Source: an optimization exercise on an open RTL-to-GDS flow (aim: small area). Production flows keep margins and buffers that such runs may drop. Function was checked by simulation only, so behaviour that the tests miss may differ from the original. Not every run is shown, and edits may drop behaviour that the tests do not exercise.

===== run.sh =====
#!/bin/bash
# synth_recipe.tcl (not shown) runs the flow's synth.tcl, then flattens the netlist and writes it again
# the make line also repeats each setting of config.mk as NAME=value (left out here)
make -C /OpenROAD-flow-scripts/flow DESIGN_CONFIG=/design/flow/config.mk WORK_HOME=/design/flow/orfs CLKGATE_MAP_FILE= SYNTH_SCRIPT=/design/flow/synth_recipe.tcl finish

===== config.mk =====
export PLATFORM = sky130hd
export DESIGN_NAME = Shooter_top
export DESIGN_NICKNAME = Shooter_top
export VERILOG_FILES = /design/flow/design.v
export SDC_FILE = /design/flow/constraint.sdc
export NUM_CORES = 8
export LEC_CHECK = 0
export CAP_MARGIN = 20
export CORE_MARGIN = 2
export CORE_UTILIZATION = 35
export GPL_ROUTABILITY_DRIVEN = 1
export SLEW_MARGIN = 20

===== constraint.sdc =====
create_clock -name core_clock -period 20.0 [get_ports {CLOCK_50}]
set_input_delay 4.0000 -clock core_clock [delete_from_list [all_inputs] [get_ports {CLOCK_50}]]
set_output_delay 4.0000 -clock core_clock [all_outputs]
set_load 0.01 [all_outputs]

===== design.v =====
module keyboard_PS2(
	clock,
	rst_n,
	ps2_clk,
	ps2_dat,
	gun_dir,
	bombing,
	shooting);
	input			clock;
	input			rst_n;									 
	input			ps2_clk;								 
	input			ps2_dat;								 
	output	[1:0]	gun_dir;
	output			bombing;								
	output			shooting;
	reg		[1:0]	gun_dir;	
	reg				bombing;							
	reg		 		shooting;
	reg				dat_ready;
	reg				ps2_clk_delay1;						 
	reg				ps2_clk_delay2;
	reg				ps2_clk_delay3;	
	wire			ps2_clk_neg;							 
	always @ (posedge clock ) begin
		if(!rst_n) begin
			ps2_clk_delay1 <= 1'b0;
			ps2_clk_delay2 <= 1'b0;
			ps2_clk_delay3 <= 1'b0;
		end
		else begin
			ps2_clk_delay1 <= ps2_clk;
			ps2_clk_delay2 <= ps2_clk_delay1;
			ps2_clk_delay3 <= ps2_clk_delay2;
		end
	end
	assign ps2_clk_neg = ~ps2_clk_delay2 & ps2_clk_delay3;	
	reg	[7:0]	ps2_byte;								 
	reg	[7:0]	temp_data;								
	reg	[3:0] 	num;								
	reg 		ps2_state;								 
	reg			ps2_state_delay1;								
	reg			ps2_state_delay2;
	reg 		key_flag;								 
	always@(posedge clock)begin
		if(!rst_n) begin
			ps2_state_delay1<=1'b0;
			ps2_state_delay2<=1'b0;
			dat_ready<=1'b0;
		end
		else begin
			ps2_state_delay1<=ps2_state;
			ps2_state_delay2<=ps2_state_delay1;
			dat_ready<=(~ps2_state_delay2) &  ps2_state_delay1;
		end
	end
	always @ (posedge clock ) begin
		if(!rst_n) begin
			num <= 4'd0;
			temp_data <= 8'd0;
		end
		else if(ps2_clk_neg) begin						 
			case (num)
				4'd0:	num <= num+1'b1;
				4'd1:	begin
						num <= num+1'b1;
						temp_data[0] <= ps2_dat;	 
						end
				4'd2:	begin
						num <= num+1'b1;
						temp_data[1] <= ps2_dat;	 
						end
				4'd3:	begin
						num <= num+1'b1;
						temp_data[2] <= ps2_dat;	 
						end
				4'd4:	begin
						num <= num+1'b1;
						temp_data[3] <= ps2_dat;	 
						end
				4'd5:	begin
						num <= num+1'b1;
						temp_data[4] <= ps2_dat;	 
						end
				4'd6:	begin
						num <= num+1'b1;
						temp_data[5] <= ps2_dat;	 
						end
				4'd7:	begin
						num <= num+1'b1;
						temp_data[6] <= ps2_dat;	 
						end
				4'd8:	begin
						num <= num+1'b1;
						temp_data[7] <= ps2_dat;	 
						end
				4'd9:	begin
						num <= num+1'b1;			
						end
				4'd10:  begin
						num <= 4'd0;				 
						end
				default:;
			endcase
		end	
	end 
	always @ (posedge clock)begin	 
		if(!rst_n) begin
			key_flag <= 1'b0;
			ps2_state <= 1'b1;
			ps2_byte <= 8'd0;
		end
		else if(num==4'd10) begin	
			if(temp_data == 8'hf0) 
				key_flag <= 1'b1;
			else begin
				if(!key_flag) begin	
					ps2_state <= 1'b1;
					ps2_byte <= temp_data;	
				end
				else begin
					ps2_state <= 1'b0;
					key_flag <= 1'b0;
				end
			end
		end
	end
	always @ (posedge clock)begin
		if(!rst_n)
			gun_dir <= 2'b00;
		else
		case (ps2_byte)
			8'h1d: gun_dir <= 2'b01; 
			8'h1c: gun_dir <= 2'b10; 
			8'h1b: gun_dir <= 2'b11; 
			8'h23: gun_dir <= 2'b00; 
			default:gun_dir<=gun_dir;
		endcase
	end
	always @ (posedge clock)begin
		if(!rst_n) begin
			bombing	<=1'b0;
			shooting<=1'b0;
		end
		else if (ps2_byte==8'h44 && dat_ready==1)begin
			shooting<=1'b1;
		end
		else if (ps2_byte==8'h32 && dat_ready==1)begin
			bombing	<=1'b1;
		end		
		else begin
			bombing	<=1'b0;
			shooting<=1'b0;
		end
	end	
endmodule
module game_ctrl(
	clock,
	rst_n,
	reset,
	start,
	gun_dir,
	bombing,
	shooting,
	disp_state,
	size_monster,
	monster_pos_x_vector,
	monster_pos_y_vector,
	ball_x_vector,
	ball_y_vector,
	num_bomb,
	play_hp,
	play_score);
	input			clock;
	input			rst_n;		 
	input			reset;
	input			start;
	input	[1:0]	gun_dir;
	input			bombing;
	input			shooting;
	output	[3:0]	disp_state;
	output	[3:0]	size_monster;
	output	[31:0]	monster_pos_x_vector;
	output	[27:0]	monster_pos_y_vector;	
	output	[63:0]	ball_x_vector	;
	output	[55:0]	ball_y_vector	;
	output	[3:0]	num_bomb	;		
	output	[3:0]	play_hp		;
	output  [7:0]	play_score	;
	parameter	IDLE 	= 4'b0001,
				RUN 	= 4'b0010,
				SUCESS 	= 4'b0100,
				FAIL 	= 4'b1000;
	reg		[3:0]	state;
	(* mem2reg *)
	reg		[7:0]	monster_pos_x[3:0];
	(* mem2reg *)
	reg		[6:0]	monster_pos_y[3:0];	
	(* mem2reg *)
	reg		[7:0]	ball_x	[7:0];
	(* mem2reg *)
	reg		[6:0]	ball_y	[7:0];	
	(* mem2reg *)
	reg		[1:0]	dir_monster	[3:0];
	reg		[3:0]	size_monster;
	(* mem2reg *)
	reg		[1:0]	dir_ball	[7:0];	
	reg		[3:0]	num_bomb;
	reg		[3:0]	play_hp;
	reg		[7:0]	play_score;
	reg		[4:0]	addr_ball;
	reg		[4:0]	addr_monster;
	integer			i;
	assign	monster_pos_x_vector={monster_pos_x[0],monster_pos_x[1],monster_pos_x[2],monster_pos_x[3]};
	assign	monster_pos_y_vector={monster_pos_y[0],monster_pos_y[1],monster_pos_y[2],monster_pos_y[3]};
	assign	ball_x_vector={ball_x[0],ball_x[1],ball_x[2],ball_x[3],ball_x[4],ball_x[5],ball_x[6],ball_x[7]};
	assign	ball_y_vector={ball_y[0],ball_y[1],ball_y[2],ball_y[3],ball_y[4],ball_y[5],ball_y[6],ball_y[7]};
	reg		[39:0]	cnt_pixel_updata; 
	reg				clk_pixel_updata;
	reg		[39:0]	cnt_pixel_updata_2; 
	reg				clk_pixel_updata_2;	
	wire	[3:0]	monster_sel;
	assign	monster_sel[0]=(monster_pos_x[0]<159) ? 1'b1 : 1'b0;
	assign	monster_sel[1]=(monster_pos_x[1]<159) ? 1'b1 : 1'b0;
	assign	monster_sel[2]=(monster_pos_x[2]<159) ? 1'b1 : 1'b0;
	assign	monster_sel[3]=(monster_pos_x[3]<159) ? 1'b1 : 1'b0;
	assign disp_state=state;
	always@(posedge clock)begin
		if(!rst_n)begin
			cnt_pixel_updata<=0;
			clk_pixel_updata<=0;
		end
		else if(cnt_pixel_updata<100)begin
			cnt_pixel_updata<=cnt_pixel_updata+1;
			clk_pixel_updata<=0;
		end
		else begin
			cnt_pixel_updata<=0;
			clk_pixel_updata<=1;
		end
	end
	always@(posedge clock)begin
		if(!rst_n)begin
			cnt_pixel_updata_2<=0;
			clk_pixel_updata_2<=0;
		end
		else if(cnt_pixel_updata_2<200)begin
			cnt_pixel_updata_2<=cnt_pixel_updata_2+1;
			clk_pixel_updata_2<=0;
		end
		else begin
			cnt_pixel_updata_2<=0;
			clk_pixel_updata_2<=1;
		end
	end	
	reg	[15:0]	tmp;
	reg	[39:0]	cnt_random;
	reg			clk_random;
	always@(posedge clock)begin
		if(!rst_n)begin
			cnt_random<=0;
			clk_random<=0;
			tmp<=16'h5555;
		end
		else if(cnt_random<20000)begin
			cnt_random<=cnt_random+1;
			clk_random<=0;
		end
		else begin
			cnt_random<=0;
			clk_random<=1;
			tmp[15:1]<=tmp[14:0];
			tmp[0]<=tmp[15]^tmp[11]^tmp[2]^tmp[0];
		end
	end
	always@(posedge clock)begin
		if(!rst_n)begin
			state<=IDLE;
			num_bomb<=3;
			play_hp<=3;
			play_score<=0;
			addr_ball<=0;
			addr_monster<=0;
			size_monster<=4'b0000;
			for(i=0;i<4;i=i+1)begin
				monster_pos_x[i]<=159;
				monster_pos_y[i]<=119;
				dir_monster[i]<=2'b00;
			end
			for(i=0;i<8;i=i+1)begin
				ball_x[i]<=0;
				ball_y[i]<=0;
				dir_ball[i]<=2'b00;
			end
		end
		else
		case(state)
			IDLE:begin
				if(start==1)begin
					state<=RUN;
					num_bomb<=3;
					play_hp<=3;
					play_score<=0;
				end
				else begin
					state<=IDLE;
					monster_pos_x[0]<=159;
					monster_pos_x[1]<=159;
					monster_pos_x[2]<=159;
					monster_pos_x[3]<=159;
					monster_pos_y[0]<=119;
					monster_pos_y[1]<=119;
					monster_pos_y[2]<=119;
					monster_pos_y[3]<=119;
					ball_x[0]<=0;
					ball_x[1]<=0;
					ball_x[2]<=0;
					ball_x[3]<=0;
					ball_x[4]<=0;
					ball_x[5]<=0;
					ball_x[6]<=0;
					ball_x[7]<=0;
					ball_y[0]<=0;
					ball_y[1]<=0;
					ball_y[2]<=0;
					ball_y[3]<=0;
					ball_y[4]<=0;
					ball_y[5]<=0;
					ball_y[6]<=0;
					ball_y[7]<=0;
					num_bomb<=3;
					play_hp<=3;
					play_score<=0;							
				end
			end
			RUN:begin
				if(reset==1)begin
					state<=IDLE;
				end
				else if(shooting==1)begin
					if(addr_ball<7)
						addr_ball<=addr_ball+1;
					else
						addr_ball<=0;
					dir_ball[addr_ball]<=gun_dir;
					case(gun_dir)
						2'b00:begin
							ball_x[addr_ball]<=85;
							ball_y[addr_ball]<=60;
						end
						2'b01:begin
							ball_x[addr_ball]<=80;
							ball_y[addr_ball]<=55;
						end
						2'b10:begin
							ball_x[addr_ball]<=75;
							ball_y[addr_ball]<=60;
						end
						2'b11:begin
							ball_x[addr_ball]<=80;
							ball_y[addr_ball]<=65;
						end
						default:begin
							ball_x[addr_ball]<=85;
							ball_y[addr_ball]<=60;
						end
					endcase
				end
				else if(clk_random==1)begin
					if(addr_monster<3)
						addr_monster<=addr_monster+1;
					else
						addr_monster<=0;
					dir_monster[addr_monster]<=tmp[9:8];
					size_monster[addr_monster]<=tmp[7];
					case(tmp[9:8])
						2'b00:begin
							monster_pos_x[addr_monster]<=150;
							monster_pos_y[addr_monster]<=60;
						end
						2'b01:begin
							monster_pos_x[addr_monster]<=80;
							monster_pos_y[addr_monster]<=10;
						end
						2'b10:begin
							monster_pos_x[addr_monster]<=10;
							monster_pos_y[addr_monster]<=60;
						end
						2'b11:begin
							monster_pos_x[addr_monster]<=80;
							monster_pos_y[addr_monster]<=110;
						end
						default:begin
							monster_pos_x[addr_ball]<=85;
							monster_pos_y[addr_ball]<=60;
						end
					endcase																								
				end
				else if(clk_pixel_updata==1)begin
					if(ball_x[0]>5 && ball_y[0]>5 && ball_x[0]<155 && ball_y[0]<115)begin
						case(dir_ball[0])
							2'b00:begin
								ball_x[0]<=ball_x[0]+1;
							end
							2'b01:begin
								ball_y[0]<=ball_y[0]-1;
							end
							2'b10:begin
								ball_x[0]<=ball_x[0]-1;
							end
							2'b11:begin
								ball_y[0]<=ball_y[0]+1;
							end
							default:begin
								ball_x[0]<=ball_x[0]+1;
							end
						endcase																											
					end
					else begin
						ball_x[0]<=0;
						ball_y[0]<=0;
					end
					if(ball_x[1]>5 && ball_y[1]>5 && ball_x[1]<155 && ball_y[1]<115)begin
						case(dir_ball[1])
							2'b00:begin
								ball_x[1]<=ball_x[1]+1;
							end
							2'b01:begin
								ball_y[1]<=ball_y[1]-1;
							end
							2'b10:begin
								ball_x[1]<=ball_x[1]-1;
							end
							2'b11:begin
								ball_y[1]<=ball_y[1]+1;
							end
							default:begin
								ball_x[1]<=ball_x[1]+1;
							end
						endcase																											
					end
					else begin
						ball_x[1]<=0;
						ball_y[1]<=0;
					end
					if(ball_x[2]>5 && ball_y[2]>5 && ball_x[2]<155 && ball_y[2]<115)begin
						case(dir_ball[2])
							2'b00:begin
								ball_x[2]<=ball_x[2]+1;
							end
							2'b01:begin
								ball_y[2]<=ball_y[2]-1;
							end
							2'b10:begin
								ball_x[2]<=ball_x[2]-1;
							end
							2'b11:begin
								ball_y[2]<=ball_y[2]+1;
							end
							default:begin
								ball_x[2]<=ball_x[2]+1;
							end
						endcase																											
					end
					else begin
						ball_x[2]<=0;
						ball_y[2]<=0;
					end
					if(ball_x[3]>5 && ball_y[3]>5 && ball_x[3]<155 && ball_y[3]<115)begin
						case(dir_ball[3])
							2'b00:begin
								ball_x[3]<=ball_x[3]+1;
							end
							2'b01:begin
								ball_y[3]<=ball_y[3]-1;
							end
							2'b10:begin
								ball_x[3]<=ball_x[3]-1;
							end
							2'b11:begin
								ball_y[3]<=ball_y[3]+1;
							end
							default:begin
								ball_x[3]<=ball_x[3]+1;
							end
						endcase																											
					end
					else begin
						ball_x[3]<=0;
						ball_y[3]<=0;
					end
					if(ball_x[4]>5 && ball_y[4]>5 && ball_x[4]<155 && ball_y[4]<115)begin
						case(dir_ball[4])
							2'b00:begin
								ball_x[4]<=ball_x[4]+1;
							end
							2'b01:begin
								ball_y[4]<=ball_y[4]-1;
							end
							2'b10:begin
								ball_x[4]<=ball_x[4]-1;
							end
							2'b11:begin
								ball_y[4]<=ball_y[4]+1;
							end
							default:begin
								ball_x[4]<=ball_x[4]+1;
							end
						endcase																											
					end
					else begin
						ball_x[4]<=0;
						ball_y[4]<=0;
					end					
					if(ball_x[5]>5 && ball_y[5]>5 && ball_x[5]<155 && ball_y[5]<115)begin
						case(dir_ball[5])
							2'b00:begin
								ball_x[5]<=ball_x[5]+1;
							end
							2'b01:begin
								ball_y[5]<=ball_y[5]-1;
							end
							2'b10:begin
								ball_x[5]<=ball_x[5]-1;
							end
							2'b11:begin
								ball_y[5]<=ball_y[5]+1;
							end
							default:begin
								ball_x[5]<=ball_x[5]+1;
							end
						endcase																											
					end
					else begin
						ball_x[5]<=0;
						ball_y[5]<=0;
					end
					if(ball_x[6]>5 && ball_y[6]>5 && ball_x[6]<155 && ball_y[6]<115)begin
						case(dir_ball[6])
							2'b00:begin
								ball_x[6]<=ball_x[6]+1;
							end
							2'b01:begin
								ball_y[6]<=ball_y[6]-1;
							end
							2'b10:begin
								ball_x[6]<=ball_x[6]-1;
							end
							2'b11:begin
								ball_y[6]<=ball_y[6]+1;
							end
							default:begin
								ball_x[6]<=ball_x[6]+1;
							end
						endcase																											
					end
					else begin
						ball_x[6]<=0;
						ball_y[6]<=0;
					end
					if(ball_x[7]>5 && ball_y[7]>5 && ball_x[7]<155 && ball_y[7]<115)begin
						case(dir_ball[7])
							2'b00:begin
								ball_x[7]<=ball_x[7]+1;
							end
							2'b01:begin
								ball_y[7]<=ball_y[7]-1;
							end
							2'b10:begin
								ball_x[7]<=ball_x[7]-1;
							end
							2'b11:begin
								ball_y[7]<=ball_y[7]+1;
							end
							default:begin
								ball_x[7]<=ball_x[7]+1;
							end
						endcase																											
					end
					else begin
						ball_x[7]<=0;
						ball_y[7]<=0;
					end				
				end
				else if(clk_pixel_updata_2==1)begin									
					if(monster_pos_x[0]>5 && monster_pos_y[0]>5 && monster_pos_x[0]<155 && monster_pos_y[0]<115)begin
						case(dir_monster[0])
							2'b00:begin
								monster_pos_x[0]<=monster_pos_x[0]-1;
							end
							2'b01:begin
								monster_pos_y[0]<=monster_pos_y[0]+1;
							end
							2'b10:begin
								monster_pos_x[0]<=monster_pos_x[0]+1;
							end
							2'b11:begin
								monster_pos_y[0]<=monster_pos_y[0]-1;
							end
							default:begin
								monster_pos_x[0]<=monster_pos_x[0]-1;
							end
						endcase																											
					end
					else begin
						monster_pos_x[0]<=159;
						monster_pos_y[0]<=119;
					end
					if(monster_pos_x[1]>5 && monster_pos_y[1]>5 && monster_pos_x[1]<155 && monster_pos_y[1]<115)begin
						case(dir_monster[1])
							2'b00:begin
								monster_pos_x[1]<=monster_pos_x[1]-1;
							end
							2'b01:begin
								monster_pos_y[1]<=monster_pos_y[1]+1;
							end
							2'b10:begin
								monster_pos_x[1]<=monster_pos_x[1]+1;
							end
							2'b11:begin
								monster_pos_y[1]<=monster_pos_y[1]-1;
							end
							default:begin
								monster_pos_x[1]<=monster_pos_x[1]-1;
							end
						endcase																											
					end
					else begin
						monster_pos_x[1]<=159;
						monster_pos_y[1]<=119;
					end
					if(monster_pos_x[2]>5 && monster_pos_y[2]>5 && monster_pos_x[2]<155 && monster_pos_y[2]<115)begin
						case(dir_monster[2])
							2'b00:begin
								monster_pos_x[2]<=monster_pos_x[2]-1;
							end
							2'b01:begin
								monster_pos_y[2]<=monster_pos_y[2]+1;
							end
							2'b10:begin
								monster_pos_x[2]<=monster_pos_x[2]+1;
							end
							2'b11:begin
								monster_pos_y[2]<=monster_pos_y[2]-1;
							end
							default:begin
								monster_pos_x[2]<=monster_pos_x[2]-1;
							end
						endcase																											
					end
					else begin
						monster_pos_x[2]<=159;
						monster_pos_y[2]<=119;
					end
					if(monster_pos_x[3]>5 && monster_pos_y[3]>5 && monster_pos_x[3]<155 && monster_pos_y[3]<115)begin
						case(dir_monster[3])
							2'b00:begin
								monster_pos_x[3]<=monster_pos_x[3]-1;
							end
							2'b01:begin
								monster_pos_y[3]<=monster_pos_y[3]+1;
							end
							2'b10:begin
								monster_pos_x[3]<=monster_pos_x[3]+1;
							end
							2'b11:begin
								monster_pos_y[3]<=monster_pos_y[3]-1;
							end
							default:begin
								monster_pos_x[3]<=monster_pos_x[3]-1;
							end
						endcase																											
					end
					else begin
						monster_pos_x[3]<=159;
						monster_pos_y[3]<=119;
					end				
				end				
				else if((ball_x[0]-monster_pos_x[0])*(ball_x[0]-monster_pos_x[0])+(ball_y[0]-monster_pos_y[0])*(ball_y[0]-monster_pos_y[0])<=25)begin
					if(play_score+2<99)begin
						play_score<=play_score+2;
					end
					else begin
						play_score<=99;
					end
					ball_x[0]<=0;
					ball_y[0]<=0;
					monster_pos_x[0]<=159;
					monster_pos_y[0]<=119;
				end
				else if((ball_x[0]-monster_pos_x[1])*(ball_x[0]-monster_pos_x[1])+(ball_y[0]-monster_pos_y[1])*(ball_y[0]-monster_pos_y[1])<=25)begin
					if(play_score+2<99)begin
						play_score<=play_score+2;
					end
					else begin
						play_score<=99;
					end
					ball_x[0]<=0;
					ball_y[0]<=0;
					monster_pos_x[1]<=159;
					monster_pos_y[1]<=119;
				end
				else if((ball_x[0]-monster_pos_x[2])*(ball_x[0]-monster_pos_x[2])+(ball_y[0]-monster_pos_y[2])*(ball_y[0]-monster_pos_y[2])<=25)begin
					if(play_score+2<99)begin
						play_score<=play_score+2;
					end
					else begin
						play_score<=99;
					end
					ball_x[0]<=0;
					ball_y[0]<=0;
					monster_pos_x[2]<=159;
					monster_pos_y[2]<=119;
				end
				else if((ball_x[0]-monster_pos_x[3])*(ball_x[0]-monster_pos_x[3])+(ball_y[0]-monster_pos_y[3])*(ball_y[0]-monster_pos_y[3])<=25)begin
					if(play_score+2<99)begin
						play_score<=play_score+2;
					end
					else begin
						play_score<=99;
					end
					ball_x[0]<=0;
					ball_y[0]<=0;
					monster_pos_x[3]<=159;
					monster_pos_y[3]<=119;
				end
				else if((ball_x[1]-monster_pos_x[0])*(ball_x[1]-monster_pos_x[0])+(ball_y[1]-monster_pos_y[0])*(ball_y[1]-monster_pos_y[0])<=25)begin
					if(play_score+2<99)begin
						play_score<=play_score+2;
					end
					else begin
						play_score<=99;
					end
					ball_x[1]<=0;
					ball_y[1]<=0;
					monster_pos_x[0]<=159;
					monster_pos_y[0]<=119;
				end
				else if((ball_x[1]-monster_pos_x[1])*(ball_x[1]-monster_pos_x[1])+(ball_y[1]-monster_pos_y[1])*(ball_y[1]-monster_pos_y[1])<=25)begin
					if(play_score+2<99)begin
						play_score<=play_score+2;
					end
					else begin
						play_score<=99;
					end
					ball_x[1]<=0;
					ball_y[1]<=0;
					monster_pos_x[1]<=159;
					monster_pos_y[1]<=119;
				end
				else if((ball_x[1]-monster_pos_x[2])*(ball_x[1]-monster_pos_x[2])+(ball_y[1]-monster_pos_y[2])*(ball_y[1]-monster_pos_y[2])<=25)begin
					if(play_score+2<99)begin
						play_score<=play_score+2;
					end
					else begin
						play_score<=99;
					end
					ball_x[1]<=0;
					ball_y[1]<=0;
					monster_pos_x[2]<=159;
					monster_pos_y[2]<=119;
				end
				else if((ball_x[1]-monster_pos_x[3])*(ball_x[1]-monster_pos_x[3])+(ball_y[1]-monster_pos_y[3])*(ball_y[1]-monster_pos_y[3])<=25)begin
					if(play_score+2<99)begin
						play_score<=play_score+2;
					end
					else begin
						play_score<=99;
					end
					ball_x[1]<=0;
					ball_y[1]<=0;
					monster_pos_x[3]<=159;
					monster_pos_y[3]<=119;
				end
				else if((ball_x[2]-monster_pos_x[0])*(ball_x[2]-monster_pos_x[0])+(ball_y[2]-monster_pos_y[0])*(ball_y[2]-monster_pos_y[0])<=25)begin
					if(play_score+2<99)begin
						play_score<=play_score+2;
					end
					else begin
						play_score<=99;
					end
					ball_x[2]<=0;
					ball_y[2]<=0;
					monster_pos_x[0]<=159;
					monster_pos_y[0]<=119;
				end
				else if((ball_x[2]-monster_pos_x[1])*(ball_x[2]-monster_pos_x[1])+(ball_y[2]-monster_pos_y[1])*(ball_y[2]-monster_pos_y[1])<=25)begin
					if(play_score+2<99)begin
						play_score<=play_score+2;
					end
					else begin
						play_score<=99;
					end
					ball_x[2]<=0;
					ball_y[2]<=0;
					monster_pos_x[1]<=159;
					monster_pos_y[1]<=119;
				end
				else if((ball_x[2]-monster_pos_x[2])*(ball_x[2]-monster_pos_x[2])+(ball_y[2]-monster_pos_y[2])*(ball_y[2]-monster_pos_y[2])<=25)begin
					if(play_score+2<99)begin
						play_score<=play_score+2;
					end
					else begin
						play_score<=99;
					end
					ball_x[2]<=0;
					ball_y[2]<=0;
					monster_pos_x[2]<=159;
					monster_pos_y[2]<=119;
				end
				else if((ball_x[2]-monster_pos_x[3])*(ball_x[2]-monster_pos_x[3])+(ball_y[2]-monster_pos_y[3])*(ball_y[2]-monster_pos_y[3])<=25)begin
					if(play_score+2<99)begin
						play_score<=play_score+2;
					end
					else begin
						play_score<=99;
					end
					ball_x[2]<=0;
					ball_y[2]<=0;
					monster_pos_x[3]<=159;
					monster_pos_y[3]<=119;
				end
				else if((ball_x[3]-monster_pos_x[0])*(ball_x[3]-monster_pos_x[0])+(ball_y[3]-monster_pos_y[0])*(ball_y[3]-monster_pos_y[0])<=25)begin
					if(play_score+2<99)begin
						play_score<=play_score+2;
					end
					else begin
						play_score<=99;
					end
					ball_x[3]<=0;
					ball_y[3]<=0;
					monster_pos_x[0]<=159;
					monster_pos_y[0]<=119;
				end
				else if((ball_x[3]-monster_pos_x[1])*(ball_x[3]-monster_pos_x[1])+(ball_y[3]-monster_pos_y[1])*(ball_y[3]-monster_pos_y[1])<=25)begin
					if(play_score+2<99)begin
						play_score<=play_score+2;
					end
					else begin
						play_score<=99;
					end
					ball_x[3]<=0;
					ball_y[3]<=0;
					monster_pos_x[1]<=159;
					monster_pos_y[1]<=119;
				end
				else if((ball_x[3]-monster_pos_x[2])*(ball_x[3]-monster_pos_x[2])+(ball_y[3]-monster_pos_y[2])*(ball_y[3]-monster_pos_y[2])<=25)begin
					if(play_score+2<99)begin
						play_score<=play_score+2;
					end
					else begin
						play_score<=99;
					end
					ball_x[3]<=0;
					ball_y[3]<=0;
					monster_pos_x[2]<=159;
					monster_pos_y[2]<=119;
				end
				else if((ball_x[3]-monster_pos_x[3])*(ball_x[3]-monster_pos_x[3])+(ball_y[3]-monster_pos_y[3])*(ball_y[3]-monster_pos_y[3])<=25)begin
					if(play_score+2<99)begin
						play_score<=play_score+2;
					end
					else begin
						play_score<=99;
					end
					ball_x[3]<=0;
					ball_y[3]<=0;
					monster_pos_x[3]<=159;
					monster_pos_y[3]<=119;
				end
				else if((ball_x[4]-monster_pos_x[0])*(ball_x[4]-monster_pos_x[0])+(ball_y[4]-monster_pos_y[0])*(ball_y[4]-monster_pos_y[0])<=25)begin
					if(play_score+2<99)begin
						play_score<=play_score+2;
					end
					else begin
						play_score<=99;
					end
					ball_x[4]<=0;
					ball_y[4]<=0;
					monster_pos_x[0]<=159;
					monster_pos_y[0]<=119;
				end
				else if((ball_x[4]-monster_pos_x[1])*(ball_x[4]-monster_pos_x[1])+(ball_y[4]-monster_pos_y[1])*(ball_y[4]-monster_pos_y[1])<=25)begin
					if(play_score+2<99)begin
						play_score<=play_score+2;
					end
					else begin
						play_score<=99;
					end
					ball_x[4]<=0;
					ball_y[4]<=0;
					monster_pos_x[1]<=159;
					monster_pos_y[1]<=119;
				end
				else if((ball_x[4]-monster_pos_x[2])*(ball_x[4]-monster_pos_x[2])+(ball_y[4]-monster_pos_y[2])*(ball_y[4]-monster_pos_y[2])<=25)begin
					if(play_score+2<99)begin
						play_score<=play_score+2;
					end
					else begin
						play_score<=99;
					end
					ball_x[4]<=0;
					ball_y[4]<=0;
					monster_pos_x[2]<=159;
					monster_pos_y[2]<=119;
				end
				else if((ball_x[4]-monster_pos_x[3])*(ball_x[4]-monster_pos_x[3])+(ball_y[4]-monster_pos_y[3])*(ball_y[4]-monster_pos_y[3])<=25)begin
					if(play_score+2<99)begin
						play_score<=play_score+2;
					end
					else begin
						play_score<=99;
					end
					ball_x[4]<=0;
					ball_y[4]<=0;
					monster_pos_x[3]<=159;
					monster_pos_y[3]<=119;
				end
				else if((ball_x[5]-monster_pos_x[0])*(ball_x[5]-monster_pos_x[0])+(ball_y[5]-monster_pos_y[0])*(ball_y[5]-monster_pos_y[0])<=25)begin
					if(play_score+2<99)begin
						play_score<=play_score+2;
					end
					else begin
						play_score<=99;
					end
					ball_x[5]<=0;
					ball_y[5]<=0;
					monster_pos_x[0]<=159;
					monster_pos_y[0]<=119;
				end
				else if((ball_x[5]-monster_pos_x[1])*(ball_x[5]-monster_pos_x[1])+(ball_y[5]-monster_pos_y[1])*(ball_y[5]-monster_pos_y[1])<=25)begin
					if(play_score+2<99)begin
						play_score<=play_score+2;
					end
					else begin
						play_score<=99;
					end
					ball_x[5]<=0;
					ball_y[5]<=0;
					monster_pos_x[1]<=159;
					monster_pos_y[1]<=119;
				end
				else if((ball_x[5]-monster_pos_x[2])*(ball_x[5]-monster_pos_x[2])+(ball_y[5]-monster_pos_y[2])*(ball_y[5]-monster_pos_y[2])<=25)begin
					if(play_score+2<99)begin
						play_score<=play_score+2;
					end
					else begin
						play_score<=99;
					end
					ball_x[5]<=0;
					ball_y[5]<=0;
					monster_pos_x[2]<=159;
					monster_pos_y[2]<=119;
				end
				else if((ball_x[5]-monster_pos_x[3])*(ball_x[5]-monster_pos_x[3])+(ball_y[5]-monster_pos_y[3])*(ball_y[5]-monster_pos_y[3])<=25)begin
					if(play_score+2<99)begin
						play_score<=play_score+2;
					end
					else begin
						play_score<=99;
					end
					ball_x[5]<=0;
					ball_y[5]<=0;
					monster_pos_x[3]<=159;
					monster_pos_y[3]<=119;
				end
				else if((ball_x[6]-monster_pos_x[0])*(ball_x[6]-monster_pos_x[0])+(ball_y[6]-monster_pos_y[0])*(ball_y[6]-monster_pos_y[0])<=25)begin
					if(play_score+2<99)begin
						play_score<=play_score+2;
					end
					else begin
						play_score<=99;
					end
					ball_x[6]<=0;
					ball_y[6]<=0;
					monster_pos_x[0]<=159;
					monster_pos_y[0]<=119;
				end
				else if((ball_x[6]-monster_pos_x[1])*(ball_x[6]-monster_pos_x[1])+(ball_y[6]-monster_pos_y[1])*(ball_y[6]-monster_pos_y[1])<=25)begin
					if(play_score+2<99)begin
						play_score<=play_score+2;
					end
					else begin
						play_score<=99;
					end
					ball_x[6]<=0;
					ball_y[6]<=0;
					monster_pos_x[1]<=159;
					monster_pos_y[1]<=119;
				end
				else if((ball_x[6]-monster_pos_x[2])*(ball_x[6]-monster_pos_x[2])+(ball_y[6]-monster_pos_y[2])*(ball_y[6]-monster_pos_y[2])<=25)begin
					if(play_score+2<99)begin
						play_score<=play_score+2;
					end
					else begin
						play_score<=99;
					end
					ball_x[6]<=0;
					ball_y[6]<=0;
					monster_pos_x[2]<=159;
					monster_pos_y[2]<=119;
				end
				else if((ball_x[6]-monster_pos_x[3])*(ball_x[6]-monster_pos_x[3])+(ball_y[6]-monster_pos_y[3])*(ball_y[6]-monster_pos_y[3])<=25)begin
					if(play_score+2<99)begin
						play_score<=play_score+2;
					end
					else begin
						play_score<=99;
					end
					ball_x[6]<=0;
					ball_y[6]<=0;
					monster_pos_x[3]<=159;
					monster_pos_y[3]<=119;
				end
				else if((ball_x[7]-monster_pos_x[0])*(ball_x[7]-monster_pos_x[0])+(ball_y[7]-monster_pos_y[0])*(ball_y[7]-monster_pos_y[0])<=25)begin
					if(play_score+2<99)begin
						play_score<=play_score+2;
					end
					else begin
						play_score<=99;
					end
					ball_x[7]<=0;
					ball_y[7]<=0;
					monster_pos_x[0]<=159;
					monster_pos_y[0]<=119;
				end
				else if((ball_x[7]-monster_pos_x[1])*(ball_x[7]-monster_pos_x[1])+(ball_y[7]-monster_pos_y[1])*(ball_y[7]-monster_pos_y[1])<=25)begin
					if(play_score+2<99)begin
						play_score<=play_score+2;
					end
					else begin
						play_score<=99;
					end
					ball_x[7]<=0;
					ball_y[7]<=0;
					monster_pos_x[1]<=159;
					monster_pos_y[1]<=119;
				end
				else if((ball_x[7]-monster_pos_x[2])*(ball_x[7]-monster_pos_x[2])+(ball_y[7]-monster_pos_y[2])*(ball_y[7]-monster_pos_y[2])<=25)begin
					if(play_score+2<99)begin
						play_score<=play_score+2;
					end
					else begin
						play_score<=99;
					end
					ball_x[7]<=0;
					ball_y[7]<=0;
					monster_pos_x[2]<=159;
					monster_pos_y[2]<=119;
				end
				else if((ball_x[7]-monster_pos_x[3])*(ball_x[7]-monster_pos_x[3])+(ball_y[7]-monster_pos_y[3])*(ball_y[7]-monster_pos_y[3])<=25)begin
					if(play_score+2<99)begin
						play_score<=play_score+2;
					end
					else begin
						play_score<=99;
					end
					ball_x[7]<=0;
					ball_y[7]<=0;
					monster_pos_x[3]<=159;
					monster_pos_y[3]<=119;
				end
				else if((monster_pos_x[0]-80)*(monster_pos_x[0]-80)+(monster_pos_y[0]-60)*(monster_pos_y[0]-60)<=81)begin	
					if(play_hp>0)begin
						play_hp<=play_hp-1;
					end
					else begin
						play_hp<=0;
						state<=FAIL;
					end
					monster_pos_x[0]<=159;
					monster_pos_x[1]<=159;
					monster_pos_x[2]<=159;
					monster_pos_x[3]<=159;
					monster_pos_y[0]<=119;
					monster_pos_y[1]<=119;
					monster_pos_y[2]<=119;
					monster_pos_y[3]<=119;
					ball_x[0]<=0;
					ball_x[1]<=0;
					ball_x[2]<=0;
					ball_x[3]<=0;
					ball_x[4]<=0;
					ball_x[5]<=0;
					ball_x[6]<=0;
					ball_x[7]<=0;
					ball_y[0]<=0;
					ball_y[1]<=0;
					ball_y[2]<=0;
					ball_y[3]<=0;
					ball_y[4]<=0;
					ball_y[5]<=0;
					ball_y[6]<=0;
					ball_y[7]<=0;				
				end
				else if((monster_pos_x[1]-80)*(monster_pos_x[1]-80)+(monster_pos_y[1]-60)*(monster_pos_y[1]-60)<=81)begin	
					if(play_hp>0)begin
						play_hp<=play_hp-1;
					end
					else begin
						play_hp<=0;
						state<=FAIL;
					end
					monster_pos_x[0]<=159;
					monster_pos_x[1]<=159;
					monster_pos_x[2]<=159;
					monster_pos_x[3]<=159;
					monster_pos_y[0]<=119;
					monster_pos_y[1]<=119;
					monster_pos_y[2]<=119;
					monster_pos_y[3]<=119;
					ball_x[0]<=0;
					ball_x[1]<=0;
					ball_x[2]<=0;
					ball_x[3]<=0;
					ball_x[4]<=0;
					ball_x[5]<=0;
					ball_x[6]<=0;
					ball_x[7]<=0;
					ball_y[0]<=0;
					ball_y[1]<=0;
					ball_y[2]<=0;
					ball_y[3]<=0;
					ball_y[4]<=0;
					ball_y[5]<=0;
					ball_y[6]<=0;
					ball_y[7]<=0;
				end
				else if((monster_pos_x[2]-80)*(monster_pos_x[2]-80)+(monster_pos_y[2]-60)*(monster_pos_y[2]-60)<=81)begin	
					if(play_hp>0)begin
						play_hp<=play_hp-1;
					end
					else begin
						play_hp<=0;
						state<=FAIL;
					end
					monster_pos_x[0]<=159;
					monster_pos_x[1]<=159;
					monster_pos_x[2]<=159;
					monster_pos_x[3]<=159;
					monster_pos_y[0]<=119;
					monster_pos_y[1]<=119;
					monster_pos_y[2]<=119;
					monster_pos_y[3]<=119;
					ball_x[0]<=0;
					ball_x[1]<=0;
					ball_x[2]<=0;
					ball_x[3]<=0;
					ball_x[4]<=0;
					ball_x[5]<=0;
					ball_x[6]<=0;
					ball_x[7]<=0;
					ball_y[0]<=0;
					ball_y[1]<=0;
					ball_y[2]<=0;
					ball_y[3]<=0;
					ball_y[4]<=0;
					ball_y[5]<=0;
					ball_y[6]<=0;
					ball_y[7]<=0;						
				end
				else if((monster_pos_x[3]-80)*(monster_pos_x[3]-80)+(monster_pos_y[3]-60)*(monster_pos_y[3]-60)<=81)begin	
					if(play_hp>0)begin
						play_hp<=play_hp-1;
					end
					else begin
						play_hp<=0;
						state<=FAIL;
					end
					monster_pos_x[0]<=159;
					monster_pos_x[1]<=159;
					monster_pos_x[2]<=159;
					monster_pos_x[3]<=159;
					monster_pos_y[0]<=119;
					monster_pos_y[1]<=119;
					monster_pos_y[2]<=119;
					monster_pos_y[3]<=119;
					ball_x[0]<=0;
					ball_x[1]<=0;
					ball_x[2]<=0;
					ball_x[3]<=0;
					ball_x[4]<=0;
					ball_x[5]<=0;
					ball_x[6]<=0;
					ball_x[7]<=0;
					ball_y[0]<=0;
					ball_y[1]<=0;
					ball_y[2]<=0;
					ball_y[3]<=0;
					ball_y[4]<=0;
					ball_y[5]<=0;
					ball_y[6]<=0;
					ball_y[7]<=0;					
				end
				else begin
					state<=RUN;
				end
				if(play_score==99)begin
					state<=SUCESS;
				end
				if(bombing==1)begin
					if(num_bomb>0)begin						
						if(monster_sel==4'b0001 || monster_sel==4'b0010 || monster_sel==4'b0100 || monster_sel==4'b1000)begin
							if(play_score+2<99)begin
								play_score<=play_score+2;
							end
							else begin
								play_score<=99;
							end
						end
						else if(monster_sel==4'b0011 || monster_sel==4'b0110 || monster_sel==4'b1100 || monster_sel==4'b1001 || monster_sel==4'b0101 || monster_sel==4'b1010)begin
							if(play_score+4<99)begin
								play_score<=play_score+4;
							end
							else begin
								play_score<=99;
							end
						end
						else if(monster_sel==4'b1110 || monster_sel==4'b1101 || monster_sel==4'b1011 || monster_sel==4'b0111)begin
							if(play_score+6<99)begin
								play_score<=play_score+6;
							end
							else begin
								play_score<=99;
							end
						end
						else if(monster_sel==4'b1111)begin
							if(play_score+8<99)begin
								play_score<=play_score+6;
							end
							else begin
								play_score<=99;
							end
						end
						else begin
							play_score<=play_score;
						end
						monster_pos_x[0]<=159;
						monster_pos_x[1]<=159;
						monster_pos_x[2]<=159;
						monster_pos_x[3]<=159;
						monster_pos_y[0]<=119;
						monster_pos_y[1]<=119;
						monster_pos_y[2]<=119;
						monster_pos_y[3]<=119;
						ball_x[0]<=0;
						ball_x[1]<=0;
						ball_x[2]<=0;
						ball_x[3]<=0;
						ball_x[4]<=0;
						ball_x[5]<=0;
						ball_x[6]<=0;
						ball_x[7]<=0;
						ball_y[0]<=0;
						ball_y[1]<=0;
						ball_y[2]<=0;
						ball_y[3]<=0;
						ball_y[4]<=0;
						ball_y[5]<=0;
						ball_y[6]<=0;
						ball_y[7]<=0;
						num_bomb<=num_bomb-1;
					end
					else begin
						num_bomb<=0;
					end
				end
			end
			SUCESS:begin
				if(reset==1)begin
					state<=IDLE;
				end
				else begin
					state<=SUCESS;
				end
			end
			FAIL:begin
				if(reset==1)begin
					state<=IDLE;
				end
				else begin
					state<=FAIL;
				end				
			end			
			default:begin
				state<=IDLE;
			end
		endcase			
	end
endmodule
module bin2bcd(
	clock,		
	rst_n,
	bin,		
	y1,			
	y2,			
	y3);		
	input			clock;
	input			rst_n;
	input	[7:0]	bin;
	output	[3:0]	y1;
	output	[3:0]	y2;
	output	[3:0]	y3;
	reg		[3:0]	y1;
	reg		[3:0]	y2;
	reg		[3:0]	y3;
	reg		[3:0]	state;
	reg		[7:0]	A;		
	reg		[3:0]	temp;		
	always@(posedge clock)begin
		if(!rst_n) begin
			state<=0;
			A<=0;
			temp<=0;
			y1<=0;
			y2<=0;
			y3<=0;
		end
		else
		case(state)
			0:begin
				A<=bin;
				temp<=0;
				state<=1;
			end
			1:begin
				if(A>=100)begin 
					A<=A-100;
					temp<=temp+1;
					state<=1;
				end
				else begin
					y1<=temp; 
					temp<=0;
					state<=2;
				end
			end
			2:begin
				if(A>=10)begin 
					A<=A-10;
					temp<=temp+1;
					state<=2;
				end
				else begin 
					y2<=temp;
					y3<=A[3:0];
					state<=0;
				end
			end
			default:state<=0;
		endcase		
	end
endmodule
module seg7_decoder(
	dat1_i,
	dat2_i,
	dat3_i,
	dat4_i,
	seg1_o,
	seg2_o,
	seg3_o,
	seg4_o
	); 
	input	[3:0]	dat1_i;				 
	input	[3:0]	dat2_i;				 
	input	[3:0]	dat3_i;				 
	input	[3:0]	dat4_i;				 
	output	[6:0]	seg1_o;				 
	output	[6:0]	seg2_o;				 
	output	[6:0]	seg3_o;				 
	output	[6:0]	seg4_o;				 
	reg		[6:0]	seg1_o;				
	reg		[6:0]	seg2_o;				
	reg		[6:0]	seg3_o;				
	reg		[6:0]	seg4_o;
	always @(*)begin
		case(dat1_i)				 
			4'h0:seg1_o=7'b1000000;	 
			4'h1:seg1_o=7'b1111001;	 
			4'h2:seg1_o=7'b0100100;	 
			4'h3:seg1_o=7'b0110000;	 
			4'h4:seg1_o=7'b0011001;	 
			4'h5:seg1_o=7'b0010010;	 
			4'h6:seg1_o=7'b0000010;	 
			4'h7:seg1_o=7'b1111000;	 
			4'h8:seg1_o=7'b0000000;	 
			4'h9:seg1_o=7'b0011000;	 
			default:seg1_o=7'b1111111;
		endcase
	end
	always @(*)begin
		case(dat2_i)				 
			4'h0:seg2_o=7'b1000000;	 
			4'h1:seg2_o=7'b1111001;	 
			4'h2:seg2_o=7'b0100100;	 
			4'h3:seg2_o=7'b0110000;	 
			4'h4:seg2_o=7'b0011001;	 
			4'h5:seg2_o=7'b0010010;	 
			4'h6:seg2_o=7'b0000010;	 
			4'h7:seg2_o=7'b1111000;	 
			4'h8:seg2_o=7'b0000000;	 
			4'h9:seg2_o=7'b0011000;	 
			default:seg2_o=7'b1111111;
		endcase
	end
	always @(*)begin
		case(dat3_i)				 
			4'h0:seg3_o=7'b1000000;	 
			4'h1:seg3_o=7'b1111001;	 
			4'h2:seg3_o=7'b0100100;	 
			4'h3:seg3_o=7'b0110000;	 
			4'h4:seg3_o=7'b0011001;	 
			4'h5:seg3_o=7'b0010010;	 
			4'h6:seg3_o=7'b0000010;	 
			4'h7:seg3_o=7'b1111000;	 
			4'h8:seg3_o=7'b0000000;	 
			4'h9:seg3_o=7'b0011000;	 
			default:seg3_o=7'b1111111;
		endcase
	end
	always @(*)begin
		case(dat4_i)				 
			4'h0:seg4_o=7'b1000000;	 
			4'h1:seg4_o=7'b1111001;	 
			4'h2:seg4_o=7'b0100100;	 
			4'h3:seg4_o=7'b0110000;	 
			4'h4:seg4_o=7'b0011001;	 
			4'h5:seg4_o=7'b0010010;	 
			4'h6:seg4_o=7'b0000010;	 
			4'h7:seg4_o=7'b1111000;	 
			4'h8:seg4_o=7'b0000000;	 
			4'h9:seg4_o=7'b0011000;	 
			default:seg4_o=7'b1111111;
		endcase
	end
endmodule
module display_ctrl(
	clock,
	rst_n,
	gun_dir,
	disp_state,
	size_monster,
	monster_pos_x_vector,
	monster_pos_y_vector,
	ball_x_vector,
	ball_y_vector,
	colour,
	x,
	y);
	input			clock;
	input			rst_n;								
	input	[1:0]	gun_dir;
	input	[3:0]	disp_state	;
	input	[19:0]	size_monster;
	input	[31:0]	monster_pos_x_vector;
	input	[27:0]	monster_pos_y_vector;	
	input	[63:0]	ball_x_vector	;
	input	[55:0]	ball_y_vector	;	
	output	[2:0]	colour	;
	output  [7:0]	x		;
	output  [6:0]	y		;
	reg		[2:0]	colour	;
	reg		[7:0]	x		;
	reg		[6:0]	y		;
	wire	[7:0]	gun_pos_x=80;
	wire	[6:0]	gun_pos_y=60;
	wire	[7:0]	monster_pos_x[19:0];
	wire	[6:0]	monster_pos_y[19:0];	
	wire	[7:0]	ball_x	[19:0];
	wire	[6:0]	ball_y	[19:0];	
	assign	{monster_pos_x[0],monster_pos_x[1],monster_pos_x[2],monster_pos_x[3]}=monster_pos_x_vector;
	assign	{monster_pos_y[0],monster_pos_y[1],monster_pos_y[2],monster_pos_y[3]}=monster_pos_y_vector;
	assign	{ball_x[0],ball_x[1],ball_x[2],ball_x[3],ball_x[4],ball_x[5],ball_x[6],ball_x[7]}=ball_x_vector;
	assign	{ball_y[0],ball_y[1],ball_y[2],ball_y[3],ball_y[4],ball_y[5],ball_y[6],ball_y[7]}=ball_y_vector;
	always@(posedge clock)begin
		if(!rst_n)begin
			x<=0;
			y<=0;
		end
		else if(x<8'd159)begin
			x<=x+8'b1;
		end
		else if(y<7'd119)begin
			x<=0;
			y<=y+7'b1;
		end
		else begin
			x<=0;
			y<=0;
		end
	end
	always@(posedge clock)begin
		if(!rst_n)begin
			colour<=3'b000;
		end
		else if(disp_state==4'b0001)begin
			colour<=3'b000;
		end
		else if(disp_state==4'b0010)begin
			if(x>=10 && x<=150 && y>=10 && y<=110)begin
				if(x>=gun_pos_x-8'd5 && x<=gun_pos_x+8'd5 && y>=gun_pos_y-7'd5 && y<=gun_pos_y+7'd5)begin
					case(gun_dir)
						2'b00: begin
							if(x<=gun_pos_x)begin
								colour<=3'b100;
							end
							else if(y>=gun_pos_y-7'd2 && y<=gun_pos_y+7'd2)begin
								colour<=3'b100;
							end
							else begin
								colour<=3'b000;
							end
						end
						2'b01: begin
							if(y>=gun_pos_y)begin
								colour<=3'b100;
							end
							else if(x>=gun_pos_x-8'd2 && x<=gun_pos_x+8'd2)begin
								colour<=3'b100;
							end
							else begin
								colour<=3'b000;
							end
						end				
						2'b10: begin
							if(x>=gun_pos_x)begin
								colour<=3'b100;
							end
							else if(y>=gun_pos_y-7'd2 && y<=gun_pos_y+7'd2)begin
								colour<=3'b100;
							end
							else begin
								colour<=3'b000;
							end
						end
						2'b11: begin
							if(y<=gun_pos_y)begin
								colour<=3'b100;
							end
							else if(x>=gun_pos_x-8'd2 && x<=gun_pos_x+8'd2)begin
								colour<=3'b100;
							end
							else begin
								colour<=3'b000;
							end
						end
						default:begin
							if(x<=gun_pos_x)begin
								colour<=3'b100;
							end
							else if(y>=gun_pos_y-7'd2 && y<=gun_pos_y+7'd2)begin
								colour<=3'b100;
							end
							else begin
								colour<=3'b000;
							end
						end
					endcase						
				end
				else if(x>=ball_x[0]-1 && x<=ball_x[0]+1 && y>=ball_y[0]-1 && y<=ball_y[0]+1)
					colour<=3'b010;	
				else if(x>=ball_x[1]-1 && x<=ball_x[1]+1 && y>=ball_y[1]-1 && y<=ball_y[1]+1)
					colour<=3'b010;
				else if(x>=ball_x[2]-1 && x<=ball_x[2]+1 && y>=ball_y[2]-1 && y<=ball_y[2]+1)
					colour<=3'b010;
				else if(x>=ball_x[3]-1 && x<=ball_x[3]+1 && y>=ball_y[3]-1 && y<=ball_y[3]+1)
					colour<=3'b010;
				else if(x>=ball_x[4]-1 && x<=ball_x[4]+1 && y>=ball_y[4]-1 && y<=ball_y[4]+1)
					colour<=3'b010;
				else if(x>=ball_x[5]-1 && x<=ball_x[5]+1 && y>=ball_y[5]-1 && y<=ball_y[5]+1)
					colour<=3'b010;
				else if(x>=ball_x[6]-1 && x<=ball_x[6]+1 && y>=ball_y[6]-1 && y<=ball_y[6]+1)
					colour<=3'b010;
				else if(x>=ball_x[7]-1 && x<=ball_x[7]+1 && y>=ball_y[7]-1 && y<=ball_y[7]+1)
					colour<=3'b010;						
				else if((x>=monster_pos_x[0]-3 && x<=monster_pos_x[0]+3 && y>=monster_pos_y[0]-3 && y<=monster_pos_y[0]+3) && size_monster[0]==0)
					colour<=3'b001;
				else if((x>=monster_pos_x[0]-3 && x<=monster_pos_x[0]+3 && y>=monster_pos_y[0]-3 && y<=monster_pos_y[0]+3) && size_monster[0]==1)
					colour<=3'b100;				
				else if((x>=monster_pos_x[1]-3 && x<=monster_pos_x[1]+3 && y>=monster_pos_y[1]-3 && y<=monster_pos_y[1]+3) && size_monster[1]==0)
					colour<=3'b001;
				else if((x>=monster_pos_x[1]-3 && x<=monster_pos_x[1]+3 && y>=monster_pos_y[1]-3 && y<=monster_pos_y[1]+3) && size_monster[1]==1)
					colour<=3'b100;					
				else if((x>=monster_pos_x[2]-3 && x<=monster_pos_x[2]+3 && y>=monster_pos_y[2]-3 && y<=monster_pos_y[2]+3) && size_monster[2]==0)
					colour<=3'b001;
				else if((x>=monster_pos_x[2]-3 && x<=monster_pos_x[2]+3 && y>=monster_pos_y[2]-3 && y<=monster_pos_y[2]+3) && size_monster[2]==1)
					colour<=3'b100;	
				else if((x>=monster_pos_x[3]-3 && x<=monster_pos_x[3]+3 && y>=monster_pos_y[3]-3 && y<=monster_pos_y[3]+3) && size_monster[3]==0)
					colour<=3'b001;
				else if((x>=monster_pos_x[3]-3 && x<=monster_pos_x[3]+3 && y>=monster_pos_y[3]-3 && y<=monster_pos_y[3]+3) && size_monster[3]==1)
					colour<=3'b100;					
				else
					colour<=3'b000;
			end
			else begin
				colour<=3'b000;
			end
		end
		else if(disp_state==4'b0100)begin
			colour<=3'b010;
		end
		else if(disp_state==4'b1000)begin
			colour<=3'b100;
		end
		else begin
			colour<=3'b000;
		end				
	end
endmodule
module Shooter_top
	(
		CLOCK_50,						 
		RESETN,							 
        SW,
        PS2_CLK,
        PS2_DAT,
        HEX3,
        HEX2,
        HEX1,
        HEX0, 
        LEDR,  
		PIX_X,
		PIX_Y,
		PIX_COLOUR
	);
	input			CLOCK_50;				 
	input			RESETN;
	input   [17:0]  SW;
    input     		PS2_CLK;
    input   	    PS2_DAT; 
	output	[6:0]	HEX3;
	output	[6:0]	HEX2;
	output	[6:0]	HEX1;
	output	[6:0]	HEX0;
	output	[15:0]	LEDR;
	output	[7:0]	PIX_X;
	output	[6:0]	PIX_Y;
	output	[2:0]	PIX_COLOUR;
	wire	[2:0]	colour	;
	wire	[7:0]	x		;
	wire	[6:0]	y		;
	wire	[1:0]	gun_dir	;
	wire			shooting;
	wire	[31:0]	monster_pos_x_vector;
	wire	[27:0]	monster_pos_y_vector;	
	wire	[63:0]	ball_x_vector	;
	wire	[55:0]	ball_y_vector	;
	wire	[3:0]	dat1;
	wire	[3:0]	dat2;
	wire	[3:0]	play_hp		;
	wire	[7:0]	play_score	;
	wire	[3:0]	disp_state	;
	wire	[3:0]	size_monster;
	wire			bombing		;
	wire	[3:0]	num_bomb	;
	assign	LEDR={play_hp,play_score};
	keyboard_PS2 u1(
		.clock(CLOCK_50),
		.rst_n(RESETN),
		.ps2_clk(PS2_CLK),
		.ps2_dat(PS2_DAT),
		.gun_dir(gun_dir),
		.bombing(bombing),
		.shooting(shooting));
	game_ctrl u2(
		.clock(CLOCK_50),
		.rst_n(RESETN),
		.reset(SW[0]),
		.start(SW[1]),		
		.gun_dir(gun_dir),
		.bombing(bombing),
		.shooting(shooting),
		.disp_state(disp_state),
		.size_monster(size_monster),
		.monster_pos_x_vector(monster_pos_x_vector),
		.monster_pos_y_vector(monster_pos_y_vector),
		.ball_x_vector(ball_x_vector),
		.ball_y_vector(ball_y_vector),	
		.num_bomb(num_bomb),
		.play_hp(play_hp),
		.play_score(play_score));
	bin2bcd u3(
		.clock(CLOCK_50),
		.rst_n(RESETN),
		.bin(play_score),
		.y1(),
		.y2(dat1),
		.y3(dat2));
	seg7_decoder u4(
		.dat1_i(num_bomb),
		.dat2_i(play_hp),
		.dat3_i(dat1),
		.dat4_i(dat2),
		.seg1_o(HEX3),
		.seg2_o(HEX2),
		.seg3_o(HEX1),
		.seg4_o(HEX0)); 
	display_ctrl u5(
		.clock(CLOCK_50),
		.rst_n(RESETN),
		.gun_dir(gun_dir),
		.disp_state(disp_state),
		.size_monster({16'b0,size_monster}),		
		.monster_pos_x_vector(monster_pos_x_vector),
		.monster_pos_y_vector(monster_pos_y_vector),
		.ball_x_vector(ball_x_vector),
		.ball_y_vector(ball_y_vector),		
		.colour(colour),
		.x(x),
		.y(y));
	assign	PIX_X		= x;
	assign	PIX_Y		= y;
	assign	PIX_COLOUR	= colour;
endmodule

==> run_summary.xml, run 1 <==
<?xml version="1.0" encoding="UTF-8"?>
<metrics>
  <group name="outcome">
    <metric name="result_of_the_run" unit="">complete, no violations</metric>
  </group>
  <group name="clocking">
    <metric name="cts_repair_resize_count" unit="">0</metric>
    <metric name="post_cts_buffers" unit="">0</metric>
    <metric name="clockBufferDepth" unit="">4</metric>
    <metric name="h-tree-depth" unit="">3</metric>
    <metric name="holdBufCountCts" unit="">0</metric>
    <metric name="cts_root_buf" unit="">sky130_fd_sc_hd__clkbuf_16</metric>
    <metric name="cts.reportedPaths.clkPinSlew" unit="ns">0.06</metric>
    <metric name="worst_skew_pair.late_latency" unit="ns">0.86</metric>
    <metric name="numCtsBuffers" unit="">70</metric>
    <metric name="cts_tree" unit="">built</metric>
    <metric name="clock_sink_count" unit="">477</metric>
  </group>
  <group name="synthesis">
    <metric name="netlist_area" unit="um^2">612000</metric>
    <metric name="postSynthRegisterBits" unit="">477</metric>
    <metric name="synth-edff-count" unit="">0</metric>
    <metric name="post-synth-top-area-cell" unit="">sky130_fd_sc_hd__fa_1</metric>
    <metric name="synth-warning-count" unit="">5</metric>
    <metric name="synth.top_cell.area_share" unit="%">50.1</metric>
    <metric name="synth.area.top_cells" unit="">sky130_fd_sc_hd__fa_1 (50%), sky130_fd_sc_hd__ha_1 (18%), sky130_fd_sc_hd__inv_1 (12%)</metric>
    <metric name="asyncSetResetFlopFracSynth" unit="%">0</metric>
    <metric name="dominantRegCellSynth" unit="">sky130_fd_sc_hd__dfxtp_1</metric>
    <metric name="share_of_the_yosys_chip_area_belonging_to_registers" unit="%">1.56</metric>
    <metric name="synth_cell_types" unit="">119</metric>
    <metric name="syn_inst" unit="">62900</metric>
  </group>
  <group name="die">
    <metric name="floorplan.die.width" unit="um">1330</metric>
    <metric name="die_h" unit="um">1330</metric>
    <metric name="number_of_core_rows" unit="">485</metric>
    <metric name="start_util" unit="%">35.1</metric>
    <metric name="boundaryPins" unit="">84</metric>
    <metric name="dieArea" unit="um^2">1760000</metric>
  </group>
  <group name="setup_path">
    <metric name="worstReg2RegEnd" unit="">HEX2[3]</metric>
    <metric name="critical_path.slowest_cell" unit="">sky130_fd_sc_hd__nand4_1</metric>
    <metric name="cp_data_required_time" unit="ns">20.67</metric>
    <metric name="setup.reg_to_reg.worst_slack" unit="ns">1.54</metric>
    <metric name="arrival_time_worst_endpoint" unit="ns">19.13</metric>
    <metric name="crit_path_frequent_cell" unit="">sky130_fd_sc_hd__inv_1</metric>
    <metric name="startpoint" unit="">u2.monster_pos_y[2][4]</metric>
    <metric name="worst_setup_path_start_kind" unit="">flop</metric>
    <metric name="worstSetupPathType" unit="">reg -&gt; reg</metric>
    <metric name="critical_path_peak_fanout" unit="">15</metric>
    <metric name="worst_setup_path_endpoint" unit="">HEX2[3]</metric>
    <metric name="cp-end-kind" unit="">flop</metric>
    <metric name="ff2ff_path_depth" unit="">45</metric>
    <metric name="worst_r2r_src" unit="">u2.monster_pos_y[2][4]</metric>
    <metric name="cp_slowest_stage_delay" unit="ns">0.97</metric>
  </group>
  <group name="sta">
    <metric name="final_min_period_over_clock_period" unit="%">92.3</metric>
    <metric name="rsz0062_at_grt" unit="">no</metric>
    <metric name="slew_viol_final" unit="">0</metric>
    <metric name="hold_violations" unit="">0</metric>
    <metric name="report.final.setup_viol" unit="">0</metric>
    <metric name="setup-tns-final" unit="ns">0</metric>
    <metric name="finalWorstPathRequiredPeriod" unit="ns">18.46</metric>
    <metric name="max_freq" unit="MHz">54.2</metric>
    <metric name="worst_rel_slew_slack" unit="%">15.5</metric>
    <metric name="timing_worst_slew_pin_value" unit="ns">1.26</metric>
    <metric name="worst_clock_skew" unit="ns">0.115</metric>
  </group>
  <group name="placed_design">
    <metric name="placed_cells_incl_taps" unit="">86000</metric>
  </group>
  <group name="job">
    <metric name="maxCapViolCount" unit="">0</metric>
  </group>
  <group name="drt">
    <metric name="via_to_cell_ratio" unit="">4.86</metric>
    <metric name="antenna_violating_nets_post_route" unit="">0</metric>
    <metric name="route.detailed.wl_per_inst" unit="um">20.9</metric>
    <metric name="drc" unit="">0</metric>
    <metric name="drtPass1Iterations" unit="">6</metric>
    <metric name="detail_route.iter0.violations" unit="">27300</metric>
  </group>
  <group name="finish">
    <metric name="final_std_cells_w_o_fill" unit="">86300</metric>
    <metric name="finish.utilization" unit="%">37.1</metric>
    <metric name="finalNetCount" unit="">86900</metric>
    <metric name="drive_above_1_share" unit="%">2.45</metric>
    <metric name="flow.area_growth_from_synthesis" unit="%">5.79</metric>
  </group>
  <group name="worst_hold_path">
    <metric name="timing.hold.worst.class" unit="">reg -&gt; reg</metric>
    <metric name="hold_path.startpoint" unit="">u1.ps2_state_delay2</metric>
  </group>
  <group name="global_routing">
    <metric name="first_global_vias" unit="">452000</metric>
    <metric name="grt_usage" unit="%">20.7</metric>
    <metric name="antenna_found_initial" unit="">131</metric>
  </group>
</metrics>
## run 1: placed cells by master, fill, tap and decap left out, types with 72 or more instances in the layout
master,netlist,layout
sky130_fd_sc_hd__a2111oi_0,87,83
sky130_fd_sc_hd__a211oi_1,227,226
sky130_fd_sc_hd__a21o_1,715,715
sky130_fd_sc_hd__a21oi_1,1645,1631
sky130_fd_sc_hd__a31oi_1,178,178
sky130_fd_sc_hd__and2_1,157,157
sky130_fd_sc_hd__and3_1,167,167
sky130_fd_sc_hd__buf_4,4,756
sky130_fd_sc_hd__clkinv_1,96,77
sky130_fd_sc_hd__conb_1,1,95
sky130_fd_sc_hd__dfxtp_1,477,394
sky130_fd_sc_hd__dfxtp_2,0,75
sky130_fd_sc_hd__diode_2,0,162
sky130_fd_sc_hd__fa_1,15300,15300
sky130_fd_sc_hd__ha_1,8637,8637
sky130_fd_sc_hd__inv_1,19200,19100
sky130_fd_sc_hd__mux2i_1,226,226
sky130_fd_sc_hd__nand2_1,2228,2224
sky130_fd_sc_hd__nand2b_1,569,568
sky130_fd_sc_hd__nand3_1,413,413
sky130_fd_sc_hd__nand4_1,261,261
sky130_fd_sc_hd__nor2_1,2979,2942
sky130_fd_sc_hd__nor2b_1,331,331
sky130_fd_sc_hd__nor3_1,512,504
sky130_fd_sc_hd__nor3b_1,93,93
sky130_fd_sc_hd__nor4_1,218,205
sky130_fd_sc_hd__o211ai_1,167,167
sky130_fd_sc_hd__o21a_1,234,234
sky130_fd_sc_hd__o21ai_0,1390,1388
sky130_fd_sc_hd__o21bai_1,200,200
sky130_fd_sc_hd__o22ai_1,149,149
sky130_fd_sc_hd__o31ai_1,116,114
sky130_fd_sc_hd__or2_2,205,205
sky130_fd_sc_hd__or3_1,145,145
sky130_fd_sc_hd__or4_1,72,72
sky130_fd_sc_hd__xnor2_1,2407,2403
sky130_fd_sc_hd__xor2_1,666,664
## run 1: cell families after synthesis
group / count (synthesis) / synth area share (%)
buffers and inverters: 20300 / 12.4
DFF: 477 / 1.56
muxes: 298 / 0.503
adders and majority gates: 24000 / 67.8
and+or+nand+nor: 8642 / 6.67
AOI/OAI and AO/OA: 6161 / 6.53
other: 1 / 0.000613
xor gates and xnor gates: 3095 / 4.48
## run 1: layout make-up
cell class              instances  area, um^2
inverters                   19300       72400
clock inverters                30         362
fillers                    176000     1100000
clock buffers                  90        1920
multi-input cells           42300      528000
diodes                        162         405
well taps                   23100       28900
repair buffers                823        6370
flip-flops and latches        477        9670
## run 1: worst max-delay path, delay by kind of cell (launching register included)
| kind | cells | cell delay, ns |
|---|---|---|
| and+or+nand+nor | 8 | 3.91 |
| buffers and inverters | 12 | 2.96 |
| AOI/OAI and AO/OA | 10 | 2.75 |
| DFF | 1 | 0.71 |
| muxes | 2 | 0.79 |
| adders and majority gates | 13 | 7.12 |
## run 1: layer usage
layer  up-vias  GRT usage [%]  part of all wire (%)
li1     190000              -                     -
met1    215000           27.7                    42
met2     12300           33.4                    46
met3      2225           4.01                   7.1
met4        68           7.59                   4.3
met5         -              0                 0.026
## run 1: how the worst min path moves through the flow
stage	depth (start not counted)	slack [ns]	endpoint
after floorplan	1	0.37	u1.dat_ready
after global placement	1	0.37	u1.dat_ready
after detailed placement	1	0.38	u1.dat_ready
after CTS	1	0.39	u1.dat_ready
after global routing	1	0.42	u1.dat_ready
final	1	0.39	u1.dat_ready
## run 1: flip-flops by register name, summed over array words and instances, names as in the netlist, 7 cells and up
name	count
HEX2	7
u2.dir_monster	8
u5.x	8
u3.A	8
u2.play_score	8
u5.y	7
u2.ball_y	56
u2.ball_x	64
u2.monster_pos_y	28
u2.tmp	16
HEX0	7
u2.cnt_pixel_updata	40
u2.cnt_random	40
u2.monster_pos_x	32
u2.cnt_pixel_updata_2	40
u1.ps2_byte	8
HEX3	7
u2.dir_ball	16
u1.temp_data	8
HEX1	7
## run 1: stage by stage
| step | area (um^2) | hold slack, ns | setup slack (ns) |
|---|---|---|---|
| 3_5_place_dp | 645000 | 0.378 | 2.01 |
| 6_report | 648000 | 0.386 | 1.54 |
| 2_1_floorplan | 612000 | 0.367 | 5.00 |
| 4_1_cts | 647000 | 0.389 | 1.93 |
| 3_3_place_gp | 645000 | 0.374 | 2.27 |
| 5_1_grt | 647000 | 0.422 | 1.18 |
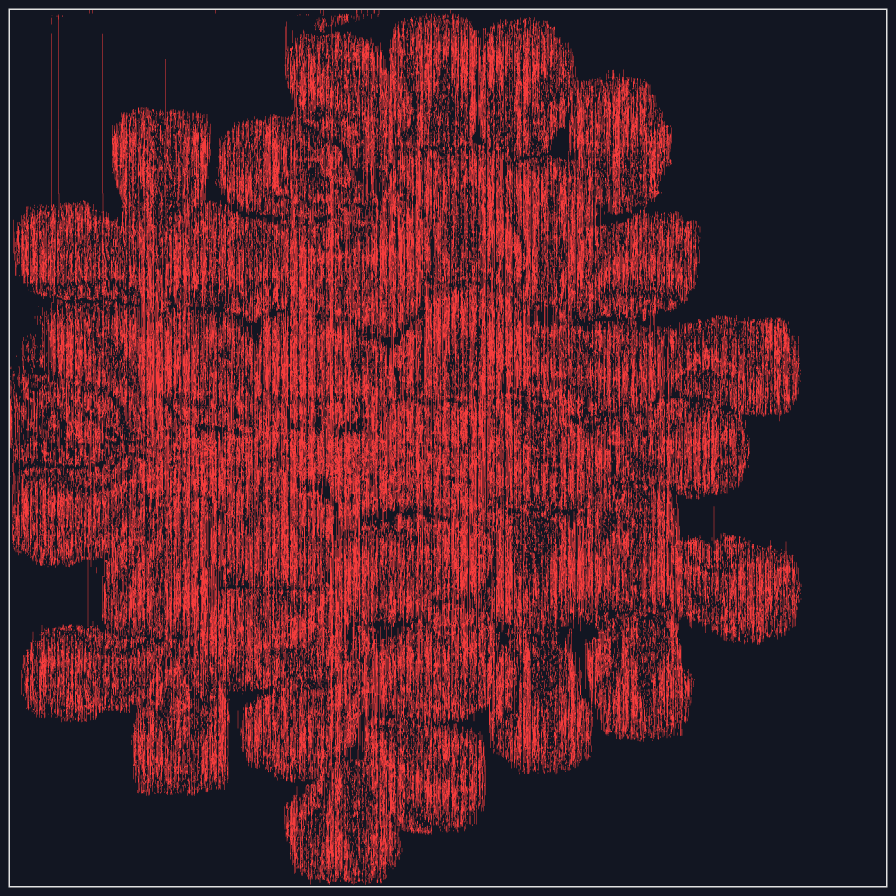
*Signal wires on met2, run 1*
longest straight run: 280 um
share of all routed wire: 46%
wire length on this layer: 831 mm
nets with wire on the layer: 72451
main direction: vertical
total number of vias: 419000
met2 Use GR: 33.4%
final WL: 1800000 um

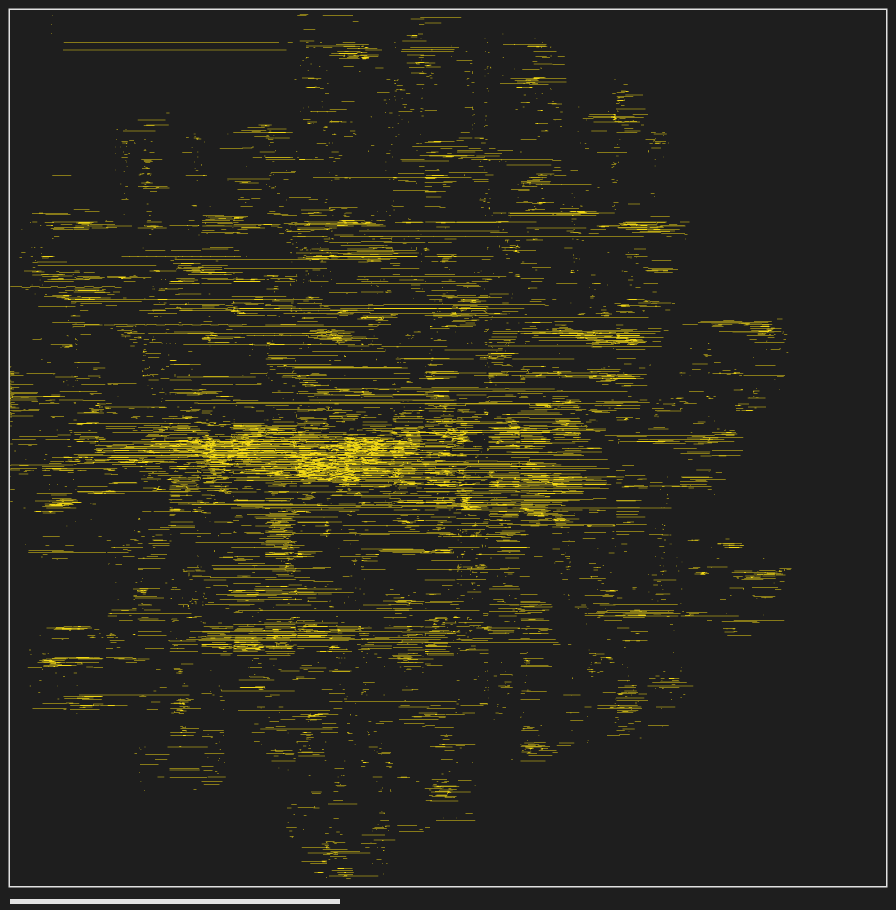
*Met3 routing, run 1*
Bar = 500 um.
main direction: horizontal
longest straight run: 644 um

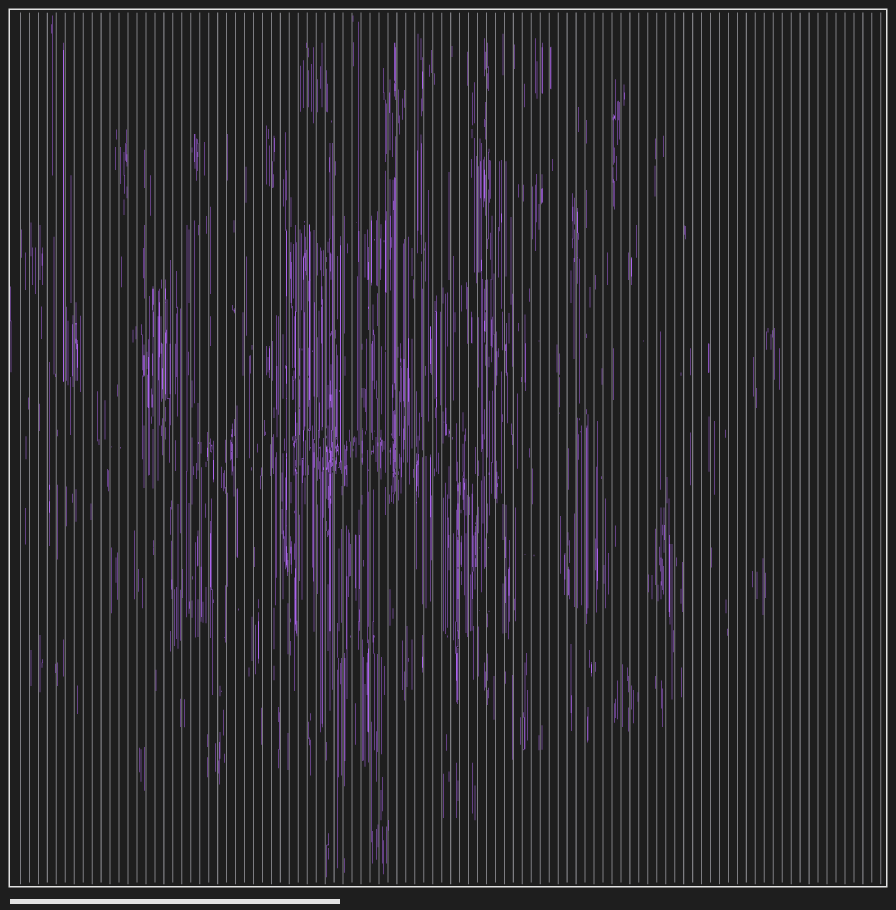
*Signal wires on met4, run 1*
Bar = 500 um. Supply wires on this layer in grey.
nets with wire on the layer: 799
longest straight run: 513 um

### M1 wires, run 1

Bar = 500 um. Supply wires on this layer in grey.
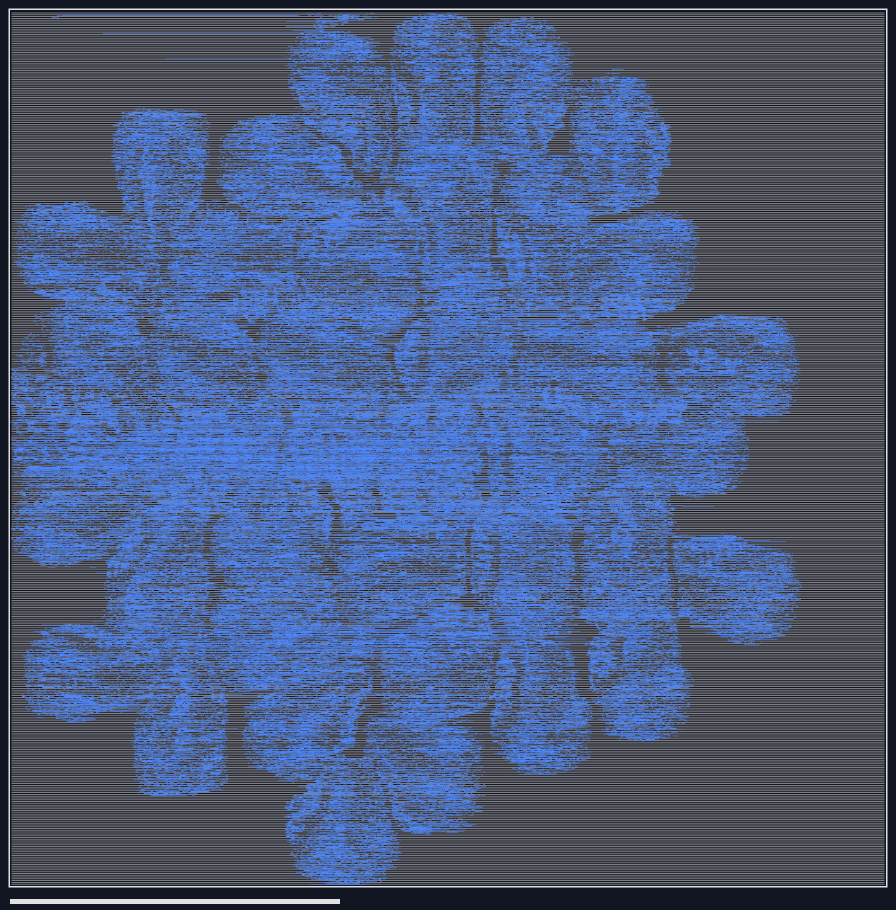

## Run 2: files that changed since run 1, shown whole
==> design.v <==
module keyboard_PS2(
	input			clock,
	input			rst_n,		 
	input			ps2_clk,
	input			ps2_dat,
	output reg	[1:0]	gun_dir,
	output reg		bombing,
	output reg		shooting);
	reg		c1, c2, c3;
	wire	neg = ~c2 & c3;
	reg	[3:0]	num;		 
	reg	[7:0]	temp;		 
	reg			key_flag;	 
	reg			ps2_state;
	reg			d1, d2, dat_ready;
	reg	[2:0]	cls;
	reg	[2:0]	tcls;
	always @* begin
		case (temp)
			8'h23: tcls = 3'b100;
			8'h1d: tcls = 3'b101;
			8'h1c: tcls = 3'b110;
			8'h1b: tcls = 3'b111;
			8'h44: tcls = 3'b001;
			8'h32: tcls = 3'b010;
			default: tcls = 3'b000;
		endcase
	end
	wire	win = (num == 4'd10);
	always @(posedge clock) begin
		if (!rst_n) begin
			c1 <= 1'b0; c2 <= 1'b0; c3 <= 1'b0;
			num <= 4'd0;
			temp <= 8'd0;
			key_flag <= 1'b0;
			ps2_state <= 1'b1;
			cls <= 3'b000;
			d1 <= 1'b0; d2 <= 1'b0; dat_ready <= 1'b0;
			gun_dir <= 2'b00;
			shooting <= 1'b0;
			bombing <= 1'b0;
		end else begin
			c1 <= ps2_clk; c2 <= c1; c3 <= c2;
			if (neg) begin
				num <= win ? 4'd0 : num + 4'd1;
				if (num != 4'd0 && num <= 4'd8)
					temp <= {ps2_dat, temp[7:1]};
			end
			if (win) begin
				if (temp == 8'hf0)
					key_flag <= 1'b1;
				else if (!key_flag) begin
					ps2_state <= 1'b1;
					cls <= tcls;
				end else begin
					ps2_state <= 1'b0;
					key_flag <= 1'b0;
				end
			end
			d1 <= ps2_state;
			d2 <= d1;
			dat_ready <= ~d2 & d1;
			if (cls[2])
				gun_dir <= cls[1:0];
			shooting <= dat_ready & (cls == 3'b001);
			bombing <= dat_ready & (cls == 3'b010);
		end
	end
endmodule
module game_ctrl(
	input			clock,
	input			rst_n,		 
	input			reset,
	input			start,
	input		[1:0]	gun_dir,
	input			bombing,
	input			shooting,
	output reg	[1:0]	state,		 
	output reg	[15:0]	bray,
	output reg	[55:0]	bpos,
	output		[7:0]	mray,
	output reg	[27:0]	mpos,
	output reg	[3:0]	size_monster,
	output reg	[1:0]	num_bomb,
	output reg	[1:0]	play_hp,
	output		[6:0]	play_score);
	localparam [6:0] BDEAD = 7'd96, MDEAD = 7'd120;
	localparam [1:0] IDLE = 2'b00, RUN = 2'b01, WIN = 2'b10, LOSE = 2'b11;
	reg	[6:0]	cb;
	reg	[7:0]	cm;
	reg	[14:0]	cs;
	wire	t_ball = (cb == 7'd59);
	wire	t_mon = (cm == 8'd29);
	wire	t_spawn = (cs == 15'd20010);
	always @(posedge clock) begin
		if (!rst_n) begin
			cb <= 7'd64;
			cm <= 8'd128;
			cs <= 15'd16384;
		end else begin
			cb <= t_ball ? 7'd1 : {cb[5:0], cb[6] ^ cb[5]};
			cm <= t_mon ? 8'd1 : {cm[6:0], cm[7] ^ cm[5] ^ cm[4] ^ cm[3]};
			cs <= t_spawn ? 15'd1 : {cs[13:0], cs[14] ^ cs[13]};
		end
	end
	reg	[15:0]	tmp;
	always @(posedge clock) begin
		if (!rst_n)
			tmp <= 16'h5555;
		else if (t_spawn)
			tmp <= {tmp[14:0], tmp[15] ^ tmp[11] ^ tmp[2] ^ tmp[0]};
	end
	wire	[1:0]	sp_dir = tmp[8:7];
	wire			sp_size = tmp[6];
	reg	[5:0]	h;		 
	reg			s0;		 
	assign play_score = {h, s0};
	reg	[2:0]	addr_b;
	reg	[1:0]	addr_m;
	reg	[7:0]	mdir;
	reg	[3:0]	mf;
	genvar gj;
	generate for (gj = 0; gj < 4; gj = gj + 1) begin : g_mray
		assign mray[2*gj+1:2*gj] = {mdir[2*gj+1] ^ mf[gj], mdir[2*gj]};
	end endgenerate
	function w5;	 
		input [6:0] v;
		w5 = (v[6:3] == 4'b0000 && v[2:0] <= 3'd5) || (v[6:3] == 4'b1111 && v[2:0] >= 3'd3);
	endfunction
	reg	[31:0]	col;
	reg	[7:0]	kill_b;
	reg	[3:0]	kill_m;
	reg			anycol;
	reg	[3:0]	alive;
	reg			anygun;
	reg	[2:0]	nalive;
	integer i, j;
	always @* begin
		for (i = 0; i < 8; i = i + 1)
			for (j = 0; j < 4; j = j + 1)
				col[4*i+j] = ((bray[2*i+:2] == mray[2*j+:2]) && w5(bpos[7*i+:7] - mpos[7*j+:7]))
					|| (bpos[7*i+:7] == 7'd5 && mpos[7*j+:7] == 7'd0);
		anycol = 1'b0;
		kill_b = 8'd0;
		kill_m = 4'd0;
		for (i = 0; i < 32; i = i + 1)
			if (!anycol && col[i]) begin
				anycol = 1'b1;
				kill_b[i/4] = 1'b1;
				kill_m[i%4] = 1'b1;
			end
		anygun = 1'b0;
		nalive = 3'd0;
		for (j = 0; j < 4; j = j + 1) begin
			alive[j] = (mpos[7*j+3+:4] != 4'b1111);
			if (mpos[7*j+:7] <= 7'd9)
				anygun = 1'b1;
			nalive = nalive + alive[j];
		end
	end
	function [6:0] satadd;
		input [5:0] hh;
		input [2:0] k;
		reg [6:0] s;
		begin
			s = hh + k;
			satadd = (s <= 7'd49) ? {s[5:0], 1'b0} : {6'd49, 1'b1};
		end
	endfunction
	reg	[6:0]	bomb_score;
	always @* begin
		case (nalive)
			3'd1: bomb_score = satadd(h, 3'd1);
			3'd2: bomb_score = satadd(h, 3'd2);
			3'd3: bomb_score = satadd(h, 3'd3);
			3'd4: bomb_score = (h <= 6'd45) ? {h + 6'd3, 1'b0} : {6'd49, 1'b1};
			default: bomb_score = {h, s0};
		endcase
	end
	wire	rs = reset;
	wire	e_shot = !rs && shooting;
	wire	e_spawn = !rs && !shooting && t_spawn;
	wire	e_bt = !rs && !shooting && !t_spawn && t_ball;
	wire	e_mt = !rs && !shooting && !t_spawn && !t_ball && t_mon;
	wire	free = !rs && !shooting && !t_spawn && !t_ball && !t_mon;
	wire	e_col = free && anycol;
	wire	e_gun = free && !anycol && anygun;
	wire	bomb_eff = bombing && (num_bomb != 2'd0);
	reg	[6:0]	b, d;
	always @(posedge clock) begin
		if (!rst_n) begin
			state <= IDLE;
			num_bomb <= 2'd3;
			play_hp <= 2'd3;
			h <= 6'd0;
			s0 <= 1'b0;
			addr_b <= 3'd0;
			addr_m <= 2'd0;
			size_monster <= 4'd0;
			mdir <= 8'd0;
			mf <= 4'd0;
			mpos <= {4{MDEAD}};
			bray <= 16'd0;
			bpos <= {8{BDEAD}};
		end else begin
			case (state)
				IDLE: begin
					num_bomb <= 2'd3;
					play_hp <= 2'd3;
					h <= 6'd0;
					s0 <= 1'b0;
					if (start)
						state <= RUN;
					else begin
						mpos <= {4{MDEAD}};
						bpos <= {8{BDEAD}};
					end
				end
				RUN: begin
					if (e_shot) begin
						addr_b <= addr_b + 3'd1;
						bray[2*addr_b+:2] <= gun_dir;
						bpos[7*addr_b+:7] <= 7'd5;
					end
					if (e_spawn) begin
						addr_m <= addr_m + 2'd1;
						mdir[2*addr_m+:2] <= sp_dir;
						size_monster[addr_m] <= sp_size;
						mf[addr_m] <= 1'b0;
						mpos[7*addr_m+:7] <= sp_dir[0] ? 7'd50 : 7'd70;
					end
					if (e_bt)
						for (i = 0; i < 8; i = i + 1) begin
							b = bpos[7*i+:7];
							bpos[7*i+:7] <= (b >= (bray[2*i] ? 7'd55 : 7'd75)) ? BDEAD : b + 7'd1;
						end
					if (e_mt)
						for (j = 0; j < 4; j = j + 1) begin
							d = mpos[7*j+:7];
							if (alive[j]) begin
								if (!mf[j]) begin
									if (d == 7'd0) begin
										mf[j] <= 1'b1;
										mpos[7*j+:7] <= 7'd1;
									end else
										mpos[7*j+:7] <= d - 7'd1;
								end else
									mpos[7*j+:7] <= (d == (mdir[2*j] ? 7'd55 : 7'd75)) ? MDEAD : d + 7'd1;
							end
						end
					if (e_col) begin
						{h, s0} <= satadd(h, 3'd1);
						for (i = 0; i < 8; i = i + 1)
							if (kill_b[i]) bpos[7*i+:7] <= BDEAD;
						for (j = 0; j < 4; j = j + 1)
							if (kill_m[j]) mpos[7*j+:7] <= MDEAD;
					end
					if (e_gun) begin
						if (play_hp != 2'd0)
							play_hp <= play_hp - 2'd1;
						else
							state <= LOSE;
						mpos <= {4{MDEAD}};
						bpos <= {8{BDEAD}};
					end
					if (rs)
						state <= IDLE;
					if (s0)
						state <= WIN;
					if (bomb_eff) begin
						{h, s0} <= bomb_score;
						mpos <= {4{MDEAD}};
						bpos <= {8{BDEAD}};
						num_bomb <= num_bomb - 2'd1;
					end
				end
				default: begin
					if (rs)
						state <= IDLE;
				end
			endcase
		end
	end
endmodule
module bin2bcd(
	input			clock,
	input			rst_n,
	input		[6:0]	bin,
	output reg	[3:0]	y2,
	output reg	[3:0]	y3);
	reg	[1:0]	state;
	reg	[6:0]	A;
	reg	[3:0]	temp;
	always @(posedge clock) begin
		if (!rst_n) begin
			state <= 2'd0;
			A <= 7'd0;
			temp <= 4'd0;
			y2 <= 4'd0;
			y3 <= 4'd0;
		end else begin
			case (state)
				2'd0: begin
					A <= bin;
					temp <= 4'd0;
					state <= 2'd1;
				end
				2'd1: begin
					temp <= 4'd0;
					state <= 2'd2;
				end
				default: begin
					if (A >= 7'd10) begin
						A <= A - 7'd10;
						temp <= temp + 4'd1;
					end else begin
						y2 <= temp;
						y3 <= A[3:0];
						state <= 2'd0;
					end
				end
			endcase
		end
	end
endmodule
module seg7_decoder(
	input		[1:0]	dat1_i,		 
	input		[1:0]	dat2_i,		 
	input		[3:0]	dat3_i,		 
	input		[3:0]	dat4_i,		 
	output		[6:0]	seg1_o,
	output		[6:0]	seg2_o,
	output		[6:0]	seg3_o,
	output		[6:0]	seg4_o);
	function [6:0] seg;
		input [3:0] d;
		case (d)
			4'h0: seg = 7'b1000000;
			4'h1: seg = 7'b1111001;
			4'h2: seg = 7'b0100100;
			4'h3: seg = 7'b0110000;
			4'h4: seg = 7'b0011001;
			4'h5: seg = 7'b0010010;
			4'h6: seg = 7'b0000010;
			4'h7: seg = 7'b1111000;
			4'h8: seg = 7'b0000000;
			4'h9: seg = 7'b0011000;
			default: seg = 7'b1111111;
		endcase
	endfunction
	assign seg1_o = seg({2'b00, dat1_i});
	assign seg2_o = seg({2'b00, dat2_i});
	assign seg3_o = seg(dat3_i);
	assign seg4_o = seg(dat4_i);
endmodule
module display_ctrl(
	input			clock,
	input			rst_n,
	input		[1:0]	gun_dir,
	input		[1:0]	state,		 
	input		[15:0]	bray,
	input		[55:0]	bpos,
	input		[7:0]	mray,
	input		[27:0]	mpos,
	input		[3:0]	size_monster,
	output reg	[2:0]	colour,
	output reg	[7:0]	x,
	output reg	[6:0]	y);
	always @(posedge clock) begin
		if (!rst_n) begin
			x <= 8'd0;
			y <= 7'd0;
		end else if (x != 8'd159) begin
			x <= x + 8'd1;
		end else begin
			x <= 8'd0;
			y <= (y != 7'd119) ? y + 7'd1 : 7'd0;
		end
	end
	wire	region = (x >= 8'd10) && (x <= 8'd150) && (y >= 7'd10) && (y <= 7'd110);
	wire	gunbox = (x >= 8'd75) && (x <= 8'd85) && (y >= 7'd55) && (y <= 7'd65);
	wire	ymid = (y >= 7'd58) && (y <= 7'd62);
	wire	xmid = (x >= 8'd78) && (x <= 8'd82);
	reg		gun_on;
	always @* begin
		case (gun_dir)
			2'b00: gun_on = (x <= 8'd80) || ymid;
			2'b01: gun_on = (y >= 7'd60) || xmid;
			2'b10: gun_on = (x >= 8'd80) || ymid;
			default: gun_on = (y <= 7'd60) || xmid;
		endcase
	end
	wire	hb = (y >= 7'd57) && (y <= 7'd63);
	wire	[7:0]	xd = (x > 8'd80) ? x - 8'd80 : 8'd80 - x;
	wire	[6:0]	yd = (y < 7'd60) ? 7'd60 - y : y - 7'd60;
	wire	[6:0]	q = hb ? xd[6:0] : yd;
	wire	[1:0]	s = hb ? ((x > 8'd80) ? 2'b00 : 2'b10) : ((y < 7'd60) ? 2'b01 : 2'b11);
	wire	bband = ((y >= 7'd59) && (y <= 7'd61)) || ((x >= 8'd79) && (x <= 8'd81));
	wire	mband = hb || ((x >= 8'd77) && (x <= 8'd83));
	reg		ballhit, monhit, monred;
	reg	[6:0]	v;
	integer i;
	always @* begin
		ballhit = 1'b0;
		for (i = 0; i < 8; i = i + 1) begin
			v = q - bpos[7*i+:7];
			if (bray[2*i+:2] == s && (v == 7'd0 || v == 7'd1 || v == 7'd127))
				ballhit = 1'b1;
		end
		monhit = 1'b0;
		monred = 1'b0;
		for (i = 3; i >= 0; i = i - 1) begin
			v = q - mpos[7*i+:7];
			if (mray[2*i+:2] == s && (v <= 7'd3 || v >= 7'd125)) begin
				monhit = 1'b1;
				monred = size_monster[i];
			end
		end
	end
	always @(posedge clock) begin
		if (!rst_n)
			colour <= 3'b000;
		else begin
			case (state)
				2'b01: begin
					if (!region)
						colour <= 3'b000;
					else if (gunbox)
						colour <= gun_on ? 3'b100 : 3'b000;
					else if (bband && ballhit)
						colour <= 3'b010;
					else if (mband && monhit)
						colour <= monred ? 3'b100 : 3'b001;
					else
						colour <= 3'b000;
				end
				2'b10: colour <= 3'b010;
				2'b11: colour <= 3'b100;
				default: colour <= 3'b000;
			endcase
		end
	end
endmodule
module Shooter_top
	(
		CLOCK_50,
		RESETN,
		SW,
		PS2_CLK,
		PS2_DAT,
		HEX3,
		HEX2,
		HEX1,
		HEX0,
		LEDR,
		PIX_X,
		PIX_Y,
		PIX_COLOUR
	);
	input			CLOCK_50;
	input			RESETN;
	input	[17:0]	SW;
	input			PS2_CLK;
	input			PS2_DAT;
	output	[6:0]	HEX3;
	output	[6:0]	HEX2;
	output	[6:0]	HEX1;
	output	[6:0]	HEX0;
	output	[15:0]	LEDR;
	output	[7:0]	PIX_X;
	output	[6:0]	PIX_Y;
	output	[2:0]	PIX_COLOUR;
	wire	[1:0]	gun_dir;
	wire			shooting, bombing;
	wire	[1:0]	state;
	wire	[15:0]	bray;
	wire	[55:0]	bpos;
	wire	[7:0]	mray;
	wire	[27:0]	mpos;
	wire	[3:0]	size_monster;
	wire	[1:0]	num_bomb, play_hp;
	wire	[6:0]	play_score;
	wire	[3:0]	dat1, dat2;
	assign LEDR = {6'b0, play_hp, 1'b0, play_score};
	keyboard_PS2 u1(
		.clock(CLOCK_50), .rst_n(RESETN), .ps2_clk(PS2_CLK), .ps2_dat(PS2_DAT),
		.gun_dir(gun_dir), .bombing(bombing), .shooting(shooting));
	game_ctrl u2(
		.clock(CLOCK_50), .rst_n(RESETN), .reset(SW[0]), .start(SW[1]),
		.gun_dir(gun_dir), .bombing(bombing), .shooting(shooting),
		.state(state), .bray(bray), .bpos(bpos), .mray(mray), .mpos(mpos),
		.size_monster(size_monster), .num_bomb(num_bomb), .play_hp(play_hp),
		.play_score(play_score));
	bin2bcd u3(
		.clock(CLOCK_50), .rst_n(RESETN), .bin(play_score), .y2(dat1), .y3(dat2));
	seg7_decoder u4(
		.dat1_i(num_bomb), .dat2_i(play_hp), .dat3_i(dat1), .dat4_i(dat2),
		.seg1_o(HEX3), .seg2_o(HEX2), .seg3_o(HEX1), .seg4_o(HEX0));
	display_ctrl u5(
		.clock(CLOCK_50), .rst_n(RESETN), .gun_dir(gun_dir), .state(state),
		.bray(bray), .bpos(bpos), .mray(mray), .mpos(mpos), .size_monster(size_monster),
		.colour(PIX_COLOUR), .x(PIX_X), .y(PIX_Y));
endmodule
==> config.mk <==
export PLATFORM = sky130hd
export DESIGN_NAME = Shooter_top
export DESIGN_NICKNAME = Shooter_top
export VERILOG_FILES = /design/flow/design.v
export SDC_FILE = /design/flow/constraint.sdc
export NUM_CORES = 8
export LEC_CHECK = 0
export ABC_AREA = 1
export CAP_MARGIN = 20
export CORE_MARGIN = 2
export CORE_UTILIZATION = 35
export GPL_ROUTABILITY_DRIVEN = 1
export SLEW_MARGIN = 20
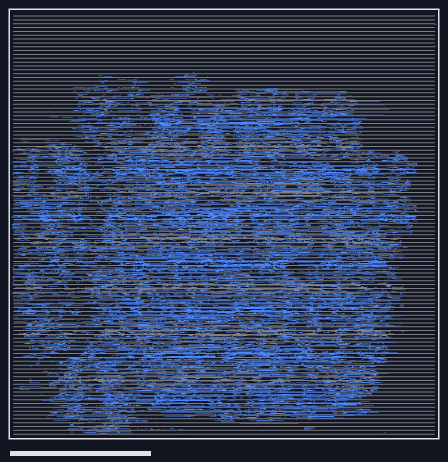
*M1 wires, run 2*
Bar = 100 um. Supply wires on this layer in grey.
nets with wire on the layer: 5017
share of all routed wire: 45%
wire length on this layer: 49.8 mm
longest straight run: 112 um
main direction: horizontal

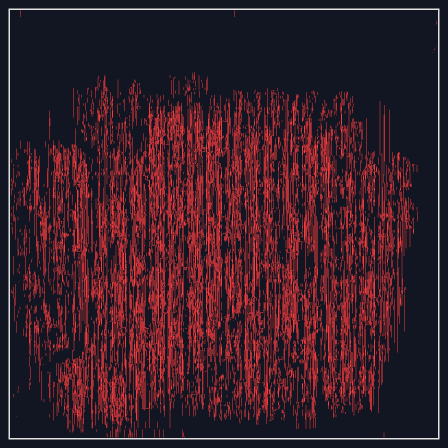
*Signal wires on met2, run 2*
main direction: vertical
wire length on this layer: 49.2 mm
longest straight run: 126 um
nets with wire on the layer: 3987
total number of vias: 32500
met2 Use GR: 38.9%
final WL: 111000 um

==> run_summary.xml, run 2 <==
<?xml version="1.0" encoding="UTF-8"?>
<metrics>
  <group name="sta">
    <metric name="timing_worst_slew_pin_value" unit="ns">1.22</metric>
    <metric name="worst_clock_skew" unit="ns">0.0171</metric>
    <metric name="worst_rel_slew_slack" unit="%">18.1</metric>
    <metric name="setup-tns-final" unit="ns">0</metric>
    <metric name="slew_viol_final" unit="">0</metric>
    <metric name="report.final.setup_viol" unit="">0</metric>
    <metric name="finalWorstPathRequiredPeriod" unit="ns">6.81</metric>
    <metric name="final_min_period_over_clock_period" unit="%">34.1</metric>
    <metric name="hold_violations" unit="">0</metric>
    <metric name="rsz0062_at_grt" unit="">no</metric>
  </group>
  <group name="synthesis">
    <metric name="asyncSetResetFlopFracSynth" unit="%">0</metric>
    <metric name="synth-edff-count" unit="">0</metric>
    <metric name="syn_inst" unit="">4846</metric>
    <metric name="synth.top_cell.area_share" unit="%">16.6</metric>
    <metric name="synth.area.top_cells" unit="">sky130_fd_sc_hd__dfxtp_1 (17%), sky130_fd_sc_hd__ha_1 (15%), sky130_fd_sc_hd__nand2_1 (8.8%)</metric>
    <metric name="postSynthRegisterBits" unit="">260</metric>
    <metric name="dominantRegCellSynth" unit="">sky130_fd_sc_hd__dfxtp_1</metric>
    <metric name="netlist_area" unit="um^2">31400</metric>
    <metric name="synth_cell_types" unit="">70</metric>
    <metric name="share_of_the_yosys_chip_area_belonging_to_registers" unit="%">16.6</metric>
  </group>
  <group name="die">
    <metric name="floorplan.die.width" unit="um">304</metric>
    <metric name="start_util" unit="%">35.4</metric>
    <metric name="number_of_core_rows" unit="">109</metric>
    <metric name="die_h" unit="um">304</metric>
    <metric name="dieArea" unit="um^2">92100</metric>
    <metric name="boundaryPins" unit="">84</metric>
  </group>
  <group name="finish">
    <metric name="biggestRegsByFlops" unit="">u2.bpos: 56 flops, u2.mpos: 28 flops</metric>
    <metric name="finalNetCount" unit="">5315</metric>
    <metric name="drive_above_1_share" unit="%">3.95</metric>
    <metric name="flow.area_growth_from_synthesis" unit="%">9.85</metric>
    <metric name="largest_register_ffs" unit="">56</metric>
    <metric name="layout.cells.most_common_list" unit="">sky130_fd_sc_hd__nand2_1 (736), sky130_fd_sc_hd__nor2_1 (678), sky130_fd_sc_hd__inv_1 (663), sky130_fd_sc_hd__ha_1 (388), sky130_fd_sc_hd__a21oi_1 (375)</metric>
    <metric name="layout.cells.most_common" unit="">sky130_fd_sc_hd__nand2_1</metric>
    <metric name="regMostFlops" unit="">u2.bpos</metric>
    <metric name="fillerInstances" unit="">9479</metric>
    <metric name="num_antenna_cells" unit="">0</metric>
  </group>
  <group name="setup_path">
    <metric name="number_of_buffers_and_inverters_on_the_critical_path" unit="">6</metric>
    <metric name="cp-end-kind" unit="">flop</metric>
    <metric name="arrival_time_worst_endpoint" unit="ns">7.28</metric>
    <metric name="crit_path_frequent_cell" unit="">sky130_fd_sc_hd__nand2_1</metric>
    <metric name="cp_slowest_stage_delay" unit="ns">0.87</metric>
    <metric name="critical_path_peak_fanout" unit="">24</metric>
    <metric name="critPathTopFamily" unit="">buffers and inverters</metric>
    <metric name="worst_setup_path_start_kind" unit="">flop</metric>
    <metric name="worstSetupPathType" unit="">reg -&gt; reg</metric>
    <metric name="critical_path.slowest_cell" unit="">sky130_fd_sc_hd__inv_1</metric>
  </group>
  <group name="outcome">
    <metric name="result_of_the_run" unit="">complete, no violations</metric>
  </group>
  <group name="job">
    <metric name="maxCapViolCount" unit="">0</metric>
  </group>
  <group name="drt">
    <metric name="detail_route.iter0.violations" unit="">2836</metric>
    <metric name="drtPass1Iterations" unit="">6</metric>
    <metric name="via_to_cell_ratio" unit="">5.37</metric>
    <metric name="antenna_violating_nets_post_route" unit="">0</metric>
    <metric name="drc" unit="">0</metric>
    <metric name="route.detailed.wl_per_inst" unit="um">18.3</metric>
  </group>
  <group name="clocking">
    <metric name="post_cts_buffers" unit="">0</metric>
    <metric name="cts.reportedPaths.clkPinSlew" unit="ns">0.06</metric>
    <metric name="numCtsBuffers" unit="">36</metric>
    <metric name="cts_tree" unit="">built</metric>
    <metric name="h-tree-depth" unit="">2</metric>
    <metric name="clock_sink_count" unit="">260</metric>
    <metric name="clockBufferDepth" unit="">3</metric>
    <metric name="worst_skew_pair.late_latency" unit="ns">0.57</metric>
  </group>
  <group name="global_routing">
    <metric name="grt_usage" unit="%">23.7</metric>
    <metric name="antenna_found_initial" unit="">1</metric>
    <metric name="first_global_vias" unit="">29900</metric>
  </group>
  <group name="worst_hold_path">
    <metric name="timing.hold.worst.class" unit="">reg -&gt; reg</metric>
  </group>
</metrics>
==> run 2: per-stage QoR <==
stage	cells	setup WS (ns)	hold WS (ns)	area, um^2
floorplan	4854	14.27	0.368	31400
global placement	5987	12.71	0.381	33300
detailed placement	5987	12.70	0.385	33300
CTS	6050	13.29	0.397	34500
global route	6050	12.81	0.416	34500
finish	6050	13.19	0.394	34500
==> run 2: final timing paths <==
kind | from | endpoint | depth (start not counted) | slack (ns)
max reg2reg | u5.y[3] | u5.colour[2] | 28 | 13.19
min | u1.d2 | u1.dat_ready | 1 | 0.39
max | u5.y[3] | u5.colour[2] | 28 | 13.19
min reg2reg | u1.d2 | u1.dat_ready | 1 | 0.39
==> run 2: layout make-up <==
cell class,count,area [um^2],share of cell area (%)
well taps,1165,1460,4.23
inverters,688,2590,7.50
repair buffers,113,988,2.87
clock buffers,47,1020,2.97
multi-input cells,3761,23000,66.8
clock inverters,16,205,0.595
flip-flops and latches,260,5200,15.1
==> run 2: kinds of logic after synthesis <==
group | synth area share, %
buffers and inverters | 10.4
other | 0.0119
adders and majority gates | 18.3
and+or+nand+nor | 28.1
xor gates and xnor gates | 9.73
DFF | 16.6
AOI/OAI and AO/OA | 16.9
==> run 2: routing by layer <==
layer / GRT usage (%) / part of all wire, % / vias up
met3: 2.57 / 7.0 / 200
met2: 38.9 / 44 / 1123
met1: 32.3 / 45 / 15100
met4: 7.85 / 3.5 / 0
li1: - / - / 16100
met5: 0 / 0 / -
==> run 2: worst register-to-register path: cells and delay by family, from the launching register on <==
| family | cells | cell delay [ns] |
|---|---|---|
| AO/OA/AOI/OAI | 8 | 1.51 |
| XOR/XNOR | 1 | 0.16 |
| adder cells (fa/ha/maj) | 1 | 0.40 |
| buffers and inverters | 6 | 2.12 |
| flip-flops | 1 | 0.57 |
| AND/OR/NAND/NOR | 12 | 1.95 |
### Routing view, run 2

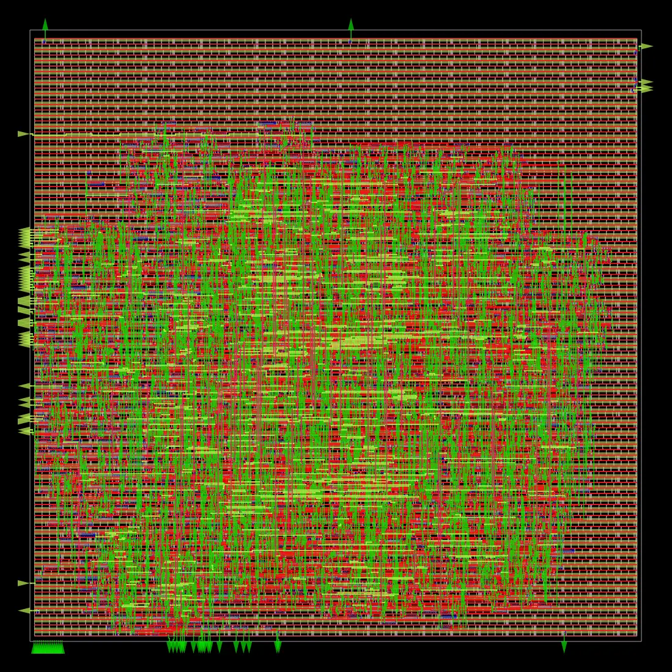

==> run 3: changes to the inputs <==
--- a/design.v
+++ b/design.v
@@ -88,2 +88,38 @@
 	localparam [1:0] IDLE = 2'b00, RUN = 2'b01, WIN = 2'b10, LOSE = 2'b11;
+	function [6:0] sub7;
+		input [6:0] a, b;
+		integer k;
+		reg c;
+		begin
+			c = 1'b1;
+			for (k = 0; k < 7; k = k + 1) begin
+				sub7[k] = a[k] ^ ~b[k] ^ c;
+				c = (a[k] & ~b[k]) | (a[k] & c) | (~b[k] & c);
+			end
+		end
+	endfunction
+	function [6:0] inc7;
+		input [6:0] a;
+		integer k;
+		reg c;
+		begin
+			c = 1'b1;
+			for (k = 0; k < 7; k = k + 1) begin
+				inc7[k] = a[k] ^ c;
+				c = a[k] & c;
+			end
+		end
+	endfunction
+	function [6:0] dec7;
+		input [6:0] a;
+		integer k;
+		reg c;
+		begin
+			c = 1'b1;
+			for (k = 0; k < 7; k = k + 1) begin
+				dec7[k] = a[k] ^ c;
+				c = ~a[k] & c;
+			end
+		end
+	endfunction
 	reg	[6:0]	cb;
@@ -125,6 +161,2 @@
 	end endgenerate
-	function w5;	 
-		input [6:0] v;
-		w5 = (v[6:3] == 4'b0000 && v[2:0] <= 3'd5) || (v[6:3] == 4'b1111 && v[2:0] >= 3'd3);
-	endfunction
 	reg	[31:0]	col;
@@ -136,2 +168,3 @@
 	reg	[2:0]	nalive;
+	reg	[6:0]	v;
 	integer i, j;
@@ -139,5 +172,8 @@
 		for (i = 0; i < 8; i = i + 1)
-			for (j = 0; j < 4; j = j + 1)
-				col[4*i+j] = ((bray[2*i+:2] == mray[2*j+:2]) && w5(bpos[7*i+:7] - mpos[7*j+:7]))
-					|| (bpos[7*i+:7] == 7'd5 && mpos[7*j+:7] == 7'd0);
+			for (j = 0; j < 4; j = j + 1) begin
+				v = sub7(bpos[7*i+:7], mpos[7*j+:7]);
+				col[4*i+j] = ((bray[2*i+:2] == mray[2*j+:2]) && v[6:4] == 3'b000 &&
+					(!v[3] || (!v[2] && !(v[1] && v[0]))))
+					|| (bpos[7*i+:7] == 7'd10 && mpos[7*j+:7] == 7'd0);
+			end
 		anycol = 1'b0;
@@ -155,4 +191,4 @@
 			alive[j] = (mpos[7*j+3+:4] != 4'b1111);
-			if (mpos[7*j+:7] <= 7'd9)
-				anygun = 1'b1;
+			if (mpos[7*j+4+:3] == 3'b000 && (!mpos[7*j+3] || mpos[7*j+1+:2] == 2'b00))
+				anygun = 1'b1;		 
 			nalive = nalive + alive[j];
@@ -222,3 +258,3 @@
 						bray[2*addr_b+:2] <= gun_dir;
-						bpos[7*addr_b+:7] <= 7'd5;
+						bpos[7*addr_b+:7] <= 7'd10;
 					end
@@ -234,3 +270,6 @@
 							b = bpos[7*i+:7];
-							bpos[7*i+:7] <= (b >= (bray[2*i] ? 7'd55 : 7'd75)) ? BDEAD : b + 7'd1;
+							if (bray[2*i] ? (b[6] || (b[5] && b[4] && b[3] && b[2])) : (b[6] && (b[5] || b[4])))
+								bpos[7*i+:7] <= BDEAD;
+							else
+								bpos[7*i+:7] <= inc7(b);
 						end
@@ -245,5 +284,5 @@
 									end else
-										mpos[7*j+:7] <= d - 7'd1;
+										mpos[7*j+:7] <= dec7(d);
 								end else
-									mpos[7*j+:7] <= (d == (mdir[2*j] ? 7'd55 : 7'd75)) ? MDEAD : d + 7'd1;
+									mpos[7*j+:7] <= (d == (mdir[2*j] ? 7'd55 : 7'd75)) ? MDEAD : inc7(d);
 							end
@@ -396,2 +435,4 @@
 	wire	[6:0]	q = hb ? xd[6:0] : yd;
+	wire	[6:0]	qb = q + 7'd4;		 
+	wire	[6:0]	qm = q - 7'd3;		 
 	wire	[1:0]	s = hb ? ((x > 8'd80) ? 2'b00 : 2'b10) : ((y < 7'd60) ? 2'b01 : 2'b11);
@@ -399,2 +440,14 @@
 	wire	mband = hb || ((x >= 8'd77) && (x <= 8'd83));
+	function [6:0] sub7;
+		input [6:0] a, b;
+		integer k;
+		reg c;
+		begin
+			c = 1'b1;
+			for (k = 0; k < 7; k = k + 1) begin
+				sub7[k] = a[k] ^ ~b[k] ^ c;
+				c = (a[k] & ~b[k]) | (a[k] & c) | (~b[k] & c);
+			end
+		end
+	endfunction
 	reg		ballhit, monhit, monred;
@@ -405,4 +458,4 @@
 		for (i = 0; i < 8; i = i + 1) begin
-			v = q - bpos[7*i+:7];
-			if (bray[2*i+:2] == s && (v == 7'd0 || v == 7'd1 || v == 7'd127))
+			v = sub7(bpos[7*i+:7], qb);
+			if (bray[2*i+:2] == s && v[6:2] == 5'd0 && v[1:0] != 2'b11)
 				ballhit = 1'b1;
@@ -412,4 +465,4 @@
 		for (i = 3; i >= 0; i = i - 1) begin
-			v = q - mpos[7*i+:7];
-			if (mray[2*i+:2] == s && (v <= 7'd3 || v >= 7'd125)) begin
+			v = sub7(mpos[7*i+:7], qm);
+			if (mray[2*i+:2] == s && v[6:3] == 4'd0 && v[2:0] != 3'b111) begin
 				monhit = 1'b1;
--- a/config.mk
+++ b/config.mk
@@ -7,3 +7,2 @@
 export LEC_CHECK = 0
-export ABC_AREA = 1
 export CAP_MARGIN = 20
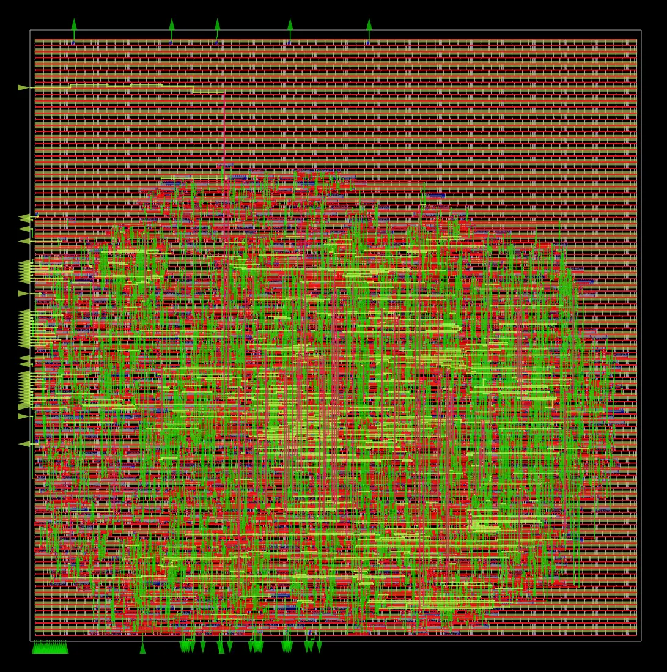
*Routing view, run 3*
total number of vias: 21200
total global-route track usage: 21.7%
final routed wire length divided by cell count: 21.3 um
final WL: 80500 um
routed metal-1 wirelength: 35000 um

==> run_summary.xml, run 3 <==
<?xml version="1.0" encoding="UTF-8"?>
<metrics>
  <group name="synthesis">
    <metric name="dominantRegCellSynth" unit="">sky130_fd_sc_hd__dfxtp_1</metric>
    <metric name="share_of_the_yosys_chip_area_belonging_to_registers" unit="%">20.9</metric>
    <metric name="syn_inst" unit="">2824</metric>
    <metric name="asyncSetResetFlopFracSynth" unit="%">0</metric>
    <metric name="synth.top_cell.area_share" unit="%">20.9</metric>
    <metric name="synth-edff-count" unit="">0</metric>
    <metric name="synth_cell_types" unit="">94</metric>
    <metric name="postSynthRegisterBits" unit="">260</metric>
  </group>
  <group name="finish">
    <metric name="regMostFlops" unit="">u2.bpos</metric>
    <metric name="biggestRegsByFlops" unit="">u2.bpos: 56 flops, u2.mpos: 28 flops</metric>
    <metric name="multi_input_gate_area" unit="um^2">18200</metric>
    <metric name="drive_above_1_share" unit="%">6.25</metric>
    <metric name="fillerInstances" unit="">7110</metric>
    <metric name="seq_area" unit="um^2">5210</metric>
    <metric name="num_antenna_cells" unit="">0</metric>
    <metric name="finalNetCount" unit="">3248</metric>
    <metric name="flow.area_growth_from_synthesis" unit="%">9.93</metric>
    <metric name="largest_register_ffs" unit="">56</metric>
    <metric name="layout.cells.most_common_list" unit="">sky130_fd_sc_hd__dfxtp_1 (259), sky130_fd_sc_hd__nor2_1 (241), sky130_fd_sc_hd__inv_1 (229), sky130_fd_sc_hd__fa_1 (221), sky130_fd_sc_hd__ha_1 (192)</metric>
  </group>
  <group name="sta">
    <metric name="report.final.setup_viol" unit="">0</metric>
    <metric name="finalWorstPathRequiredPeriod" unit="ns">7.76</metric>
    <metric name="worst_rel_slew_slack" unit="%">18.2</metric>
    <metric name="hold_violations" unit="">0</metric>
    <metric name="post-route-worst-setup-slack" unit="ns">12.24</metric>
    <metric name="rsz0062_at_grt" unit="">no</metric>
    <metric name="slew_viol_final" unit="">0</metric>
    <metric name="timing_worst_slew_pin_value" unit="ns">1.22</metric>
    <metric name="setup-tns-final" unit="ns">0</metric>
  </group>
  <group name="worst_hold_path">
    <metric name="worst_hold_path.endpoint" unit="">u1.dat_ready</metric>
    <metric name="hold_path.startpoint" unit="">u1.d2</metric>
    <metric name="worst_hold_path.num_cells" unit="">1</metric>
    <metric name="timing.hold.worst.class" unit="">reg -&gt; reg</metric>
  </group>
  <group name="outcome">
    <metric name="result_of_the_run" unit="">complete, no violations</metric>
  </group>
  <group name="drt">
    <metric name="via_to_cell_ratio" unit="">5.63</metric>
    <metric name="detail_route.iter0.violations" unit="">2168</metric>
    <metric name="drtPass1Iterations" unit="">7</metric>
    <metric name="drc" unit="">0</metric>
    <metric name="antenna_violating_nets_post_route" unit="">0</metric>
  </group>
  <group name="clocking">
    <metric name="post_cts_buffers" unit="">0</metric>
    <metric name="cts.reportedPaths.clkPinSlew" unit="ns">0.07</metric>
    <metric name="clockBufferDepth" unit="">3</metric>
    <metric name="worst_skew_pair.late_latency" unit="ns">0.62</metric>
  </group>
  <group name="setup_path">
    <metric name="worstReg2RegEnd" unit="">u5.colour[2]</metric>
    <metric name="critical_path_peak_fanout" unit="">18</metric>
    <metric name="worst_r2r_src" unit="">u5.y[3]</metric>
    <metric name="cp_slowest_stage_delay" unit="ns">0.69</metric>
    <metric name="worstSetupPathType" unit="">reg -&gt; reg</metric>
    <metric name="setup.reg_to_reg.worst_slack" unit="ns">12.24</metric>
    <metric name="arrival_time_worst_endpoint" unit="ns">8.29</metric>
    <metric name="crit_path_frequent_cell" unit="">sky130_fd_sc_hd__fa_1</metric>
    <metric name="ff2ff_path_depth" unit="">21</metric>
    <metric name="worst_setup_path_start_kind" unit="">flop</metric>
    <metric name="cp-end-kind" unit="">flop</metric>
    <metric name="critical_path.slowest_cell" unit="">sky130_fd_sc_hd__dfxtp_1</metric>
  </group>
  <group name="die">
    <metric name="die_h" unit="um">271</metric>
    <metric name="start_util" unit="%">35.4</metric>
    <metric name="floorplan.die.width" unit="um">271</metric>
    <metric name="dieArea" unit="um^2">73300</metric>
    <metric name="boundaryPins" unit="">84</metric>
    <metric name="number_of_core_rows" unit="">97</metric>
  </group>
  <group name="placed_design">
    <metric name="dp_worst_setup_slack" unit="ns">12.48</metric>
  </group>
  <group name="job">
    <metric name="maxCapViolCount" unit="">0</metric>
  </group>
  <group name="global_routing">
    <metric name="first_global_vias" unit="">20300</metric>
  </group>
</metrics>
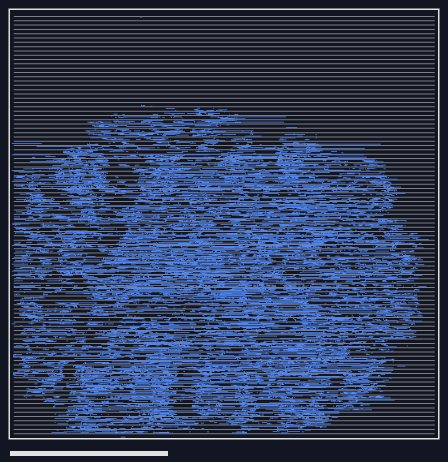
*M1 wires, run 3*
Bar = 100 um. Supply wires on this layer in grey.
longest straight run: 67.6 um
wire length on this layer: 35.0 mm

==> run 3: worst max-delay path by stage <==
stage	from	end	slack, ns	cells after the start
CTS	u5.y[3]	u5.colour[2]	12.47	21
finish	u5.y[3]	u5.colour[2]	12.24	21
global route	u5.y[3]	u5.colour[2]	11.80	21
global placement	u5.y[3]	u5.colour[2]	12.48	21
floorplan	u5.y[2]	u5.colour[2]	13.26	23
detailed placement	SW[0]	u2.bpos[23]	12.48	8
==> run 3: layout make-up <==
class                   instances  share of cell area (%)
flip-flops and latches        260                    19.0
multi-input cells            2186                    66.5
repair buffers                103                    3.35
inverters                     232                    3.19
clock inverters                15                   0.663
well taps                     940                    4.30
clock buffers                  37                    2.95
==> run 3: per-layer routing <==
layer	vias to the layer above	wire length, um	global-route usage, %
met5	-	0	0
met4	0	3480	8.56
met3	163	6470	4.53
met2	811	35500	34.0
met1	10300	35000	29.0
li1	9949	-	-
==> run 3: metrics by stage <==
step           utilization, %  std cells  hold WS (ns)  cell area [um^2]
5_1_grt                  38.9       3773         0.407             27400
3_3_place_gp             37.5       3719         0.372             26400
4_1_cts                  38.9       3771         0.389             27300
3_5_place_dp             37.5       3719         0.380             26400
6_report                 38.9       3773         0.387             27400
2_1_floorplan               -       2832         0.367             24900
==> run 3: critical path, delay by kind of cell (launching register included) <==
| family | cells | cell delay, ns |
|---|---|---|
| adders and majority gates | 5 | 2.17 |
| AOI/OAI and AO/OA | 9 | 2.43 |
| xor gates and xnor gates | 1 | 0.56 |
| and+or+nand+nor | 5 | 1.42 |
| buffers and inverters | 1 | 0.40 |
| DFF | 1 | 0.69 |
==> run 3: kinds of logic (layout without fill, tap and decap cells) <==
group	Yosys count	in the layout	synth area share, %
AOI/OAI and AO/OA	671	671	19.0
xor gates and xnor gates	207	207	7.58
adders and majority gates	413	413	27.4
buffers and inverters	386	387	6.29
DFF	260	260	20.9
muxes	46	46	1.90
other	1	9	0.0151
and+or+nand+nor	840	840	16.8
### Met3 routing, run 3

Bar = 100 um.
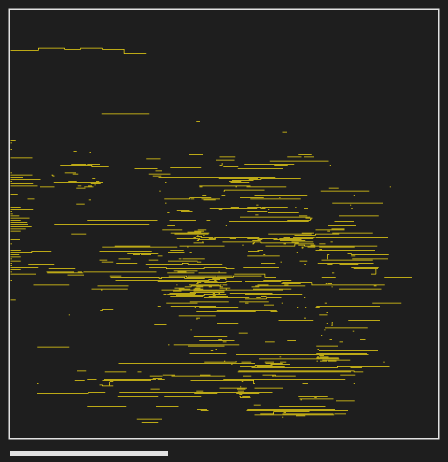

==> run 4: changes to the inputs <==
--- a/design.v
+++ b/design.v
@@ -373,22 +373,27 @@
 	output		[6:0]	seg4_o);
-	function [6:0] seg;
+	function [6:0] seg03;
+		input [1:0] d;
+		seg03 = {~d[1], d[1] | d[0], d[0], ~d[1] & d[0], d[1] & ~d[0], 1'b0, ~d[1] & d[0]};
+	endfunction
+	function [6:0] seg09;
+		input [3:0] d;
+		begin
+			seg09[0] = (~d[0] & ~d[1] & d[2]) | (d[0] & ~d[1] & ~d[2] & ~d[3]);
+			seg09[1] = (d[0] & ~d[1] & d[2]) | (~d[0] & d[1] & d[2]);
+			seg09[2] = ~d[0] & d[1] & ~d[2];
+			seg09[3] = (d[0] & ~d[1] & ~d[2]) | (~d[0] & ~d[1] & d[2]) | (d[0] & d[1] & d[2]);
+			seg09[4] = d[0] | (~d[1] & d[2]);
+			seg09[5] = (d[0] & d[1]) | (d[1] & ~d[2]) | (d[0] & ~d[2] & ~d[3]);
+			seg09[6] = (d[0] & d[1] & d[2]) | (~d[1] & ~d[2] & ~d[3]);
+		end
+	endfunction
+	function [6:0] segeven;
 		input [3:0] d;
-		case (d)
-			4'h0: seg = 7'b1000000;
-			4'h1: seg = 7'b1111001;
-			4'h2: seg = 7'b0100100;
-			4'h3: seg = 7'b0110000;
-			4'h4: seg = 7'b0011001;
-			4'h5: seg = 7'b0010010;
-			4'h6: seg = 7'b0000010;
-			4'h7: seg = 7'b1111000;
-			4'h8: seg = 7'b0000000;
-			4'h9: seg = 7'b0011000;
-			default: seg = 7'b1111111;
-		endcase
+		segeven = {~d[1] & ~d[2] & ~d[3], d[1] & ~d[2], d[0] | (~d[1] & d[2]),
+			d[0] | (~d[1] & d[2]), d[1] & ~d[2], d[1] & d[2], ~d[1] & d[2]};
 	endfunction
-	assign seg1_o = seg({2'b00, dat1_i});
-	assign seg2_o = seg({2'b00, dat2_i});
-	assign seg3_o = seg(dat3_i);
-	assign seg4_o = seg(dat4_i);
+	assign seg1_o = seg03(dat1_i);
+	assign seg2_o = seg03(dat2_i);
+	assign seg3_o = seg09(dat3_i);
+	assign seg4_o = segeven(dat4_i);
 endmodule
==> flow/run.sh (new file) <==
#!/bin/bash
# Standard ORFS layout, with one extra step: after the standard synthesis, the
# combinational logic between the registers is re-optimised with ABC (deepsyn); every
# register instance is kept as the standard synthesis made it.
set -euo pipefail
cd "$(dirname "$0")/.."
WORK=$PWD
R=$WORK/orfs/results/$FLOW_PLATFORM/Shooter_top/base
LIB=$FLOW_HOME/platforms/$FLOW_PLATFORM/lib/sky130_fd_sc_hd__tt_025C_1v80.lib
YOSYS=$(command -v yosys || echo /OpenROAD-flow-scripts/tools/install/yosys/bin/yosys)

# 1. standard synthesis
bash standard.sh $R/1_2_yosys.v > synth_standard.log 2>&1
cp $R/1_2_yosys.v $WORK/std_1_2_yosys.v

# 2. re-optimise the logic
DU=$(grep -o 'cell *( *"\?sky130_fd_sc_hd__\(lpflow\|probe\)[a-z0-9_]*' $LIB | sed 's/.*(\s*"\?//' | sort -u | sed 's/^/-dont_use /' | tr '\n' ' ')
sed -e "s|@LIB@|$LIB|g" -e "s|@IN@|$WORK/std_1_2_yosys.v|g" -e "s|@OUT@|$WORK/reopt.v|g" \
    -e "s|@DU@|$DU|g" -e "s|@TOP@|$FLOW_TOP|g" flow/reopt.ys > reopt_run.ys
$YOSYS -s reopt_run.ys > reopt.log 2>&1
n0=$(grep -c 'sky130_fd_sc_hd__df' $WORK/std_1_2_yosys.v)
n1=$(grep -c 'sky130_fd_sc_hd__df' $WORK/reopt.v)
if [[ "$n0" != "$n1" ]]; then echo "register count changed: $n0 -> $n1" >&2; exit 1; fi
cp $WORK/reopt.v $R/1_2_yosys.v
touch $R/1_2_yosys.v

# 3. the rest of the standard layout
bash standard.sh > layout.log 2>&1
==> flow/reopt.ys (new file) <==
read_liberty -ignore_miss_func @LIB@
read_verilog @IN@
hierarchy -top @TOP@
setattr -mod -set keep_hierarchy 1 sky130_fd_sc_hd__df*
flatten
hierarchy -top @TOP@
setattr -mod -set blackbox 1 sky130_fd_sc_hd__df*
opt -purge
tee -o reopt_stat_before.txt stat
abc -liberty @LIB@ @DU@ -script "+strash; &get -n; &deepsyn -T 60; &put; dch; map -a; topo"
opt_clean -purge
hilomap -singleton -hicell sky130_fd_sc_hd__conb_1 HI -locell sky130_fd_sc_hd__conb_1 LO
splitnets
opt_clean -purge
tee -o reopt_stat.txt stat -liberty @LIB@
write_verilog -noattr -noexpr -nohex -nodec @OUT@
==> standard.sh (new file) <==
#!/bin/bash
# synth_recipe.tcl (not shown) runs the flow's synth.tcl, then flattens the netlist and writes it again
# the make line also repeats each setting of config.mk as NAME=value (left out here)
make -C /OpenROAD-flow-scripts/flow DESIGN_CONFIG=/design/flow/config.mk WORK_HOME=/design/flow/orfs CLKGATE_MAP_FILE= SYNTH_SCRIPT=/design/flow/synth_recipe.tcl "${@:-finish}"
--- a/config.mk
+++ b/config.mk
@@ -9,3 +9,5 @@
 export CORE_MARGIN = 2
-export CORE_UTILIZATION = 35
+export CORE_UTILIZATION = 55
+export CTS_BUF_LIST = sky130_fd_sc_hd__clkbuf_4
+export CTS_CLUSTER_SIZE = 20
 export GPL_ROUTABILITY_DRIVEN = 1
removed: run.sh
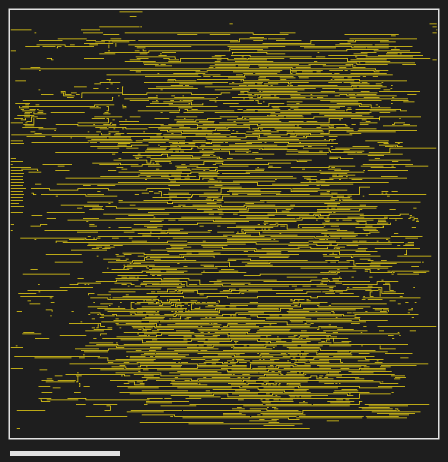
*Met3 routing, run 4*
Bar = 50 um.
longest straight run: 129 um
main direction: horizontal
wire length on this layer: 20.3 mm
nets with wire on the layer: 647
share of all routed wire: 18%
final WL: 110000 um
met3 track demand over resource: 32.8%
total number of vias: 28400

==> run_summary.xml, run 4 <==
<?xml version="1.0" encoding="UTF-8"?>
<metrics>
  <group name="global_routing">
    <metric name="grt_usage" unit="%">56.4</metric>
    <metric name="grt_start_max_net_pins" unit="">56</metric>
    <metric name="antenna_found_initial" unit="">15</metric>
    <metric name="first_global_vias" unit="">25700</metric>
    <metric name="overflow" unit="">0</metric>
  </group>
  <group name="finish">
    <metric name="biggestRegsByFlops" unit="">u2.bpos: 56 flops, u2.mpos: 28 flops</metric>
    <metric name="flow.area_growth_from_synthesis" unit="%">13.2</metric>
    <metric name="layout.cells.most_common" unit="">sky130_fd_sc_hd__nor2_1</metric>
    <metric name="largest_register_ffs" unit="">56</metric>
    <metric name="regMostFlops" unit="">u2.bpos</metric>
    <metric name="fillerInstances" unit="">3293</metric>
    <metric name="final_design_area_no_fill" unit="um^2">22600</metric>
    <metric name="layout.cells.most_common_list" unit="">sky130_fd_sc_hd__nor2_1 (780), sky130_fd_sc_hd__clkinv_1 (502), sky130_fd_sc_hd__nand2_1 (478), sky130_fd_sc_hd__o21ai_0 (273), sky130_fd_sc_hd__dfxtp_1 (246)</metric>
    <metric name="drive_above_1_share" unit="%">5.52</metric>
    <metric name="finalNetCount" unit="">3562</metric>
  </group>
  <group name="die">
    <metric name="dieArea" unit="um^2">37800</metric>
    <metric name="boundaryPins" unit="">84</metric>
    <metric name="number_of_core_rows" unit="">69</metric>
    <metric name="die_h" unit="um">194</metric>
    <metric name="floorplan.die.width" unit="um">194</metric>
    <metric name="start_util" unit="%">55.9</metric>
  </group>
  <group name="clocking">
    <metric name="clock_sink_count" unit="">246</metric>
    <metric name="h-tree-depth" unit="">3</metric>
    <metric name="cts.reportedPaths.clkPinSlew" unit="ns">0.07</metric>
    <metric name="holdBufCountCts" unit="">0</metric>
    <metric name="cts_root_buf" unit="">sky130_fd_sc_hd__clkbuf_4</metric>
    <metric name="post_cts_buffers" unit="">0</metric>
    <metric name="worst_skew_pair.late_latency" unit="ns">0.84</metric>
    <metric name="numCtsBuffers" unit="">70</metric>
    <metric name="cts_tree" unit="">built</metric>
    <metric name="clockBufferDepth" unit="">3</metric>
  </group>
  <group name="sta">
    <metric name="hold_violations" unit="">0</metric>
    <metric name="finalWorstPathRequiredPeriod" unit="ns">8.29</metric>
    <metric name="worst_rel_slew_slack" unit="%">16.2</metric>
    <metric name="timing_worst_slew_pin_value" unit="ns">1.25</metric>
    <metric name="final_min_period_over_clock_period" unit="%">41.5</metric>
    <metric name="rsz0062_at_grt" unit="">no</metric>
    <metric name="worst_clock_skew" unit="ns">0.0643</metric>
    <metric name="setup-tns-final" unit="ns">0</metric>
    <metric name="report.final.setup_viol" unit="">0</metric>
    <metric name="hold_ws" unit="ns">0.391</metric>
    <metric name="slew_viol_final" unit="">0</metric>
  </group>
  <group name="setup_path">
    <metric name="worst_setup_path_start_kind" unit="">flop</metric>
    <metric name="critical_path.slowest_cell" unit="">sky130_fd_sc_hd__clkinv_1</metric>
    <metric name="critPathTopFamily" unit="">simple AND/OR/NAND/NOR gates</metric>
    <metric name="arrival_time_worst_endpoint" unit="ns">8.99</metric>
    <metric name="cp_data_required_time" unit="ns">20.70</metric>
    <metric name="number_of_buffers_and_inverters_on_the_critical_path" unit="">5</metric>
    <metric name="worstSetupPathType" unit="">reg -&gt; reg</metric>
    <metric name="crit_path_frequent_cell" unit="">sky130_fd_sc_hd__nand2_1</metric>
    <metric name="cp_slowest_stage_delay" unit="ns">1.10</metric>
    <metric name="cp-end-kind" unit="">flop</metric>
    <metric name="critical_path_peak_fanout" unit="">15</metric>
  </group>
  <group name="drt">
    <metric name="drtPass1Iterations" unit="">21</metric>
    <metric name="route.detailed.wl_per_inst" unit="um">27.0</metric>
    <metric name="antenna_violating_nets_post_route" unit="">0</metric>
    <metric name="drc" unit="">0</metric>
    <metric name="detail_route.iter0.violations" unit="">4454</metric>
    <metric name="via_to_cell_ratio" unit="">6.97</metric>
  </group>
  <group name="placed_design">
    <metric name="io_buffer_count" unit="">58</metric>
    <metric name="placement.cell_area" unit="um^2">21700</metric>
    <metric name="place_congestion" unit="">1.17</metric>
  </group>
  <group name="job">
    <metric name="maxCapViolCount" unit="">0</metric>
  </group>
  <group name="synthesis">
    <metric name="syn_inst" unit="">3328</metric>
    <metric name="netlist_area" unit="um^2">19900</metric>
  </group>
  <group name="worst_hold_path">
    <metric name="timing.hold.worst.class" unit="">reg -&gt; reg</metric>
  </group>
  <group name="outcome">
    <metric name="result_of_the_run" unit="">complete, no violations</metric>
  </group>
</metrics>
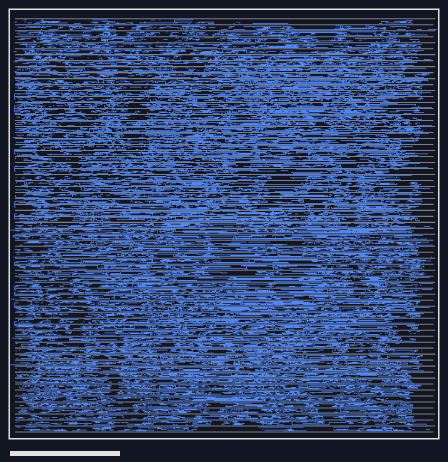
*M1 wires, run 4*
Bar = 50 um. Supply wires on this layer in grey.
share of all routed wire: 32%
main direction: horizontal

==> run 4: path summary, 6_finish.rpt <==
path | startpoint | endpoint | slack (ns) | cells past startpoint
max | u2.mpos[1] | u2.bpos[3] | 11.71 | 28
min | u1.d2 | u1.dat_ready | 0.39 | 1
max reg2reg | u2.mpos[1] | u2.bpos[3] | 11.71 | 28
min reg2reg | u1.d2 | u1.dat_ready | 0.39 | 1
==> run 4: cell type report <==
cell class,instances,area (um^2),share of cell area [%]
inverters,484,1820,8.05
multi-input cells,2606,13200,58.6
well taps,461,577,2.56
clock inverters,29,160,0.710
clock buffers,90,676,2.99
flip-flops and latches,246,4920,21.8
diodes,20,50.0,0.222
repair buffers,132,1130,5.01
==> run 4: stage by stage <==
stage	setup slack (ns)	util [%]	instances
after global placement	12.15	60.8	3929
after global routing	12.08	63.2	4050
after floorplan	13.27	-	3336
after detailed placement	12.04	60.8	3929
final	11.71	63.3	4068
after CTS	12.44	63.1	4048
==> run 4: metal layers <==
metal / part of all wire [%] / global-route usage [%]
met2: 37 / 77.5
met4: 12 / 47.0
met1: 32 / 62.0
met5: 0.39 / 3.07
met3: 18 / 32.8
### Routing view, run 4

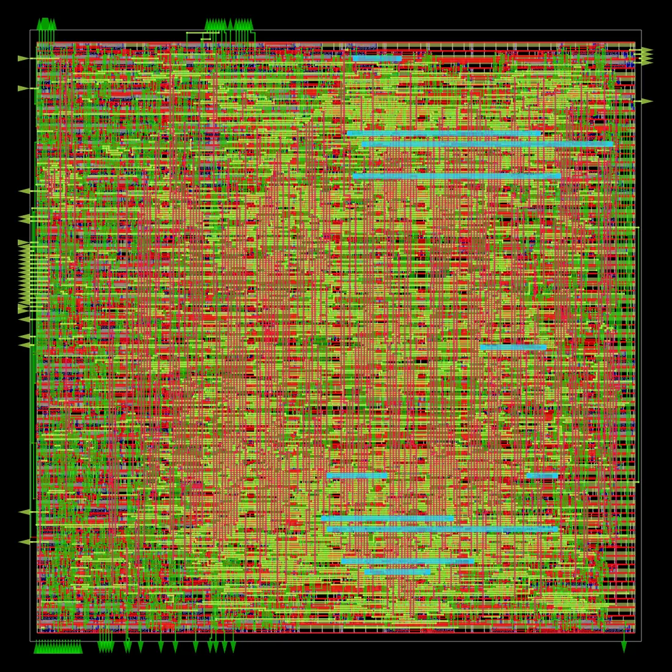

==> run 5: changes to the inputs <==
--- a/config.mk
+++ b/config.mk
@@ -9,6 +9,5 @@
 export CORE_MARGIN = 2
-export CORE_UTILIZATION = 55
-export CTS_BUF_LIST = sky130_fd_sc_hd__clkbuf_4
-export CTS_CLUSTER_SIZE = 20
+export CORE_UTILIZATION = 50
 export GPL_ROUTABILITY_DRIVEN = 1
+export GPL_TIMING_DRIVEN = 0
 export SLEW_MARGIN = 20
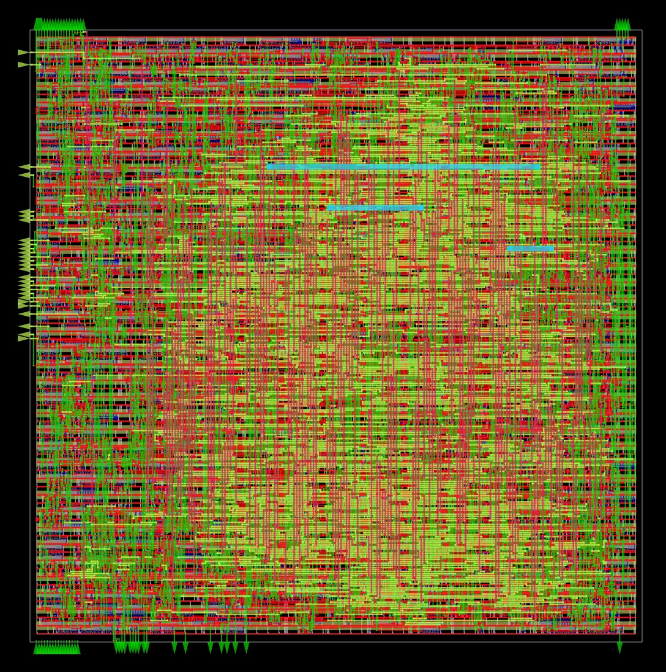
*Routing view, run 5*
total number of vias: 26900
Met3 Wirelength: 17900 um
routed metal-1 wirelength: 36900 um
final routed wire length divided by cell count: 26.4 um
total met2 wirelength after detailed routing: 39800 um

==> run_summary.xml, run 5 <==
<?xml version="1.0" encoding="UTF-8"?>
<metrics>
  <group name="outcome">
    <metric name="result_of_the_run" unit="">complete, no violations</metric>
  </group>
  <group name="clocking">
    <metric name="h-tree-depth" unit="">1</metric>
    <metric name="clock_sink_count" unit="">246</metric>
    <metric name="post_cts_buffers" unit="">0</metric>
    <metric name="cts.reportedPaths.clkPinSlew" unit="ns">0.06</metric>
    <metric name="clockBufferDepth" unit="">3</metric>
    <metric name="cts_tree" unit="">built</metric>
    <metric name="worst_skew_pair.late_latency" unit="ns">0.61</metric>
  </group>
  <group name="sta">
    <metric name="timing_worst_slew_pin_value" unit="ns">1.40</metric>
    <metric name="worst_clock_skew" unit="ns">0.0293</metric>
    <metric name="slew_viol_final" unit="">0</metric>
    <metric name="final_min_period_over_clock_period" unit="%">45.3</metric>
    <metric name="report.final.setup_viol" unit="">0</metric>
    <metric name="finalWorstPathRequiredPeriod" unit="ns">9.06</metric>
    <metric name="setup-tns-final" unit="ns">0</metric>
  </group>
  <group name="finish">
    <metric name="fillerInstances" unit="">4019</metric>
    <metric name="drive_above_1_share" unit="%">2.84</metric>
    <metric name="seq_area" unit="um^2">4930</metric>
    <metric name="regMostFlops" unit="">u2.bpos</metric>
    <metric name="flow.area_growth_from_synthesis" unit="%">12.6</metric>
    <metric name="multi_input_gate_area" unit="um^2">13300</metric>
    <metric name="largest_register_ffs" unit="">56</metric>
    <metric name="layout.cells.most_common" unit="">sky130_fd_sc_hd__nor2_1</metric>
  </group>
  <group name="die">
    <metric name="number_of_core_rows" unit="">73</metric>
    <metric name="floorplan.die.width" unit="um">204</metric>
    <metric name="die_h" unit="um">204</metric>
    <metric name="dieArea" unit="um^2">41500</metric>
    <metric name="boundaryPins" unit="">84</metric>
  </group>
  <group name="setup_path">
    <metric name="worst_setup_path_start_kind" unit="">flop</metric>
    <metric name="worstSetupPathType" unit="">reg -&gt; reg</metric>
    <metric name="arrival_time_worst_endpoint" unit="ns">9.55</metric>
    <metric name="cp-end-kind" unit="">flop</metric>
  </group>
  <group name="global_routing">
    <metric name="grt_usage" unit="%">49.2</metric>
    <metric name="grt_start_max_net_pins" unit="">56</metric>
    <metric name="overflow" unit="">0</metric>
    <metric name="first_global_vias" unit="">24100</metric>
  </group>
  <group name="placed_design">
    <metric name="io_buffer_count" unit="">58</metric>
    <metric name="place_congestion" unit="">1.14</metric>
  </group>
  <group name="job">
    <metric name="maxCapViolCount" unit="">0</metric>
  </group>
  <group name="drt">
    <metric name="drtPass1Iterations" unit="">8</metric>
    <metric name="totalWireLength" unit="um">105000</metric>
    <metric name="antenna_violating_nets_post_route" unit="">0</metric>
    <metric name="drc" unit="">0</metric>
  </group>
  <group name="synthesis">
    <metric name="syn_inst" unit="">3328</metric>
  </group>
  <group name="worst_hold_path">
    <metric name="timing.hold.worst.class" unit="">reg -&gt; reg</metric>
  </group>
</metrics>
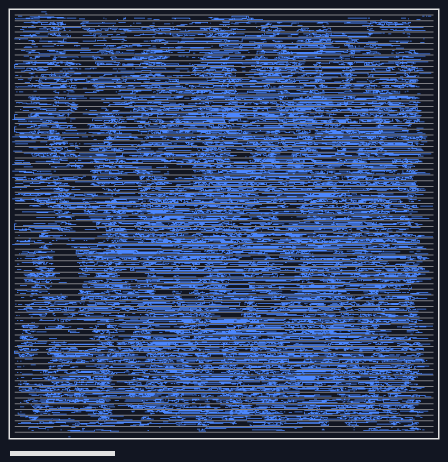
*M1 wires, run 5*
Bar = 50 um. Supply wires on this layer in grey.
nets with wire on the layer: 3302
share of all routed wire: 35%
wire length on this layer: 36.9 mm

## run 5: final cells by class
type	instances	area share, %
clock buffers	38	3.47
clock inverters	14	0.998
inverters	484	8.10
diodes	6	0.0669
multi-input cells	2606	59.3
repair buffers	65	3.18
well taps	525	2.93
flip-flops and latches	246	22.0
## run 5: path summary, 6_finish.rpt
check,start,endpoint,slack [ns],depth (start not counted)
worst max-delay path,u2.mpos[18],u2.bpos[4],10.94,19
worst min-delay path,u1.d2,u1.dat_ready,0.41,1
worst max register to register,u2.mpos[18],u2.bpos[4],10.94,19
worst min register to register,u1.d2,u1.dat_ready,0.41,1
## run 5: worst max-delay path, stage by stage, from the launching register on
cell                        delay, ns
sky130_fd_sc_hd__dfxtp_1         1.18
sky130_fd_sc_hd__clkinv_1        1.13
sky130_fd_sc_hd__nor2_1          1.19
sky130_fd_sc_hd__clkinv_1        0.73
sky130_fd_sc_hd__nor2_1          0.21
sky130_fd_sc_hd__o21ai_0         0.09
sky130_fd_sc_hd__a2111oi_0       0.43
sky130_fd_sc_hd__o2111ai_1       0.18
sky130_fd_sc_hd__o21ai_0         0.21
sky130_fd_sc_hd__clkinv_1        0.19
sky130_fd_sc_hd__nand3_1         0.15
sky130_fd_sc_hd__nor3_1          0.10
sky130_fd_sc_hd__nand2_1         0.13
sky130_fd_sc_hd__clkinv_1        0.12
sky130_fd_sc_hd__nand2_1         0.24
sky130_fd_sc_hd__nand2_1         0.33
sky130_fd_sc_hd__nor2_2          0.95
sky130_fd_sc_hd__clkinv_1        0.58
sky130_fd_sc_hd__or2_2           0.47
sky130_fd_sc_hd__o32ai_1         0.29
## run 5: metal layers
metal | vias to the layer above | track usage, %
li1 | 11800 | -
met1 | 12100 | 59.7
met2 | 2314 | 67.9
met3 | 716 | 21.7
met4 | 6 | 37.3
met5 | - | 0
## run 5: stage by stage
stage	worst slack [ns]	std cells	utilization [%]	area, um^2
final	10.94	3984	56.7	22400
after global routing	11.32	3979	56.7	22400
after CTS	12.10	3978	56.7	22400
after detailed placement	11.54	3926	54.1	21400
after global placement	7.41	3919	53.6	21200
after floorplan	13.27	3336	-	20000
### Signal wires on met2, run 5

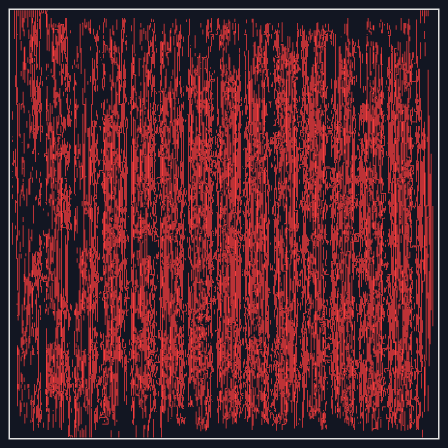

==> run 6: changes to the inputs <==
--- a/config.mk
+++ b/config.mk
@@ -9,5 +9,4 @@
 export CORE_MARGIN = 2
-export CORE_UTILIZATION = 50
+export CORE_UTILIZATION = 35
 export GPL_ROUTABILITY_DRIVEN = 1
-export GPL_TIMING_DRIVEN = 0
 export SLEW_MARGIN = 20
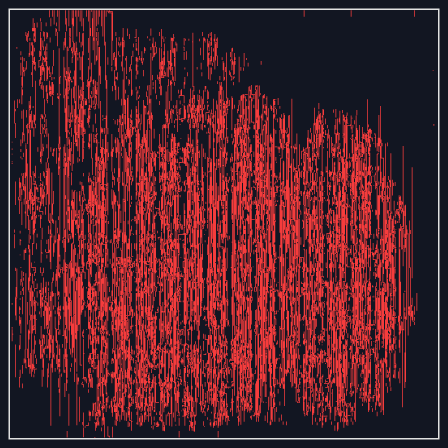
*Signal wires on met2, run 6*
share of all routed wire: 39%
longest straight run: 99.5 um
wire length on this layer: 41.9 mm
main direction: vertical
total number of vias: 26200
met2 Use GR: 49.9%
final WL: 107000 um

==> run_summary.xml, run 6 <==
<?xml version="1.0" encoding="UTF-8"?>
<metrics>
  <group name="global_routing">
    <metric name="first_global_vias" unit="">23100</metric>
    <metric name="antenna_found_initial" unit="">5</metric>
    <metric name="grt_pass1_wl" unit="um">153000</metric>
    <metric name="grt_start_max_net_pins" unit="">56</metric>
    <metric name="grt_usage" unit="%">34.8</metric>
    <metric name="use_met1" unit="%">44.1</metric>
    <metric name="overflow" unit="">0</metric>
    <metric name="met3_usage" unit="%">10.1</metric>
    <metric name="grt_most_used_layer" unit="">met2</metric>
  </group>
  <group name="die">
    <metric name="start_util" unit="%">35.3</metric>
    <metric name="die_h" unit="um">243</metric>
    <metric name="boundaryPins" unit="">84</metric>
    <metric name="coreArea" unit="um^2">56400</metric>
    <metric name="number_of_core_rows" unit="">87</metric>
    <metric name="dieArea" unit="um^2">58900</metric>
    <metric name="floorplan.die.width" unit="um">243</metric>
  </group>
  <group name="clocking">
    <metric name="worst_skew_pair.late_latency" unit="ns">0.62</metric>
    <metric name="clockBufferDepth" unit="">3</metric>
    <metric name="cts_root_buf" unit="">sky130_fd_sc_hd__clkbuf_16</metric>
    <metric name="post_cts_buffers" unit="">0</metric>
    <metric name="holdBufCountCts" unit="">0</metric>
    <metric name="cts_repair_resize_count" unit="">0</metric>
    <metric name="numCtsBuffers" unit="">30</metric>
    <metric name="cts_tree" unit="">built</metric>
    <metric name="h-tree-depth" unit="">1</metric>
    <metric name="cts.reportedPaths.clkPinSlew" unit="ns">0.06</metric>
    <metric name="clock_sink_count" unit="">246</metric>
  </group>
  <group name="setup_path">
    <metric name="worstSetupPathType" unit="">reg -&gt; reg</metric>
    <metric name="critical_path.slowest_cell" unit="">sky130_fd_sc_hd__nor2_1</metric>
    <metric name="cp_slowest_stage_delay" unit="ns">0.64</metric>
    <metric name="cp-end-kind" unit="">flop</metric>
    <metric name="worst_setup_path_start_kind" unit="">flop</metric>
    <metric name="arrival_time_worst_endpoint" unit="ns">8.96</metric>
    <metric name="critical_path_peak_fanout" unit="">14</metric>
    <metric name="crit_path_frequent_cell" unit="">sky130_fd_sc_hd__nand2_1</metric>
    <metric name="cp_data_required_time" unit="ns">20.50</metric>
  </group>
  <group name="synthesis">
    <metric name="synth-warning-count" unit="">5</metric>
    <metric name="netlist_area" unit="um^2">19900</metric>
    <metric name="syn_inst" unit="">3328</metric>
    <metric name="synth_area_per_cell" unit="um^2">5.99</metric>
  </group>
  <group name="sta">
    <metric name="finalWorstPathRequiredPeriod" unit="ns">8.46</metric>
    <metric name="slew_viol_final" unit="">0</metric>
    <metric name="max_freq" unit="MHz">118</metric>
    <metric name="report.final.setup_viol" unit="">0</metric>
    <metric name="timing_worst_slew_pin_value" unit="ns">1.30</metric>
    <metric name="hold_violations" unit="">0</metric>
    <metric name="worst_rel_slew_slack" unit="%">13.3</metric>
    <metric name="rsz0062_at_grt" unit="">no</metric>
    <metric name="final_min_period_over_clock_period" unit="%">42.3</metric>
    <metric name="worst_clock_skew" unit="ns">0.0282</metric>
    <metric name="setup-tns-final" unit="ns">0</metric>
  </group>
  <group name="job">
    <metric name="maxCapViolCount" unit="">0</metric>
  </group>
  <group name="drt">
    <metric name="detail_route.iter0.violations" unit="">3519</metric>
    <metric name="drtPass1Iterations" unit="">8</metric>
    <metric name="drc" unit="">0</metric>
    <metric name="via_to_cell_ratio" unit="">6.12</metric>
    <metric name="antenna_violating_nets_post_route" unit="">0</metric>
    <metric name="route.detailed.wl_per_inst" unit="um">24.9</metric>
  </group>
  <group name="finish">
    <metric name="seq_area" unit="um^2">4920</metric>
    <metric name="multi_input_gate_area" unit="um^2">13200</metric>
    <metric name="biggestRegsByFlops" unit="">u2.bpos: 56 flops, u2.mpos: 28 flops</metric>
    <metric name="regMostFlops" unit="">u2.bpos</metric>
    <metric name="fillerInstances" unit="">6310</metric>
    <metric name="drive_above_1_share" unit="%">3.95</metric>
    <metric name="largest_register_ffs" unit="">56</metric>
    <metric name="finalNetCount" unit="">3520</metric>
    <metric name="layout.cells.most_common" unit="">sky130_fd_sc_hd__nor2_1</metric>
    <metric name="layout.cells.most_common_list" unit="">sky130_fd_sc_hd__nor2_1 (783), sky130_fd_sc_hd__clkinv_1 (484), sky130_fd_sc_hd__nand2_1 (478), sky130_fd_sc_hd__o21ai_0 (273), sky130_fd_sc_hd__dfxtp_1 (246)</metric>
    <metric name="flow.area_growth_from_synthesis" unit="%">15.6</metric>
  </group>
  <group name="placed_design">
    <metric name="io_buffer_count" unit="">58</metric>
    <metric name="hpwlAfterDp" unit="um">75800</metric>
    <metric name="place_congestion" unit="">1.12</metric>
  </group>
  <group name="outcome">
    <metric name="result_of_the_run" unit="">complete, no violations</metric>
  </group>
  <group name="worst_hold_path">
    <metric name="timing.hold.worst.class" unit="">reg -&gt; reg</metric>
  </group>
</metrics>
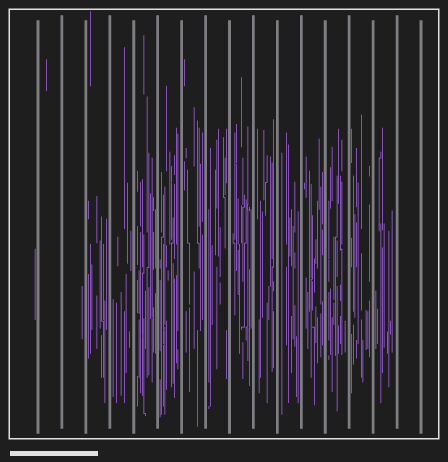
*Signal wires on met4, run 6*
Bar = 50 um. Supply wires on this layer in grey.
main direction: vertical
nets with wire on the layer: 129
longest straight run: 148 um

-- run 6: routing by layer --
metal | up-vias | routed length (um)
li1 | 11900 | -
met1 | 11900 | 40700
met2 | 1875 | 41900
met3 | 503 | 14500
met4 | 2 | 9650
met5 | - | 15
-- run 6: final timing paths --
kind	start	slack, ns	to	cells past startpoint
max	u2.mpos[8]	11.54	u2.bpos[3]	29
max reg2reg	u2.mpos[8]	11.54	u2.bpos[3]	29
min	u1.d2	0.39	u1.dat_ready	1
min reg2reg	u1.d2	0.39	u1.dat_ready	1
-- run 6: metrics by stage --
step,hold slack (ns),cell area [um^2],utilization (%),instances,worst slack (ns)
2_1_floorplan,0.373,20000,-,3336,13.27
3_3_place_gp,0.382,22000,39.1,4222,11.71
3_5_place_dp,0.390,22000,39.1,4222,11.69
4_1_cts,0.395,23000,40.8,4275,12.30
5_1_grt,0.408,23000,40.8,4275,11.82
6_report,0.391,23000,40.9,4280,11.54
-- run 6: critical path: cells and delay by family (launching register included) --
kind	cells	cell delay (ns)
compound gates	8	2.03
flops	1	0.31
simple gates	14	3.71
buf+inv	7	2.25
-- run 6: layout make-up --
class | count | area share, %
timing repair buffer | 130 | 4.84
antenna | 5 | 0.0543
tap | 756 | 4.10
multi-input combinational | 2606 | 57.4
sequential | 246 | 21.4
inverter | 484 | 7.88
clock buffer | 41 | 3.65
clock inverter | 12 | 0.717
==> run 7: changes to the inputs <==
--- a/design.v
+++ b/design.v
@@ -30,2 +30,9 @@
 	always @(posedge clock) begin
+		if (neg && num != 4'd0 && num <= 4'd8)
+			temp <= {ps2_dat, temp[7:1]};
+		d1 <= ps2_state;
+		d2 <= d1;
+		dat_ready <= ~d2 & d1;
+	end
+	always @(posedge clock) begin
 		if (!rst_n) begin
@@ -33,3 +40,2 @@
 			num <= 4'd0;
-			temp <= 8'd0;
 			key_flag <= 1'b0;
@@ -37,3 +43,2 @@
 			cls <= 3'b000;
-			d1 <= 1'b0; d2 <= 1'b0; dat_ready <= 1'b0;
 			gun_dir <= 2'b00;
@@ -43,7 +48,4 @@
 			c1 <= ps2_clk; c2 <= c1; c3 <= c2;
-			if (neg) begin
+			if (neg)
 				num <= win ? 4'd0 : num + 4'd1;
-				if (num != 4'd0 && num <= 4'd8)
-					temp <= {ps2_dat, temp[7:1]};
-			end
 			if (win) begin
@@ -59,5 +61,2 @@
 			end
-			d1 <= ps2_state;
-			d2 <= d1;
-			dat_ready <= ~d2 & d1;
 			if (cls[2])
@@ -86,3 +85,3 @@
 	output		[6:0]	play_score);
-	localparam [6:0] BDEAD = 7'd96, MDEAD = 7'd120;
+	localparam [6:0] BDEAD = 7'd96, MDEAD = 7'd112;
 	localparam [1:0] IDLE = 2'b00, RUN = 2'b01, WIN = 2'b10, LOSE = 2'b11;
@@ -100,2 +99,17 @@
 	endfunction
+	function ge7;
+		input [6:0] a, b;
+		integer k;
+		reg c;
+		begin
+			c = 1'b1;
+			for (k = 0; k < 7; k = k + 1)
+				c = (a[k] & ~b[k]) | (a[k] & c) | (~b[k] & c);
+			ge7 = c;
+		end
+	endfunction
+	function [6:0] add10;
+		input [6:0] a;
+		add10 = a + 7'd10;
+	endfunction
 	function [6:0] inc7;
@@ -173,6 +187,4 @@
 			for (j = 0; j < 4; j = j + 1) begin
-				v = sub7(bpos[7*i+:7], mpos[7*j+:7]);
-				col[4*i+j] = ((bray[2*i+:2] == mray[2*j+:2]) && v[6:4] == 3'b000 &&
-					(!v[3] || (!v[2] && !(v[1] && v[0]))))
-					|| (bpos[7*i+:7] == 7'd10 && mpos[7*j+:7] == 7'd0);
+				col[4*i+j] = ((bray[2*i+:2] == mray[2*j+:2]) || mpos[7*j+:7] == 7'd0)
+					&& ge7(bpos[7*i+:7], mpos[7*j+:7]) && ge7(add10(mpos[7*j+:7]), bpos[7*i+:7]);
 			end
@@ -190,3 +202,3 @@
 		for (j = 0; j < 4; j = j + 1) begin
-			alive[j] = (mpos[7*j+3+:4] != 4'b1111);
+			alive[j] = (mpos[7*j+4+:3] != 3'b111);
 			if (mpos[7*j+4+:3] == 3'b000 && (!mpos[7*j+3] || mpos[7*j+1+:2] == 2'b00))
@@ -196,21 +208,14 @@
 	end
-	function [6:0] satadd;
-		input [5:0] hh;
-		input [2:0] k;
-		reg [6:0] s;
-		begin
-			s = hh + k;
-			satadd = (s <= 7'd49) ? {s[5:0], 1'b0} : {6'd49, 1'b1};
-		end
-	endfunction
-	reg	[6:0]	bomb_score;
+	reg	[2:0]	kadd;
+	reg	[6:0]	hsum;
+	reg			sat;
 	always @* begin
-		case (nalive)
-			3'd1: bomb_score = satadd(h, 3'd1);
-			3'd2: bomb_score = satadd(h, 3'd2);
-			3'd3: bomb_score = satadd(h, 3'd3);
-			3'd4: bomb_score = (h <= 6'd45) ? {h + 6'd3, 1'b0} : {6'd49, 1'b1};
-			default: bomb_score = {h, s0};
-		endcase
+		if (bombing)
+			kadd = (nalive == 3'd4) ? 3'd3 : nalive;
+		else
+			kadd = 3'd1;
+		hsum = h + kadd;
+		sat = s0 || (hsum >= 7'd50) || (bombing && nalive == 3'd4 && hsum == 7'd49);
 	end
+	wire	[6:0]	new_score = sat ? {6'd49, 1'b1} : {hsum[5:0], 1'b0};
 	wire	rs = reset;
@@ -224,2 +229,17 @@
 	wire	bomb_eff = bombing && (num_bomb != 2'd0);
+	always @(posedge clock) begin
+		if (state == RUN) begin
+			if (e_shot)
+				bray[2*addr_b+:2] <= gun_dir;
+			if (e_spawn) begin
+				mdir[2*addr_m+:2] <= sp_dir;
+				size_monster[addr_m] <= sp_size;
+				mf[addr_m] <= 1'b0;
+			end
+			if (e_mt)
+				for (j = 0; j < 4; j = j + 1)
+					if (alive[j] && !mf[j] && mpos[7*j+:7] == 7'd0)
+						mf[j] <= 1'b1;
+		end
+	end
 	reg	[6:0]	b, d;
@@ -234,7 +254,3 @@
 			addr_m <= 2'd0;
-			size_monster <= 4'd0;
-			mdir <= 8'd0;
-			mf <= 4'd0;
 			mpos <= {4{MDEAD}};
-			bray <= 16'd0;
 			bpos <= {8{BDEAD}};
@@ -257,3 +273,2 @@
 						addr_b <= addr_b + 3'd1;
-						bray[2*addr_b+:2] <= gun_dir;
 						bpos[7*addr_b+:7] <= 7'd10;
@@ -262,5 +277,2 @@
 						addr_m <= addr_m + 2'd1;
-						mdir[2*addr_m+:2] <= sp_dir;
-						size_monster[addr_m] <= sp_size;
-						mf[addr_m] <= 1'b0;
 						mpos[7*addr_m+:7] <= sp_dir[0] ? 7'd50 : 7'd70;
@@ -281,3 +293,2 @@
 									if (d == 7'd0) begin
-										mf[j] <= 1'b1;
 										mpos[7*j+:7] <= 7'd1;
@@ -290,3 +301,3 @@
 					if (e_col) begin
-						{h, s0} <= satadd(h, 3'd1);
+						{h, s0} <= new_score;
 						for (i = 0; i < 8; i = i + 1)
@@ -309,3 +320,3 @@
 					if (bomb_eff) begin
-						{h, s0} <= bomb_score;
+						{h, s0} <= new_score;
 						mpos <= {4{MDEAD}};
@@ -332,2 +343,18 @@
 	reg	[3:0]	temp;
+	wire		ge10 = (A >= 7'd10);
+	always @(posedge clock) begin
+		case (state)
+			2'd0: begin
+				A <= bin;
+				temp <= 4'd0;
+			end
+			2'd1: ;
+			default: begin
+				if (ge10) begin
+					A <= A - 7'd10;
+					temp <= temp + 4'd1;
+				end
+			end
+		endcase
+	end
 	always @(posedge clock) begin
@@ -335,4 +362,2 @@
 			state <= 2'd0;
-			A <= 7'd0;
-			temp <= 4'd0;
 			y2 <= 4'd0;
@@ -341,16 +366,6 @@
 			case (state)
-				2'd0: begin
-					A <= bin;
-					temp <= 4'd0;
-					state <= 2'd1;
-				end
-				2'd1: begin
-					temp <= 4'd0;
-					state <= 2'd2;
-				end
+				2'd0: state <= 2'd1;
+				2'd1: state <= 2'd2;
 				default: begin
-					if (A >= 7'd10) begin
-						A <= A - 7'd10;
-						temp <= temp + 4'd1;
-					end else begin
+					if (!ge10) begin
 						y2 <= temp;
@@ -440,4 +455,2 @@
 	wire	[6:0]	q = hb ? xd[6:0] : yd;
-	wire	[6:0]	qb = q + 7'd4;		 
-	wire	[6:0]	qm = q - 7'd3;		 
 	wire	[1:0]	s = hb ? ((x > 8'd80) ? 2'b00 : 2'b10) : ((y < 7'd60) ? 2'b01 : 2'b11);
@@ -463,4 +476,4 @@
 		for (i = 0; i < 8; i = i + 1) begin
-			v = sub7(bpos[7*i+:7], qb);
-			if (bray[2*i+:2] == s && v[6:2] == 5'd0 && v[1:0] != 2'b11)
+			v = sub7(bpos[7*i+:7], q);	 
+			if (bray[2*i+:2] == s && v[6:3] == 4'd0 && v[2] && !(v[1] && v[0]))
 				ballhit = 1'b1;
@@ -470,4 +483,4 @@
 		for (i = 3; i >= 0; i = i - 1) begin
-			v = sub7(mpos[7*i+:7], qm);
-			if (mray[2*i+:2] == s && v[6:3] == 4'd0 && v[2:0] != 3'b111) begin
+			v = sub7(mpos[7*i+:7], q);	 
+			if (mray[2*i+:2] == s && (v[6:2] == 5'd0 || (v[6:2] == 5'b11111 && v[1:0] != 2'b00))) begin
 				monhit = 1'b1;
--- a/flow/reopt.ys
+++ b/flow/reopt.ys
@@ -9,3 +9,3 @@
 tee -o reopt_stat_before.txt stat
-abc -liberty @LIB@ @DU@ -script "+strash; &get -n; &deepsyn -T 60; &put; dch; map -a; topo"
+abc -liberty @LIB@ @DU@ -script "+strash; dc2; &get -n; &deepsyn -T 120; &put; dch; amap; topo"
 opt_clean -purge
--- a/config.mk
+++ b/config.mk
@@ -9,4 +9,5 @@
 export CORE_MARGIN = 2
-export CORE_UTILIZATION = 35
+export CORE_UTILIZATION = 50
 export GPL_ROUTABILITY_DRIVEN = 1
+export GPL_TIMING_DRIVEN = 0
 export SLEW_MARGIN = 20
==> run_summary.xml, run 7 <==
<?xml version="1.0" encoding="UTF-8"?>
<metrics>
  <group name="synthesis">
    <metric name="synth-warning-count" unit="">5</metric>
  </group>
  <group name="outcome">
    <metric name="stop_stage" unit="">netlist read-in after synthesis</metric>
    <metric name="log_error" unit="">[ERROR ORD-2013] instance _3173_.A_reg LEF master $_DFF_P_ not found.</metric>
    <metric name="result_of_the_run" unit="">aborted with a tool error</metric>
  </group>
</metrics>
==> run 8: changes to the inputs <==
--- a/design.v
+++ b/design.v
@@ -30,9 +30,2 @@
 	always @(posedge clock) begin
-		if (neg && num != 4'd0 && num <= 4'd8)
-			temp <= {ps2_dat, temp[7:1]};
-		d1 <= ps2_state;
-		d2 <= d1;
-		dat_ready <= ~d2 & d1;
-	end
-	always @(posedge clock) begin
 		if (!rst_n) begin
@@ -40,2 +33,3 @@
 			num <= 4'd0;
+			temp <= 8'd0;
 			key_flag <= 1'b0;
@@ -43,2 +37,3 @@
 			cls <= 3'b000;
+			d1 <= 1'b0; d2 <= 1'b0; dat_ready <= 1'b0;
 			gun_dir <= 2'b00;
@@ -48,4 +43,7 @@
 			c1 <= ps2_clk; c2 <= c1; c3 <= c2;
-			if (neg)
+			if (neg) begin
 				num <= win ? 4'd0 : num + 4'd1;
+				if (num != 4'd0 && num <= 4'd8)
+					temp <= {ps2_dat, temp[7:1]};
+			end
 			if (win) begin
@@ -61,2 +59,5 @@
 			end
+			d1 <= ps2_state;
+			d2 <= d1;
+			dat_ready <= ~d2 & d1;
 			if (cls[2])
@@ -229,17 +230,2 @@
 	wire	bomb_eff = bombing && (num_bomb != 2'd0);
-	always @(posedge clock) begin
-		if (state == RUN) begin
-			if (e_shot)
-				bray[2*addr_b+:2] <= gun_dir;
-			if (e_spawn) begin
-				mdir[2*addr_m+:2] <= sp_dir;
-				size_monster[addr_m] <= sp_size;
-				mf[addr_m] <= 1'b0;
-			end
-			if (e_mt)
-				for (j = 0; j < 4; j = j + 1)
-					if (alive[j] && !mf[j] && mpos[7*j+:7] == 7'd0)
-						mf[j] <= 1'b1;
-		end
-	end
 	reg	[6:0]	b, d;
@@ -254,3 +240,7 @@
 			addr_m <= 2'd0;
+			size_monster <= 4'd0;
+			mdir <= 8'd0;
+			mf <= 4'd0;
 			mpos <= {4{MDEAD}};
+			bray <= 16'd0;
 			bpos <= {8{BDEAD}};
@@ -273,2 +263,3 @@
 						addr_b <= addr_b + 3'd1;
+						bray[2*addr_b+:2] <= gun_dir;
 						bpos[7*addr_b+:7] <= 7'd10;
@@ -277,2 +268,5 @@
 						addr_m <= addr_m + 2'd1;
+						mdir[2*addr_m+:2] <= sp_dir;
+						size_monster[addr_m] <= sp_size;
+						mf[addr_m] <= 1'b0;
 						mpos[7*addr_m+:7] <= sp_dir[0] ? 7'd50 : 7'd70;
@@ -293,2 +287,3 @@
 									if (d == 7'd0) begin
+										mf[j] <= 1'b1;
 										mpos[7*j+:7] <= 7'd1;
@@ -343,18 +338,2 @@
 	reg	[3:0]	temp;
-	wire		ge10 = (A >= 7'd10);
-	always @(posedge clock) begin
-		case (state)
-			2'd0: begin
-				A <= bin;
-				temp <= 4'd0;
-			end
-			2'd1: ;
-			default: begin
-				if (ge10) begin
-					A <= A - 7'd10;
-					temp <= temp + 4'd1;
-				end
-			end
-		endcase
-	end
 	always @(posedge clock) begin
@@ -362,2 +341,4 @@
 			state <= 2'd0;
+			A <= 7'd0;
+			temp <= 4'd0;
 			y2 <= 4'd0;
@@ -366,6 +347,16 @@
 			case (state)
-				2'd0: state <= 2'd1;
-				2'd1: state <= 2'd2;
+				2'd0: begin
+					A <= bin;
+					temp <= 4'd0;
+					state <= 2'd1;
+				end
+				2'd1: begin
+					temp <= 4'd0;
+					state <= 2'd2;
+				end
 				default: begin
-					if (!ge10) begin
+					if (A >= 7'd10) begin
+						A <= A - 7'd10;
+						temp <= temp + 4'd1;
+					end else begin
 						y2 <= temp;
==> flow/run.sh (replaced) <==
#!/bin/bash
# Standard ORFS layout, with one extra step: after the standard synthesis, the
# combinational logic between the registers is re-optimised with ABC (deepsyn with a
# few random seeds, in rounds, keeping the smallest netlist); every register instance is
# kept as the standard synthesis made it, which the script checks.
set -euo pipefail
cd "$(dirname "$0")/.."
WORK=$PWD
R=$WORK/orfs/results/$FLOW_PLATFORM/Shooter_top/base
LIB=$FLOW_HOME/platforms/$FLOW_PLATFORM/lib/sky130_fd_sc_hd__tt_025C_1v80.lib
YOSYS=$(command -v yosys || echo /OpenROAD-flow-scripts/tools/install/yosys/bin/yosys)
JOBS=${NUM_CORES:-8}
ROUNDS=3
T=120

# 1. standard synthesis
bash standard.sh $R/1_2_yosys.v > synth_standard.log 2>&1
cp $R/1_2_yosys.v $WORK/std_1_2_yosys.v

# 2. re-optimise the logic
DU=$(grep -o 'cell *( *"\?sky130_fd_sc_hd__\(lpflow\|probe\)[a-z0-9_]*' $LIB | sed 's/.*(\s*"\?//' | sort -u | sed 's/^/-dont_use /' | tr '\n' ' ')
area() { grep 'Chip area' "$1" | awk '{print $NF}'; }
mkdir -p reopt
best=$WORK/std_1_2_yosys.v
bestarea=1e12
for r in $(seq 1 $ROUNDS); do
  for k in $(seq 0 $((JOBS - 1))); do
    if (( k % 2 == 0 )); then m="dch -f; amap"; else m="dch; amap"; fi
    if (( k % 4 < 2 )); then pre="strash; dc2"; else pre="strash"; fi
    sc="$pre; \&get -n; \&deepsyn -T $T -S $(( (r * JOBS + k) % 101 )); \&put; $m; topo"
    sed -e "s|@LIB@|$LIB|g" -e "s|@IN@|$best|g" -e "s|@OUT@|$WORK/reopt/r${r}_$k.v|g" \
        -e "s|@DU@|$DU|g" -e "s|@TOP@|$FLOW_TOP|g" -e "s|@SCRIPT@|$sc|" \
        -e "s|@STAT@|$WORK/reopt/r${r}_$k.stat|" flow/reopt.ys > reopt/r${r}_$k.ys
    $YOSYS -s reopt/r${r}_$k.ys > reopt/r${r}_$k.log 2>&1 &
  done
  wait
  for k in $(seq 0 $((JOBS - 1))); do
    f=$WORK/reopt/r${r}_$k
    [[ -f $f.stat && -f $f.v ]] || continue
    a=$(area $f.stat)
    if awk "BEGIN{exit !($a < $bestarea)}"; then bestarea=$a; best=$f.v; fi
  done
  echo "round $r: best $bestarea ($best)" >> reopt.log
done
cp $best $WORK/reopt.v

regs() { grep -o 'sky130_fd_sc_hd__[es]\?df[a-z0-9_]* [^ ]*' "$1" | sort; }
if ! cmp -s <(regs $WORK/std_1_2_yosys.v) <(regs $WORK/reopt.v); then
  echo "registers changed by the re-optimisation" >&2; exit 1
fi
cp $WORK/reopt.v $R/1_2_yosys.v
touch $R/1_2_yosys.v

# 3. the rest of the standard layout
bash standard.sh > layout.log 2>&1
==> flow/reopt.ys (replaced) <==
read_liberty -ignore_miss_func @LIB@
read_verilog @IN@
hierarchy -top @TOP@
setattr -mod -set keep_hierarchy 1 sky130_fd_sc_hd__df* sky130_fd_sc_hd__edf* sky130_fd_sc_hd__sdf*
flatten
hierarchy -top @TOP@
setattr -mod -set blackbox 1 sky130_fd_sc_hd__df* sky130_fd_sc_hd__edf* sky130_fd_sc_hd__sdf*
opt -purge
abc -liberty @LIB@ @DU@ -script "+@SCRIPT@"
opt_clean -purge
hilomap -singleton -hicell sky130_fd_sc_hd__conb_1 HI -locell sky130_fd_sc_hd__conb_1 LO
splitnets
opt_clean -purge
tee -o @STAT@ stat -liberty @LIB@
write_verilog -noattr -noexpr -nohex -nodec @OUT@
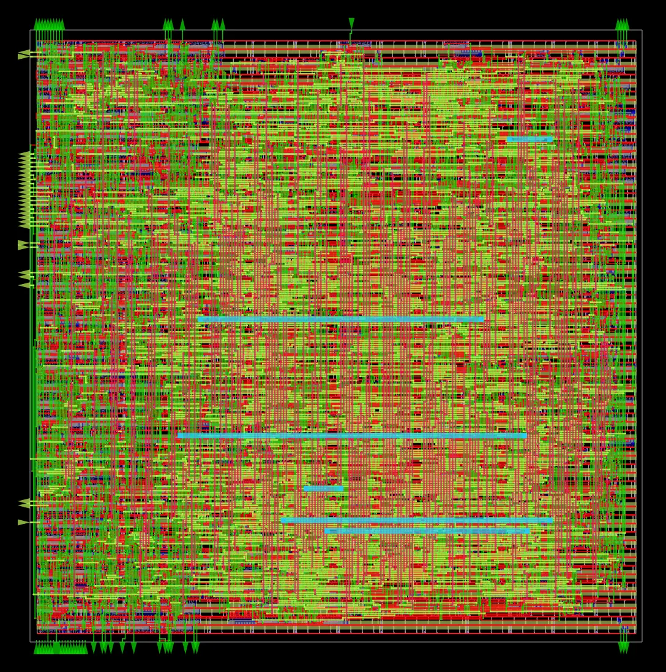
*Routing view, run 8*
final WL: 110000 um
final routed wire length divided by cell count: 32.4 um
total number of vias: 26700
routed metal-1 wirelength: 36900 um

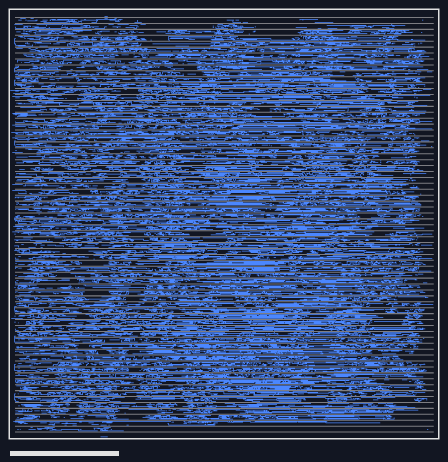
*M1 wires, run 8*
Bar = 50 um. Supply wires on this layer in grey.
wire length on this layer: 36.9 mm
nets with wire on the layer: 2798
share of all routed wire: 34%
fraction of met1 tracks used by global routing: 64.0%

==> run_summary.xml, run 8 <==
<?xml version="1.0" encoding="UTF-8"?>
<metrics>
  <group name="clocking">
    <metric name="h-tree-depth" unit="">1</metric>
    <metric name="holdBufCountCts" unit="">0</metric>
    <metric name="clock_sink_count" unit="">246</metric>
    <metric name="post_cts_buffers" unit="">0</metric>
    <metric name="worst_skew_pair.late_latency" unit="ns">0.62</metric>
    <metric name="clockBufferDepth" unit="">3</metric>
    <metric name="numCtsBuffers" unit="">28</metric>
    <metric name="cts_repair_resize_count" unit="">0</metric>
    <metric name="cts_tree" unit="">built</metric>
    <metric name="cts.reportedPaths.clkPinSlew" unit="ns">0.07</metric>
    <metric name="cts_root_buf" unit="">sky130_fd_sc_hd__clkbuf_16</metric>
  </group>
  <group name="synthesis">
    <metric name="synth-warning-count" unit="">5</metric>
    <metric name="netlist_area" unit="um^2">18500</metric>
    <metric name="syn_inst" unit="">2780</metric>
    <metric name="synth_area_per_cell" unit="um^2">6.67</metric>
  </group>
  <group name="drt">
    <metric name="drc" unit="">0</metric>
    <metric name="detail_route.iter0.violations" unit="">5246</metric>
    <metric name="drtPass1Iterations" unit="">15</metric>
    <metric name="via_to_cell_ratio" unit="">7.87</metric>
    <metric name="antenna_violating_nets_post_route" unit="">0</metric>
  </group>
  <group name="finish">
    <metric name="fillerInstances" unit="">3371</metric>
    <metric name="biggestRegsByFlops" unit="">u2.bpos: 56 flops, u2.mpos: 28 flops</metric>
    <metric name="layout.cells.most_common_list" unit="">sky130_fd_sc_hd__nor2_1 (448), sky130_fd_sc_hd__clkinv_1 (340), sky130_fd_sc_hd__nand2_1 (285), sky130_fd_sc_hd__o21ai_0 (264), sky130_fd_sc_hd__dfxtp_1 (244)</metric>
    <metric name="drive_above_1_share" unit="%">3.53</metric>
    <metric name="largest_register_ffs" unit="">56</metric>
    <metric name="regMostFlops" unit="">u2.bpos</metric>
    <metric name="flow.area_growth_from_synthesis" unit="%">14.2</metric>
    <metric name="layout.cells.most_common" unit="">sky130_fd_sc_hd__nor2_1</metric>
    <metric name="finalNetCount" unit="">2920</metric>
    <metric name="final_design_area_no_fill" unit="um^2">21200</metric>
  </group>
  <group name="placed_design">
    <metric name="io_buffer_count" unit="">58</metric>
    <metric name="hpwlAfterDp" unit="um">74000</metric>
    <metric name="place_congestion" unit="">1.20</metric>
    <metric name="placement.cell_area" unit="um^2">20100</metric>
  </group>
  <group name="sta">
    <metric name="rsz0062_at_grt" unit="">no</metric>
    <metric name="timing_worst_slew_pin_value" unit="ns">1.36</metric>
    <metric name="hold_ws" unit="ns">0.380</metric>
    <metric name="slew_viol_final" unit="">0</metric>
    <metric name="finalWorstPathRequiredPeriod" unit="ns">13.45</metric>
    <metric name="hold_violations" unit="">0</metric>
    <metric name="setup-tns-final" unit="ns">0</metric>
    <metric name="worst_rel_slew_slack" unit="%">9.23</metric>
    <metric name="worst_clock_skew" unit="ns">0.0153</metric>
    <metric name="max_freq" unit="MHz">74.3</metric>
    <metric name="report.final.setup_viol" unit="">0</metric>
    <metric name="final_min_period_over_clock_period" unit="%">67.3</metric>
  </group>
  <group name="die">
    <metric name="start_util" unit="%">50.7</metric>
    <metric name="floorplan.die.width" unit="um">197</metric>
    <metric name="die_h" unit="um">197</metric>
    <metric name="dieArea" unit="um^2">38600</metric>
    <metric name="coreArea" unit="um^2">36600</metric>
    <metric name="number_of_core_rows" unit="">70</metric>
    <metric name="boundaryPins" unit="">84</metric>
  </group>
  <group name="setup_path">
    <metric name="critical_path.slowest_cell" unit="">sky130_fd_sc_hd__clkinv_1</metric>
    <metric name="worstSetupPathType" unit="">reg -&gt; reg</metric>
    <metric name="cp_slowest_stage_delay" unit="ns">1.42</metric>
    <metric name="crit_path_frequent_cell" unit="">sky130_fd_sc_hd__nor2_1</metric>
    <metric name="cp_data_required_time" unit="ns">20.52</metric>
    <metric name="worst_setup_path_start_kind" unit="">flop</metric>
    <metric name="cp-end-kind" unit="">flop</metric>
    <metric name="arrival_time_worst_endpoint" unit="ns">13.97</metric>
    <metric name="critical_path_peak_fanout" unit="">22</metric>
  </group>
  <group name="global_routing">
    <metric name="overflow" unit="">0</metric>
    <metric name="grt_start_max_net_pins" unit="">60</metric>
    <metric name="antenna_found_initial" unit="">9</metric>
    <metric name="grt_usage" unit="%">55.2</metric>
    <metric name="first_global_vias" unit="">24400</metric>
    <metric name="grt_pass1_wl" unit="um">158000</metric>
  </group>
  <group name="outcome">
    <metric name="result_of_the_run" unit="">complete, no violations</metric>
  </group>
  <group name="job">
    <metric name="maxCapViolCount" unit="">0</metric>
  </group>
  <group name="worst_hold_path">
    <metric name="timing.hold.worst.class" unit="">reg -&gt; reg</metric>
  </group>
</metrics>
[run 8: final cells by class]
| class | count | area (um^2) | share of cell area [%] |
|---|---|---|---|
| multi-input cells | 2201 | 12500 | 59.1 |
| clock inverters | 15 | 228 | 1.08 |
| repair buffers | 80 | 823 | 3.89 |
| inverters | 341 | 1280 | 6.05 |
| well taps | 468 | 586 | 2.76 |
| flip-flops and latches | 246 | 4930 | 23.3 |
| clock buffers | 37 | 795 | 3.75 |
| diodes | 8 | 20.0 | 0.0945 |
[run 8: per-stage QoR]
step	setup slack, ns	util [%]	instances
after floorplan	12.54	-	2788
after global placement	5.85	53.9	3314
after detailed placement	8.66	54.9	3334
after CTS	8.55	57.7	3386
after global routing	7.27	57.8	3388
final	6.55	57.9	3396
[run 8: path summary, 6_finish.rpt]
check | start | end | slack [ns] | cells past startpoint
worst min-delay path | u1.d2 | u1.dat_ready | 0.38 | 1
worst max-delay path | u2.mpos[8] | u2.bpos[18] | 6.55 | 34
worst min register to register | u1.d2 | u1.dat_ready | 0.38 | 1
worst max register to register | u2.mpos[8] | u2.bpos[18] | 6.55 | 34
[run 8: metal layers]
| layer | vias to the layer above | part of all wire [%] | global-route usage [%] |
|---|---|---|---|
| met2 | 2683 | 37 | 75.2 |
| met1 | 12200 | 34 | 64.0 |
| li1 | 11000 | - | - |
| met5 | - | 0.34 | 6.13 |
| met3 | 845 | 19 | 30.7 |
| met4 | 12 | 10 | 39.7 |
[run 8: worst max-delay path: cells and delay by family, from the launching register on]
kind / cells / cell delay, ns
buffers and inverters: 10 / 4.17
AOI/OAI and AO/OA: 6 / 1.97
DFF: 1 / 1.22
and+or+nand+nor: 18 / 5.91
### Signal wires on met2, run 8

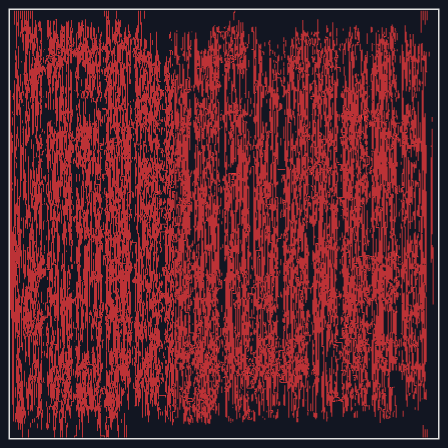

==> run 9: changes to the inputs <==
--- a/config.mk
+++ b/config.mk
@@ -9,3 +9,3 @@
 export CORE_MARGIN = 2
-export CORE_UTILIZATION = 50
+export CORE_UTILIZATION = 40
 export GPL_ROUTABILITY_DRIVEN = 1
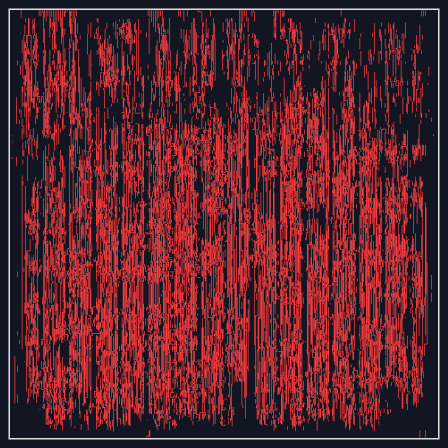
*Signal wires on met2, run 9*
share of all routed wire: 38%
main direction: vertical
longest straight run: 89.2 um
nets with wire on the layer: 2492
total number of vias: 26400
met2 Use GR: 62.6%

==> run_summary.xml, run 9 <==
<?xml version="1.0" encoding="UTF-8"?>
<metrics>
  <group name="placed_design">
    <metric name="hpwlAfterDp" unit="um">79600</metric>
    <metric name="place_congestion" unit="">1.16</metric>
    <metric name="io_buffer_count" unit="">58</metric>
    <metric name="dp_worst_setup_slack" unit="ns">9.15</metric>
    <metric name="placed_cells_incl_taps" unit="">3533</metric>
  </group>
  <group name="finish">
    <metric name="layout.cells.most_common" unit="">sky130_fd_sc_hd__nor2_1</metric>
    <metric name="flow.area_growth_from_synthesis" unit="%">15.6</metric>
    <metric name="regMostFlops" unit="">u2.bpos</metric>
    <metric name="final_std_cells_w_o_fill" unit="">3591</metric>
    <metric name="layout.cells.most_common_list" unit="">sky130_fd_sc_hd__nor2_1 (491), sky130_fd_sc_hd__clkinv_1 (353), sky130_fd_sc_hd__nand2_1 (312), sky130_fd_sc_hd__dfxtp_1 (244), sky130_fd_sc_hd__o21ai_0 (243)</metric>
    <metric name="drive_above_1_share" unit="%">3.52</metric>
    <metric name="largest_register_ffs" unit="">56</metric>
    <metric name="finalNetCount" unit="">2980</metric>
    <metric name="biggestRegsByFlops" unit="">u2.bpos: 56 flops, u2.mpos: 28 flops</metric>
  </group>
  <group name="drt">
    <metric name="route.detailed.wl_per_inst" unit="um">31.6</metric>
    <metric name="drtPass1Iterations" unit="">12</metric>
    <metric name="drc" unit="">0</metric>
    <metric name="antenna_violating_nets_post_route" unit="">0</metric>
    <metric name="detail_route.iter0.violations" unit="">4773</metric>
    <metric name="via_to_cell_ratio" unit="">7.34</metric>
  </group>
  <group name="global_routing">
    <metric name="grt_pass1_wl" unit="um">160000</metric>
    <metric name="overflow" unit="">0</metric>
    <metric name="grt_start_max_net_pins" unit="">48</metric>
    <metric name="first_global_vias" unit="">23800</metric>
    <metric name="antenna_found_initial" unit="">3</metric>
  </group>
  <group name="clocking">
    <metric name="post_cts_buffers" unit="">0</metric>
    <metric name="numCtsBuffers" unit="">30</metric>
    <metric name="clock_sink_count" unit="">246</metric>
    <metric name="worst_skew_pair.late_latency" unit="ns">0.58</metric>
    <metric name="cts.reportedPaths.clkPinSlew" unit="ns">0.06</metric>
    <metric name="cts_repair_resize_count" unit="">0</metric>
    <metric name="cts_tree" unit="">built</metric>
    <metric name="holdBufCountCts" unit="">0</metric>
    <metric name="cts_root_buf" unit="">sky130_fd_sc_hd__clkbuf_16</metric>
    <metric name="clockBufferDepth" unit="">3</metric>
    <metric name="h-tree-depth" unit="">1</metric>
  </group>
  <group name="die">
    <metric name="number_of_core_rows" unit="">79</metric>
    <metric name="start_util" unit="%">40.3</metric>
    <metric name="die_h" unit="um">220</metric>
    <metric name="boundaryPins" unit="">84</metric>
    <metric name="floorplan.die.width" unit="um">220</metric>
    <metric name="dieArea" unit="um^2">48500</metric>
    <metric name="coreArea" unit="um^2">46400</metric>
  </group>
  <group name="setup_path">
    <metric name="worstReg2RegEnd" unit="">u2.bpos[16]</metric>
    <metric name="cp_data_required_time" unit="ns">20.50</metric>
    <metric name="worst_r2r_src" unit="">u2.mpos[1]</metric>
    <metric name="cp_slowest_stage_delay" unit="ns">1.17</metric>
    <metric name="cp-end-kind" unit="">flop</metric>
    <metric name="ff2ff_path_depth" unit="">32</metric>
    <metric name="critical_path.slowest_cell" unit="">sky130_fd_sc_hd__clkinv_1</metric>
    <metric name="critical_path_peak_fanout" unit="">22</metric>
    <metric name="worstSetupPathType" unit="">reg -&gt; reg</metric>
    <metric name="worst_setup_path_start_kind" unit="">flop</metric>
    <metric name="arrival_time_worst_endpoint" unit="ns">12.98</metric>
    <metric name="setup.reg_to_reg.worst_slack" unit="ns">7.52</metric>
  </group>
  <group name="sta">
    <metric name="post-route-worst-setup-slack" unit="ns">7.52</metric>
    <metric name="timing_worst_slew_pin_value" unit="ns">1.34</metric>
    <metric name="finalWorstPathRequiredPeriod" unit="ns">12.48</metric>
    <metric name="hold_violations" unit="">0</metric>
    <metric name="report.final.setup_viol" unit="">0</metric>
    <metric name="worst_clock_skew" unit="ns">0.0131</metric>
    <metric name="rsz0062_at_grt" unit="">no</metric>
    <metric name="max_freq" unit="MHz">80.1</metric>
    <metric name="setup-tns-final" unit="ns">0</metric>
    <metric name="final_min_period_over_clock_period" unit="%">62.4</metric>
    <metric name="worst_rel_slew_slack" unit="%">10.7</metric>
    <metric name="slew_viol_final" unit="">0</metric>
  </group>
  <group name="worst_hold_path">
    <metric name="worst_hold_path.num_cells" unit="">1</metric>
    <metric name="timing.hold.worst.class" unit="">reg -&gt; reg</metric>
    <metric name="hold_path.startpoint" unit="">u1.d2</metric>
    <metric name="worst_hold_path.endpoint" unit="">u1.dat_ready</metric>
  </group>
  <group name="synthesis">
    <metric name="syn_inst" unit="">2842</metric>
    <metric name="netlist_area" unit="um^2">18700</metric>
    <metric name="synth-warning-count" unit="">5</metric>
    <metric name="synth_area_per_cell" unit="um^2">6.58</metric>
  </group>
  <group name="job">
    <metric name="maxCapViolCount" unit="">0</metric>
  </group>
  <group name="outcome">
    <metric name="result_of_the_run" unit="">complete, no violations</metric>
  </group>
</metrics>
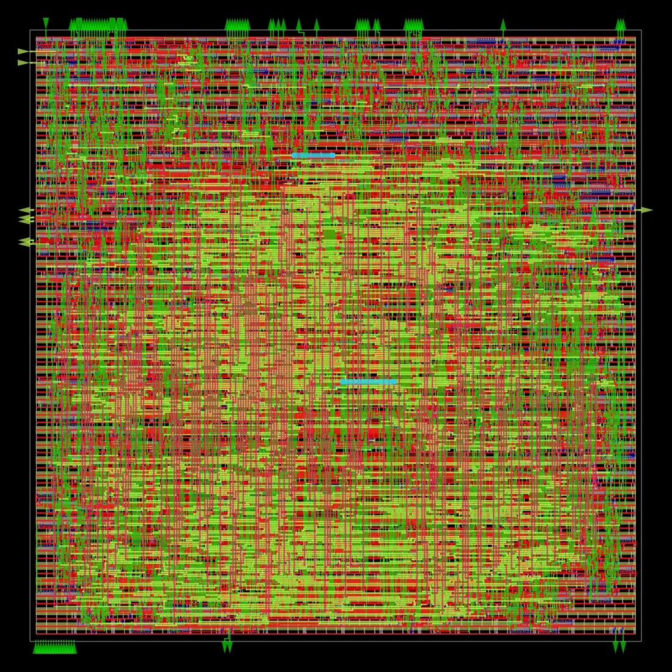
*Routing view, run 9*
total met2 wirelength after detailed routing: 43500 um
total global-route track usage: 45.3%
final WL: 114000 um
Met3 Wirelength: 18400 um
routed metal-1 wirelength: 41300 um

==> run 9: worst max-delay path, delay by kind of cell, from the launching register on <==
kind	cells	cell delay [ns]
AO/OA/AOI/OAI	6	3.37
buffers and inverters	8	3.45
flip-flops	1	1.07
AND/OR/NAND/NOR	18	4.44
==> run 9: final cells by class <==
type / instances / area, um^2
flip-flops and latches: 246 / 4930
fillers: 4764 / 24700
clock buffers: 36 / 825
diodes: 5 / 12.5
multi-input cells: 2249 / 12700
clock inverters: 17 / 293
repair buffers: 76 / 823
inverters: 355 / 1340
well taps: 607 / 759
==> run 9: worst max-delay path by stage <==
stage	slack, ns	to	depth (start not counted)	from
floorplan	12.95	u2.bpos[31]	10	SW[0]
global placement	6.40	u2.bpos[7]	8	RESETN
detailed placement	9.15	u2.bpos[16]	32	u2.mpos[1]
CTS	9.13	u2.bpos[16]	32	u2.mpos[1]
global route	7.86	u2.bpos[18]	32	u2.mpos[1]
finish	7.52	u2.bpos[16]	32	u2.mpos[1]
==> run 9: routing by layer <==
| layer | vias to the layer above | global-route usage, % | wire length (um) |
|---|---|---|---|
| met5 | - | 0 | 32 |
| met4 | 4 | 32.6 | 10400 |
| met3 | 631 | 19.4 | 18400 |
| met2 | 2300 | 62.6 | 43500 |
| met1 | 12300 | 56.0 | 41300 |
| li1 | 11100 | - | - |
==> run 9: stage by stage <==
stage                     hold WS [ns]  area, um^2  utilization, %
final                            0.404       21600            46.7
after CTS                        0.410       21600            46.6
after global placement           0.384       20100            43.3
after floorplan                  0.367       18700               -
after global routing             0.430       21600            46.6
after detailed placement         0.394       20500            44.2
### M1 wires, run 9

Bar = 50 um. Supply wires on this layer in grey.
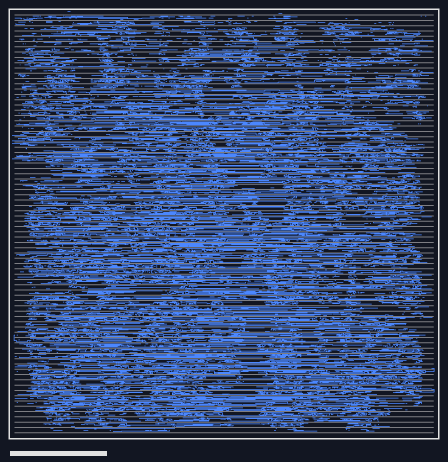

==> run 10: changes to the inputs <==
--- a/config.mk
+++ b/config.mk
@@ -10,2 +10,4 @@
 export CORE_UTILIZATION = 40
+export CTS_CLUSTER_DIAMETER = 120
+export CTS_CLUSTER_SIZE = 22
 export GPL_ROUTABILITY_DRIVEN = 1
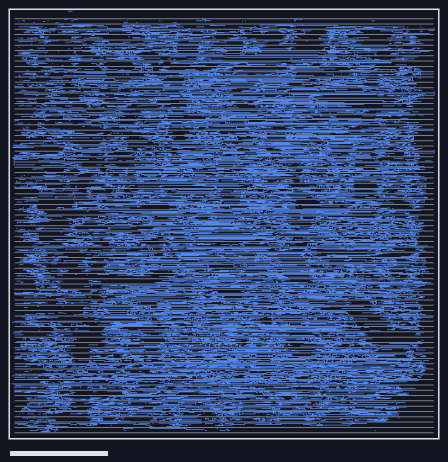
*M1 wires, run 10*
Bar = 50 um. Supply wires on this layer in grey.
longest straight run: 87.7 um
share of all routed wire: 38%
wire length on this layer: 39.6 mm
fraction of met1 tracks used by global routing: 53.3%
total number of vias: 25300
final WL: 106000 um

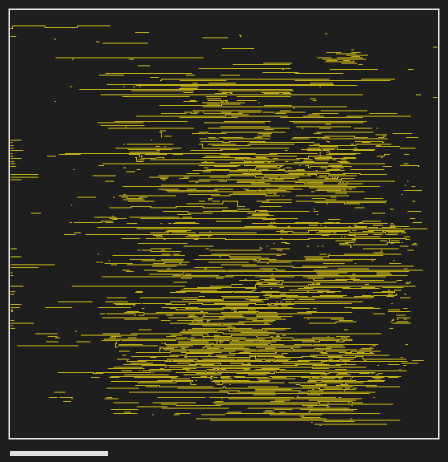
*Met3 routing, run 10*
Bar = 50 um.
wire length on this layer: 15900 um
share of all routed wire: 15%

==> run_summary.xml, run 10 <==
<?xml version="1.0" encoding="UTF-8"?>
<metrics>
  <group name="clocking">
    <metric name="clockBufferDepth" unit="">3</metric>
    <metric name="h-tree-depth" unit="">1</metric>
    <metric name="cts_repair_resize_count" unit="">0</metric>
    <metric name="post_cts_buffers" unit="">0</metric>
    <metric name="clock_sink_count" unit="">246</metric>
    <metric name="worst_skew_pair.late_latency" unit="ns">0.54</metric>
    <metric name="cts.reportedPaths.clkPinSlew" unit="ns">0.10</metric>
    <metric name="cts_root_buf" unit="">sky130_fd_sc_hd__clkbuf_16</metric>
    <metric name="cts_tree" unit="">built</metric>
  </group>
  <group name="placed_design">
    <metric name="io_buffer_count" unit="">58</metric>
    <metric name="hpwlAfterDp" unit="um">76800</metric>
    <metric name="placement.cell_area" unit="um^2">20300</metric>
  </group>
  <group name="synthesis">
    <metric name="netlist_area" unit="um^2">18500</metric>
    <metric name="synth-warning-count" unit="">5</metric>
  </group>
  <group name="finish">
    <metric name="final_design_area_no_fill" unit="um^2">20800</metric>
    <metric name="layout.cells.most_common" unit="">sky130_fd_sc_hd__nor2_1</metric>
    <metric name="finish.utilization" unit="%">45.6</metric>
    <metric name="drive_above_1_share" unit="%">2.56</metric>
    <metric name="fillerInstances" unit="">4728</metric>
    <metric name="biggestRegsByFlops" unit="">u2.bpos: 56 flops, u2.mpos: 28 flops</metric>
  </group>
  <group name="global_routing">
    <metric name="first_global_vias" unit="">22600</metric>
    <metric name="use_met2" unit="%">60.2</metric>
    <metric name="grt_most_used_layer" unit="">met2</metric>
    <metric name="antenna_found_initial" unit="">5</metric>
    <metric name="grt_usage" unit="%">42.7</metric>
    <metric name="grt_pass1_wl" unit="um">151000</metric>
    <metric name="met3_usage" unit="%">17.7</metric>
    <metric name="grt_start_max_net_pins" unit="">60</metric>
  </group>
  <group name="outcome">
    <metric name="result_of_the_run" unit="">complete, no violations</metric>
  </group>
  <group name="die">
    <metric name="floorplan.die.width" unit="um">219</metric>
    <metric name="number_of_core_rows" unit="">78</metric>
    <metric name="die_h" unit="um">219</metric>
    <metric name="boundaryPins" unit="">84</metric>
  </group>
  <group name="setup_path">
    <metric name="arrival_time_worst_endpoint" unit="ns">12.88</metric>
    <metric name="cp_data_required_time" unit="ns">20.40</metric>
    <metric name="critical_path_peak_fanout" unit="">22</metric>
    <metric name="worstSetupPathType" unit="">reg -&gt; reg</metric>
    <metric name="cp_slowest_stage_delay" unit="ns">1.16</metric>
    <metric name="worst_setup_path_start_kind" unit="">flop</metric>
  </group>
  <group name="sta">
    <metric name="setup-tns-final" unit="ns">0</metric>
    <metric name="rsz0062_at_grt" unit="">no</metric>
    <metric name="report.final.setup_viol" unit="">0</metric>
    <metric name="max_freq" unit="MHz">80.1</metric>
    <metric name="hold_violations" unit="">0</metric>
    <metric name="worst_rel_slew_slack" unit="%">6.17</metric>
  </group>
  <group name="drt">
    <metric name="detail_route.iter0.violations" unit="">4297</metric>
    <metric name="route.detailed.wl_per_inst" unit="um">30.2</metric>
    <metric name="antenna_violating_nets_post_route" unit="">0</metric>
    <metric name="drc" unit="">0</metric>
  </group>
  <group name="worst_hold_path">
    <metric name="timing.hold.worst.class" unit="">reg -&gt; reg</metric>
  </group>
  <group name="job">
    <metric name="maxCapViolCount" unit="">0</metric>
  </group>
</metrics>
## run 10: changes by cell type in the layout (fill, tap and decap cells not counted), moves of 14 or more
cell and change:
sky130_fd_sc_hd__nor2_1 -41, sky130_fd_sc_hd__nand2_1 -27, sky130_fd_sc_hd__o21ai_0 +22, sky130_fd_sc_hd__a31oi_1 -17, sky130_fd_sc_hd__clkbuf_16 -16, sky130_fd_sc_hd__o221ai_1 +14
## run 10: area by class of cell
type                            count  area [um^2]  area share (%)
Multi-Input combinational cell   2201        12600            60.5
Sequential cell                   246         4930            23.7
Inverter                          341         1280            6.17
Timing Repair Buffer               80          801            3.86
Tap cell                          600          751            3.62
Clock buffer                       15          375            1.81
Clock inverter                      4         60.1           0.289
Antenna cell                        5         12.5          0.0603
## run 10: worst paths after layout
path                     from           end  slack (ns)  cells past startpoint
setup / recovery  u2.mpos[15]   u2.bpos[18]        7.52                     35
hold / removal          u1.d2  u1.dat_ready        0.40                      1
setup reg to reg  u2.mpos[15]   u2.bpos[18]        7.52                     35
hold reg to reg         u1.d2  u1.dat_ready        0.40                      1
## run 10: per-layer routing
layer | part of all wire, % | vias up | wire length (um)
met1 | 38 | 11900 | 39600
met4 | 7.9 | 6 | 8370
li1 | - | 11000 | -
met3 | 15 | 513 | 15900
met5 | 0.17 | - | 183
met2 | 39 | 1933 | 41500
## run 10: worst max-delay path: cells and delay by family (launching register included)
| kind | cells | cell delay [ns] |
|---|---|---|
| and+or+nand+nor | 19 | 5.59 |
| AOI/OAI and AO/OA | 7 | 2.50 |
| buffers and inverters | 9 | 3.11 |
| DFF | 1 | 1.12 |
## run 10: through the flow
stage / instances / setup WS (ns)
floorplan: 2788 / 12.54
global placement: 3446 / 4.68
CTS: 3486 / 8.31
finish: 3492 / 7.52
global route: 3487 / 7.22
detailed placement: 3467 / 8.39
### Routing view, run 10

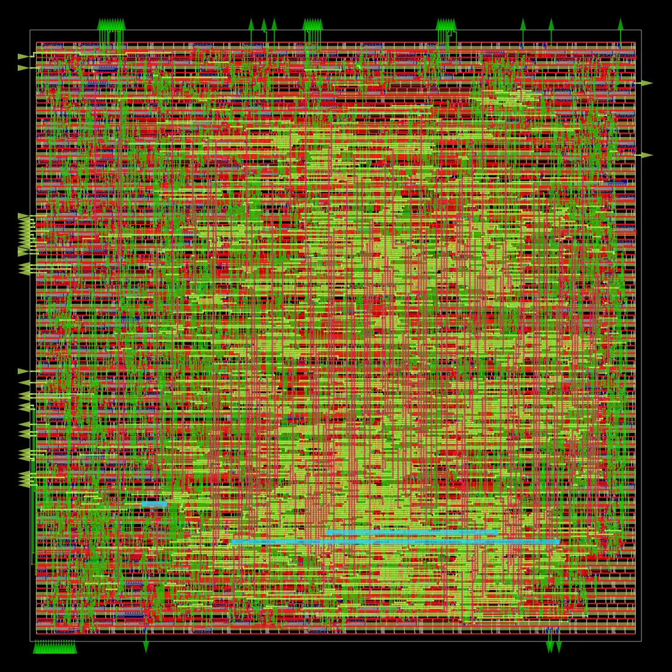

==> run 11: changes to the inputs <==
--- a/flow/run.sh
+++ b/flow/run.sh
@@ -12,4 +12,4 @@
 JOBS=${NUM_CORES:-8}
-ROUNDS=3
-T=120
+ROUNDS=4
+T=180
 
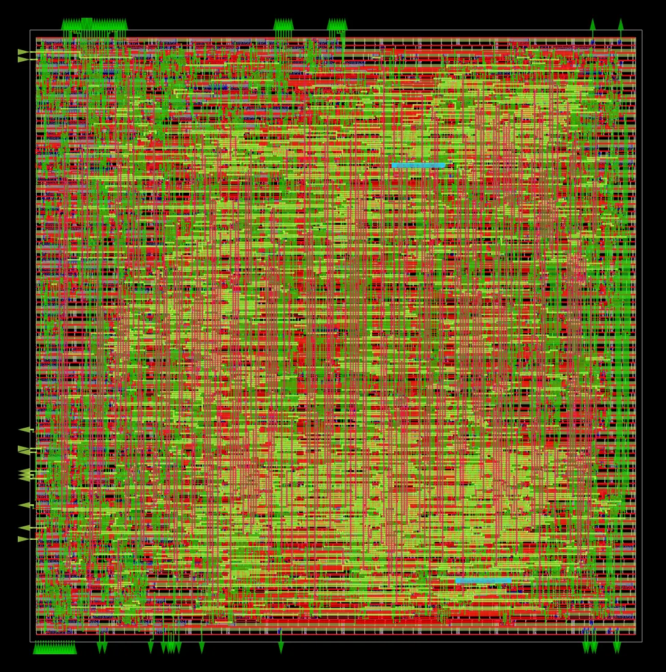
*Routing view, run 11*
total number of vias: 26500
top routing layer in use: met5

==> run_summary.xml, run 11 <==
<?xml version="1.0" encoding="UTF-8"?>
<metrics>
  <group name="outcome">
    <metric name="result_of_the_run" unit="">complete, no violations</metric>
  </group>
  <group name="clocking">
    <metric name="cts_repair_resize_count" unit="">0</metric>
    <metric name="cts_tree" unit="">built</metric>
    <metric name="clockBufferDepth" unit="">3</metric>
    <metric name="h-tree-depth" unit="">1</metric>
    <metric name="cts_root_buf" unit="">sky130_fd_sc_hd__clkbuf_16</metric>
    <metric name="cts.reportedPaths.clkPinSlew" unit="ns">0.11</metric>
    <metric name="worst_skew_pair.late_latency" unit="ns">0.55</metric>
    <metric name="holdBufCountCts" unit="">0</metric>
    <metric name="clock_sink_count" unit="">246</metric>
    <metric name="numCtsBuffers" unit="">15</metric>
    <metric name="post_cts_buffers" unit="">0</metric>
  </group>
  <group name="sta">
    <metric name="timing_worst_slew_pin_value" unit="ns">1.31</metric>
    <metric name="finalWorstPathRequiredPeriod" unit="ns">13.40</metric>
    <metric name="report.final.setup_viol" unit="">0</metric>
    <metric name="worst_clock_skew" unit="ns">0.0232</metric>
    <metric name="rsz0062_at_grt" unit="">no</metric>
    <metric name="worst_rel_slew_slack" unit="%">10.5</metric>
    <metric name="max_freq" unit="MHz">74.6</metric>
    <metric name="hold_violations" unit="">0</metric>
    <metric name="setup-tns-final" unit="ns">0</metric>
    <metric name="final_min_period_over_clock_period" unit="%">67.0</metric>
    <metric name="slew_viol_final" unit="">0</metric>
  </group>
  <group name="setup_path">
    <metric name="cp_data_required_time" unit="ns">20.40</metric>
    <metric name="crit_path_frequent_cell" unit="">sky130_fd_sc_hd__clkinv_1</metric>
    <metric name="cp-end-kind" unit="">flop</metric>
    <metric name="worst_setup_path_start_kind" unit="">flop</metric>
    <metric name="arrival_time_worst_endpoint" unit="ns">13.79</metric>
    <metric name="number_of_buffers_and_inverters_on_the_critical_path" unit="">9</metric>
    <metric name="critical_path.slowest_cell" unit="">sky130_fd_sc_hd__nor2_2</metric>
    <metric name="cp_slowest_stage_delay" unit="ns">1.21</metric>
    <metric name="worstSetupPathType" unit="">reg -&gt; reg</metric>
    <metric name="critPathTopFamily" unit="">simple AND/OR/NAND/NOR gates</metric>
    <metric name="critical_path_peak_fanout" unit="">16</metric>
  </group>
  <group name="drt">
    <metric name="routed-wl-met3" unit="um">18300</metric>
    <metric name="totalWireLength" unit="um">123000</metric>
    <metric name="antenna_violating_nets_post_route" unit="">0</metric>
    <metric name="wl_met1" unit="um">44200</metric>
    <metric name="detail_route.iter0.violations" unit="">4831</metric>
    <metric name="drtPass1Iterations" unit="">10</metric>
    <metric name="wl_met2" unit="um">47900</metric>
    <metric name="drc" unit="">0</metric>
    <metric name="via_to_cell_ratio" unit="">7.40</metric>
    <metric name="route.detailed.wl_per_inst" unit="um">34.3</metric>
  </group>
  <group name="finish">
    <metric name="multi_input_gate_area" unit="um^2">12600</metric>
    <metric name="seq_area" unit="um^2">4930</metric>
    <metric name="fillerInstances" unit="">4753</metric>
    <metric name="layout.cells.most_common" unit="">sky130_fd_sc_hd__nor2_1</metric>
    <metric name="biggestRegsByFlops" unit="">u2.bpos: 56 flops, u2.mpos: 28 flops</metric>
    <metric name="finalNetCount" unit="">2997</metric>
    <metric name="layout.cells.most_common_list" unit="">sky130_fd_sc_hd__nor2_1 (588), sky130_fd_sc_hd__clkinv_1 (370), sky130_fd_sc_hd__nand2_1 (257), sky130_fd_sc_hd__dfxtp_1 (242), sky130_fd_sc_hd__o22ai_1 (218)</metric>
    <metric name="flow.area_growth_from_synthesis" unit="%">11.3</metric>
    <metric name="regMostFlops" unit="">u2.bpos</metric>
    <metric name="largest_register_ffs" unit="">56</metric>
    <metric name="drive_above_1_share" unit="%">2.38</metric>
    <metric name="finish.utilization" unit="%">45.0</metric>
  </group>
  <group name="die">
    <metric name="floorplan.die.width" unit="um">220</metric>
    <metric name="boundaryPins" unit="">84</metric>
    <metric name="number_of_core_rows" unit="">79</metric>
    <metric name="die_h" unit="um">220</metric>
    <metric name="dieArea" unit="um^2">48600</metric>
    <metric name="start_util" unit="%">40.4</metric>
    <metric name="coreArea" unit="um^2">46400</metric>
  </group>
  <group name="global_routing">
    <metric name="grt_start_max_net_pins" unit="">52</metric>
    <metric name="grt_pass1_wl" unit="um">170000</metric>
    <metric name="grt_usage" unit="%">49.1</metric>
    <metric name="overflow" unit="">0</metric>
    <metric name="antenna_found_initial" unit="">6</metric>
    <metric name="first_global_vias" unit="">23600</metric>
  </group>
  <group name="synthesis">
    <metric name="synth-warning-count" unit="">5</metric>
    <metric name="netlist_area" unit="um^2">18700</metric>
    <metric name="synth_area_per_cell" unit="um^2">6.52</metric>
    <metric name="syn_inst" unit="">2873</metric>
  </group>
  <group name="placed_design">
    <metric name="hpwlAfterDp" unit="um">88600</metric>
    <metric name="io_buffer_count" unit="">58</metric>
    <metric name="place_congestion" unit="">1.19</metric>
  </group>
  <group name="worst_hold_path">
    <metric name="timing.hold.worst.class" unit="">reg -&gt; reg</metric>
  </group>
  <group name="job">
    <metric name="maxCapViolCount" unit="">0</metric>
  </group>
</metrics>
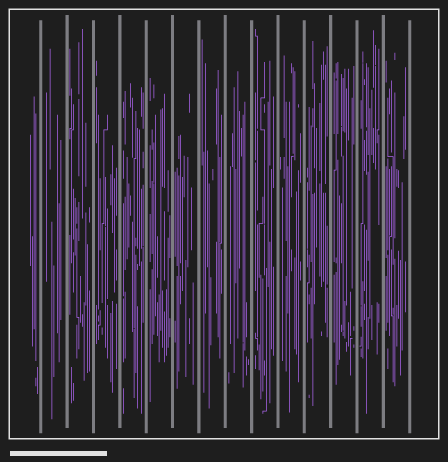
*Signal wires on met4, run 11*
Bar = 50 um. Supply wires on this layer in grey.
wire length on this layer: 12900 um
longest straight run: 160 um

run 11: routing by layer:
metal  track usage, %  vias to the layer above
li1                 -                    11100
met1             58.4                    12400
met2             69.1                     2336
met3             20.0                      685
met4             39.6                        4
met5                0                        -
run 11: cell type report:
| type | count | share of cell area [%] |
|---|---|---|
| tap | 607 | 3.64 |
| inverter | 371 | 6.68 |
| timing repair buffer | 77 | 3.70 |
| clock buffer | 16 | 1.82 |
| multi-input combinational | 2264 | 60.3 |
| sequential | 246 | 23.6 |
| antenna | 3 | 0.0360 |
| clock inverter | 4 | 0.156 |
run 11: final timing paths:
kind              start            to  slack, ns  cells after the start
min reg2reg       u1.d2  u1.dat_ready       0.39                      1
max          u2.mpos[2]   u2.bpos[19]       6.60                     33
min               u1.d2  u1.dat_ready       0.39                      1
max reg2reg  u2.mpos[2]   u2.bpos[19]       6.60                     33
run 11: worst reg2reg max path: cells and delay by family, from the launching register on:
kind,cells,cell delay [ns]
DFF,1,1.13
AOI/OAI and AO/OA,9,3.15
buffers and inverters,9,4.45
and+or+nand+nor,15,4.54
run 11: per-stage QoR:
stage                     instances  hold WS (ns)  instance area [um^2]  setup slack [ns]
final                          3588         0.391                 20900              6.60
after global routing           3585         0.399                 20800              7.30
after CTS                      3583         0.393                 20800              8.16
after detailed placement       3563         0.380                 20400              8.24
after global placement         3546         0.374                 20100              6.09
after floorplan                2881         0.367                 18800             12.88
### Signal wires on met2, run 11

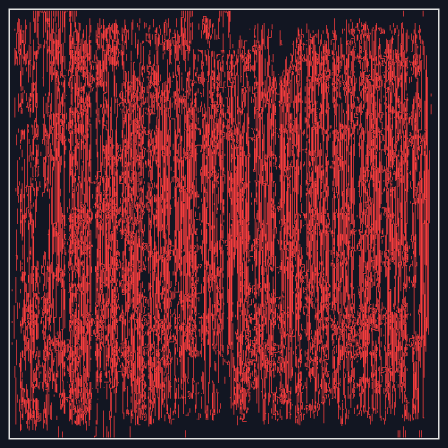

==> run 12: changes to the inputs <==
--- a/flow/run.sh
+++ b/flow/run.sh
@@ -53,3 +53,5 @@
 
-# 3. the rest of the standard layout
+# 3. the rest of the standard layout; every port still gets its own buffer, the
+# smallest one (buf_1)
+export BUFFER_PORTS_ARGS="-buffer_cell sky130_fd_sc_hd__buf_1"
 bash standard.sh > layout.log 2>&1
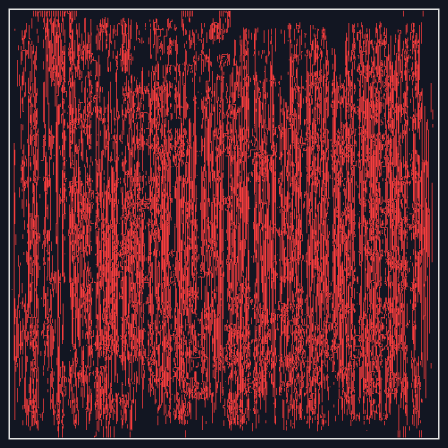
*Signal wires on met2, run 12*
wire length on this layer: 45.5 mm
nets with wire on the layer: 2533
longest straight run: 153 um
main direction: vertical
share of all routed wire: 38%

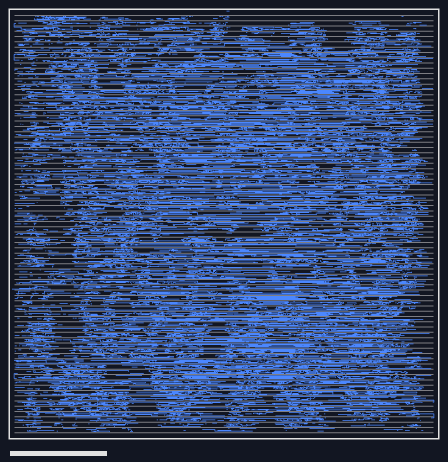
*M1 wires, run 12*
Bar = 50 um. Supply wires on this layer in grey.
nets with wire on the layer: 2848
longest straight run: 70.8 um
wire length on this layer: 43.2 mm
share of all routed wire: 36%

==> run_summary.xml, run 12 <==
<?xml version="1.0" encoding="UTF-8"?>
<metrics>
  <group name="clocking">
    <metric name="cts.reportedPaths.clkPinSlew" unit="ns">0.10</metric>
    <metric name="clockBufferDepth" unit="">3</metric>
    <metric name="numCtsBuffers" unit="">15</metric>
    <metric name="holdBufCountCts" unit="">0</metric>
    <metric name="h-tree-depth" unit="">1</metric>
    <metric name="cts_root_buf" unit="">sky130_fd_sc_hd__clkbuf_16</metric>
    <metric name="clock_sink_count" unit="">246</metric>
    <metric name="worst_skew_pair.late_latency" unit="ns">0.57</metric>
    <metric name="cts_repair_resize_count" unit="">0</metric>
    <metric name="cts_tree" unit="">built</metric>
  </group>
  <group name="die">
    <metric name="dieArea" unit="um^2">48600</metric>
    <metric name="coreArea" unit="um^2">46400</metric>
    <metric name="number_of_core_rows" unit="">79</metric>
    <metric name="floorplan.die.width" unit="um">220</metric>
    <metric name="die_h" unit="um">220</metric>
    <metric name="boundaryPins" unit="">84</metric>
  </group>
  <group name="sta">
    <metric name="final_min_period_over_clock_period" unit="%">67.1</metric>
    <metric name="slew_viol_final" unit="">0</metric>
    <metric name="timing_worst_slew_pin_value" unit="ns">1.38</metric>
    <metric name="setup-tns-final" unit="ns">0</metric>
    <metric name="post-route-worst-setup-slack" unit="ns">6.58</metric>
    <metric name="max_freq" unit="MHz">74.5</metric>
  </group>
  <group name="synthesis">
    <metric name="syn_inst" unit="">2873</metric>
    <metric name="synth-warning-count" unit="">5</metric>
    <metric name="synth_area_per_cell" unit="um^2">6.52</metric>
    <metric name="netlist_area" unit="um^2">18700</metric>
  </group>
  <group name="finish">
    <metric name="regMostFlops" unit="">u2.bpos</metric>
    <metric name="final_design_area_no_fill" unit="um^2">20600</metric>
    <metric name="drive_above_1_share" unit="%">2.82</metric>
    <metric name="biggestRegsByFlops" unit="">u2.bpos: 56 flops, u2.mpos: 28 flops</metric>
    <metric name="finish.utilization" unit="%">44.3</metric>
    <metric name="fillerInstances" unit="">4904</metric>
  </group>
  <group name="global_routing">
    <metric name="grt_usage" unit="%">47.9</metric>
    <metric name="grt_pass1_wl" unit="um">167000</metric>
    <metric name="overflow" unit="">0</metric>
  </group>
  <group name="drt">
    <metric name="antenna_violating_nets_post_route" unit="">0</metric>
    <metric name="drc" unit="">0</metric>
    <metric name="route.detailed.wl_per_inst" unit="um">33.2</metric>
    <metric name="drtPass1Iterations" unit="">11</metric>
    <metric name="dr_total_vias" unit="">26200</metric>
  </group>
  <group name="setup_path">
    <metric name="worstSetupPathType" unit="">reg -&gt; reg</metric>
    <metric name="critical_path_peak_fanout" unit="">16</metric>
    <metric name="cp-end-kind" unit="">flop</metric>
    <metric name="cp_slowest_stage_delay" unit="ns">1.22</metric>
    <metric name="arrival_time_worst_endpoint" unit="ns">13.85</metric>
    <metric name="setup.reg_to_reg.worst_slack" unit="ns">6.58</metric>
    <metric name="worst_r2r_src" unit="">u2.mpos[2]</metric>
    <metric name="crit_path_frequent_cell" unit="">sky130_fd_sc_hd__clkinv_1</metric>
    <metric name="worst_setup_path_start_kind" unit="">flop</metric>
    <metric name="ff2ff_path_depth" unit="">33</metric>
    <metric name="cp_data_required_time" unit="ns">20.43</metric>
  </group>
  <group name="job">
    <metric name="maxCapViolCount" unit="">0</metric>
  </group>
  <group name="outcome">
    <metric name="result_of_the_run" unit="">complete, no violations</metric>
  </group>
  <group name="worst_hold_path">
    <metric name="worst_hold_path.endpoint" unit="">u2.cs[1]</metric>
    <metric name="timing.hold.worst.class" unit="">reg -&gt; reg</metric>
    <metric name="hold_path.startpoint" unit="">u2.cs[0]</metric>
    <metric name="worst_hold_path.num_cells" unit="">2</metric>
  </group>
  <group name="placed_design">
    <metric name="placement.cell_area" unit="um^2">20100</metric>
    <metric name="io_buffer_count" unit="">58</metric>
    <metric name="dp_worst_setup_slack" unit="ns">8.19</metric>
  </group>
</metrics>
-- run 12: worst max-delay path by stage --
| stage | from | to |
|---|---|---|
| CTS | u2.mpos[8] | u2.bpos[19] |
| detailed placement | u2.mpos[8] | u2.bpos[19] |
| global route | u2.mpos[2] | u2.bpos[19] |
| finish | u2.mpos[2] | u2.bpos[19] |
| floorplan | RESETN | u2.bpos[12] |
| global placement | u2.mpos[2] | u2.bpos[20] |
-- run 12: layout make-up --
| type | count | area [um^2] | area share (%) |
|---|---|---|---|
| antenna | 2 | 5.00 | 0.0243 |
| clock buffer | 16 | 379 | 1.84 |
| clock inverter | 3 | 28.8 | 0.140 |
| inverter | 371 | 1390 | 6.78 |
| multi-input combinational | 2264 | 12600 | 61.4 |
| sequential | 246 | 4930 | 24.0 |
| tap | 607 | 759 | 3.69 |
| timing repair buffer | 79 | 428 | 2.08 |
-- run 12: worst max-delay path, delay by kind of cell, from the launching register on --
kind	cells	cell delay, ns
and+or+nand+nor	15	4.03
AOI/OAI and AO/OA	9	3.65
DFF	1	1.16
buffers and inverters	9	4.40
-- run 12: per-layer routing --
| metal | routed length (um) | global-route usage, % | up-vias |
|---|---|---|---|
| met3 | 17300 | 20.5 | 663 |
| met1 | 43200 | 56.6 | 12300 |
| met5 | 47 | 0.707 | - |
| li1 | - | - | 11100 |
| met2 | 45500 | 66.0 | 2156 |
| met4 | 13200 | 41.3 | 2 |
-- run 12: through the flow --
step / hold WS [ns] / std cells
6_report: 0.402 / 3588
4_1_cts: 0.407 / 3584
3_3_place_gp: 0.372 / 3546
2_1_floorplan: 0.367 / 2881
3_5_place_dp: 0.406 / 3565
5_1_grt: 0.419 / 3586
### Met3 routing, run 12

Bar = 50 um.
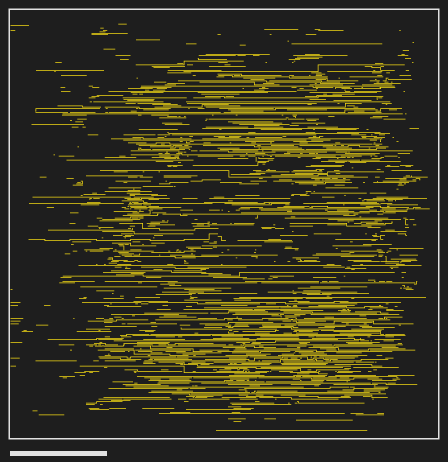

==> run 13: changes to the inputs <==
--- a/flow/run.sh
+++ b/flow/run.sh
@@ -11,5 +11,5 @@
 YOSYS=$(command -v yosys || echo /OpenROAD-flow-scripts/tools/install/yosys/bin/yosys)
-JOBS=${NUM_CORES:-8}
-ROUNDS=4
-T=180
+JOBS=12
+ROUNDS=5
+T=150
 
@@ -56,2 +56,5 @@
 export BUFFER_PORTS_ARGS="-buffer_cell sky130_fd_sc_hd__buf_1"
+# clock tree: clusters of up to 22 registers, each driven by a clkbuf_16, clkbuf_4 above
+# them, no dummy loads
+export CTS_ARGS="-sink_clustering_enable -repair_clock_nets -sink_clustering_size 22 -sink_clustering_max_diameter 120 -dont_use_dummy_load -buf_list sky130_fd_sc_hd__clkbuf_4 -sink_clustering_buffer sky130_fd_sc_hd__clkbuf_16"
 bash standard.sh > layout.log 2>&1
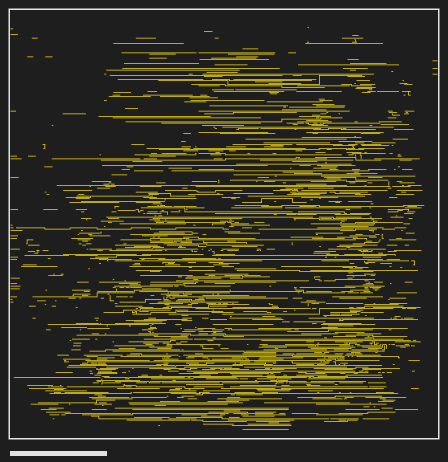
*Met3 routing, run 13*
Bar = 50 um.
main direction: horizontal
nets with wire on the layer: 536
share of all routed wire: 15%
wire length on this layer: 16800 um
final WL: 116000 um
total number of vias: 25800
met3 track demand over resource: 17.7%

==> run_summary.xml, run 13 <==
<?xml version="1.0" encoding="UTF-8"?>
<metrics>
  <group name="sta">
    <metric name="final_min_period_over_clock_period" unit="%">62.9</metric>
    <metric name="timing_worst_slew_pin_value" unit="ns">1.35</metric>
    <metric name="max_freq" unit="MHz">79.5</metric>
  </group>
  <group name="placed_design">
    <metric name="io_buffer_count" unit="">58</metric>
    <metric name="placement.cell_area" unit="um^2">19900</metric>
    <metric name="placed_cells_incl_taps" unit="">3480</metric>
  </group>
  <group name="die">
    <metric name="dieArea" unit="um^2">48200</metric>
    <metric name="floorplan.die.width" unit="um">220</metric>
    <metric name="coreArea" unit="um^2">45600</metric>
    <metric name="boundaryPins" unit="">84</metric>
    <metric name="die_h" unit="um">220</metric>
  </group>
  <group name="drt">
    <metric name="drc" unit="">0</metric>
    <metric name="antenna_violating_nets_post_route" unit="">0</metric>
    <metric name="route.detailed.wl_per_inst" unit="um">33.0</metric>
    <metric name="drtPass1Iterations" unit="">9</metric>
  </group>
  <group name="setup_path">
    <metric name="cp_data_required_time" unit="ns">20.70</metric>
    <metric name="worstSetupPathType" unit="">reg -&gt; reg</metric>
    <metric name="cp-end-kind" unit="">flop</metric>
    <metric name="arrival_time_worst_endpoint" unit="ns">13.28</metric>
    <metric name="worst_setup_path_start_kind" unit="">flop</metric>
    <metric name="cp_slowest_stage_delay" unit="ns">0.99</metric>
    <metric name="critical_path_peak_fanout" unit="">14</metric>
  </group>
  <group name="finish">
    <metric name="regMostFlops" unit="">u2.bpos</metric>
    <metric name="biggestRegsByFlops" unit="">u2.bpos: 56 flops, u2.mpos: 28 flops</metric>
    <metric name="drive_above_1_share" unit="%">2.18</metric>
    <metric name="final_design_area_no_fill" unit="um^2">20300</metric>
    <metric name="final_std_cells_w_o_fill" unit="">3503</metric>
  </group>
  <group name="synthesis">
    <metric name="synth_area_per_cell" unit="um^2">6.64</metric>
    <metric name="syn_inst" unit="">2797</metric>
    <metric name="synth-warning-count" unit="">5</metric>
  </group>
  <group name="clocking">
    <metric name="cts_repair_resize_count" unit="">0</metric>
    <metric name="numCtsBuffers" unit="">15</metric>
    <metric name="cts_tree" unit="">built</metric>
    <metric name="worst_skew_pair.late_latency" unit="ns">0.80</metric>
    <metric name="holdBufCountCts" unit="">0</metric>
    <metric name="clock_sink_count" unit="">246</metric>
    <metric name="cts.reportedPaths.clkPinSlew" unit="ns">0.09</metric>
  </group>
  <group name="job">
    <metric name="maxCapViolCount" unit="">0</metric>
  </group>
  <group name="global_routing">
    <metric name="overflow" unit="">0</metric>
    <metric name="grt_pass1_wl" unit="um">164000</metric>
  </group>
  <group name="outcome">
    <metric name="result_of_the_run" unit="">complete, no violations</metric>
  </group>
</metrics>
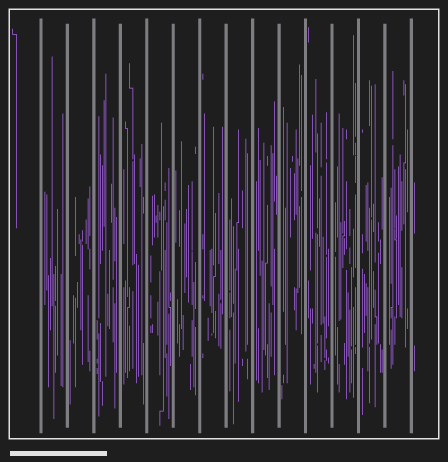
*Signal wires on met4, run 13*
Bar = 50 um. Supply wires on this layer in grey.
wire length on this layer: 10300 um
main direction: vertical
nets with wire on the layer: 186
share of all routed wire: 8.9%
longest straight run: 155 um

[run 13: critical path: cells and delay by family, from the launching register on]
family	cells	cell delay (ns)
and+or+nand+nor	17	4.76
DFF	1	0.97
buffers and inverters	8	3.15
AOI/OAI and AO/OA	6	3.55
[run 13: worst paths after layout]
kind         slack (ns)            to   startpoint  cells after the start
max                7.42   u2.bpos[25]  u2.mpos[23]                     31
min reg2reg        0.40  u1.dat_ready        u1.d2                      1
min                0.40  u1.dat_ready        u1.d2                      1
max reg2reg        7.42   u2.bpos[25]  u2.mpos[23]                     31
[run 13: cell type report]
class | instances | area, um^2
multi-input combinational | 2207 | 12500
timing repair buffer | 76 | 442
clock buffer | 15 | 323
antenna | 7 | 17.5
inverter | 352 | 1320
tap | 600 | 751
sequential | 246 | 4930
fill | 4816 | 25300
[run 13: layer usage]
metal | global-route usage [%] | part of all wire, % | up-vias | wire length [um]
met2 | 67.2 | 40 | 2084 | 46200
met3 | 17.7 | 15 | 559 | 16800
met5 | 0 | 0.029 | - | 33
met1 | 58.4 | 37 | 12100 | 42400
met4 | 32.4 | 8.9 | 6 | 10300
li1 | - | - | 11000 | -
[run 13: stage by stage]
| stage | util, % | hold slack [ns] | setup WS, ns |
|---|---|---|---|
| 2_1_floorplan | - | 0.367 | 13.37 |
| 3_3_place_gp | 43.0 | 0.378 | 7.28 |
| 3_5_place_dp | 43.7 | 0.384 | 8.12 |
| 4_1_cts | 44.4 | 0.403 | 8.01 |
| 5_1_grt | 44.5 | 0.411 | 7.50 |
| 6_report | 44.6 | 0.403 | 7.42 |
### Routing view, run 13

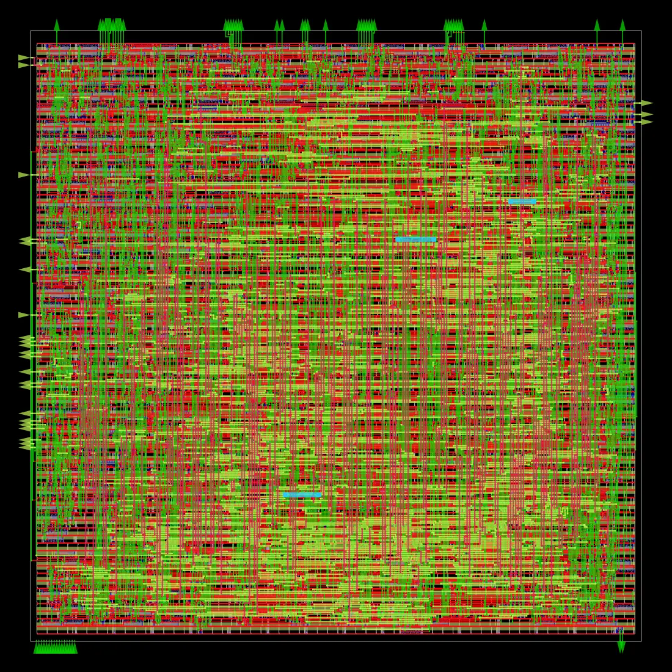

==> run 14: changes to the inputs <==
--- a/flow/run.sh
+++ b/flow/run.sh
@@ -12,3 +12,3 @@
 JOBS=12
-ROUNDS=5
+ROUNDS=2
 T=150
--- a/config.mk
+++ b/config.mk
@@ -7,3 +7,3 @@
 export LEC_CHECK = 0
-export CAP_MARGIN = 20
+export CAP_MARGIN = 0
 export CORE_MARGIN = 2
@@ -14,2 +14,2 @@
 export GPL_TIMING_DRIVEN = 0
-export SLEW_MARGIN = 20
+export SLEW_MARGIN = 0
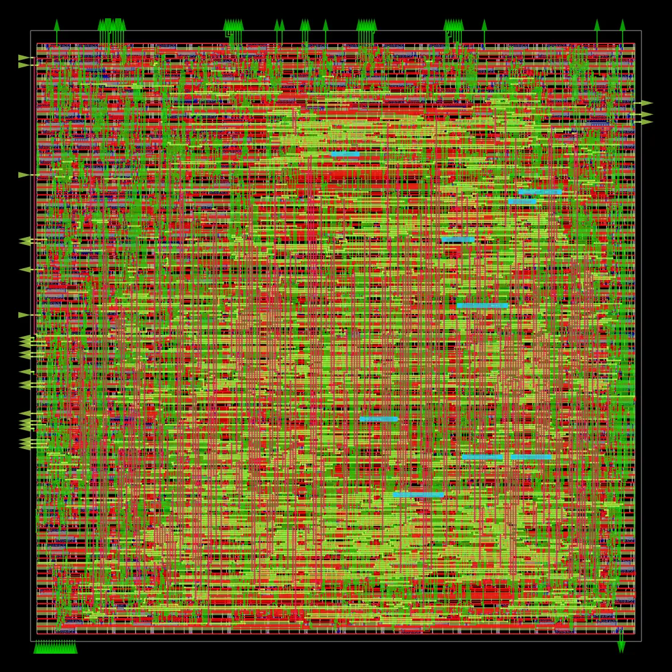
*Routing view, run 14*
Met3 Wirelength: 17300 um
routed metal-1 wirelength: 42200 um
final WL: 116000 um
total global-route track usage: 47.1%
total number of vias: 26000

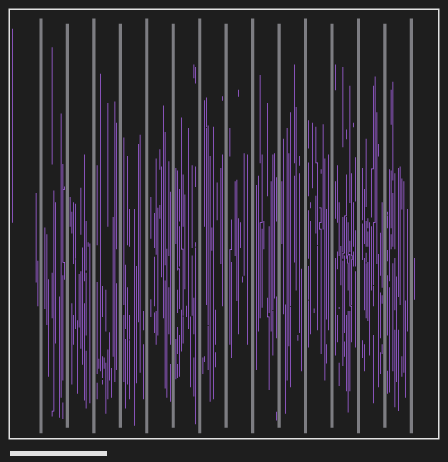
*Signal wires on met4, run 14*
Bar = 50 um. Supply wires on this layer in grey.
main direction: vertical
longest straight run: 152 um
nets with wire on the layer: 193

==> run_summary.xml, run 14 <==
<?xml version="1.0" encoding="UTF-8"?>
<metrics>
  <group name="sta">
    <metric name="final_min_period_over_clock_period" unit="%">66.9</metric>
    <metric name="hold_ws" unit="ns">0.401</metric>
    <metric name="hold_violations" unit="">0</metric>
    <metric name="rsz0062_at_grt" unit="">no</metric>
    <metric name="max_freq" unit="MHz">74.8</metric>
    <metric name="slew_viol_final" unit="">9</metric>
  </group>
  <group name="global_routing">
    <metric name="grt_start_max_net_pins" unit="">38</metric>
    <metric name="grt_pass1_wl" unit="um">164000</metric>
    <metric name="overflow" unit="">0</metric>
  </group>
  <group name="setup_path">
    <metric name="number_of_buffers_and_inverters_on_the_critical_path" unit="">8</metric>
    <metric name="critPathTopFamily" unit="">simple AND/OR/NAND/NOR gates</metric>
    <metric name="worstSetupPathType" unit="">reg -&gt; reg</metric>
    <metric name="critical_path_peak_fanout" unit="">24</metric>
    <metric name="cp_slowest_stage_delay" unit="ns">1.22</metric>
    <metric name="arrival_time_worst_endpoint" unit="ns">14.10</metric>
    <metric name="worst_setup_path_start_kind" unit="">flop</metric>
    <metric name="cp_data_required_time" unit="ns">20.72</metric>
    <metric name="cp-end-kind" unit="">flop</metric>
  </group>
  <group name="die">
    <metric name="boundaryPins" unit="">84</metric>
    <metric name="dieArea" unit="um^2">48200</metric>
    <metric name="coreArea" unit="um^2">45600</metric>
    <metric name="number_of_core_rows" unit="">78</metric>
    <metric name="floorplan.die.width" unit="um">220</metric>
  </group>
  <group name="finish">
    <metric name="multi_input_gate_area" unit="um^2">12400</metric>
    <metric name="biggestRegsByFlops" unit="">u2.bpos: 56 flops, u2.mpos: 28 flops</metric>
    <metric name="final_design_area_no_fill" unit="um^2">20200</metric>
    <metric name="drive_above_1_share" unit="%">1.69</metric>
    <metric name="regMostFlops" unit="">u2.bpos</metric>
    <metric name="fillerInstances" unit="">4776</metric>
    <metric name="seq_area" unit="um^2">4920</metric>
  </group>
  <group name="drt">
    <metric name="drc" unit="">0</metric>
    <metric name="antenna_violating_nets_post_route" unit="">0</metric>
    <metric name="drtPass1Iterations" unit="">10</metric>
    <metric name="route.detailed.wl_per_inst" unit="um">33.2</metric>
  </group>
  <group name="clocking">
    <metric name="cts_repair_resize_count" unit="">0</metric>
    <metric name="numCtsBuffers" unit="">15</metric>
    <metric name="cts.reportedPaths.clkPinSlew" unit="ns">0.09</metric>
    <metric name="worst_skew_pair.late_latency" unit="ns">0.81</metric>
    <metric name="holdBufCountCts" unit="">0</metric>
    <metric name="clock_sink_count" unit="">246</metric>
    <metric name="cts_tree" unit="">built</metric>
  </group>
  <group name="outcome">
    <metric name="result_of_the_run" unit="">failed layout checks</metric>
    <metric name="failed_layout_checks" unit="">capacitance limit, slew limit</metric>
  </group>
  <group name="placed_design">
    <metric name="placement.cell_area" unit="um^2">19900</metric>
    <metric name="io_buffer_count" unit="">58</metric>
  </group>
  <group name="synthesis">
    <metric name="synth-warning-count" unit="">5</metric>
    <metric name="synth_area_per_cell" unit="um^2">6.64</metric>
    <metric name="syn_inst" unit="">2797</metric>
  </group>
  <group name="job">
    <metric name="maxCapViolCount" unit="">2</metric>
  </group>
</metrics>
-- run 14: worst paths after layout --
path / to / slack (ns) / startpoint / cells after the start
worst min register to register: u1.dat_ready / 0.40 / u1.d2 / 1
worst min-delay path: u1.dat_ready / 0.40 / u1.d2 / 1
worst max-delay path: u2.bpos[25] / 6.63 / u2.mpos[22] / 31
worst max register to register: u2.bpos[25] / 6.63 / u2.mpos[22] / 31
-- run 14: cell type report --
type,count,share of cell area (%)
timing repair buffer,78,2.23
multi-input combinational,2207,61.5
tap,600,3.71
clock buffer,15,1.60
inverter,352,6.54
sequential,246,24.4
antenna,7,0.0867
-- run 14: per-layer routing --
layer,global-route usage [%],wire [um]
met3,20.5,17300
met1,56.5,42200
met2,66.1,45600
met4,35.2,10900
met5,0,111
-- run 14: metrics by stage --
step | worst slack (ns) | utilization (%) | std cells
3_3_place_gp | 7.28 | 43.0 | 3463
5_1_grt | 6.87 | 44.3 | 3499
2_1_floorplan | 13.37 | - | 2805
3_5_place_dp | 8.01 | 43.6 | 3482
6_report | 6.63 | 44.3 | 3505
4_1_cts | 7.96 | 44.3 | 3497
### Met3 routing, run 14

Bar = 50 um.
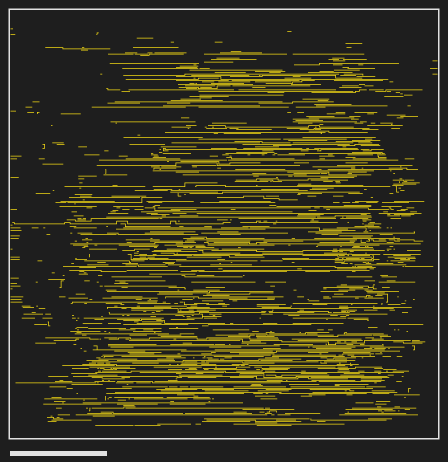

==> run 15: changes to the inputs <==
--- a/design.v
+++ b/design.v
@@ -209,2 +209,3 @@
 	end
+	wire	bomb_eff = bombing && (num_bomb != 2'd0);	 
 	reg	[2:0]	kadd;
@@ -213,3 +214,3 @@
 	always @* begin
-		if (bombing)
+		if (bomb_eff)
 			kadd = (nalive == 3'd4) ? 3'd3 : nalive;
@@ -218,3 +219,3 @@
 		hsum = h + kadd;
-		sat = s0 || (hsum >= 7'd50) || (bombing && nalive == 3'd4 && hsum == 7'd49);
+		sat = s0 || (hsum >= 7'd50) || (bomb_eff && nalive == 3'd4 && hsum == 7'd49);
 	end
@@ -229,3 +230,2 @@
 	wire	e_gun = free && !anycol && anygun;
-	wire	bomb_eff = bombing && (num_bomb != 2'd0);
 	reg	[6:0]	b, d;
--- a/flow/run.sh
+++ b/flow/run.sh
@@ -12,3 +12,3 @@
 JOBS=12
-ROUNDS=2
+ROUNDS=5
 T=150
--- a/config.mk
+++ b/config.mk
@@ -7,3 +7,3 @@
 export LEC_CHECK = 0
-export CAP_MARGIN = 0
+export CAP_MARGIN = 20
 export CORE_MARGIN = 2
@@ -14,2 +14,2 @@
 export GPL_TIMING_DRIVEN = 0
-export SLEW_MARGIN = 0
+export SLEW_MARGIN = 20
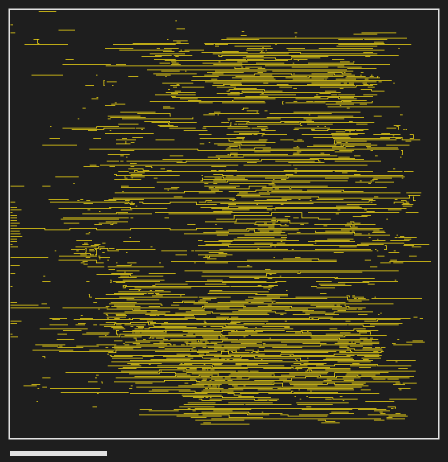
*Met3 routing, run 15*
Bar = 50 um.
wire length on this layer: 18600 um
main direction: horizontal
longest straight run: 110 um
nets with wire on the layer: 532
share of all routed wire: 15%
final WL: 122000 um
total number of vias: 26300

==> run_summary.xml, run 15 <==
<?xml version="1.0" encoding="UTF-8"?>
<metrics>
  <group name="worst_hold_path">
    <metric name="timing.hold.worst.class" unit="">reg -&gt; reg</metric>
    <metric name="hold_path.startpoint" unit="">u1.d2</metric>
  </group>
  <group name="job">
    <metric name="maxCapViolCount" unit="">0</metric>
  </group>
  <group name="setup_path">
    <metric name="critical_path.slowest_cell" unit="">sky130_fd_sc_hd__nor2_1</metric>
    <metric name="cp-end-kind" unit="">flop</metric>
    <metric name="arrival_time_worst_endpoint" unit="ns">13.94</metric>
    <metric name="worstSetupPathType" unit="">reg -&gt; reg</metric>
    <metric name="startpoint" unit="">u2.mpos[2]</metric>
    <metric name="critical_path_peak_fanout" unit="">17</metric>
    <metric name="setup.reg_to_reg.worst_slack" unit="ns">6.84</metric>
    <metric name="cp_slowest_stage_delay" unit="ns">1.24</metric>
    <metric name="worst_setup_path_start_kind" unit="">flop</metric>
    <metric name="crit_path_frequent_cell" unit="">sky130_fd_sc_hd__clkinv_1</metric>
    <metric name="worst_r2r_src" unit="">u2.mpos[2]</metric>
    <metric name="cp_data_required_time" unit="ns">20.78</metric>
  </group>
  <group name="placed_design">
    <metric name="place_congestion" unit="">1.13</metric>
    <metric name="io_buffer_count" unit="">58</metric>
    <metric name="placement.cell_area" unit="um^2">20300</metric>
    <metric name="hpwlAfterDp" unit="um">82900</metric>
    <metric name="placed_cells_incl_taps" unit="">3513</metric>
  </group>
  <group name="synthesis">
    <metric name="syn_inst" unit="">2809</metric>
    <metric name="netlist_area" unit="um^2">18700</metric>
    <metric name="synth-warning-count" unit="">5</metric>
    <metric name="synth_area_per_cell" unit="um^2">6.65</metric>
  </group>
  <group name="global_routing">
    <metric name="antenna_found_initial" unit="">7</metric>
    <metric name="grt_start_max_net_pins" unit="">40</metric>
    <metric name="overflow" unit="">0</metric>
    <metric name="first_global_vias" unit="">23500</metric>
    <metric name="grt_pass1_wl" unit="um">169000</metric>
  </group>
  <group name="clocking">
    <metric name="clockBufferDepth" unit="">3</metric>
    <metric name="worst_skew_pair.late_latency" unit="ns">0.90</metric>
    <metric name="cts_repair_resize_count" unit="">0</metric>
    <metric name="numCtsBuffers" unit="">17</metric>
    <metric name="cts.reportedPaths.clkPinSlew" unit="ns">0.09</metric>
    <metric name="cts_tree" unit="">built</metric>
    <metric name="post_cts_buffers" unit="">0</metric>
    <metric name="clock_sink_count" unit="">246</metric>
    <metric name="holdBufCountCts" unit="">0</metric>
    <metric name="cts_root_buf" unit="">sky130_fd_sc_hd__clkbuf_4</metric>
    <metric name="h-tree-depth" unit="">1</metric>
  </group>
  <group name="drt">
    <metric name="antenna_violating_nets_post_route" unit="">0</metric>
    <metric name="drtPass1Iterations" unit="">13</metric>
    <metric name="drc" unit="">0</metric>
    <metric name="detail_route.iter0.violations" unit="">4408</metric>
    <metric name="via_to_cell_ratio" unit="">7.43</metric>
  </group>
  <group name="sta">
    <metric name="setup-tns-final" unit="ns">0</metric>
    <metric name="hold_violations" unit="">0</metric>
    <metric name="worst_rel_slew_slack" unit="%">8.46</metric>
    <metric name="max_freq" unit="MHz">76.0</metric>
    <metric name="timing_worst_slew_pin_value" unit="ns">1.37</metric>
    <metric name="worst_clock_skew" unit="ns">0.103</metric>
    <metric name="hold_ws" unit="ns">0.382</metric>
    <metric name="slew_viol_final" unit="">0</metric>
    <metric name="report.final.setup_viol" unit="">0</metric>
    <metric name="rsz0062_at_grt" unit="">no</metric>
    <metric name="final_min_period_over_clock_period" unit="%">65.8</metric>
    <metric name="finalWorstPathRequiredPeriod" unit="ns">13.16</metric>
  </group>
  <group name="die">
    <metric name="start_util" unit="%">40.3</metric>
    <metric name="number_of_core_rows" unit="">79</metric>
    <metric name="floorplan.die.width" unit="um">220</metric>
    <metric name="coreArea" unit="um^2">46400</metric>
    <metric name="dieArea" unit="um^2">48500</metric>
    <metric name="boundaryPins" unit="">84</metric>
    <metric name="die_h" unit="um">220</metric>
  </group>
  <group name="finish">
    <metric name="drive_above_1_share" unit="%">3.52</metric>
    <metric name="layout.cells.most_common_list" unit="">sky130_fd_sc_hd__nor2_1 (516), sky130_fd_sc_hd__clkinv_1 (326), sky130_fd_sc_hd__nand2_1 (281), sky130_fd_sc_hd__dfxtp_1 (236), sky130_fd_sc_hd__o21ai_0 (230)</metric>
    <metric name="final_std_cells_w_o_fill" unit="">3538</metric>
    <metric name="final_design_area_no_fill" unit="um^2">20700</metric>
    <metric name="layout.cells.most_common" unit="">sky130_fd_sc_hd__nor2_1</metric>
    <metric name="flow.area_growth_from_synthesis" unit="%">10.8</metric>
    <metric name="largest_register_ffs" unit="">56</metric>
    <metric name="biggestRegsByFlops" unit="">u2.bpos: 56 flops, u2.mpos: 28 flops</metric>
    <metric name="finalNetCount" unit="">2950</metric>
    <metric name="regMostFlops" unit="">u2.bpos</metric>
  </group>
  <group name="outcome">
    <metric name="result_of_the_run" unit="">complete, no violations</metric>
  </group>
</metrics>
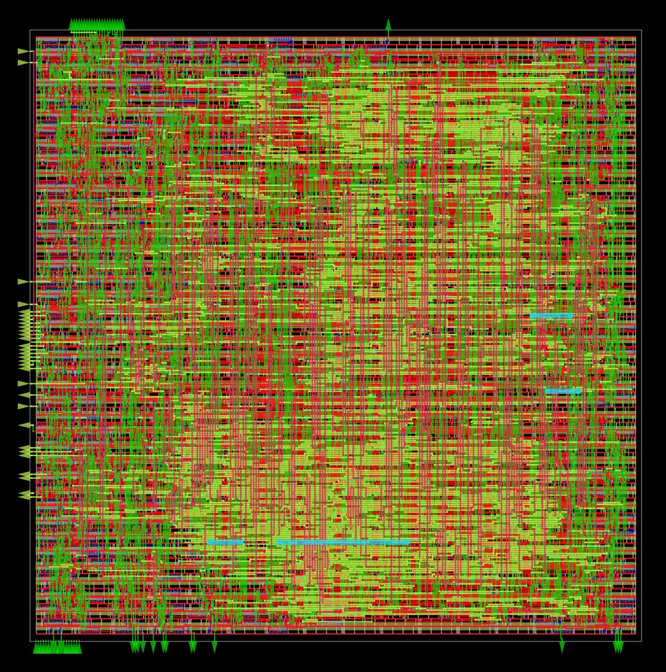
*Routing view, run 15*
total global-route track usage: 48.7%
total met2 wirelength after detailed routing: 47500 um
Met3 Wirelength: 18600 um
routed metal-1 wirelength: 44200 um
final routed wire length divided by cell count: 34.5 um

-- run 15: critical path, delay by kind of cell (launching register included) --
family                 cells  cell delay, ns
buffers and inverters      6            4.52
AO/OA/AOI/OAI             10            4.05
AND/OR/NAND/NOR           10            3.41
flip-flops                 1            1.10
-- run 15: through the flow --
step	setup slack [ns]	util, %
final	6.84	44.7
after floorplan	12.99	-
after global placement	5.01	42.5
after global routing	7.31	44.6
after CTS	8.40	44.5
after detailed placement	8.45	43.7
-- run 15: layout make-up --
class | instances | area [um^2]
Clock buffer | 17 | 373
Inverter | 329 | 1240
Tap cell | 607 | 759
Timing Repair Buffer | 92 | 612
Antenna cell | 5 | 12.5
Fill cell | 4874 | 25700
Sequential cell | 246 | 4940
Multi-Input combinational cell | 2242 | 12800
-- run 15: routing by layer --
metal	vias up	GRT usage [%]	wire (um)
met5	-	0.505	81
met4	8	36.6	11500
met3	666	22.2	18600
met2	2283	68.3	47500
met1	12300	57.9	44200
li1	11100	-	-
-- run 15: path summary, 6_finish.rpt --
| check | to | cells past startpoint |
|---|---|---|
| max | u2.bpos[9] | 26 |
| min | u1.dat_ready | 1 |
| max reg2reg | u2.bpos[9] | 26 |
| min reg2reg | u1.dat_ready | 1 |
### M1 wires, run 15

Bar = 50 um. Supply wires on this layer in grey.
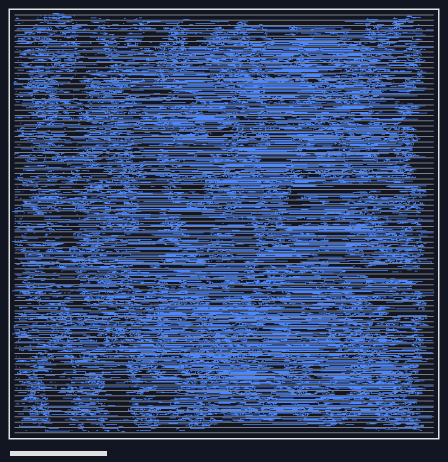

==> run 16: changes to the inputs <==
--- a/design.v
+++ b/design.v
@@ -209,3 +209,2 @@
 	end
-	wire	bomb_eff = bombing && (num_bomb != 2'd0);	 
 	reg	[2:0]	kadd;
@@ -214,3 +213,3 @@
 	always @* begin
-		if (bomb_eff)
+		if (bombing)
 			kadd = (nalive == 3'd4) ? 3'd3 : nalive;
@@ -219,3 +218,3 @@
 		hsum = h + kadd;
-		sat = s0 || (hsum >= 7'd50) || (bomb_eff && nalive == 3'd4 && hsum == 7'd49);
+		sat = s0 || (hsum >= 7'd50) || (bombing && nalive == 3'd4 && hsum == 7'd49);
 	end
@@ -230,2 +229,3 @@
 	wire	e_gun = free && !anycol && anygun;
+	wire	bomb_eff = bombing && (num_bomb != 2'd0);
 	reg	[6:0]	b, d;
--- a/flow/run.sh
+++ b/flow/run.sh
@@ -12,3 +12,3 @@
 JOBS=12
-ROUNDS=5
+ROUNDS=6
 T=150
@@ -23,4 +23,5 @@
 mkdir -p reopt
-best=$WORK/std_1_2_yosys.v
-bestarea=1e12
+# beam search: each round starts its jobs from the BEAM smallest netlists so far
+BEAM=3
+beam=($WORK/std_1_2_yosys.v)
 for r in $(seq 1 $ROUNDS); do
@@ -29,4 +30,5 @@
     if (( k % 4 < 2 )); then pre="strash; dc2"; else pre="strash"; fi
+    src=${beam[$(( k % ${#beam[@]} ))]}
     sc="$pre; \&get -n; \&deepsyn -T $T -S $(( (r * JOBS + k) % 101 )); \&put; $m; topo"
-    sed -e "s|@LIB@|$LIB|g" -e "s|@IN@|$best|g" -e "s|@OUT@|$WORK/reopt/r${r}_$k.v|g" \
+    sed -e "s|@LIB@|$LIB|g" -e "s|@IN@|$src|g" -e "s|@OUT@|$WORK/reopt/r${r}_$k.v|g" \
         -e "s|@DU@|$DU|g" -e "s|@TOP@|$FLOW_TOP|g" -e "s|@SCRIPT@|$sc|" \
@@ -36,10 +38,10 @@
   wait
-  for k in $(seq 0 $((JOBS - 1))); do
-    f=$WORK/reopt/r${r}_$k
-    [[ -f $f.stat && -f $f.v ]] || continue
-    a=$(area $f.stat)
-    if awk "BEGIN{exit !($a < $bestarea)}"; then bestarea=$a; best=$f.v; fi
-  done
-  echo "round $r: best $bestarea ($best)" >> reopt.log
+  for f in $WORK/reopt/r*_*.stat; do
+    a=$(area $f || true)
+    if [[ -f ${f%.stat}.v && -n "$a" ]]; then echo "$a ${f%.stat}.v"; fi
+  done | sort -g > reopt/ranking.txt
+  mapfile -t beam < <(head -n $BEAM reopt/ranking.txt | awk '{print $2}')
+  echo "round $r: best $(head -n 1 reopt/ranking.txt)" >> reopt.log
 done
+best=$(head -n 1 reopt/ranking.txt | awk '{print $2}')
 cp $best $WORK/reopt.v
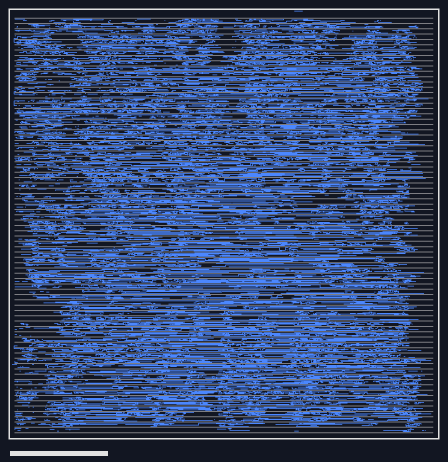
*M1 wires, run 16*
Bar = 50 um. Supply wires on this layer in grey.
wire length on this layer: 43.4 mm
longest straight run: 101 um
nets with wire on the layer: 2712

==> run_summary.xml, run 16 <==
<?xml version="1.0" encoding="UTF-8"?>
<metrics>
  <group name="die">
    <metric name="coreArea" unit="um^2">45500</metric>
    <metric name="dieArea" unit="um^2">48000</metric>
    <metric name="boundaryPins" unit="">84</metric>
    <metric name="floorplan.die.width" unit="um">219</metric>
    <metric name="die_h" unit="um">219</metric>
    <metric name="number_of_core_rows" unit="">78</metric>
  </group>
  <group name="setup_path">
    <metric name="worstSetupPathType" unit="">reg -&gt; reg</metric>
    <metric name="critPathTopFamily" unit="">simple AND/OR/NAND/NOR gates</metric>
    <metric name="critical_path.slowest_cell" unit="">sky130_fd_sc_hd__clkinv_1</metric>
    <metric name="cp_num_cells" unit="">32</metric>
    <metric name="arrival_time_worst_endpoint" unit="ns">15.14</metric>
    <metric name="crit_path_frequent_cell" unit="">sky130_fd_sc_hd__clkinv_1</metric>
    <metric name="worst_setup_path_start_kind" unit="">flop</metric>
    <metric name="worst_setup_path_endpoint" unit="">u2.bpos[42]</metric>
    <metric name="cp-end-kind" unit="">flop</metric>
    <metric name="startpoint" unit="">u2.mpos[22]</metric>
  </group>
  <group name="worst_hold_path">
    <metric name="worst_hold_path.num_cells" unit="">1</metric>
  </group>
  <group name="clocking">
    <metric name="holdBufCountCts" unit="">0</metric>
    <metric name="post_cts_buffers" unit="">0</metric>
    <metric name="cts_repair_resize_count" unit="">0</metric>
    <metric name="cts_tree" unit="">built</metric>
    <metric name="numCtsBuffers" unit="">15</metric>
    <metric name="cts.reportedPaths.clkPinSlew" unit="ns">0.10</metric>
    <metric name="clockBufferDepth" unit="">3</metric>
    <metric name="h-tree-depth" unit="">1</metric>
    <metric name="clock_sink_count" unit="">246</metric>
  </group>
  <group name="finish">
    <metric name="layout.cells.most_common" unit="">sky130_fd_sc_hd__nor2_1</metric>
    <metric name="regMostFlops" unit="">u2.bpos</metric>
    <metric name="flow.area_growth_from_synthesis" unit="%">10.2</metric>
    <metric name="finalNetCount" unit="">2844</metric>
    <metric name="layout.cells.most_common_list" unit="">sky130_fd_sc_hd__nor2_1 (452), sky130_fd_sc_hd__clkinv_1 (333), sky130_fd_sc_hd__dfxtp_1 (241), sky130_fd_sc_hd__o21ai_0 (235), sky130_fd_sc_hd__nand2_1 (231)</metric>
    <metric name="largest_register_ffs" unit="">56</metric>
  </group>
  <group name="sta">
    <metric name="rsz0062_at_grt" unit="">no</metric>
    <metric name="finalWorstPathRequiredPeriod" unit="ns">14.43</metric>
    <metric name="hold_ws" unit="ns">0.395</metric>
    <metric name="setup-tns-final" unit="ns">0</metric>
    <metric name="timing_worst_slew_pin_value" unit="ns">1.33</metric>
    <metric name="hold_violations" unit="">0</metric>
    <metric name="worst_clock_skew" unit="ns">0.0413</metric>
    <metric name="report.final.setup_viol" unit="">0</metric>
    <metric name="max_freq" unit="MHz">69.3</metric>
    <metric name="worst_rel_slew_slack" unit="%">11.1</metric>
    <metric name="final_min_period_over_clock_period" unit="%">72.2</metric>
  </group>
  <group name="drt">
    <metric name="wl_met2" unit="um">45400</metric>
    <metric name="wl_met1" unit="um">43400</metric>
    <metric name="detail_route.iter0.violations" unit="">4767</metric>
    <metric name="routed-wl-met3" unit="um">17800</metric>
    <metric name="antenna_violating_nets_post_route" unit="">0</metric>
  </group>
  <group name="global_routing">
    <metric name="grt_usage" unit="%">47.4</metric>
    <metric name="antenna_found_initial" unit="">3</metric>
    <metric name="overflow" unit="">0</metric>
    <metric name="grt_start_max_net_pins" unit="">85</metric>
    <metric name="grt_pass1_wl" unit="um">164000</metric>
    <metric name="first_global_vias" unit="">23200</metric>
  </group>
  <group name="job">
    <metric name="maxCapViolCount" unit="">0</metric>
  </group>
  <group name="placed_design">
    <metric name="hpwlAfterDp" unit="um">82500</metric>
    <metric name="placed_cells_incl_taps" unit="">3403</metric>
    <metric name="dp_worst_setup_slack" unit="ns">7.21</metric>
  </group>
  <group name="synthesis">
    <metric name="synth-warning-count" unit="">5</metric>
    <metric name="synth_area_per_cell" unit="um^2">6.81</metric>
  </group>
  <group name="outcome">
    <metric name="result_of_the_run" unit="">complete, no violations</metric>
  </group>
</metrics>
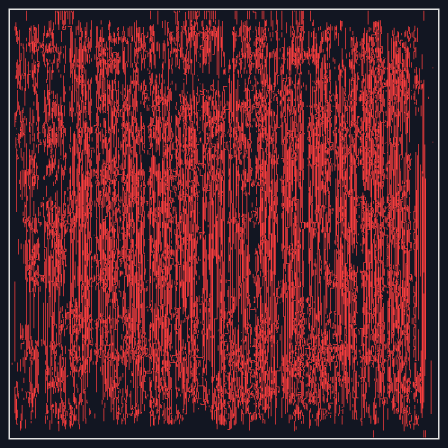
*Signal wires on met2, run 16*
main direction: vertical
nets with wire on the layer: 2431
share of all routed wire: 39%
wire length on this layer: 45.4 mm
final WL: 117000 um
met2 Use GR: 65.6%
total number of vias: 25900

## run 16: layer usage
| layer | up-vias | track usage (%) |
|---|---|---|
| li1 | 10800 | - |
| met1 | 12200 | 59.5 |
| met3 | 586 | 18.8 |
| met4 | 4 | 33.4 |
| met5 | - | 0 |
| met2 | 2230 | 65.6 |
## run 16: worst min path at each step
stage          slack, ns   from           end
3_5_place_dp        0.39  u1.d2  u1.dat_ready
4_1_cts             0.40  u1.d2  u1.dat_ready
3_3_place_gp        0.37  u1.d2  u1.dat_ready
2_1_floorplan       0.37  u1.d2  u1.dat_ready
5_1_grt             0.43  u1.d2  u1.dat_ready
6_report            0.40  u1.d2  u1.dat_ready
## run 16: area by class of cell
cell class / count / area, um^2
Fill cell: 4760 / 25100
Multi-Input combinational cell: 2141 / 12500
Sequential cell: 246 / 4930
Inverter: 336 / 1270
Tap cell: 600 / 751
Timing Repair Buffer: 82 / 567
Clock buffer: 15 / 323
Antenna cell: 6 / 15.0
## run 16: metrics by stage
step	util [%]	area [um^2]
2_1_floorplan	-	18500
3_3_place_gp	42.9	19500
6_report	44.8	20400
3_5_place_dp	43.9	20000
5_1_grt	44.8	20400
4_1_cts	44.7	20300
### Met3 routing, run 16

Bar = 50 um.
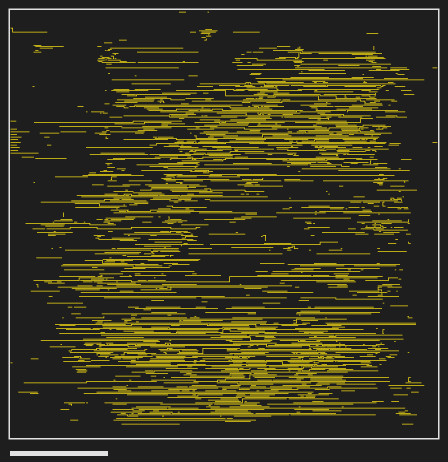

==> run 17: changes to the inputs <==
--- a/design.v
+++ b/design.v
@@ -209,2 +209,3 @@
 	end
+	wire	bomb_eff = bombing && (num_bomb != 2'd0);	 
 	reg	[2:0]	kadd;
@@ -213,3 +214,3 @@
 	always @* begin
-		if (bombing)
+		if (bomb_eff)
 			kadd = (nalive == 3'd4) ? 3'd3 : nalive;
@@ -218,3 +219,3 @@
 		hsum = h + kadd;
-		sat = s0 || (hsum >= 7'd50) || (bombing && nalive == 3'd4 && hsum == 7'd49);
+		sat = s0 || (hsum >= 7'd50) || (bomb_eff && nalive == 3'd4 && hsum == 7'd49);
 	end
@@ -229,3 +230,2 @@
 	wire	e_gun = free && !anycol && anygun;
-	wire	bomb_eff = bombing && (num_bomb != 2'd0);
 	reg	[6:0]	b, d;
--- a/flow/run.sh
+++ b/flow/run.sh
@@ -1,6 +1,11 @@
 #!/bin/bash
-# Standard ORFS layout, with one extra step: after the standard synthesis, the
-# combinational logic between the registers is re-optimised with ABC (deepsyn with a
-# few random seeds, in rounds, keeping the smallest netlist); every register instance is
-# kept as the standard synthesis made it, which the script checks.
+# The standard ORFS layout with three changes:
+#  - after the standard synthesis, the combinational logic between the registers is
+#    re-optimised with ABC (deepsyn with several random seeds, in rounds, as a beam
+#    search keeping the smallest netlists); every register instance is kept exactly as
+#    the standard synthesis made it, which the script checks;
+#  - every port still gets its own buffer, but the smallest one (buf_1);
+#  - the clock tree uses clkbuf_16 sink buffers under clkbuf_4, without dummy loads.
+# Each tool writes its full output to its own log in this folder (synth_standard.log,
+# reopt/*.log, reopt.log, layout.log; ORFS's own logs are under orfs/logs).
 set -euo pipefail
@@ -11,4 +16,4 @@
 YOSYS=$(command -v yosys || echo /OpenROAD-flow-scripts/tools/install/yosys/bin/yosys)
-JOBS=12
-ROUNDS=6
+JOBS=14
+ROUNDS=3
 T=150
@@ -24,3 +29,3 @@
 # beam search: each round starts its jobs from the BEAM smallest netlists so far
-BEAM=3
+BEAM=4
 beam=($WORK/std_1_2_yosys.v)
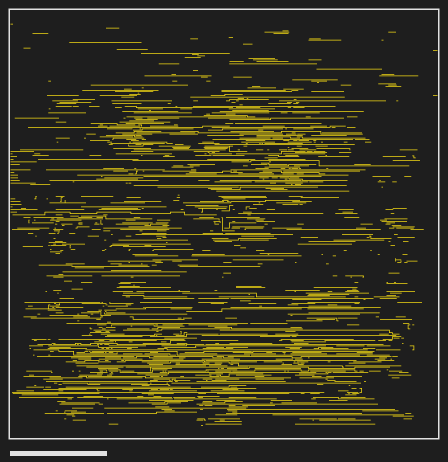
*Met3 routing, run 17*
Bar = 50 um.
nets with wire on the layer: 515
main direction: horizontal
share of all routed wire: 14%
met3 track demand over resource: 14.2%
total number of vias: 25500

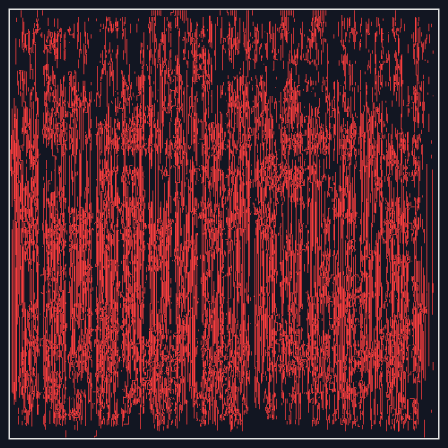
*Signal wires on met2, run 17*
main direction: vertical
longest straight run: 97.6 um
share of all routed wire: 40%
nets with wire on the layer: 2479
wire length on this layer: 43.8 mm

==> run_summary.xml, run 17 <==
<?xml version="1.0" encoding="UTF-8"?>
<metrics>
  <group name="die">
    <metric name="number_of_core_rows" unit="">79</metric>
    <metric name="floorplan.die.width" unit="um">220</metric>
    <metric name="die_h" unit="um">220</metric>
    <metric name="dieArea" unit="um^2">48300</metric>
    <metric name="boundaryPins" unit="">84</metric>
    <metric name="coreArea" unit="um^2">46300</metric>
  </group>
  <group name="finish">
    <metric name="final_std_cells_w_o_fill" unit="">3507</metric>
    <metric name="finish.utilization" unit="%">43.9</metric>
    <metric name="final_design_area_no_fill" unit="um^2">20300</metric>
    <metric name="regMostFlops" unit="">u2.bpos</metric>
    <metric name="layout.cells.most_common_list" unit="">sky130_fd_sc_hd__nor2_1 (488), sky130_fd_sc_hd__clkinv_1 (314), sky130_fd_sc_hd__nand2_1 (308), sky130_fd_sc_hd__o21ai_0 (245), sky130_fd_sc_hd__dfxtp_1 (243)</metric>
    <metric name="seq_area" unit="um^2">4930</metric>
    <metric name="flow.area_growth_from_synthesis" unit="%">9.03</metric>
    <metric name="largest_register_ffs" unit="">56</metric>
    <metric name="layout.cells.most_common" unit="">sky130_fd_sc_hd__nor2_1</metric>
    <metric name="finalNetCount" unit="">2922</metric>
  </group>
  <group name="sta">
    <metric name="timing_worst_slew_pin_value" unit="ns">1.39</metric>
    <metric name="hold_violations" unit="">0</metric>
    <metric name="finalWorstPathRequiredPeriod" unit="ns">12.49</metric>
    <metric name="rsz0062_at_grt" unit="">no</metric>
    <metric name="final_min_period_over_clock_period" unit="%">62.5</metric>
    <metric name="setup-tns-final" unit="ns">0</metric>
    <metric name="worst_clock_skew" unit="ns">0.104</metric>
    <metric name="worst_rel_slew_slack" unit="%">6.92</metric>
    <metric name="report.final.setup_viol" unit="">0</metric>
  </group>
  <group name="worst_hold_path">
    <metric name="worst_hold_path.endpoint" unit="">u1.dat_ready</metric>
    <metric name="hold_path.startpoint" unit="">u1.d2</metric>
    <metric name="worst_hold_path.num_cells" unit="">1</metric>
  </group>
  <group name="clocking">
    <metric name="cts_repair_resize_count" unit="">0</metric>
    <metric name="numCtsBuffers" unit="">16</metric>
    <metric name="cts_tree" unit="">built</metric>
    <metric name="holdBufCountCts" unit="">0</metric>
    <metric name="clock_sink_count" unit="">246</metric>
    <metric name="clockBufferDepth" unit="">3</metric>
    <metric name="h-tree-depth" unit="">1</metric>
    <metric name="post_cts_buffers" unit="">0</metric>
    <metric name="cts.reportedPaths.clkPinSlew" unit="ns">0.09</metric>
  </group>
  <group name="setup_path">
    <metric name="worstSetupPathType" unit="">reg -&gt; reg</metric>
    <metric name="worst_setup_path_start_kind" unit="">flop</metric>
    <metric name="worst_r2r_src" unit="">u2.mpos[1]</metric>
    <metric name="arrival_time_worst_endpoint" unit="ns">13.22</metric>
    <metric name="cp-end-kind" unit="">flop</metric>
    <metric name="critical_path.slowest_cell" unit="">sky130_fd_sc_hd__clkinv_1</metric>
    <metric name="critical_path_peak_fanout" unit="">21</metric>
  </group>
  <group name="global_routing">
    <metric name="overflow" unit="">0</metric>
    <metric name="first_global_vias" unit="">23000</metric>
    <metric name="grt_start_max_net_pins" unit="">34</metric>
    <metric name="grt_pass1_wl" unit="um">155000</metric>
    <metric name="grt_usage" unit="%">44.2</metric>
    <metric name="antenna_found_initial" unit="">2</metric>
  </group>
  <group name="synthesis">
    <metric name="synth_area_per_cell" unit="um^2">6.65</metric>
    <metric name="netlist_area" unit="um^2">18600</metric>
    <metric name="synth-warning-count" unit="">5</metric>
  </group>
  <group name="placed_design">
    <metric name="hpwlAfterDp" unit="um">80500</metric>
    <metric name="placement.cell_area" unit="um^2">19900</metric>
  </group>
  <group name="drt">
    <metric name="detail_route.iter0.violations" unit="">4525</metric>
    <metric name="antenna_violating_nets_post_route" unit="">0</metric>
    <metric name="totalWireLength" unit="um">110000</metric>
  </group>
  <group name="job">
    <metric name="maxCapViolCount" unit="">0</metric>
  </group>
  <group name="outcome">
    <metric name="result_of_the_run" unit="">complete, no violations</metric>
  </group>
</metrics>
-- run 17: cell types whose count changed in the layout (fill, tap and decap cells not counted), sizes merged, moves of 20 or more --
cell and delta:
nand2 +79, nor2 +31, a21oi +20, clkinv -20, o221ai -44, a221oi -20
-- run 17: how the worst max path moves through the flow --
stage / cells past startpoint / slack (ns) / from / to
after floorplan: 32 / 12.94 / u2.mpos[1] / u2.mpos[26]
after global placement: 20 / 4.75 / u5.y[1] / u5.colour[2]
after detailed placement: 32 / 8.19 / u2.mpos[2] / u2.bpos[5]
after CTS: 32 / 8.09 / u2.mpos[2] / u2.bpos[5]
after global routing: 32 / 7.47 / u2.mpos[1] / u2.bpos[5]
final: 32 / 7.51 / u2.mpos[1] / u2.bpos[5]
-- run 17: routing by layer --
| metal | GRT usage (%) | vias up | share of wire [%] |
|---|---|---|---|
| met4 | 31.4 | 2 | 8.3 |
| met5 | 0 | - | 0.012 |
| met2 | 62.3 | 1996 | 40 |
| met3 | 14.2 | 447 | 14 |
| met1 | 56.6 | 12000 | 38 |
| li1 | - | 11000 | - |
-- run 17: critical path: cells and delay by family (launching register included) --
family                 cells  cell delay, ns
AND/OR/NAND/NOR           16            5.21
buffers and inverters     11            4.10
AO/OA/AOI/OAI              5            2.17
flip-flops                 1            0.90
-- run 17: through the flow --
step / hold WS, ns / setup slack, ns
3_5_place_dp: 0.386 / 8.19
5_1_grt: 0.414 / 7.47
2_1_floorplan: 0.367 / 12.94
3_3_place_gp: 0.375 / 4.75
4_1_cts: 0.399 / 8.09
6_report: 0.389 / 7.51
-- run 17: area by class of cell --
cell class,count,share of cell area [%]
Sequential cell,246,24.3
Multi-Input combinational cell,2249,62.4
Inverter,315,5.83
Timing Repair Buffer,72,2.01
Clock buffer,16,1.71
Tap cell,607,3.74
Antenna cell,2,0.0246

==> notes/layouts.md <==
Pictures saved along the way, in no particular order.

Met3 routing.
image #1
Bar = 50 um.
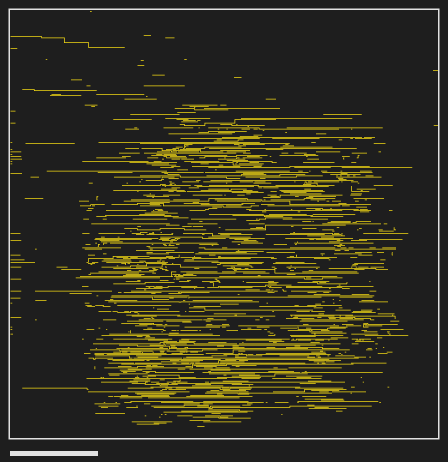
image #2
Bar = 100 um.
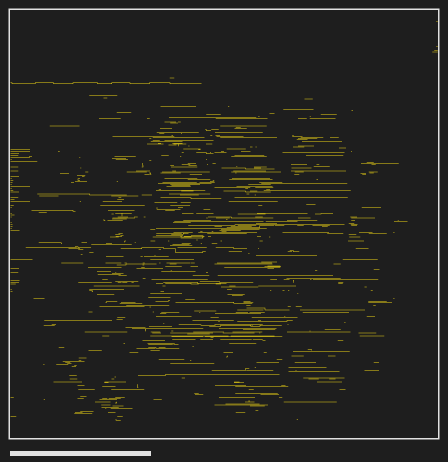
image #3
Bar = 50 um.
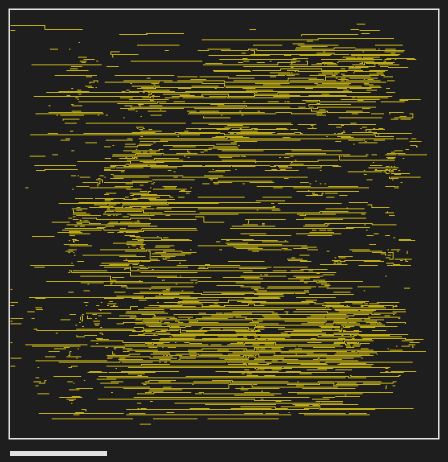
image #4
Bar = 50 um.
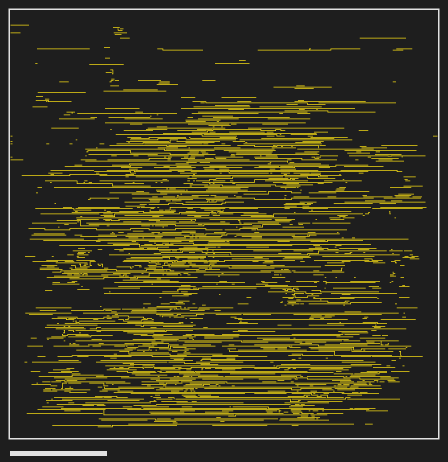
image #5
Bar = 50 um.
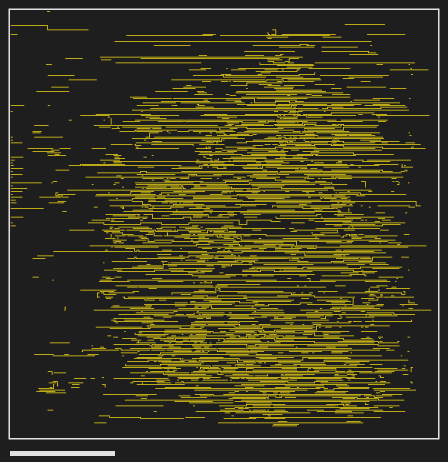
image #6
Bar = 50 um.
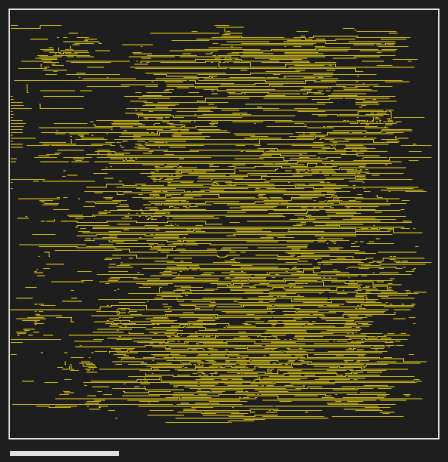
Image #4 comes from run 9.
Image #5 comes from run 5.
Image #2 comes from run 2.
Image #3 comes from run 11.
Image #1 comes from run 6.
Image #6 comes from run 8.
- largest die: image #2

Key to image #6:
nets with wire on the layer: 642
longest straight run: 125 um
share of all routed wire: 19%
wire length on this layer: 20.4 mm


## Gallery

Routing view.
picture 1
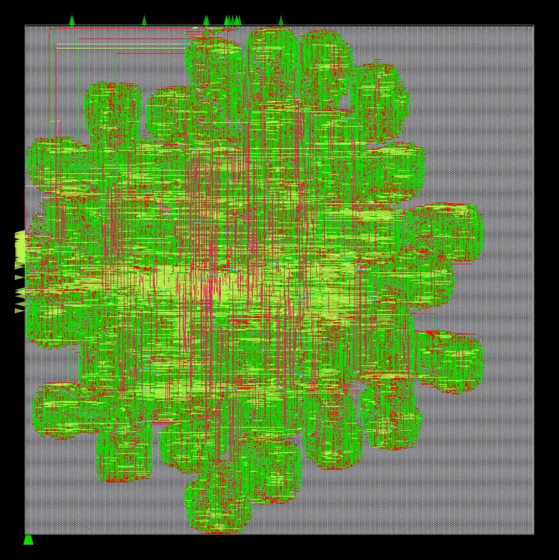
picture 2
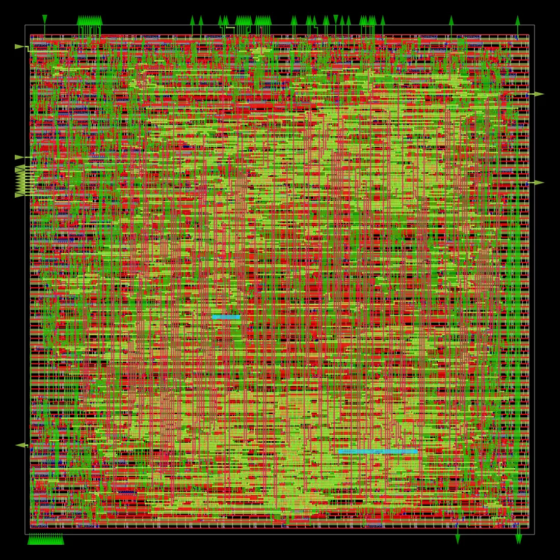
picture 3
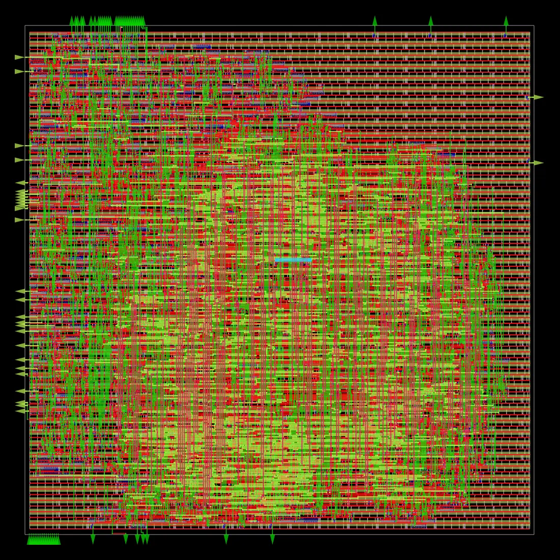
picture 4
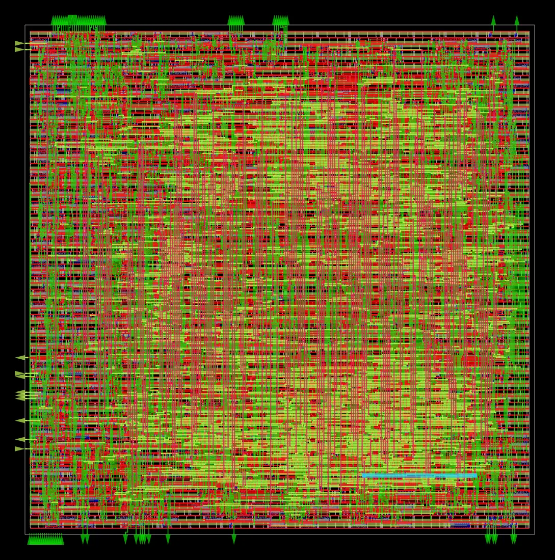
picture 5
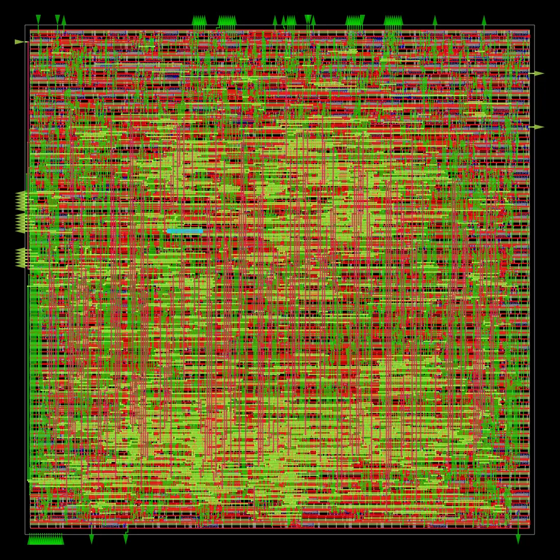
Of these, lowest track usage: picture 1
Of these, most wire: picture 1
For run 16, see picture 2.
For run 6, see picture 3.
For run 17, see picture 5.
For run 1, see picture 1.
For run 12, see picture 4.

[separate check: timing with driven ports]
The flow's constraints put no driver on any port. The routed layouts listed below were extracted and timed again, unchanged, in two steps. Step 1: set_driving_cell puts a clkbuf_16 on CLOCK_50 and a buf_2 on each other input, an assumption about the parent block. Step 2 moves the port delays by t, midway between the first and last clock arrival at a register: inputs arrive t later, outputs are due t later. That takes back most of the time a late clock gives input paths. Three values: ideal ports, drivers, drivers and shift; two values: the first two.
| run | t, ns | slack for setup (ns) | worst register clock-pin slew, ns | pins driven straight from the clock port |
|---|---|---|---|---|
| run 1 | 0.907 | 1.538 / 1.538 / 1.538 | 0.07 / 0.07 | 1 |
| run 2 | 0.629 | 13.185 / 13.185 / 12.627 | 0.06 / 0.06 | 1 |
| run 3 | 0.681 | 12.245 / 12.245 / 12.245 | 0.07 / 0.07 | 1 |
| run 4 | 0.865 | 11.707 / 11.707 / 11.637 | 0.09 / 0.09 | 1 |
| run 5 | 0.659 | 10.941 / 10.941 / 10.859 | 0.07 / 0.07 | 1 |
| run 6 | 0.672 | 11.536 / 11.536 / 11.527 | 0.07 / 0.07 | 1 |
| run 8 | 0.672 | 6.548 / 6.548 / 6.548 | 0.07 / 0.07 | 1 |
| run 9 | 0.639 | 7.517 / 7.517 / 7.517 | 0.07 / 0.07 | 1 |
| run 10 | 0.592 | 7.520 / 7.520 / 7.520 | 0.10 / 0.10 | 1 |
| run 11 | 0.597 | 6.602 / 6.602 / 6.602 | 0.11 / 0.11 | 1 |
| run 12 | 0.617 | 6.578 / 6.578 / 6.578 | 0.10 / 0.10 | 1 |
| run 13 | 0.849 | 7.422 / 7.422 / 7.422 | 0.10 / 0.10 | 1 |
| run 14 | 0.844 | 6.626 / 6.626 / 6.626 | 0.10 / 0.10 | 1 |
| run 15 | 0.904 | 6.838 / 6.838 / 6.838 | 0.11 / 0.11 | 1 |
| run 16 | 0.841 | 5.568 / 5.568 / 5.568 | 0.11 / 0.11 | 1 |
| run 17 | 0.883 | 7.510 / 7.510 / 7.510 | 0.11 / 0.11 | 1 |
The setup slack of run 2, which loses most, moves by 0.000 ns with the drivers and by -0.558 ns with both steps.
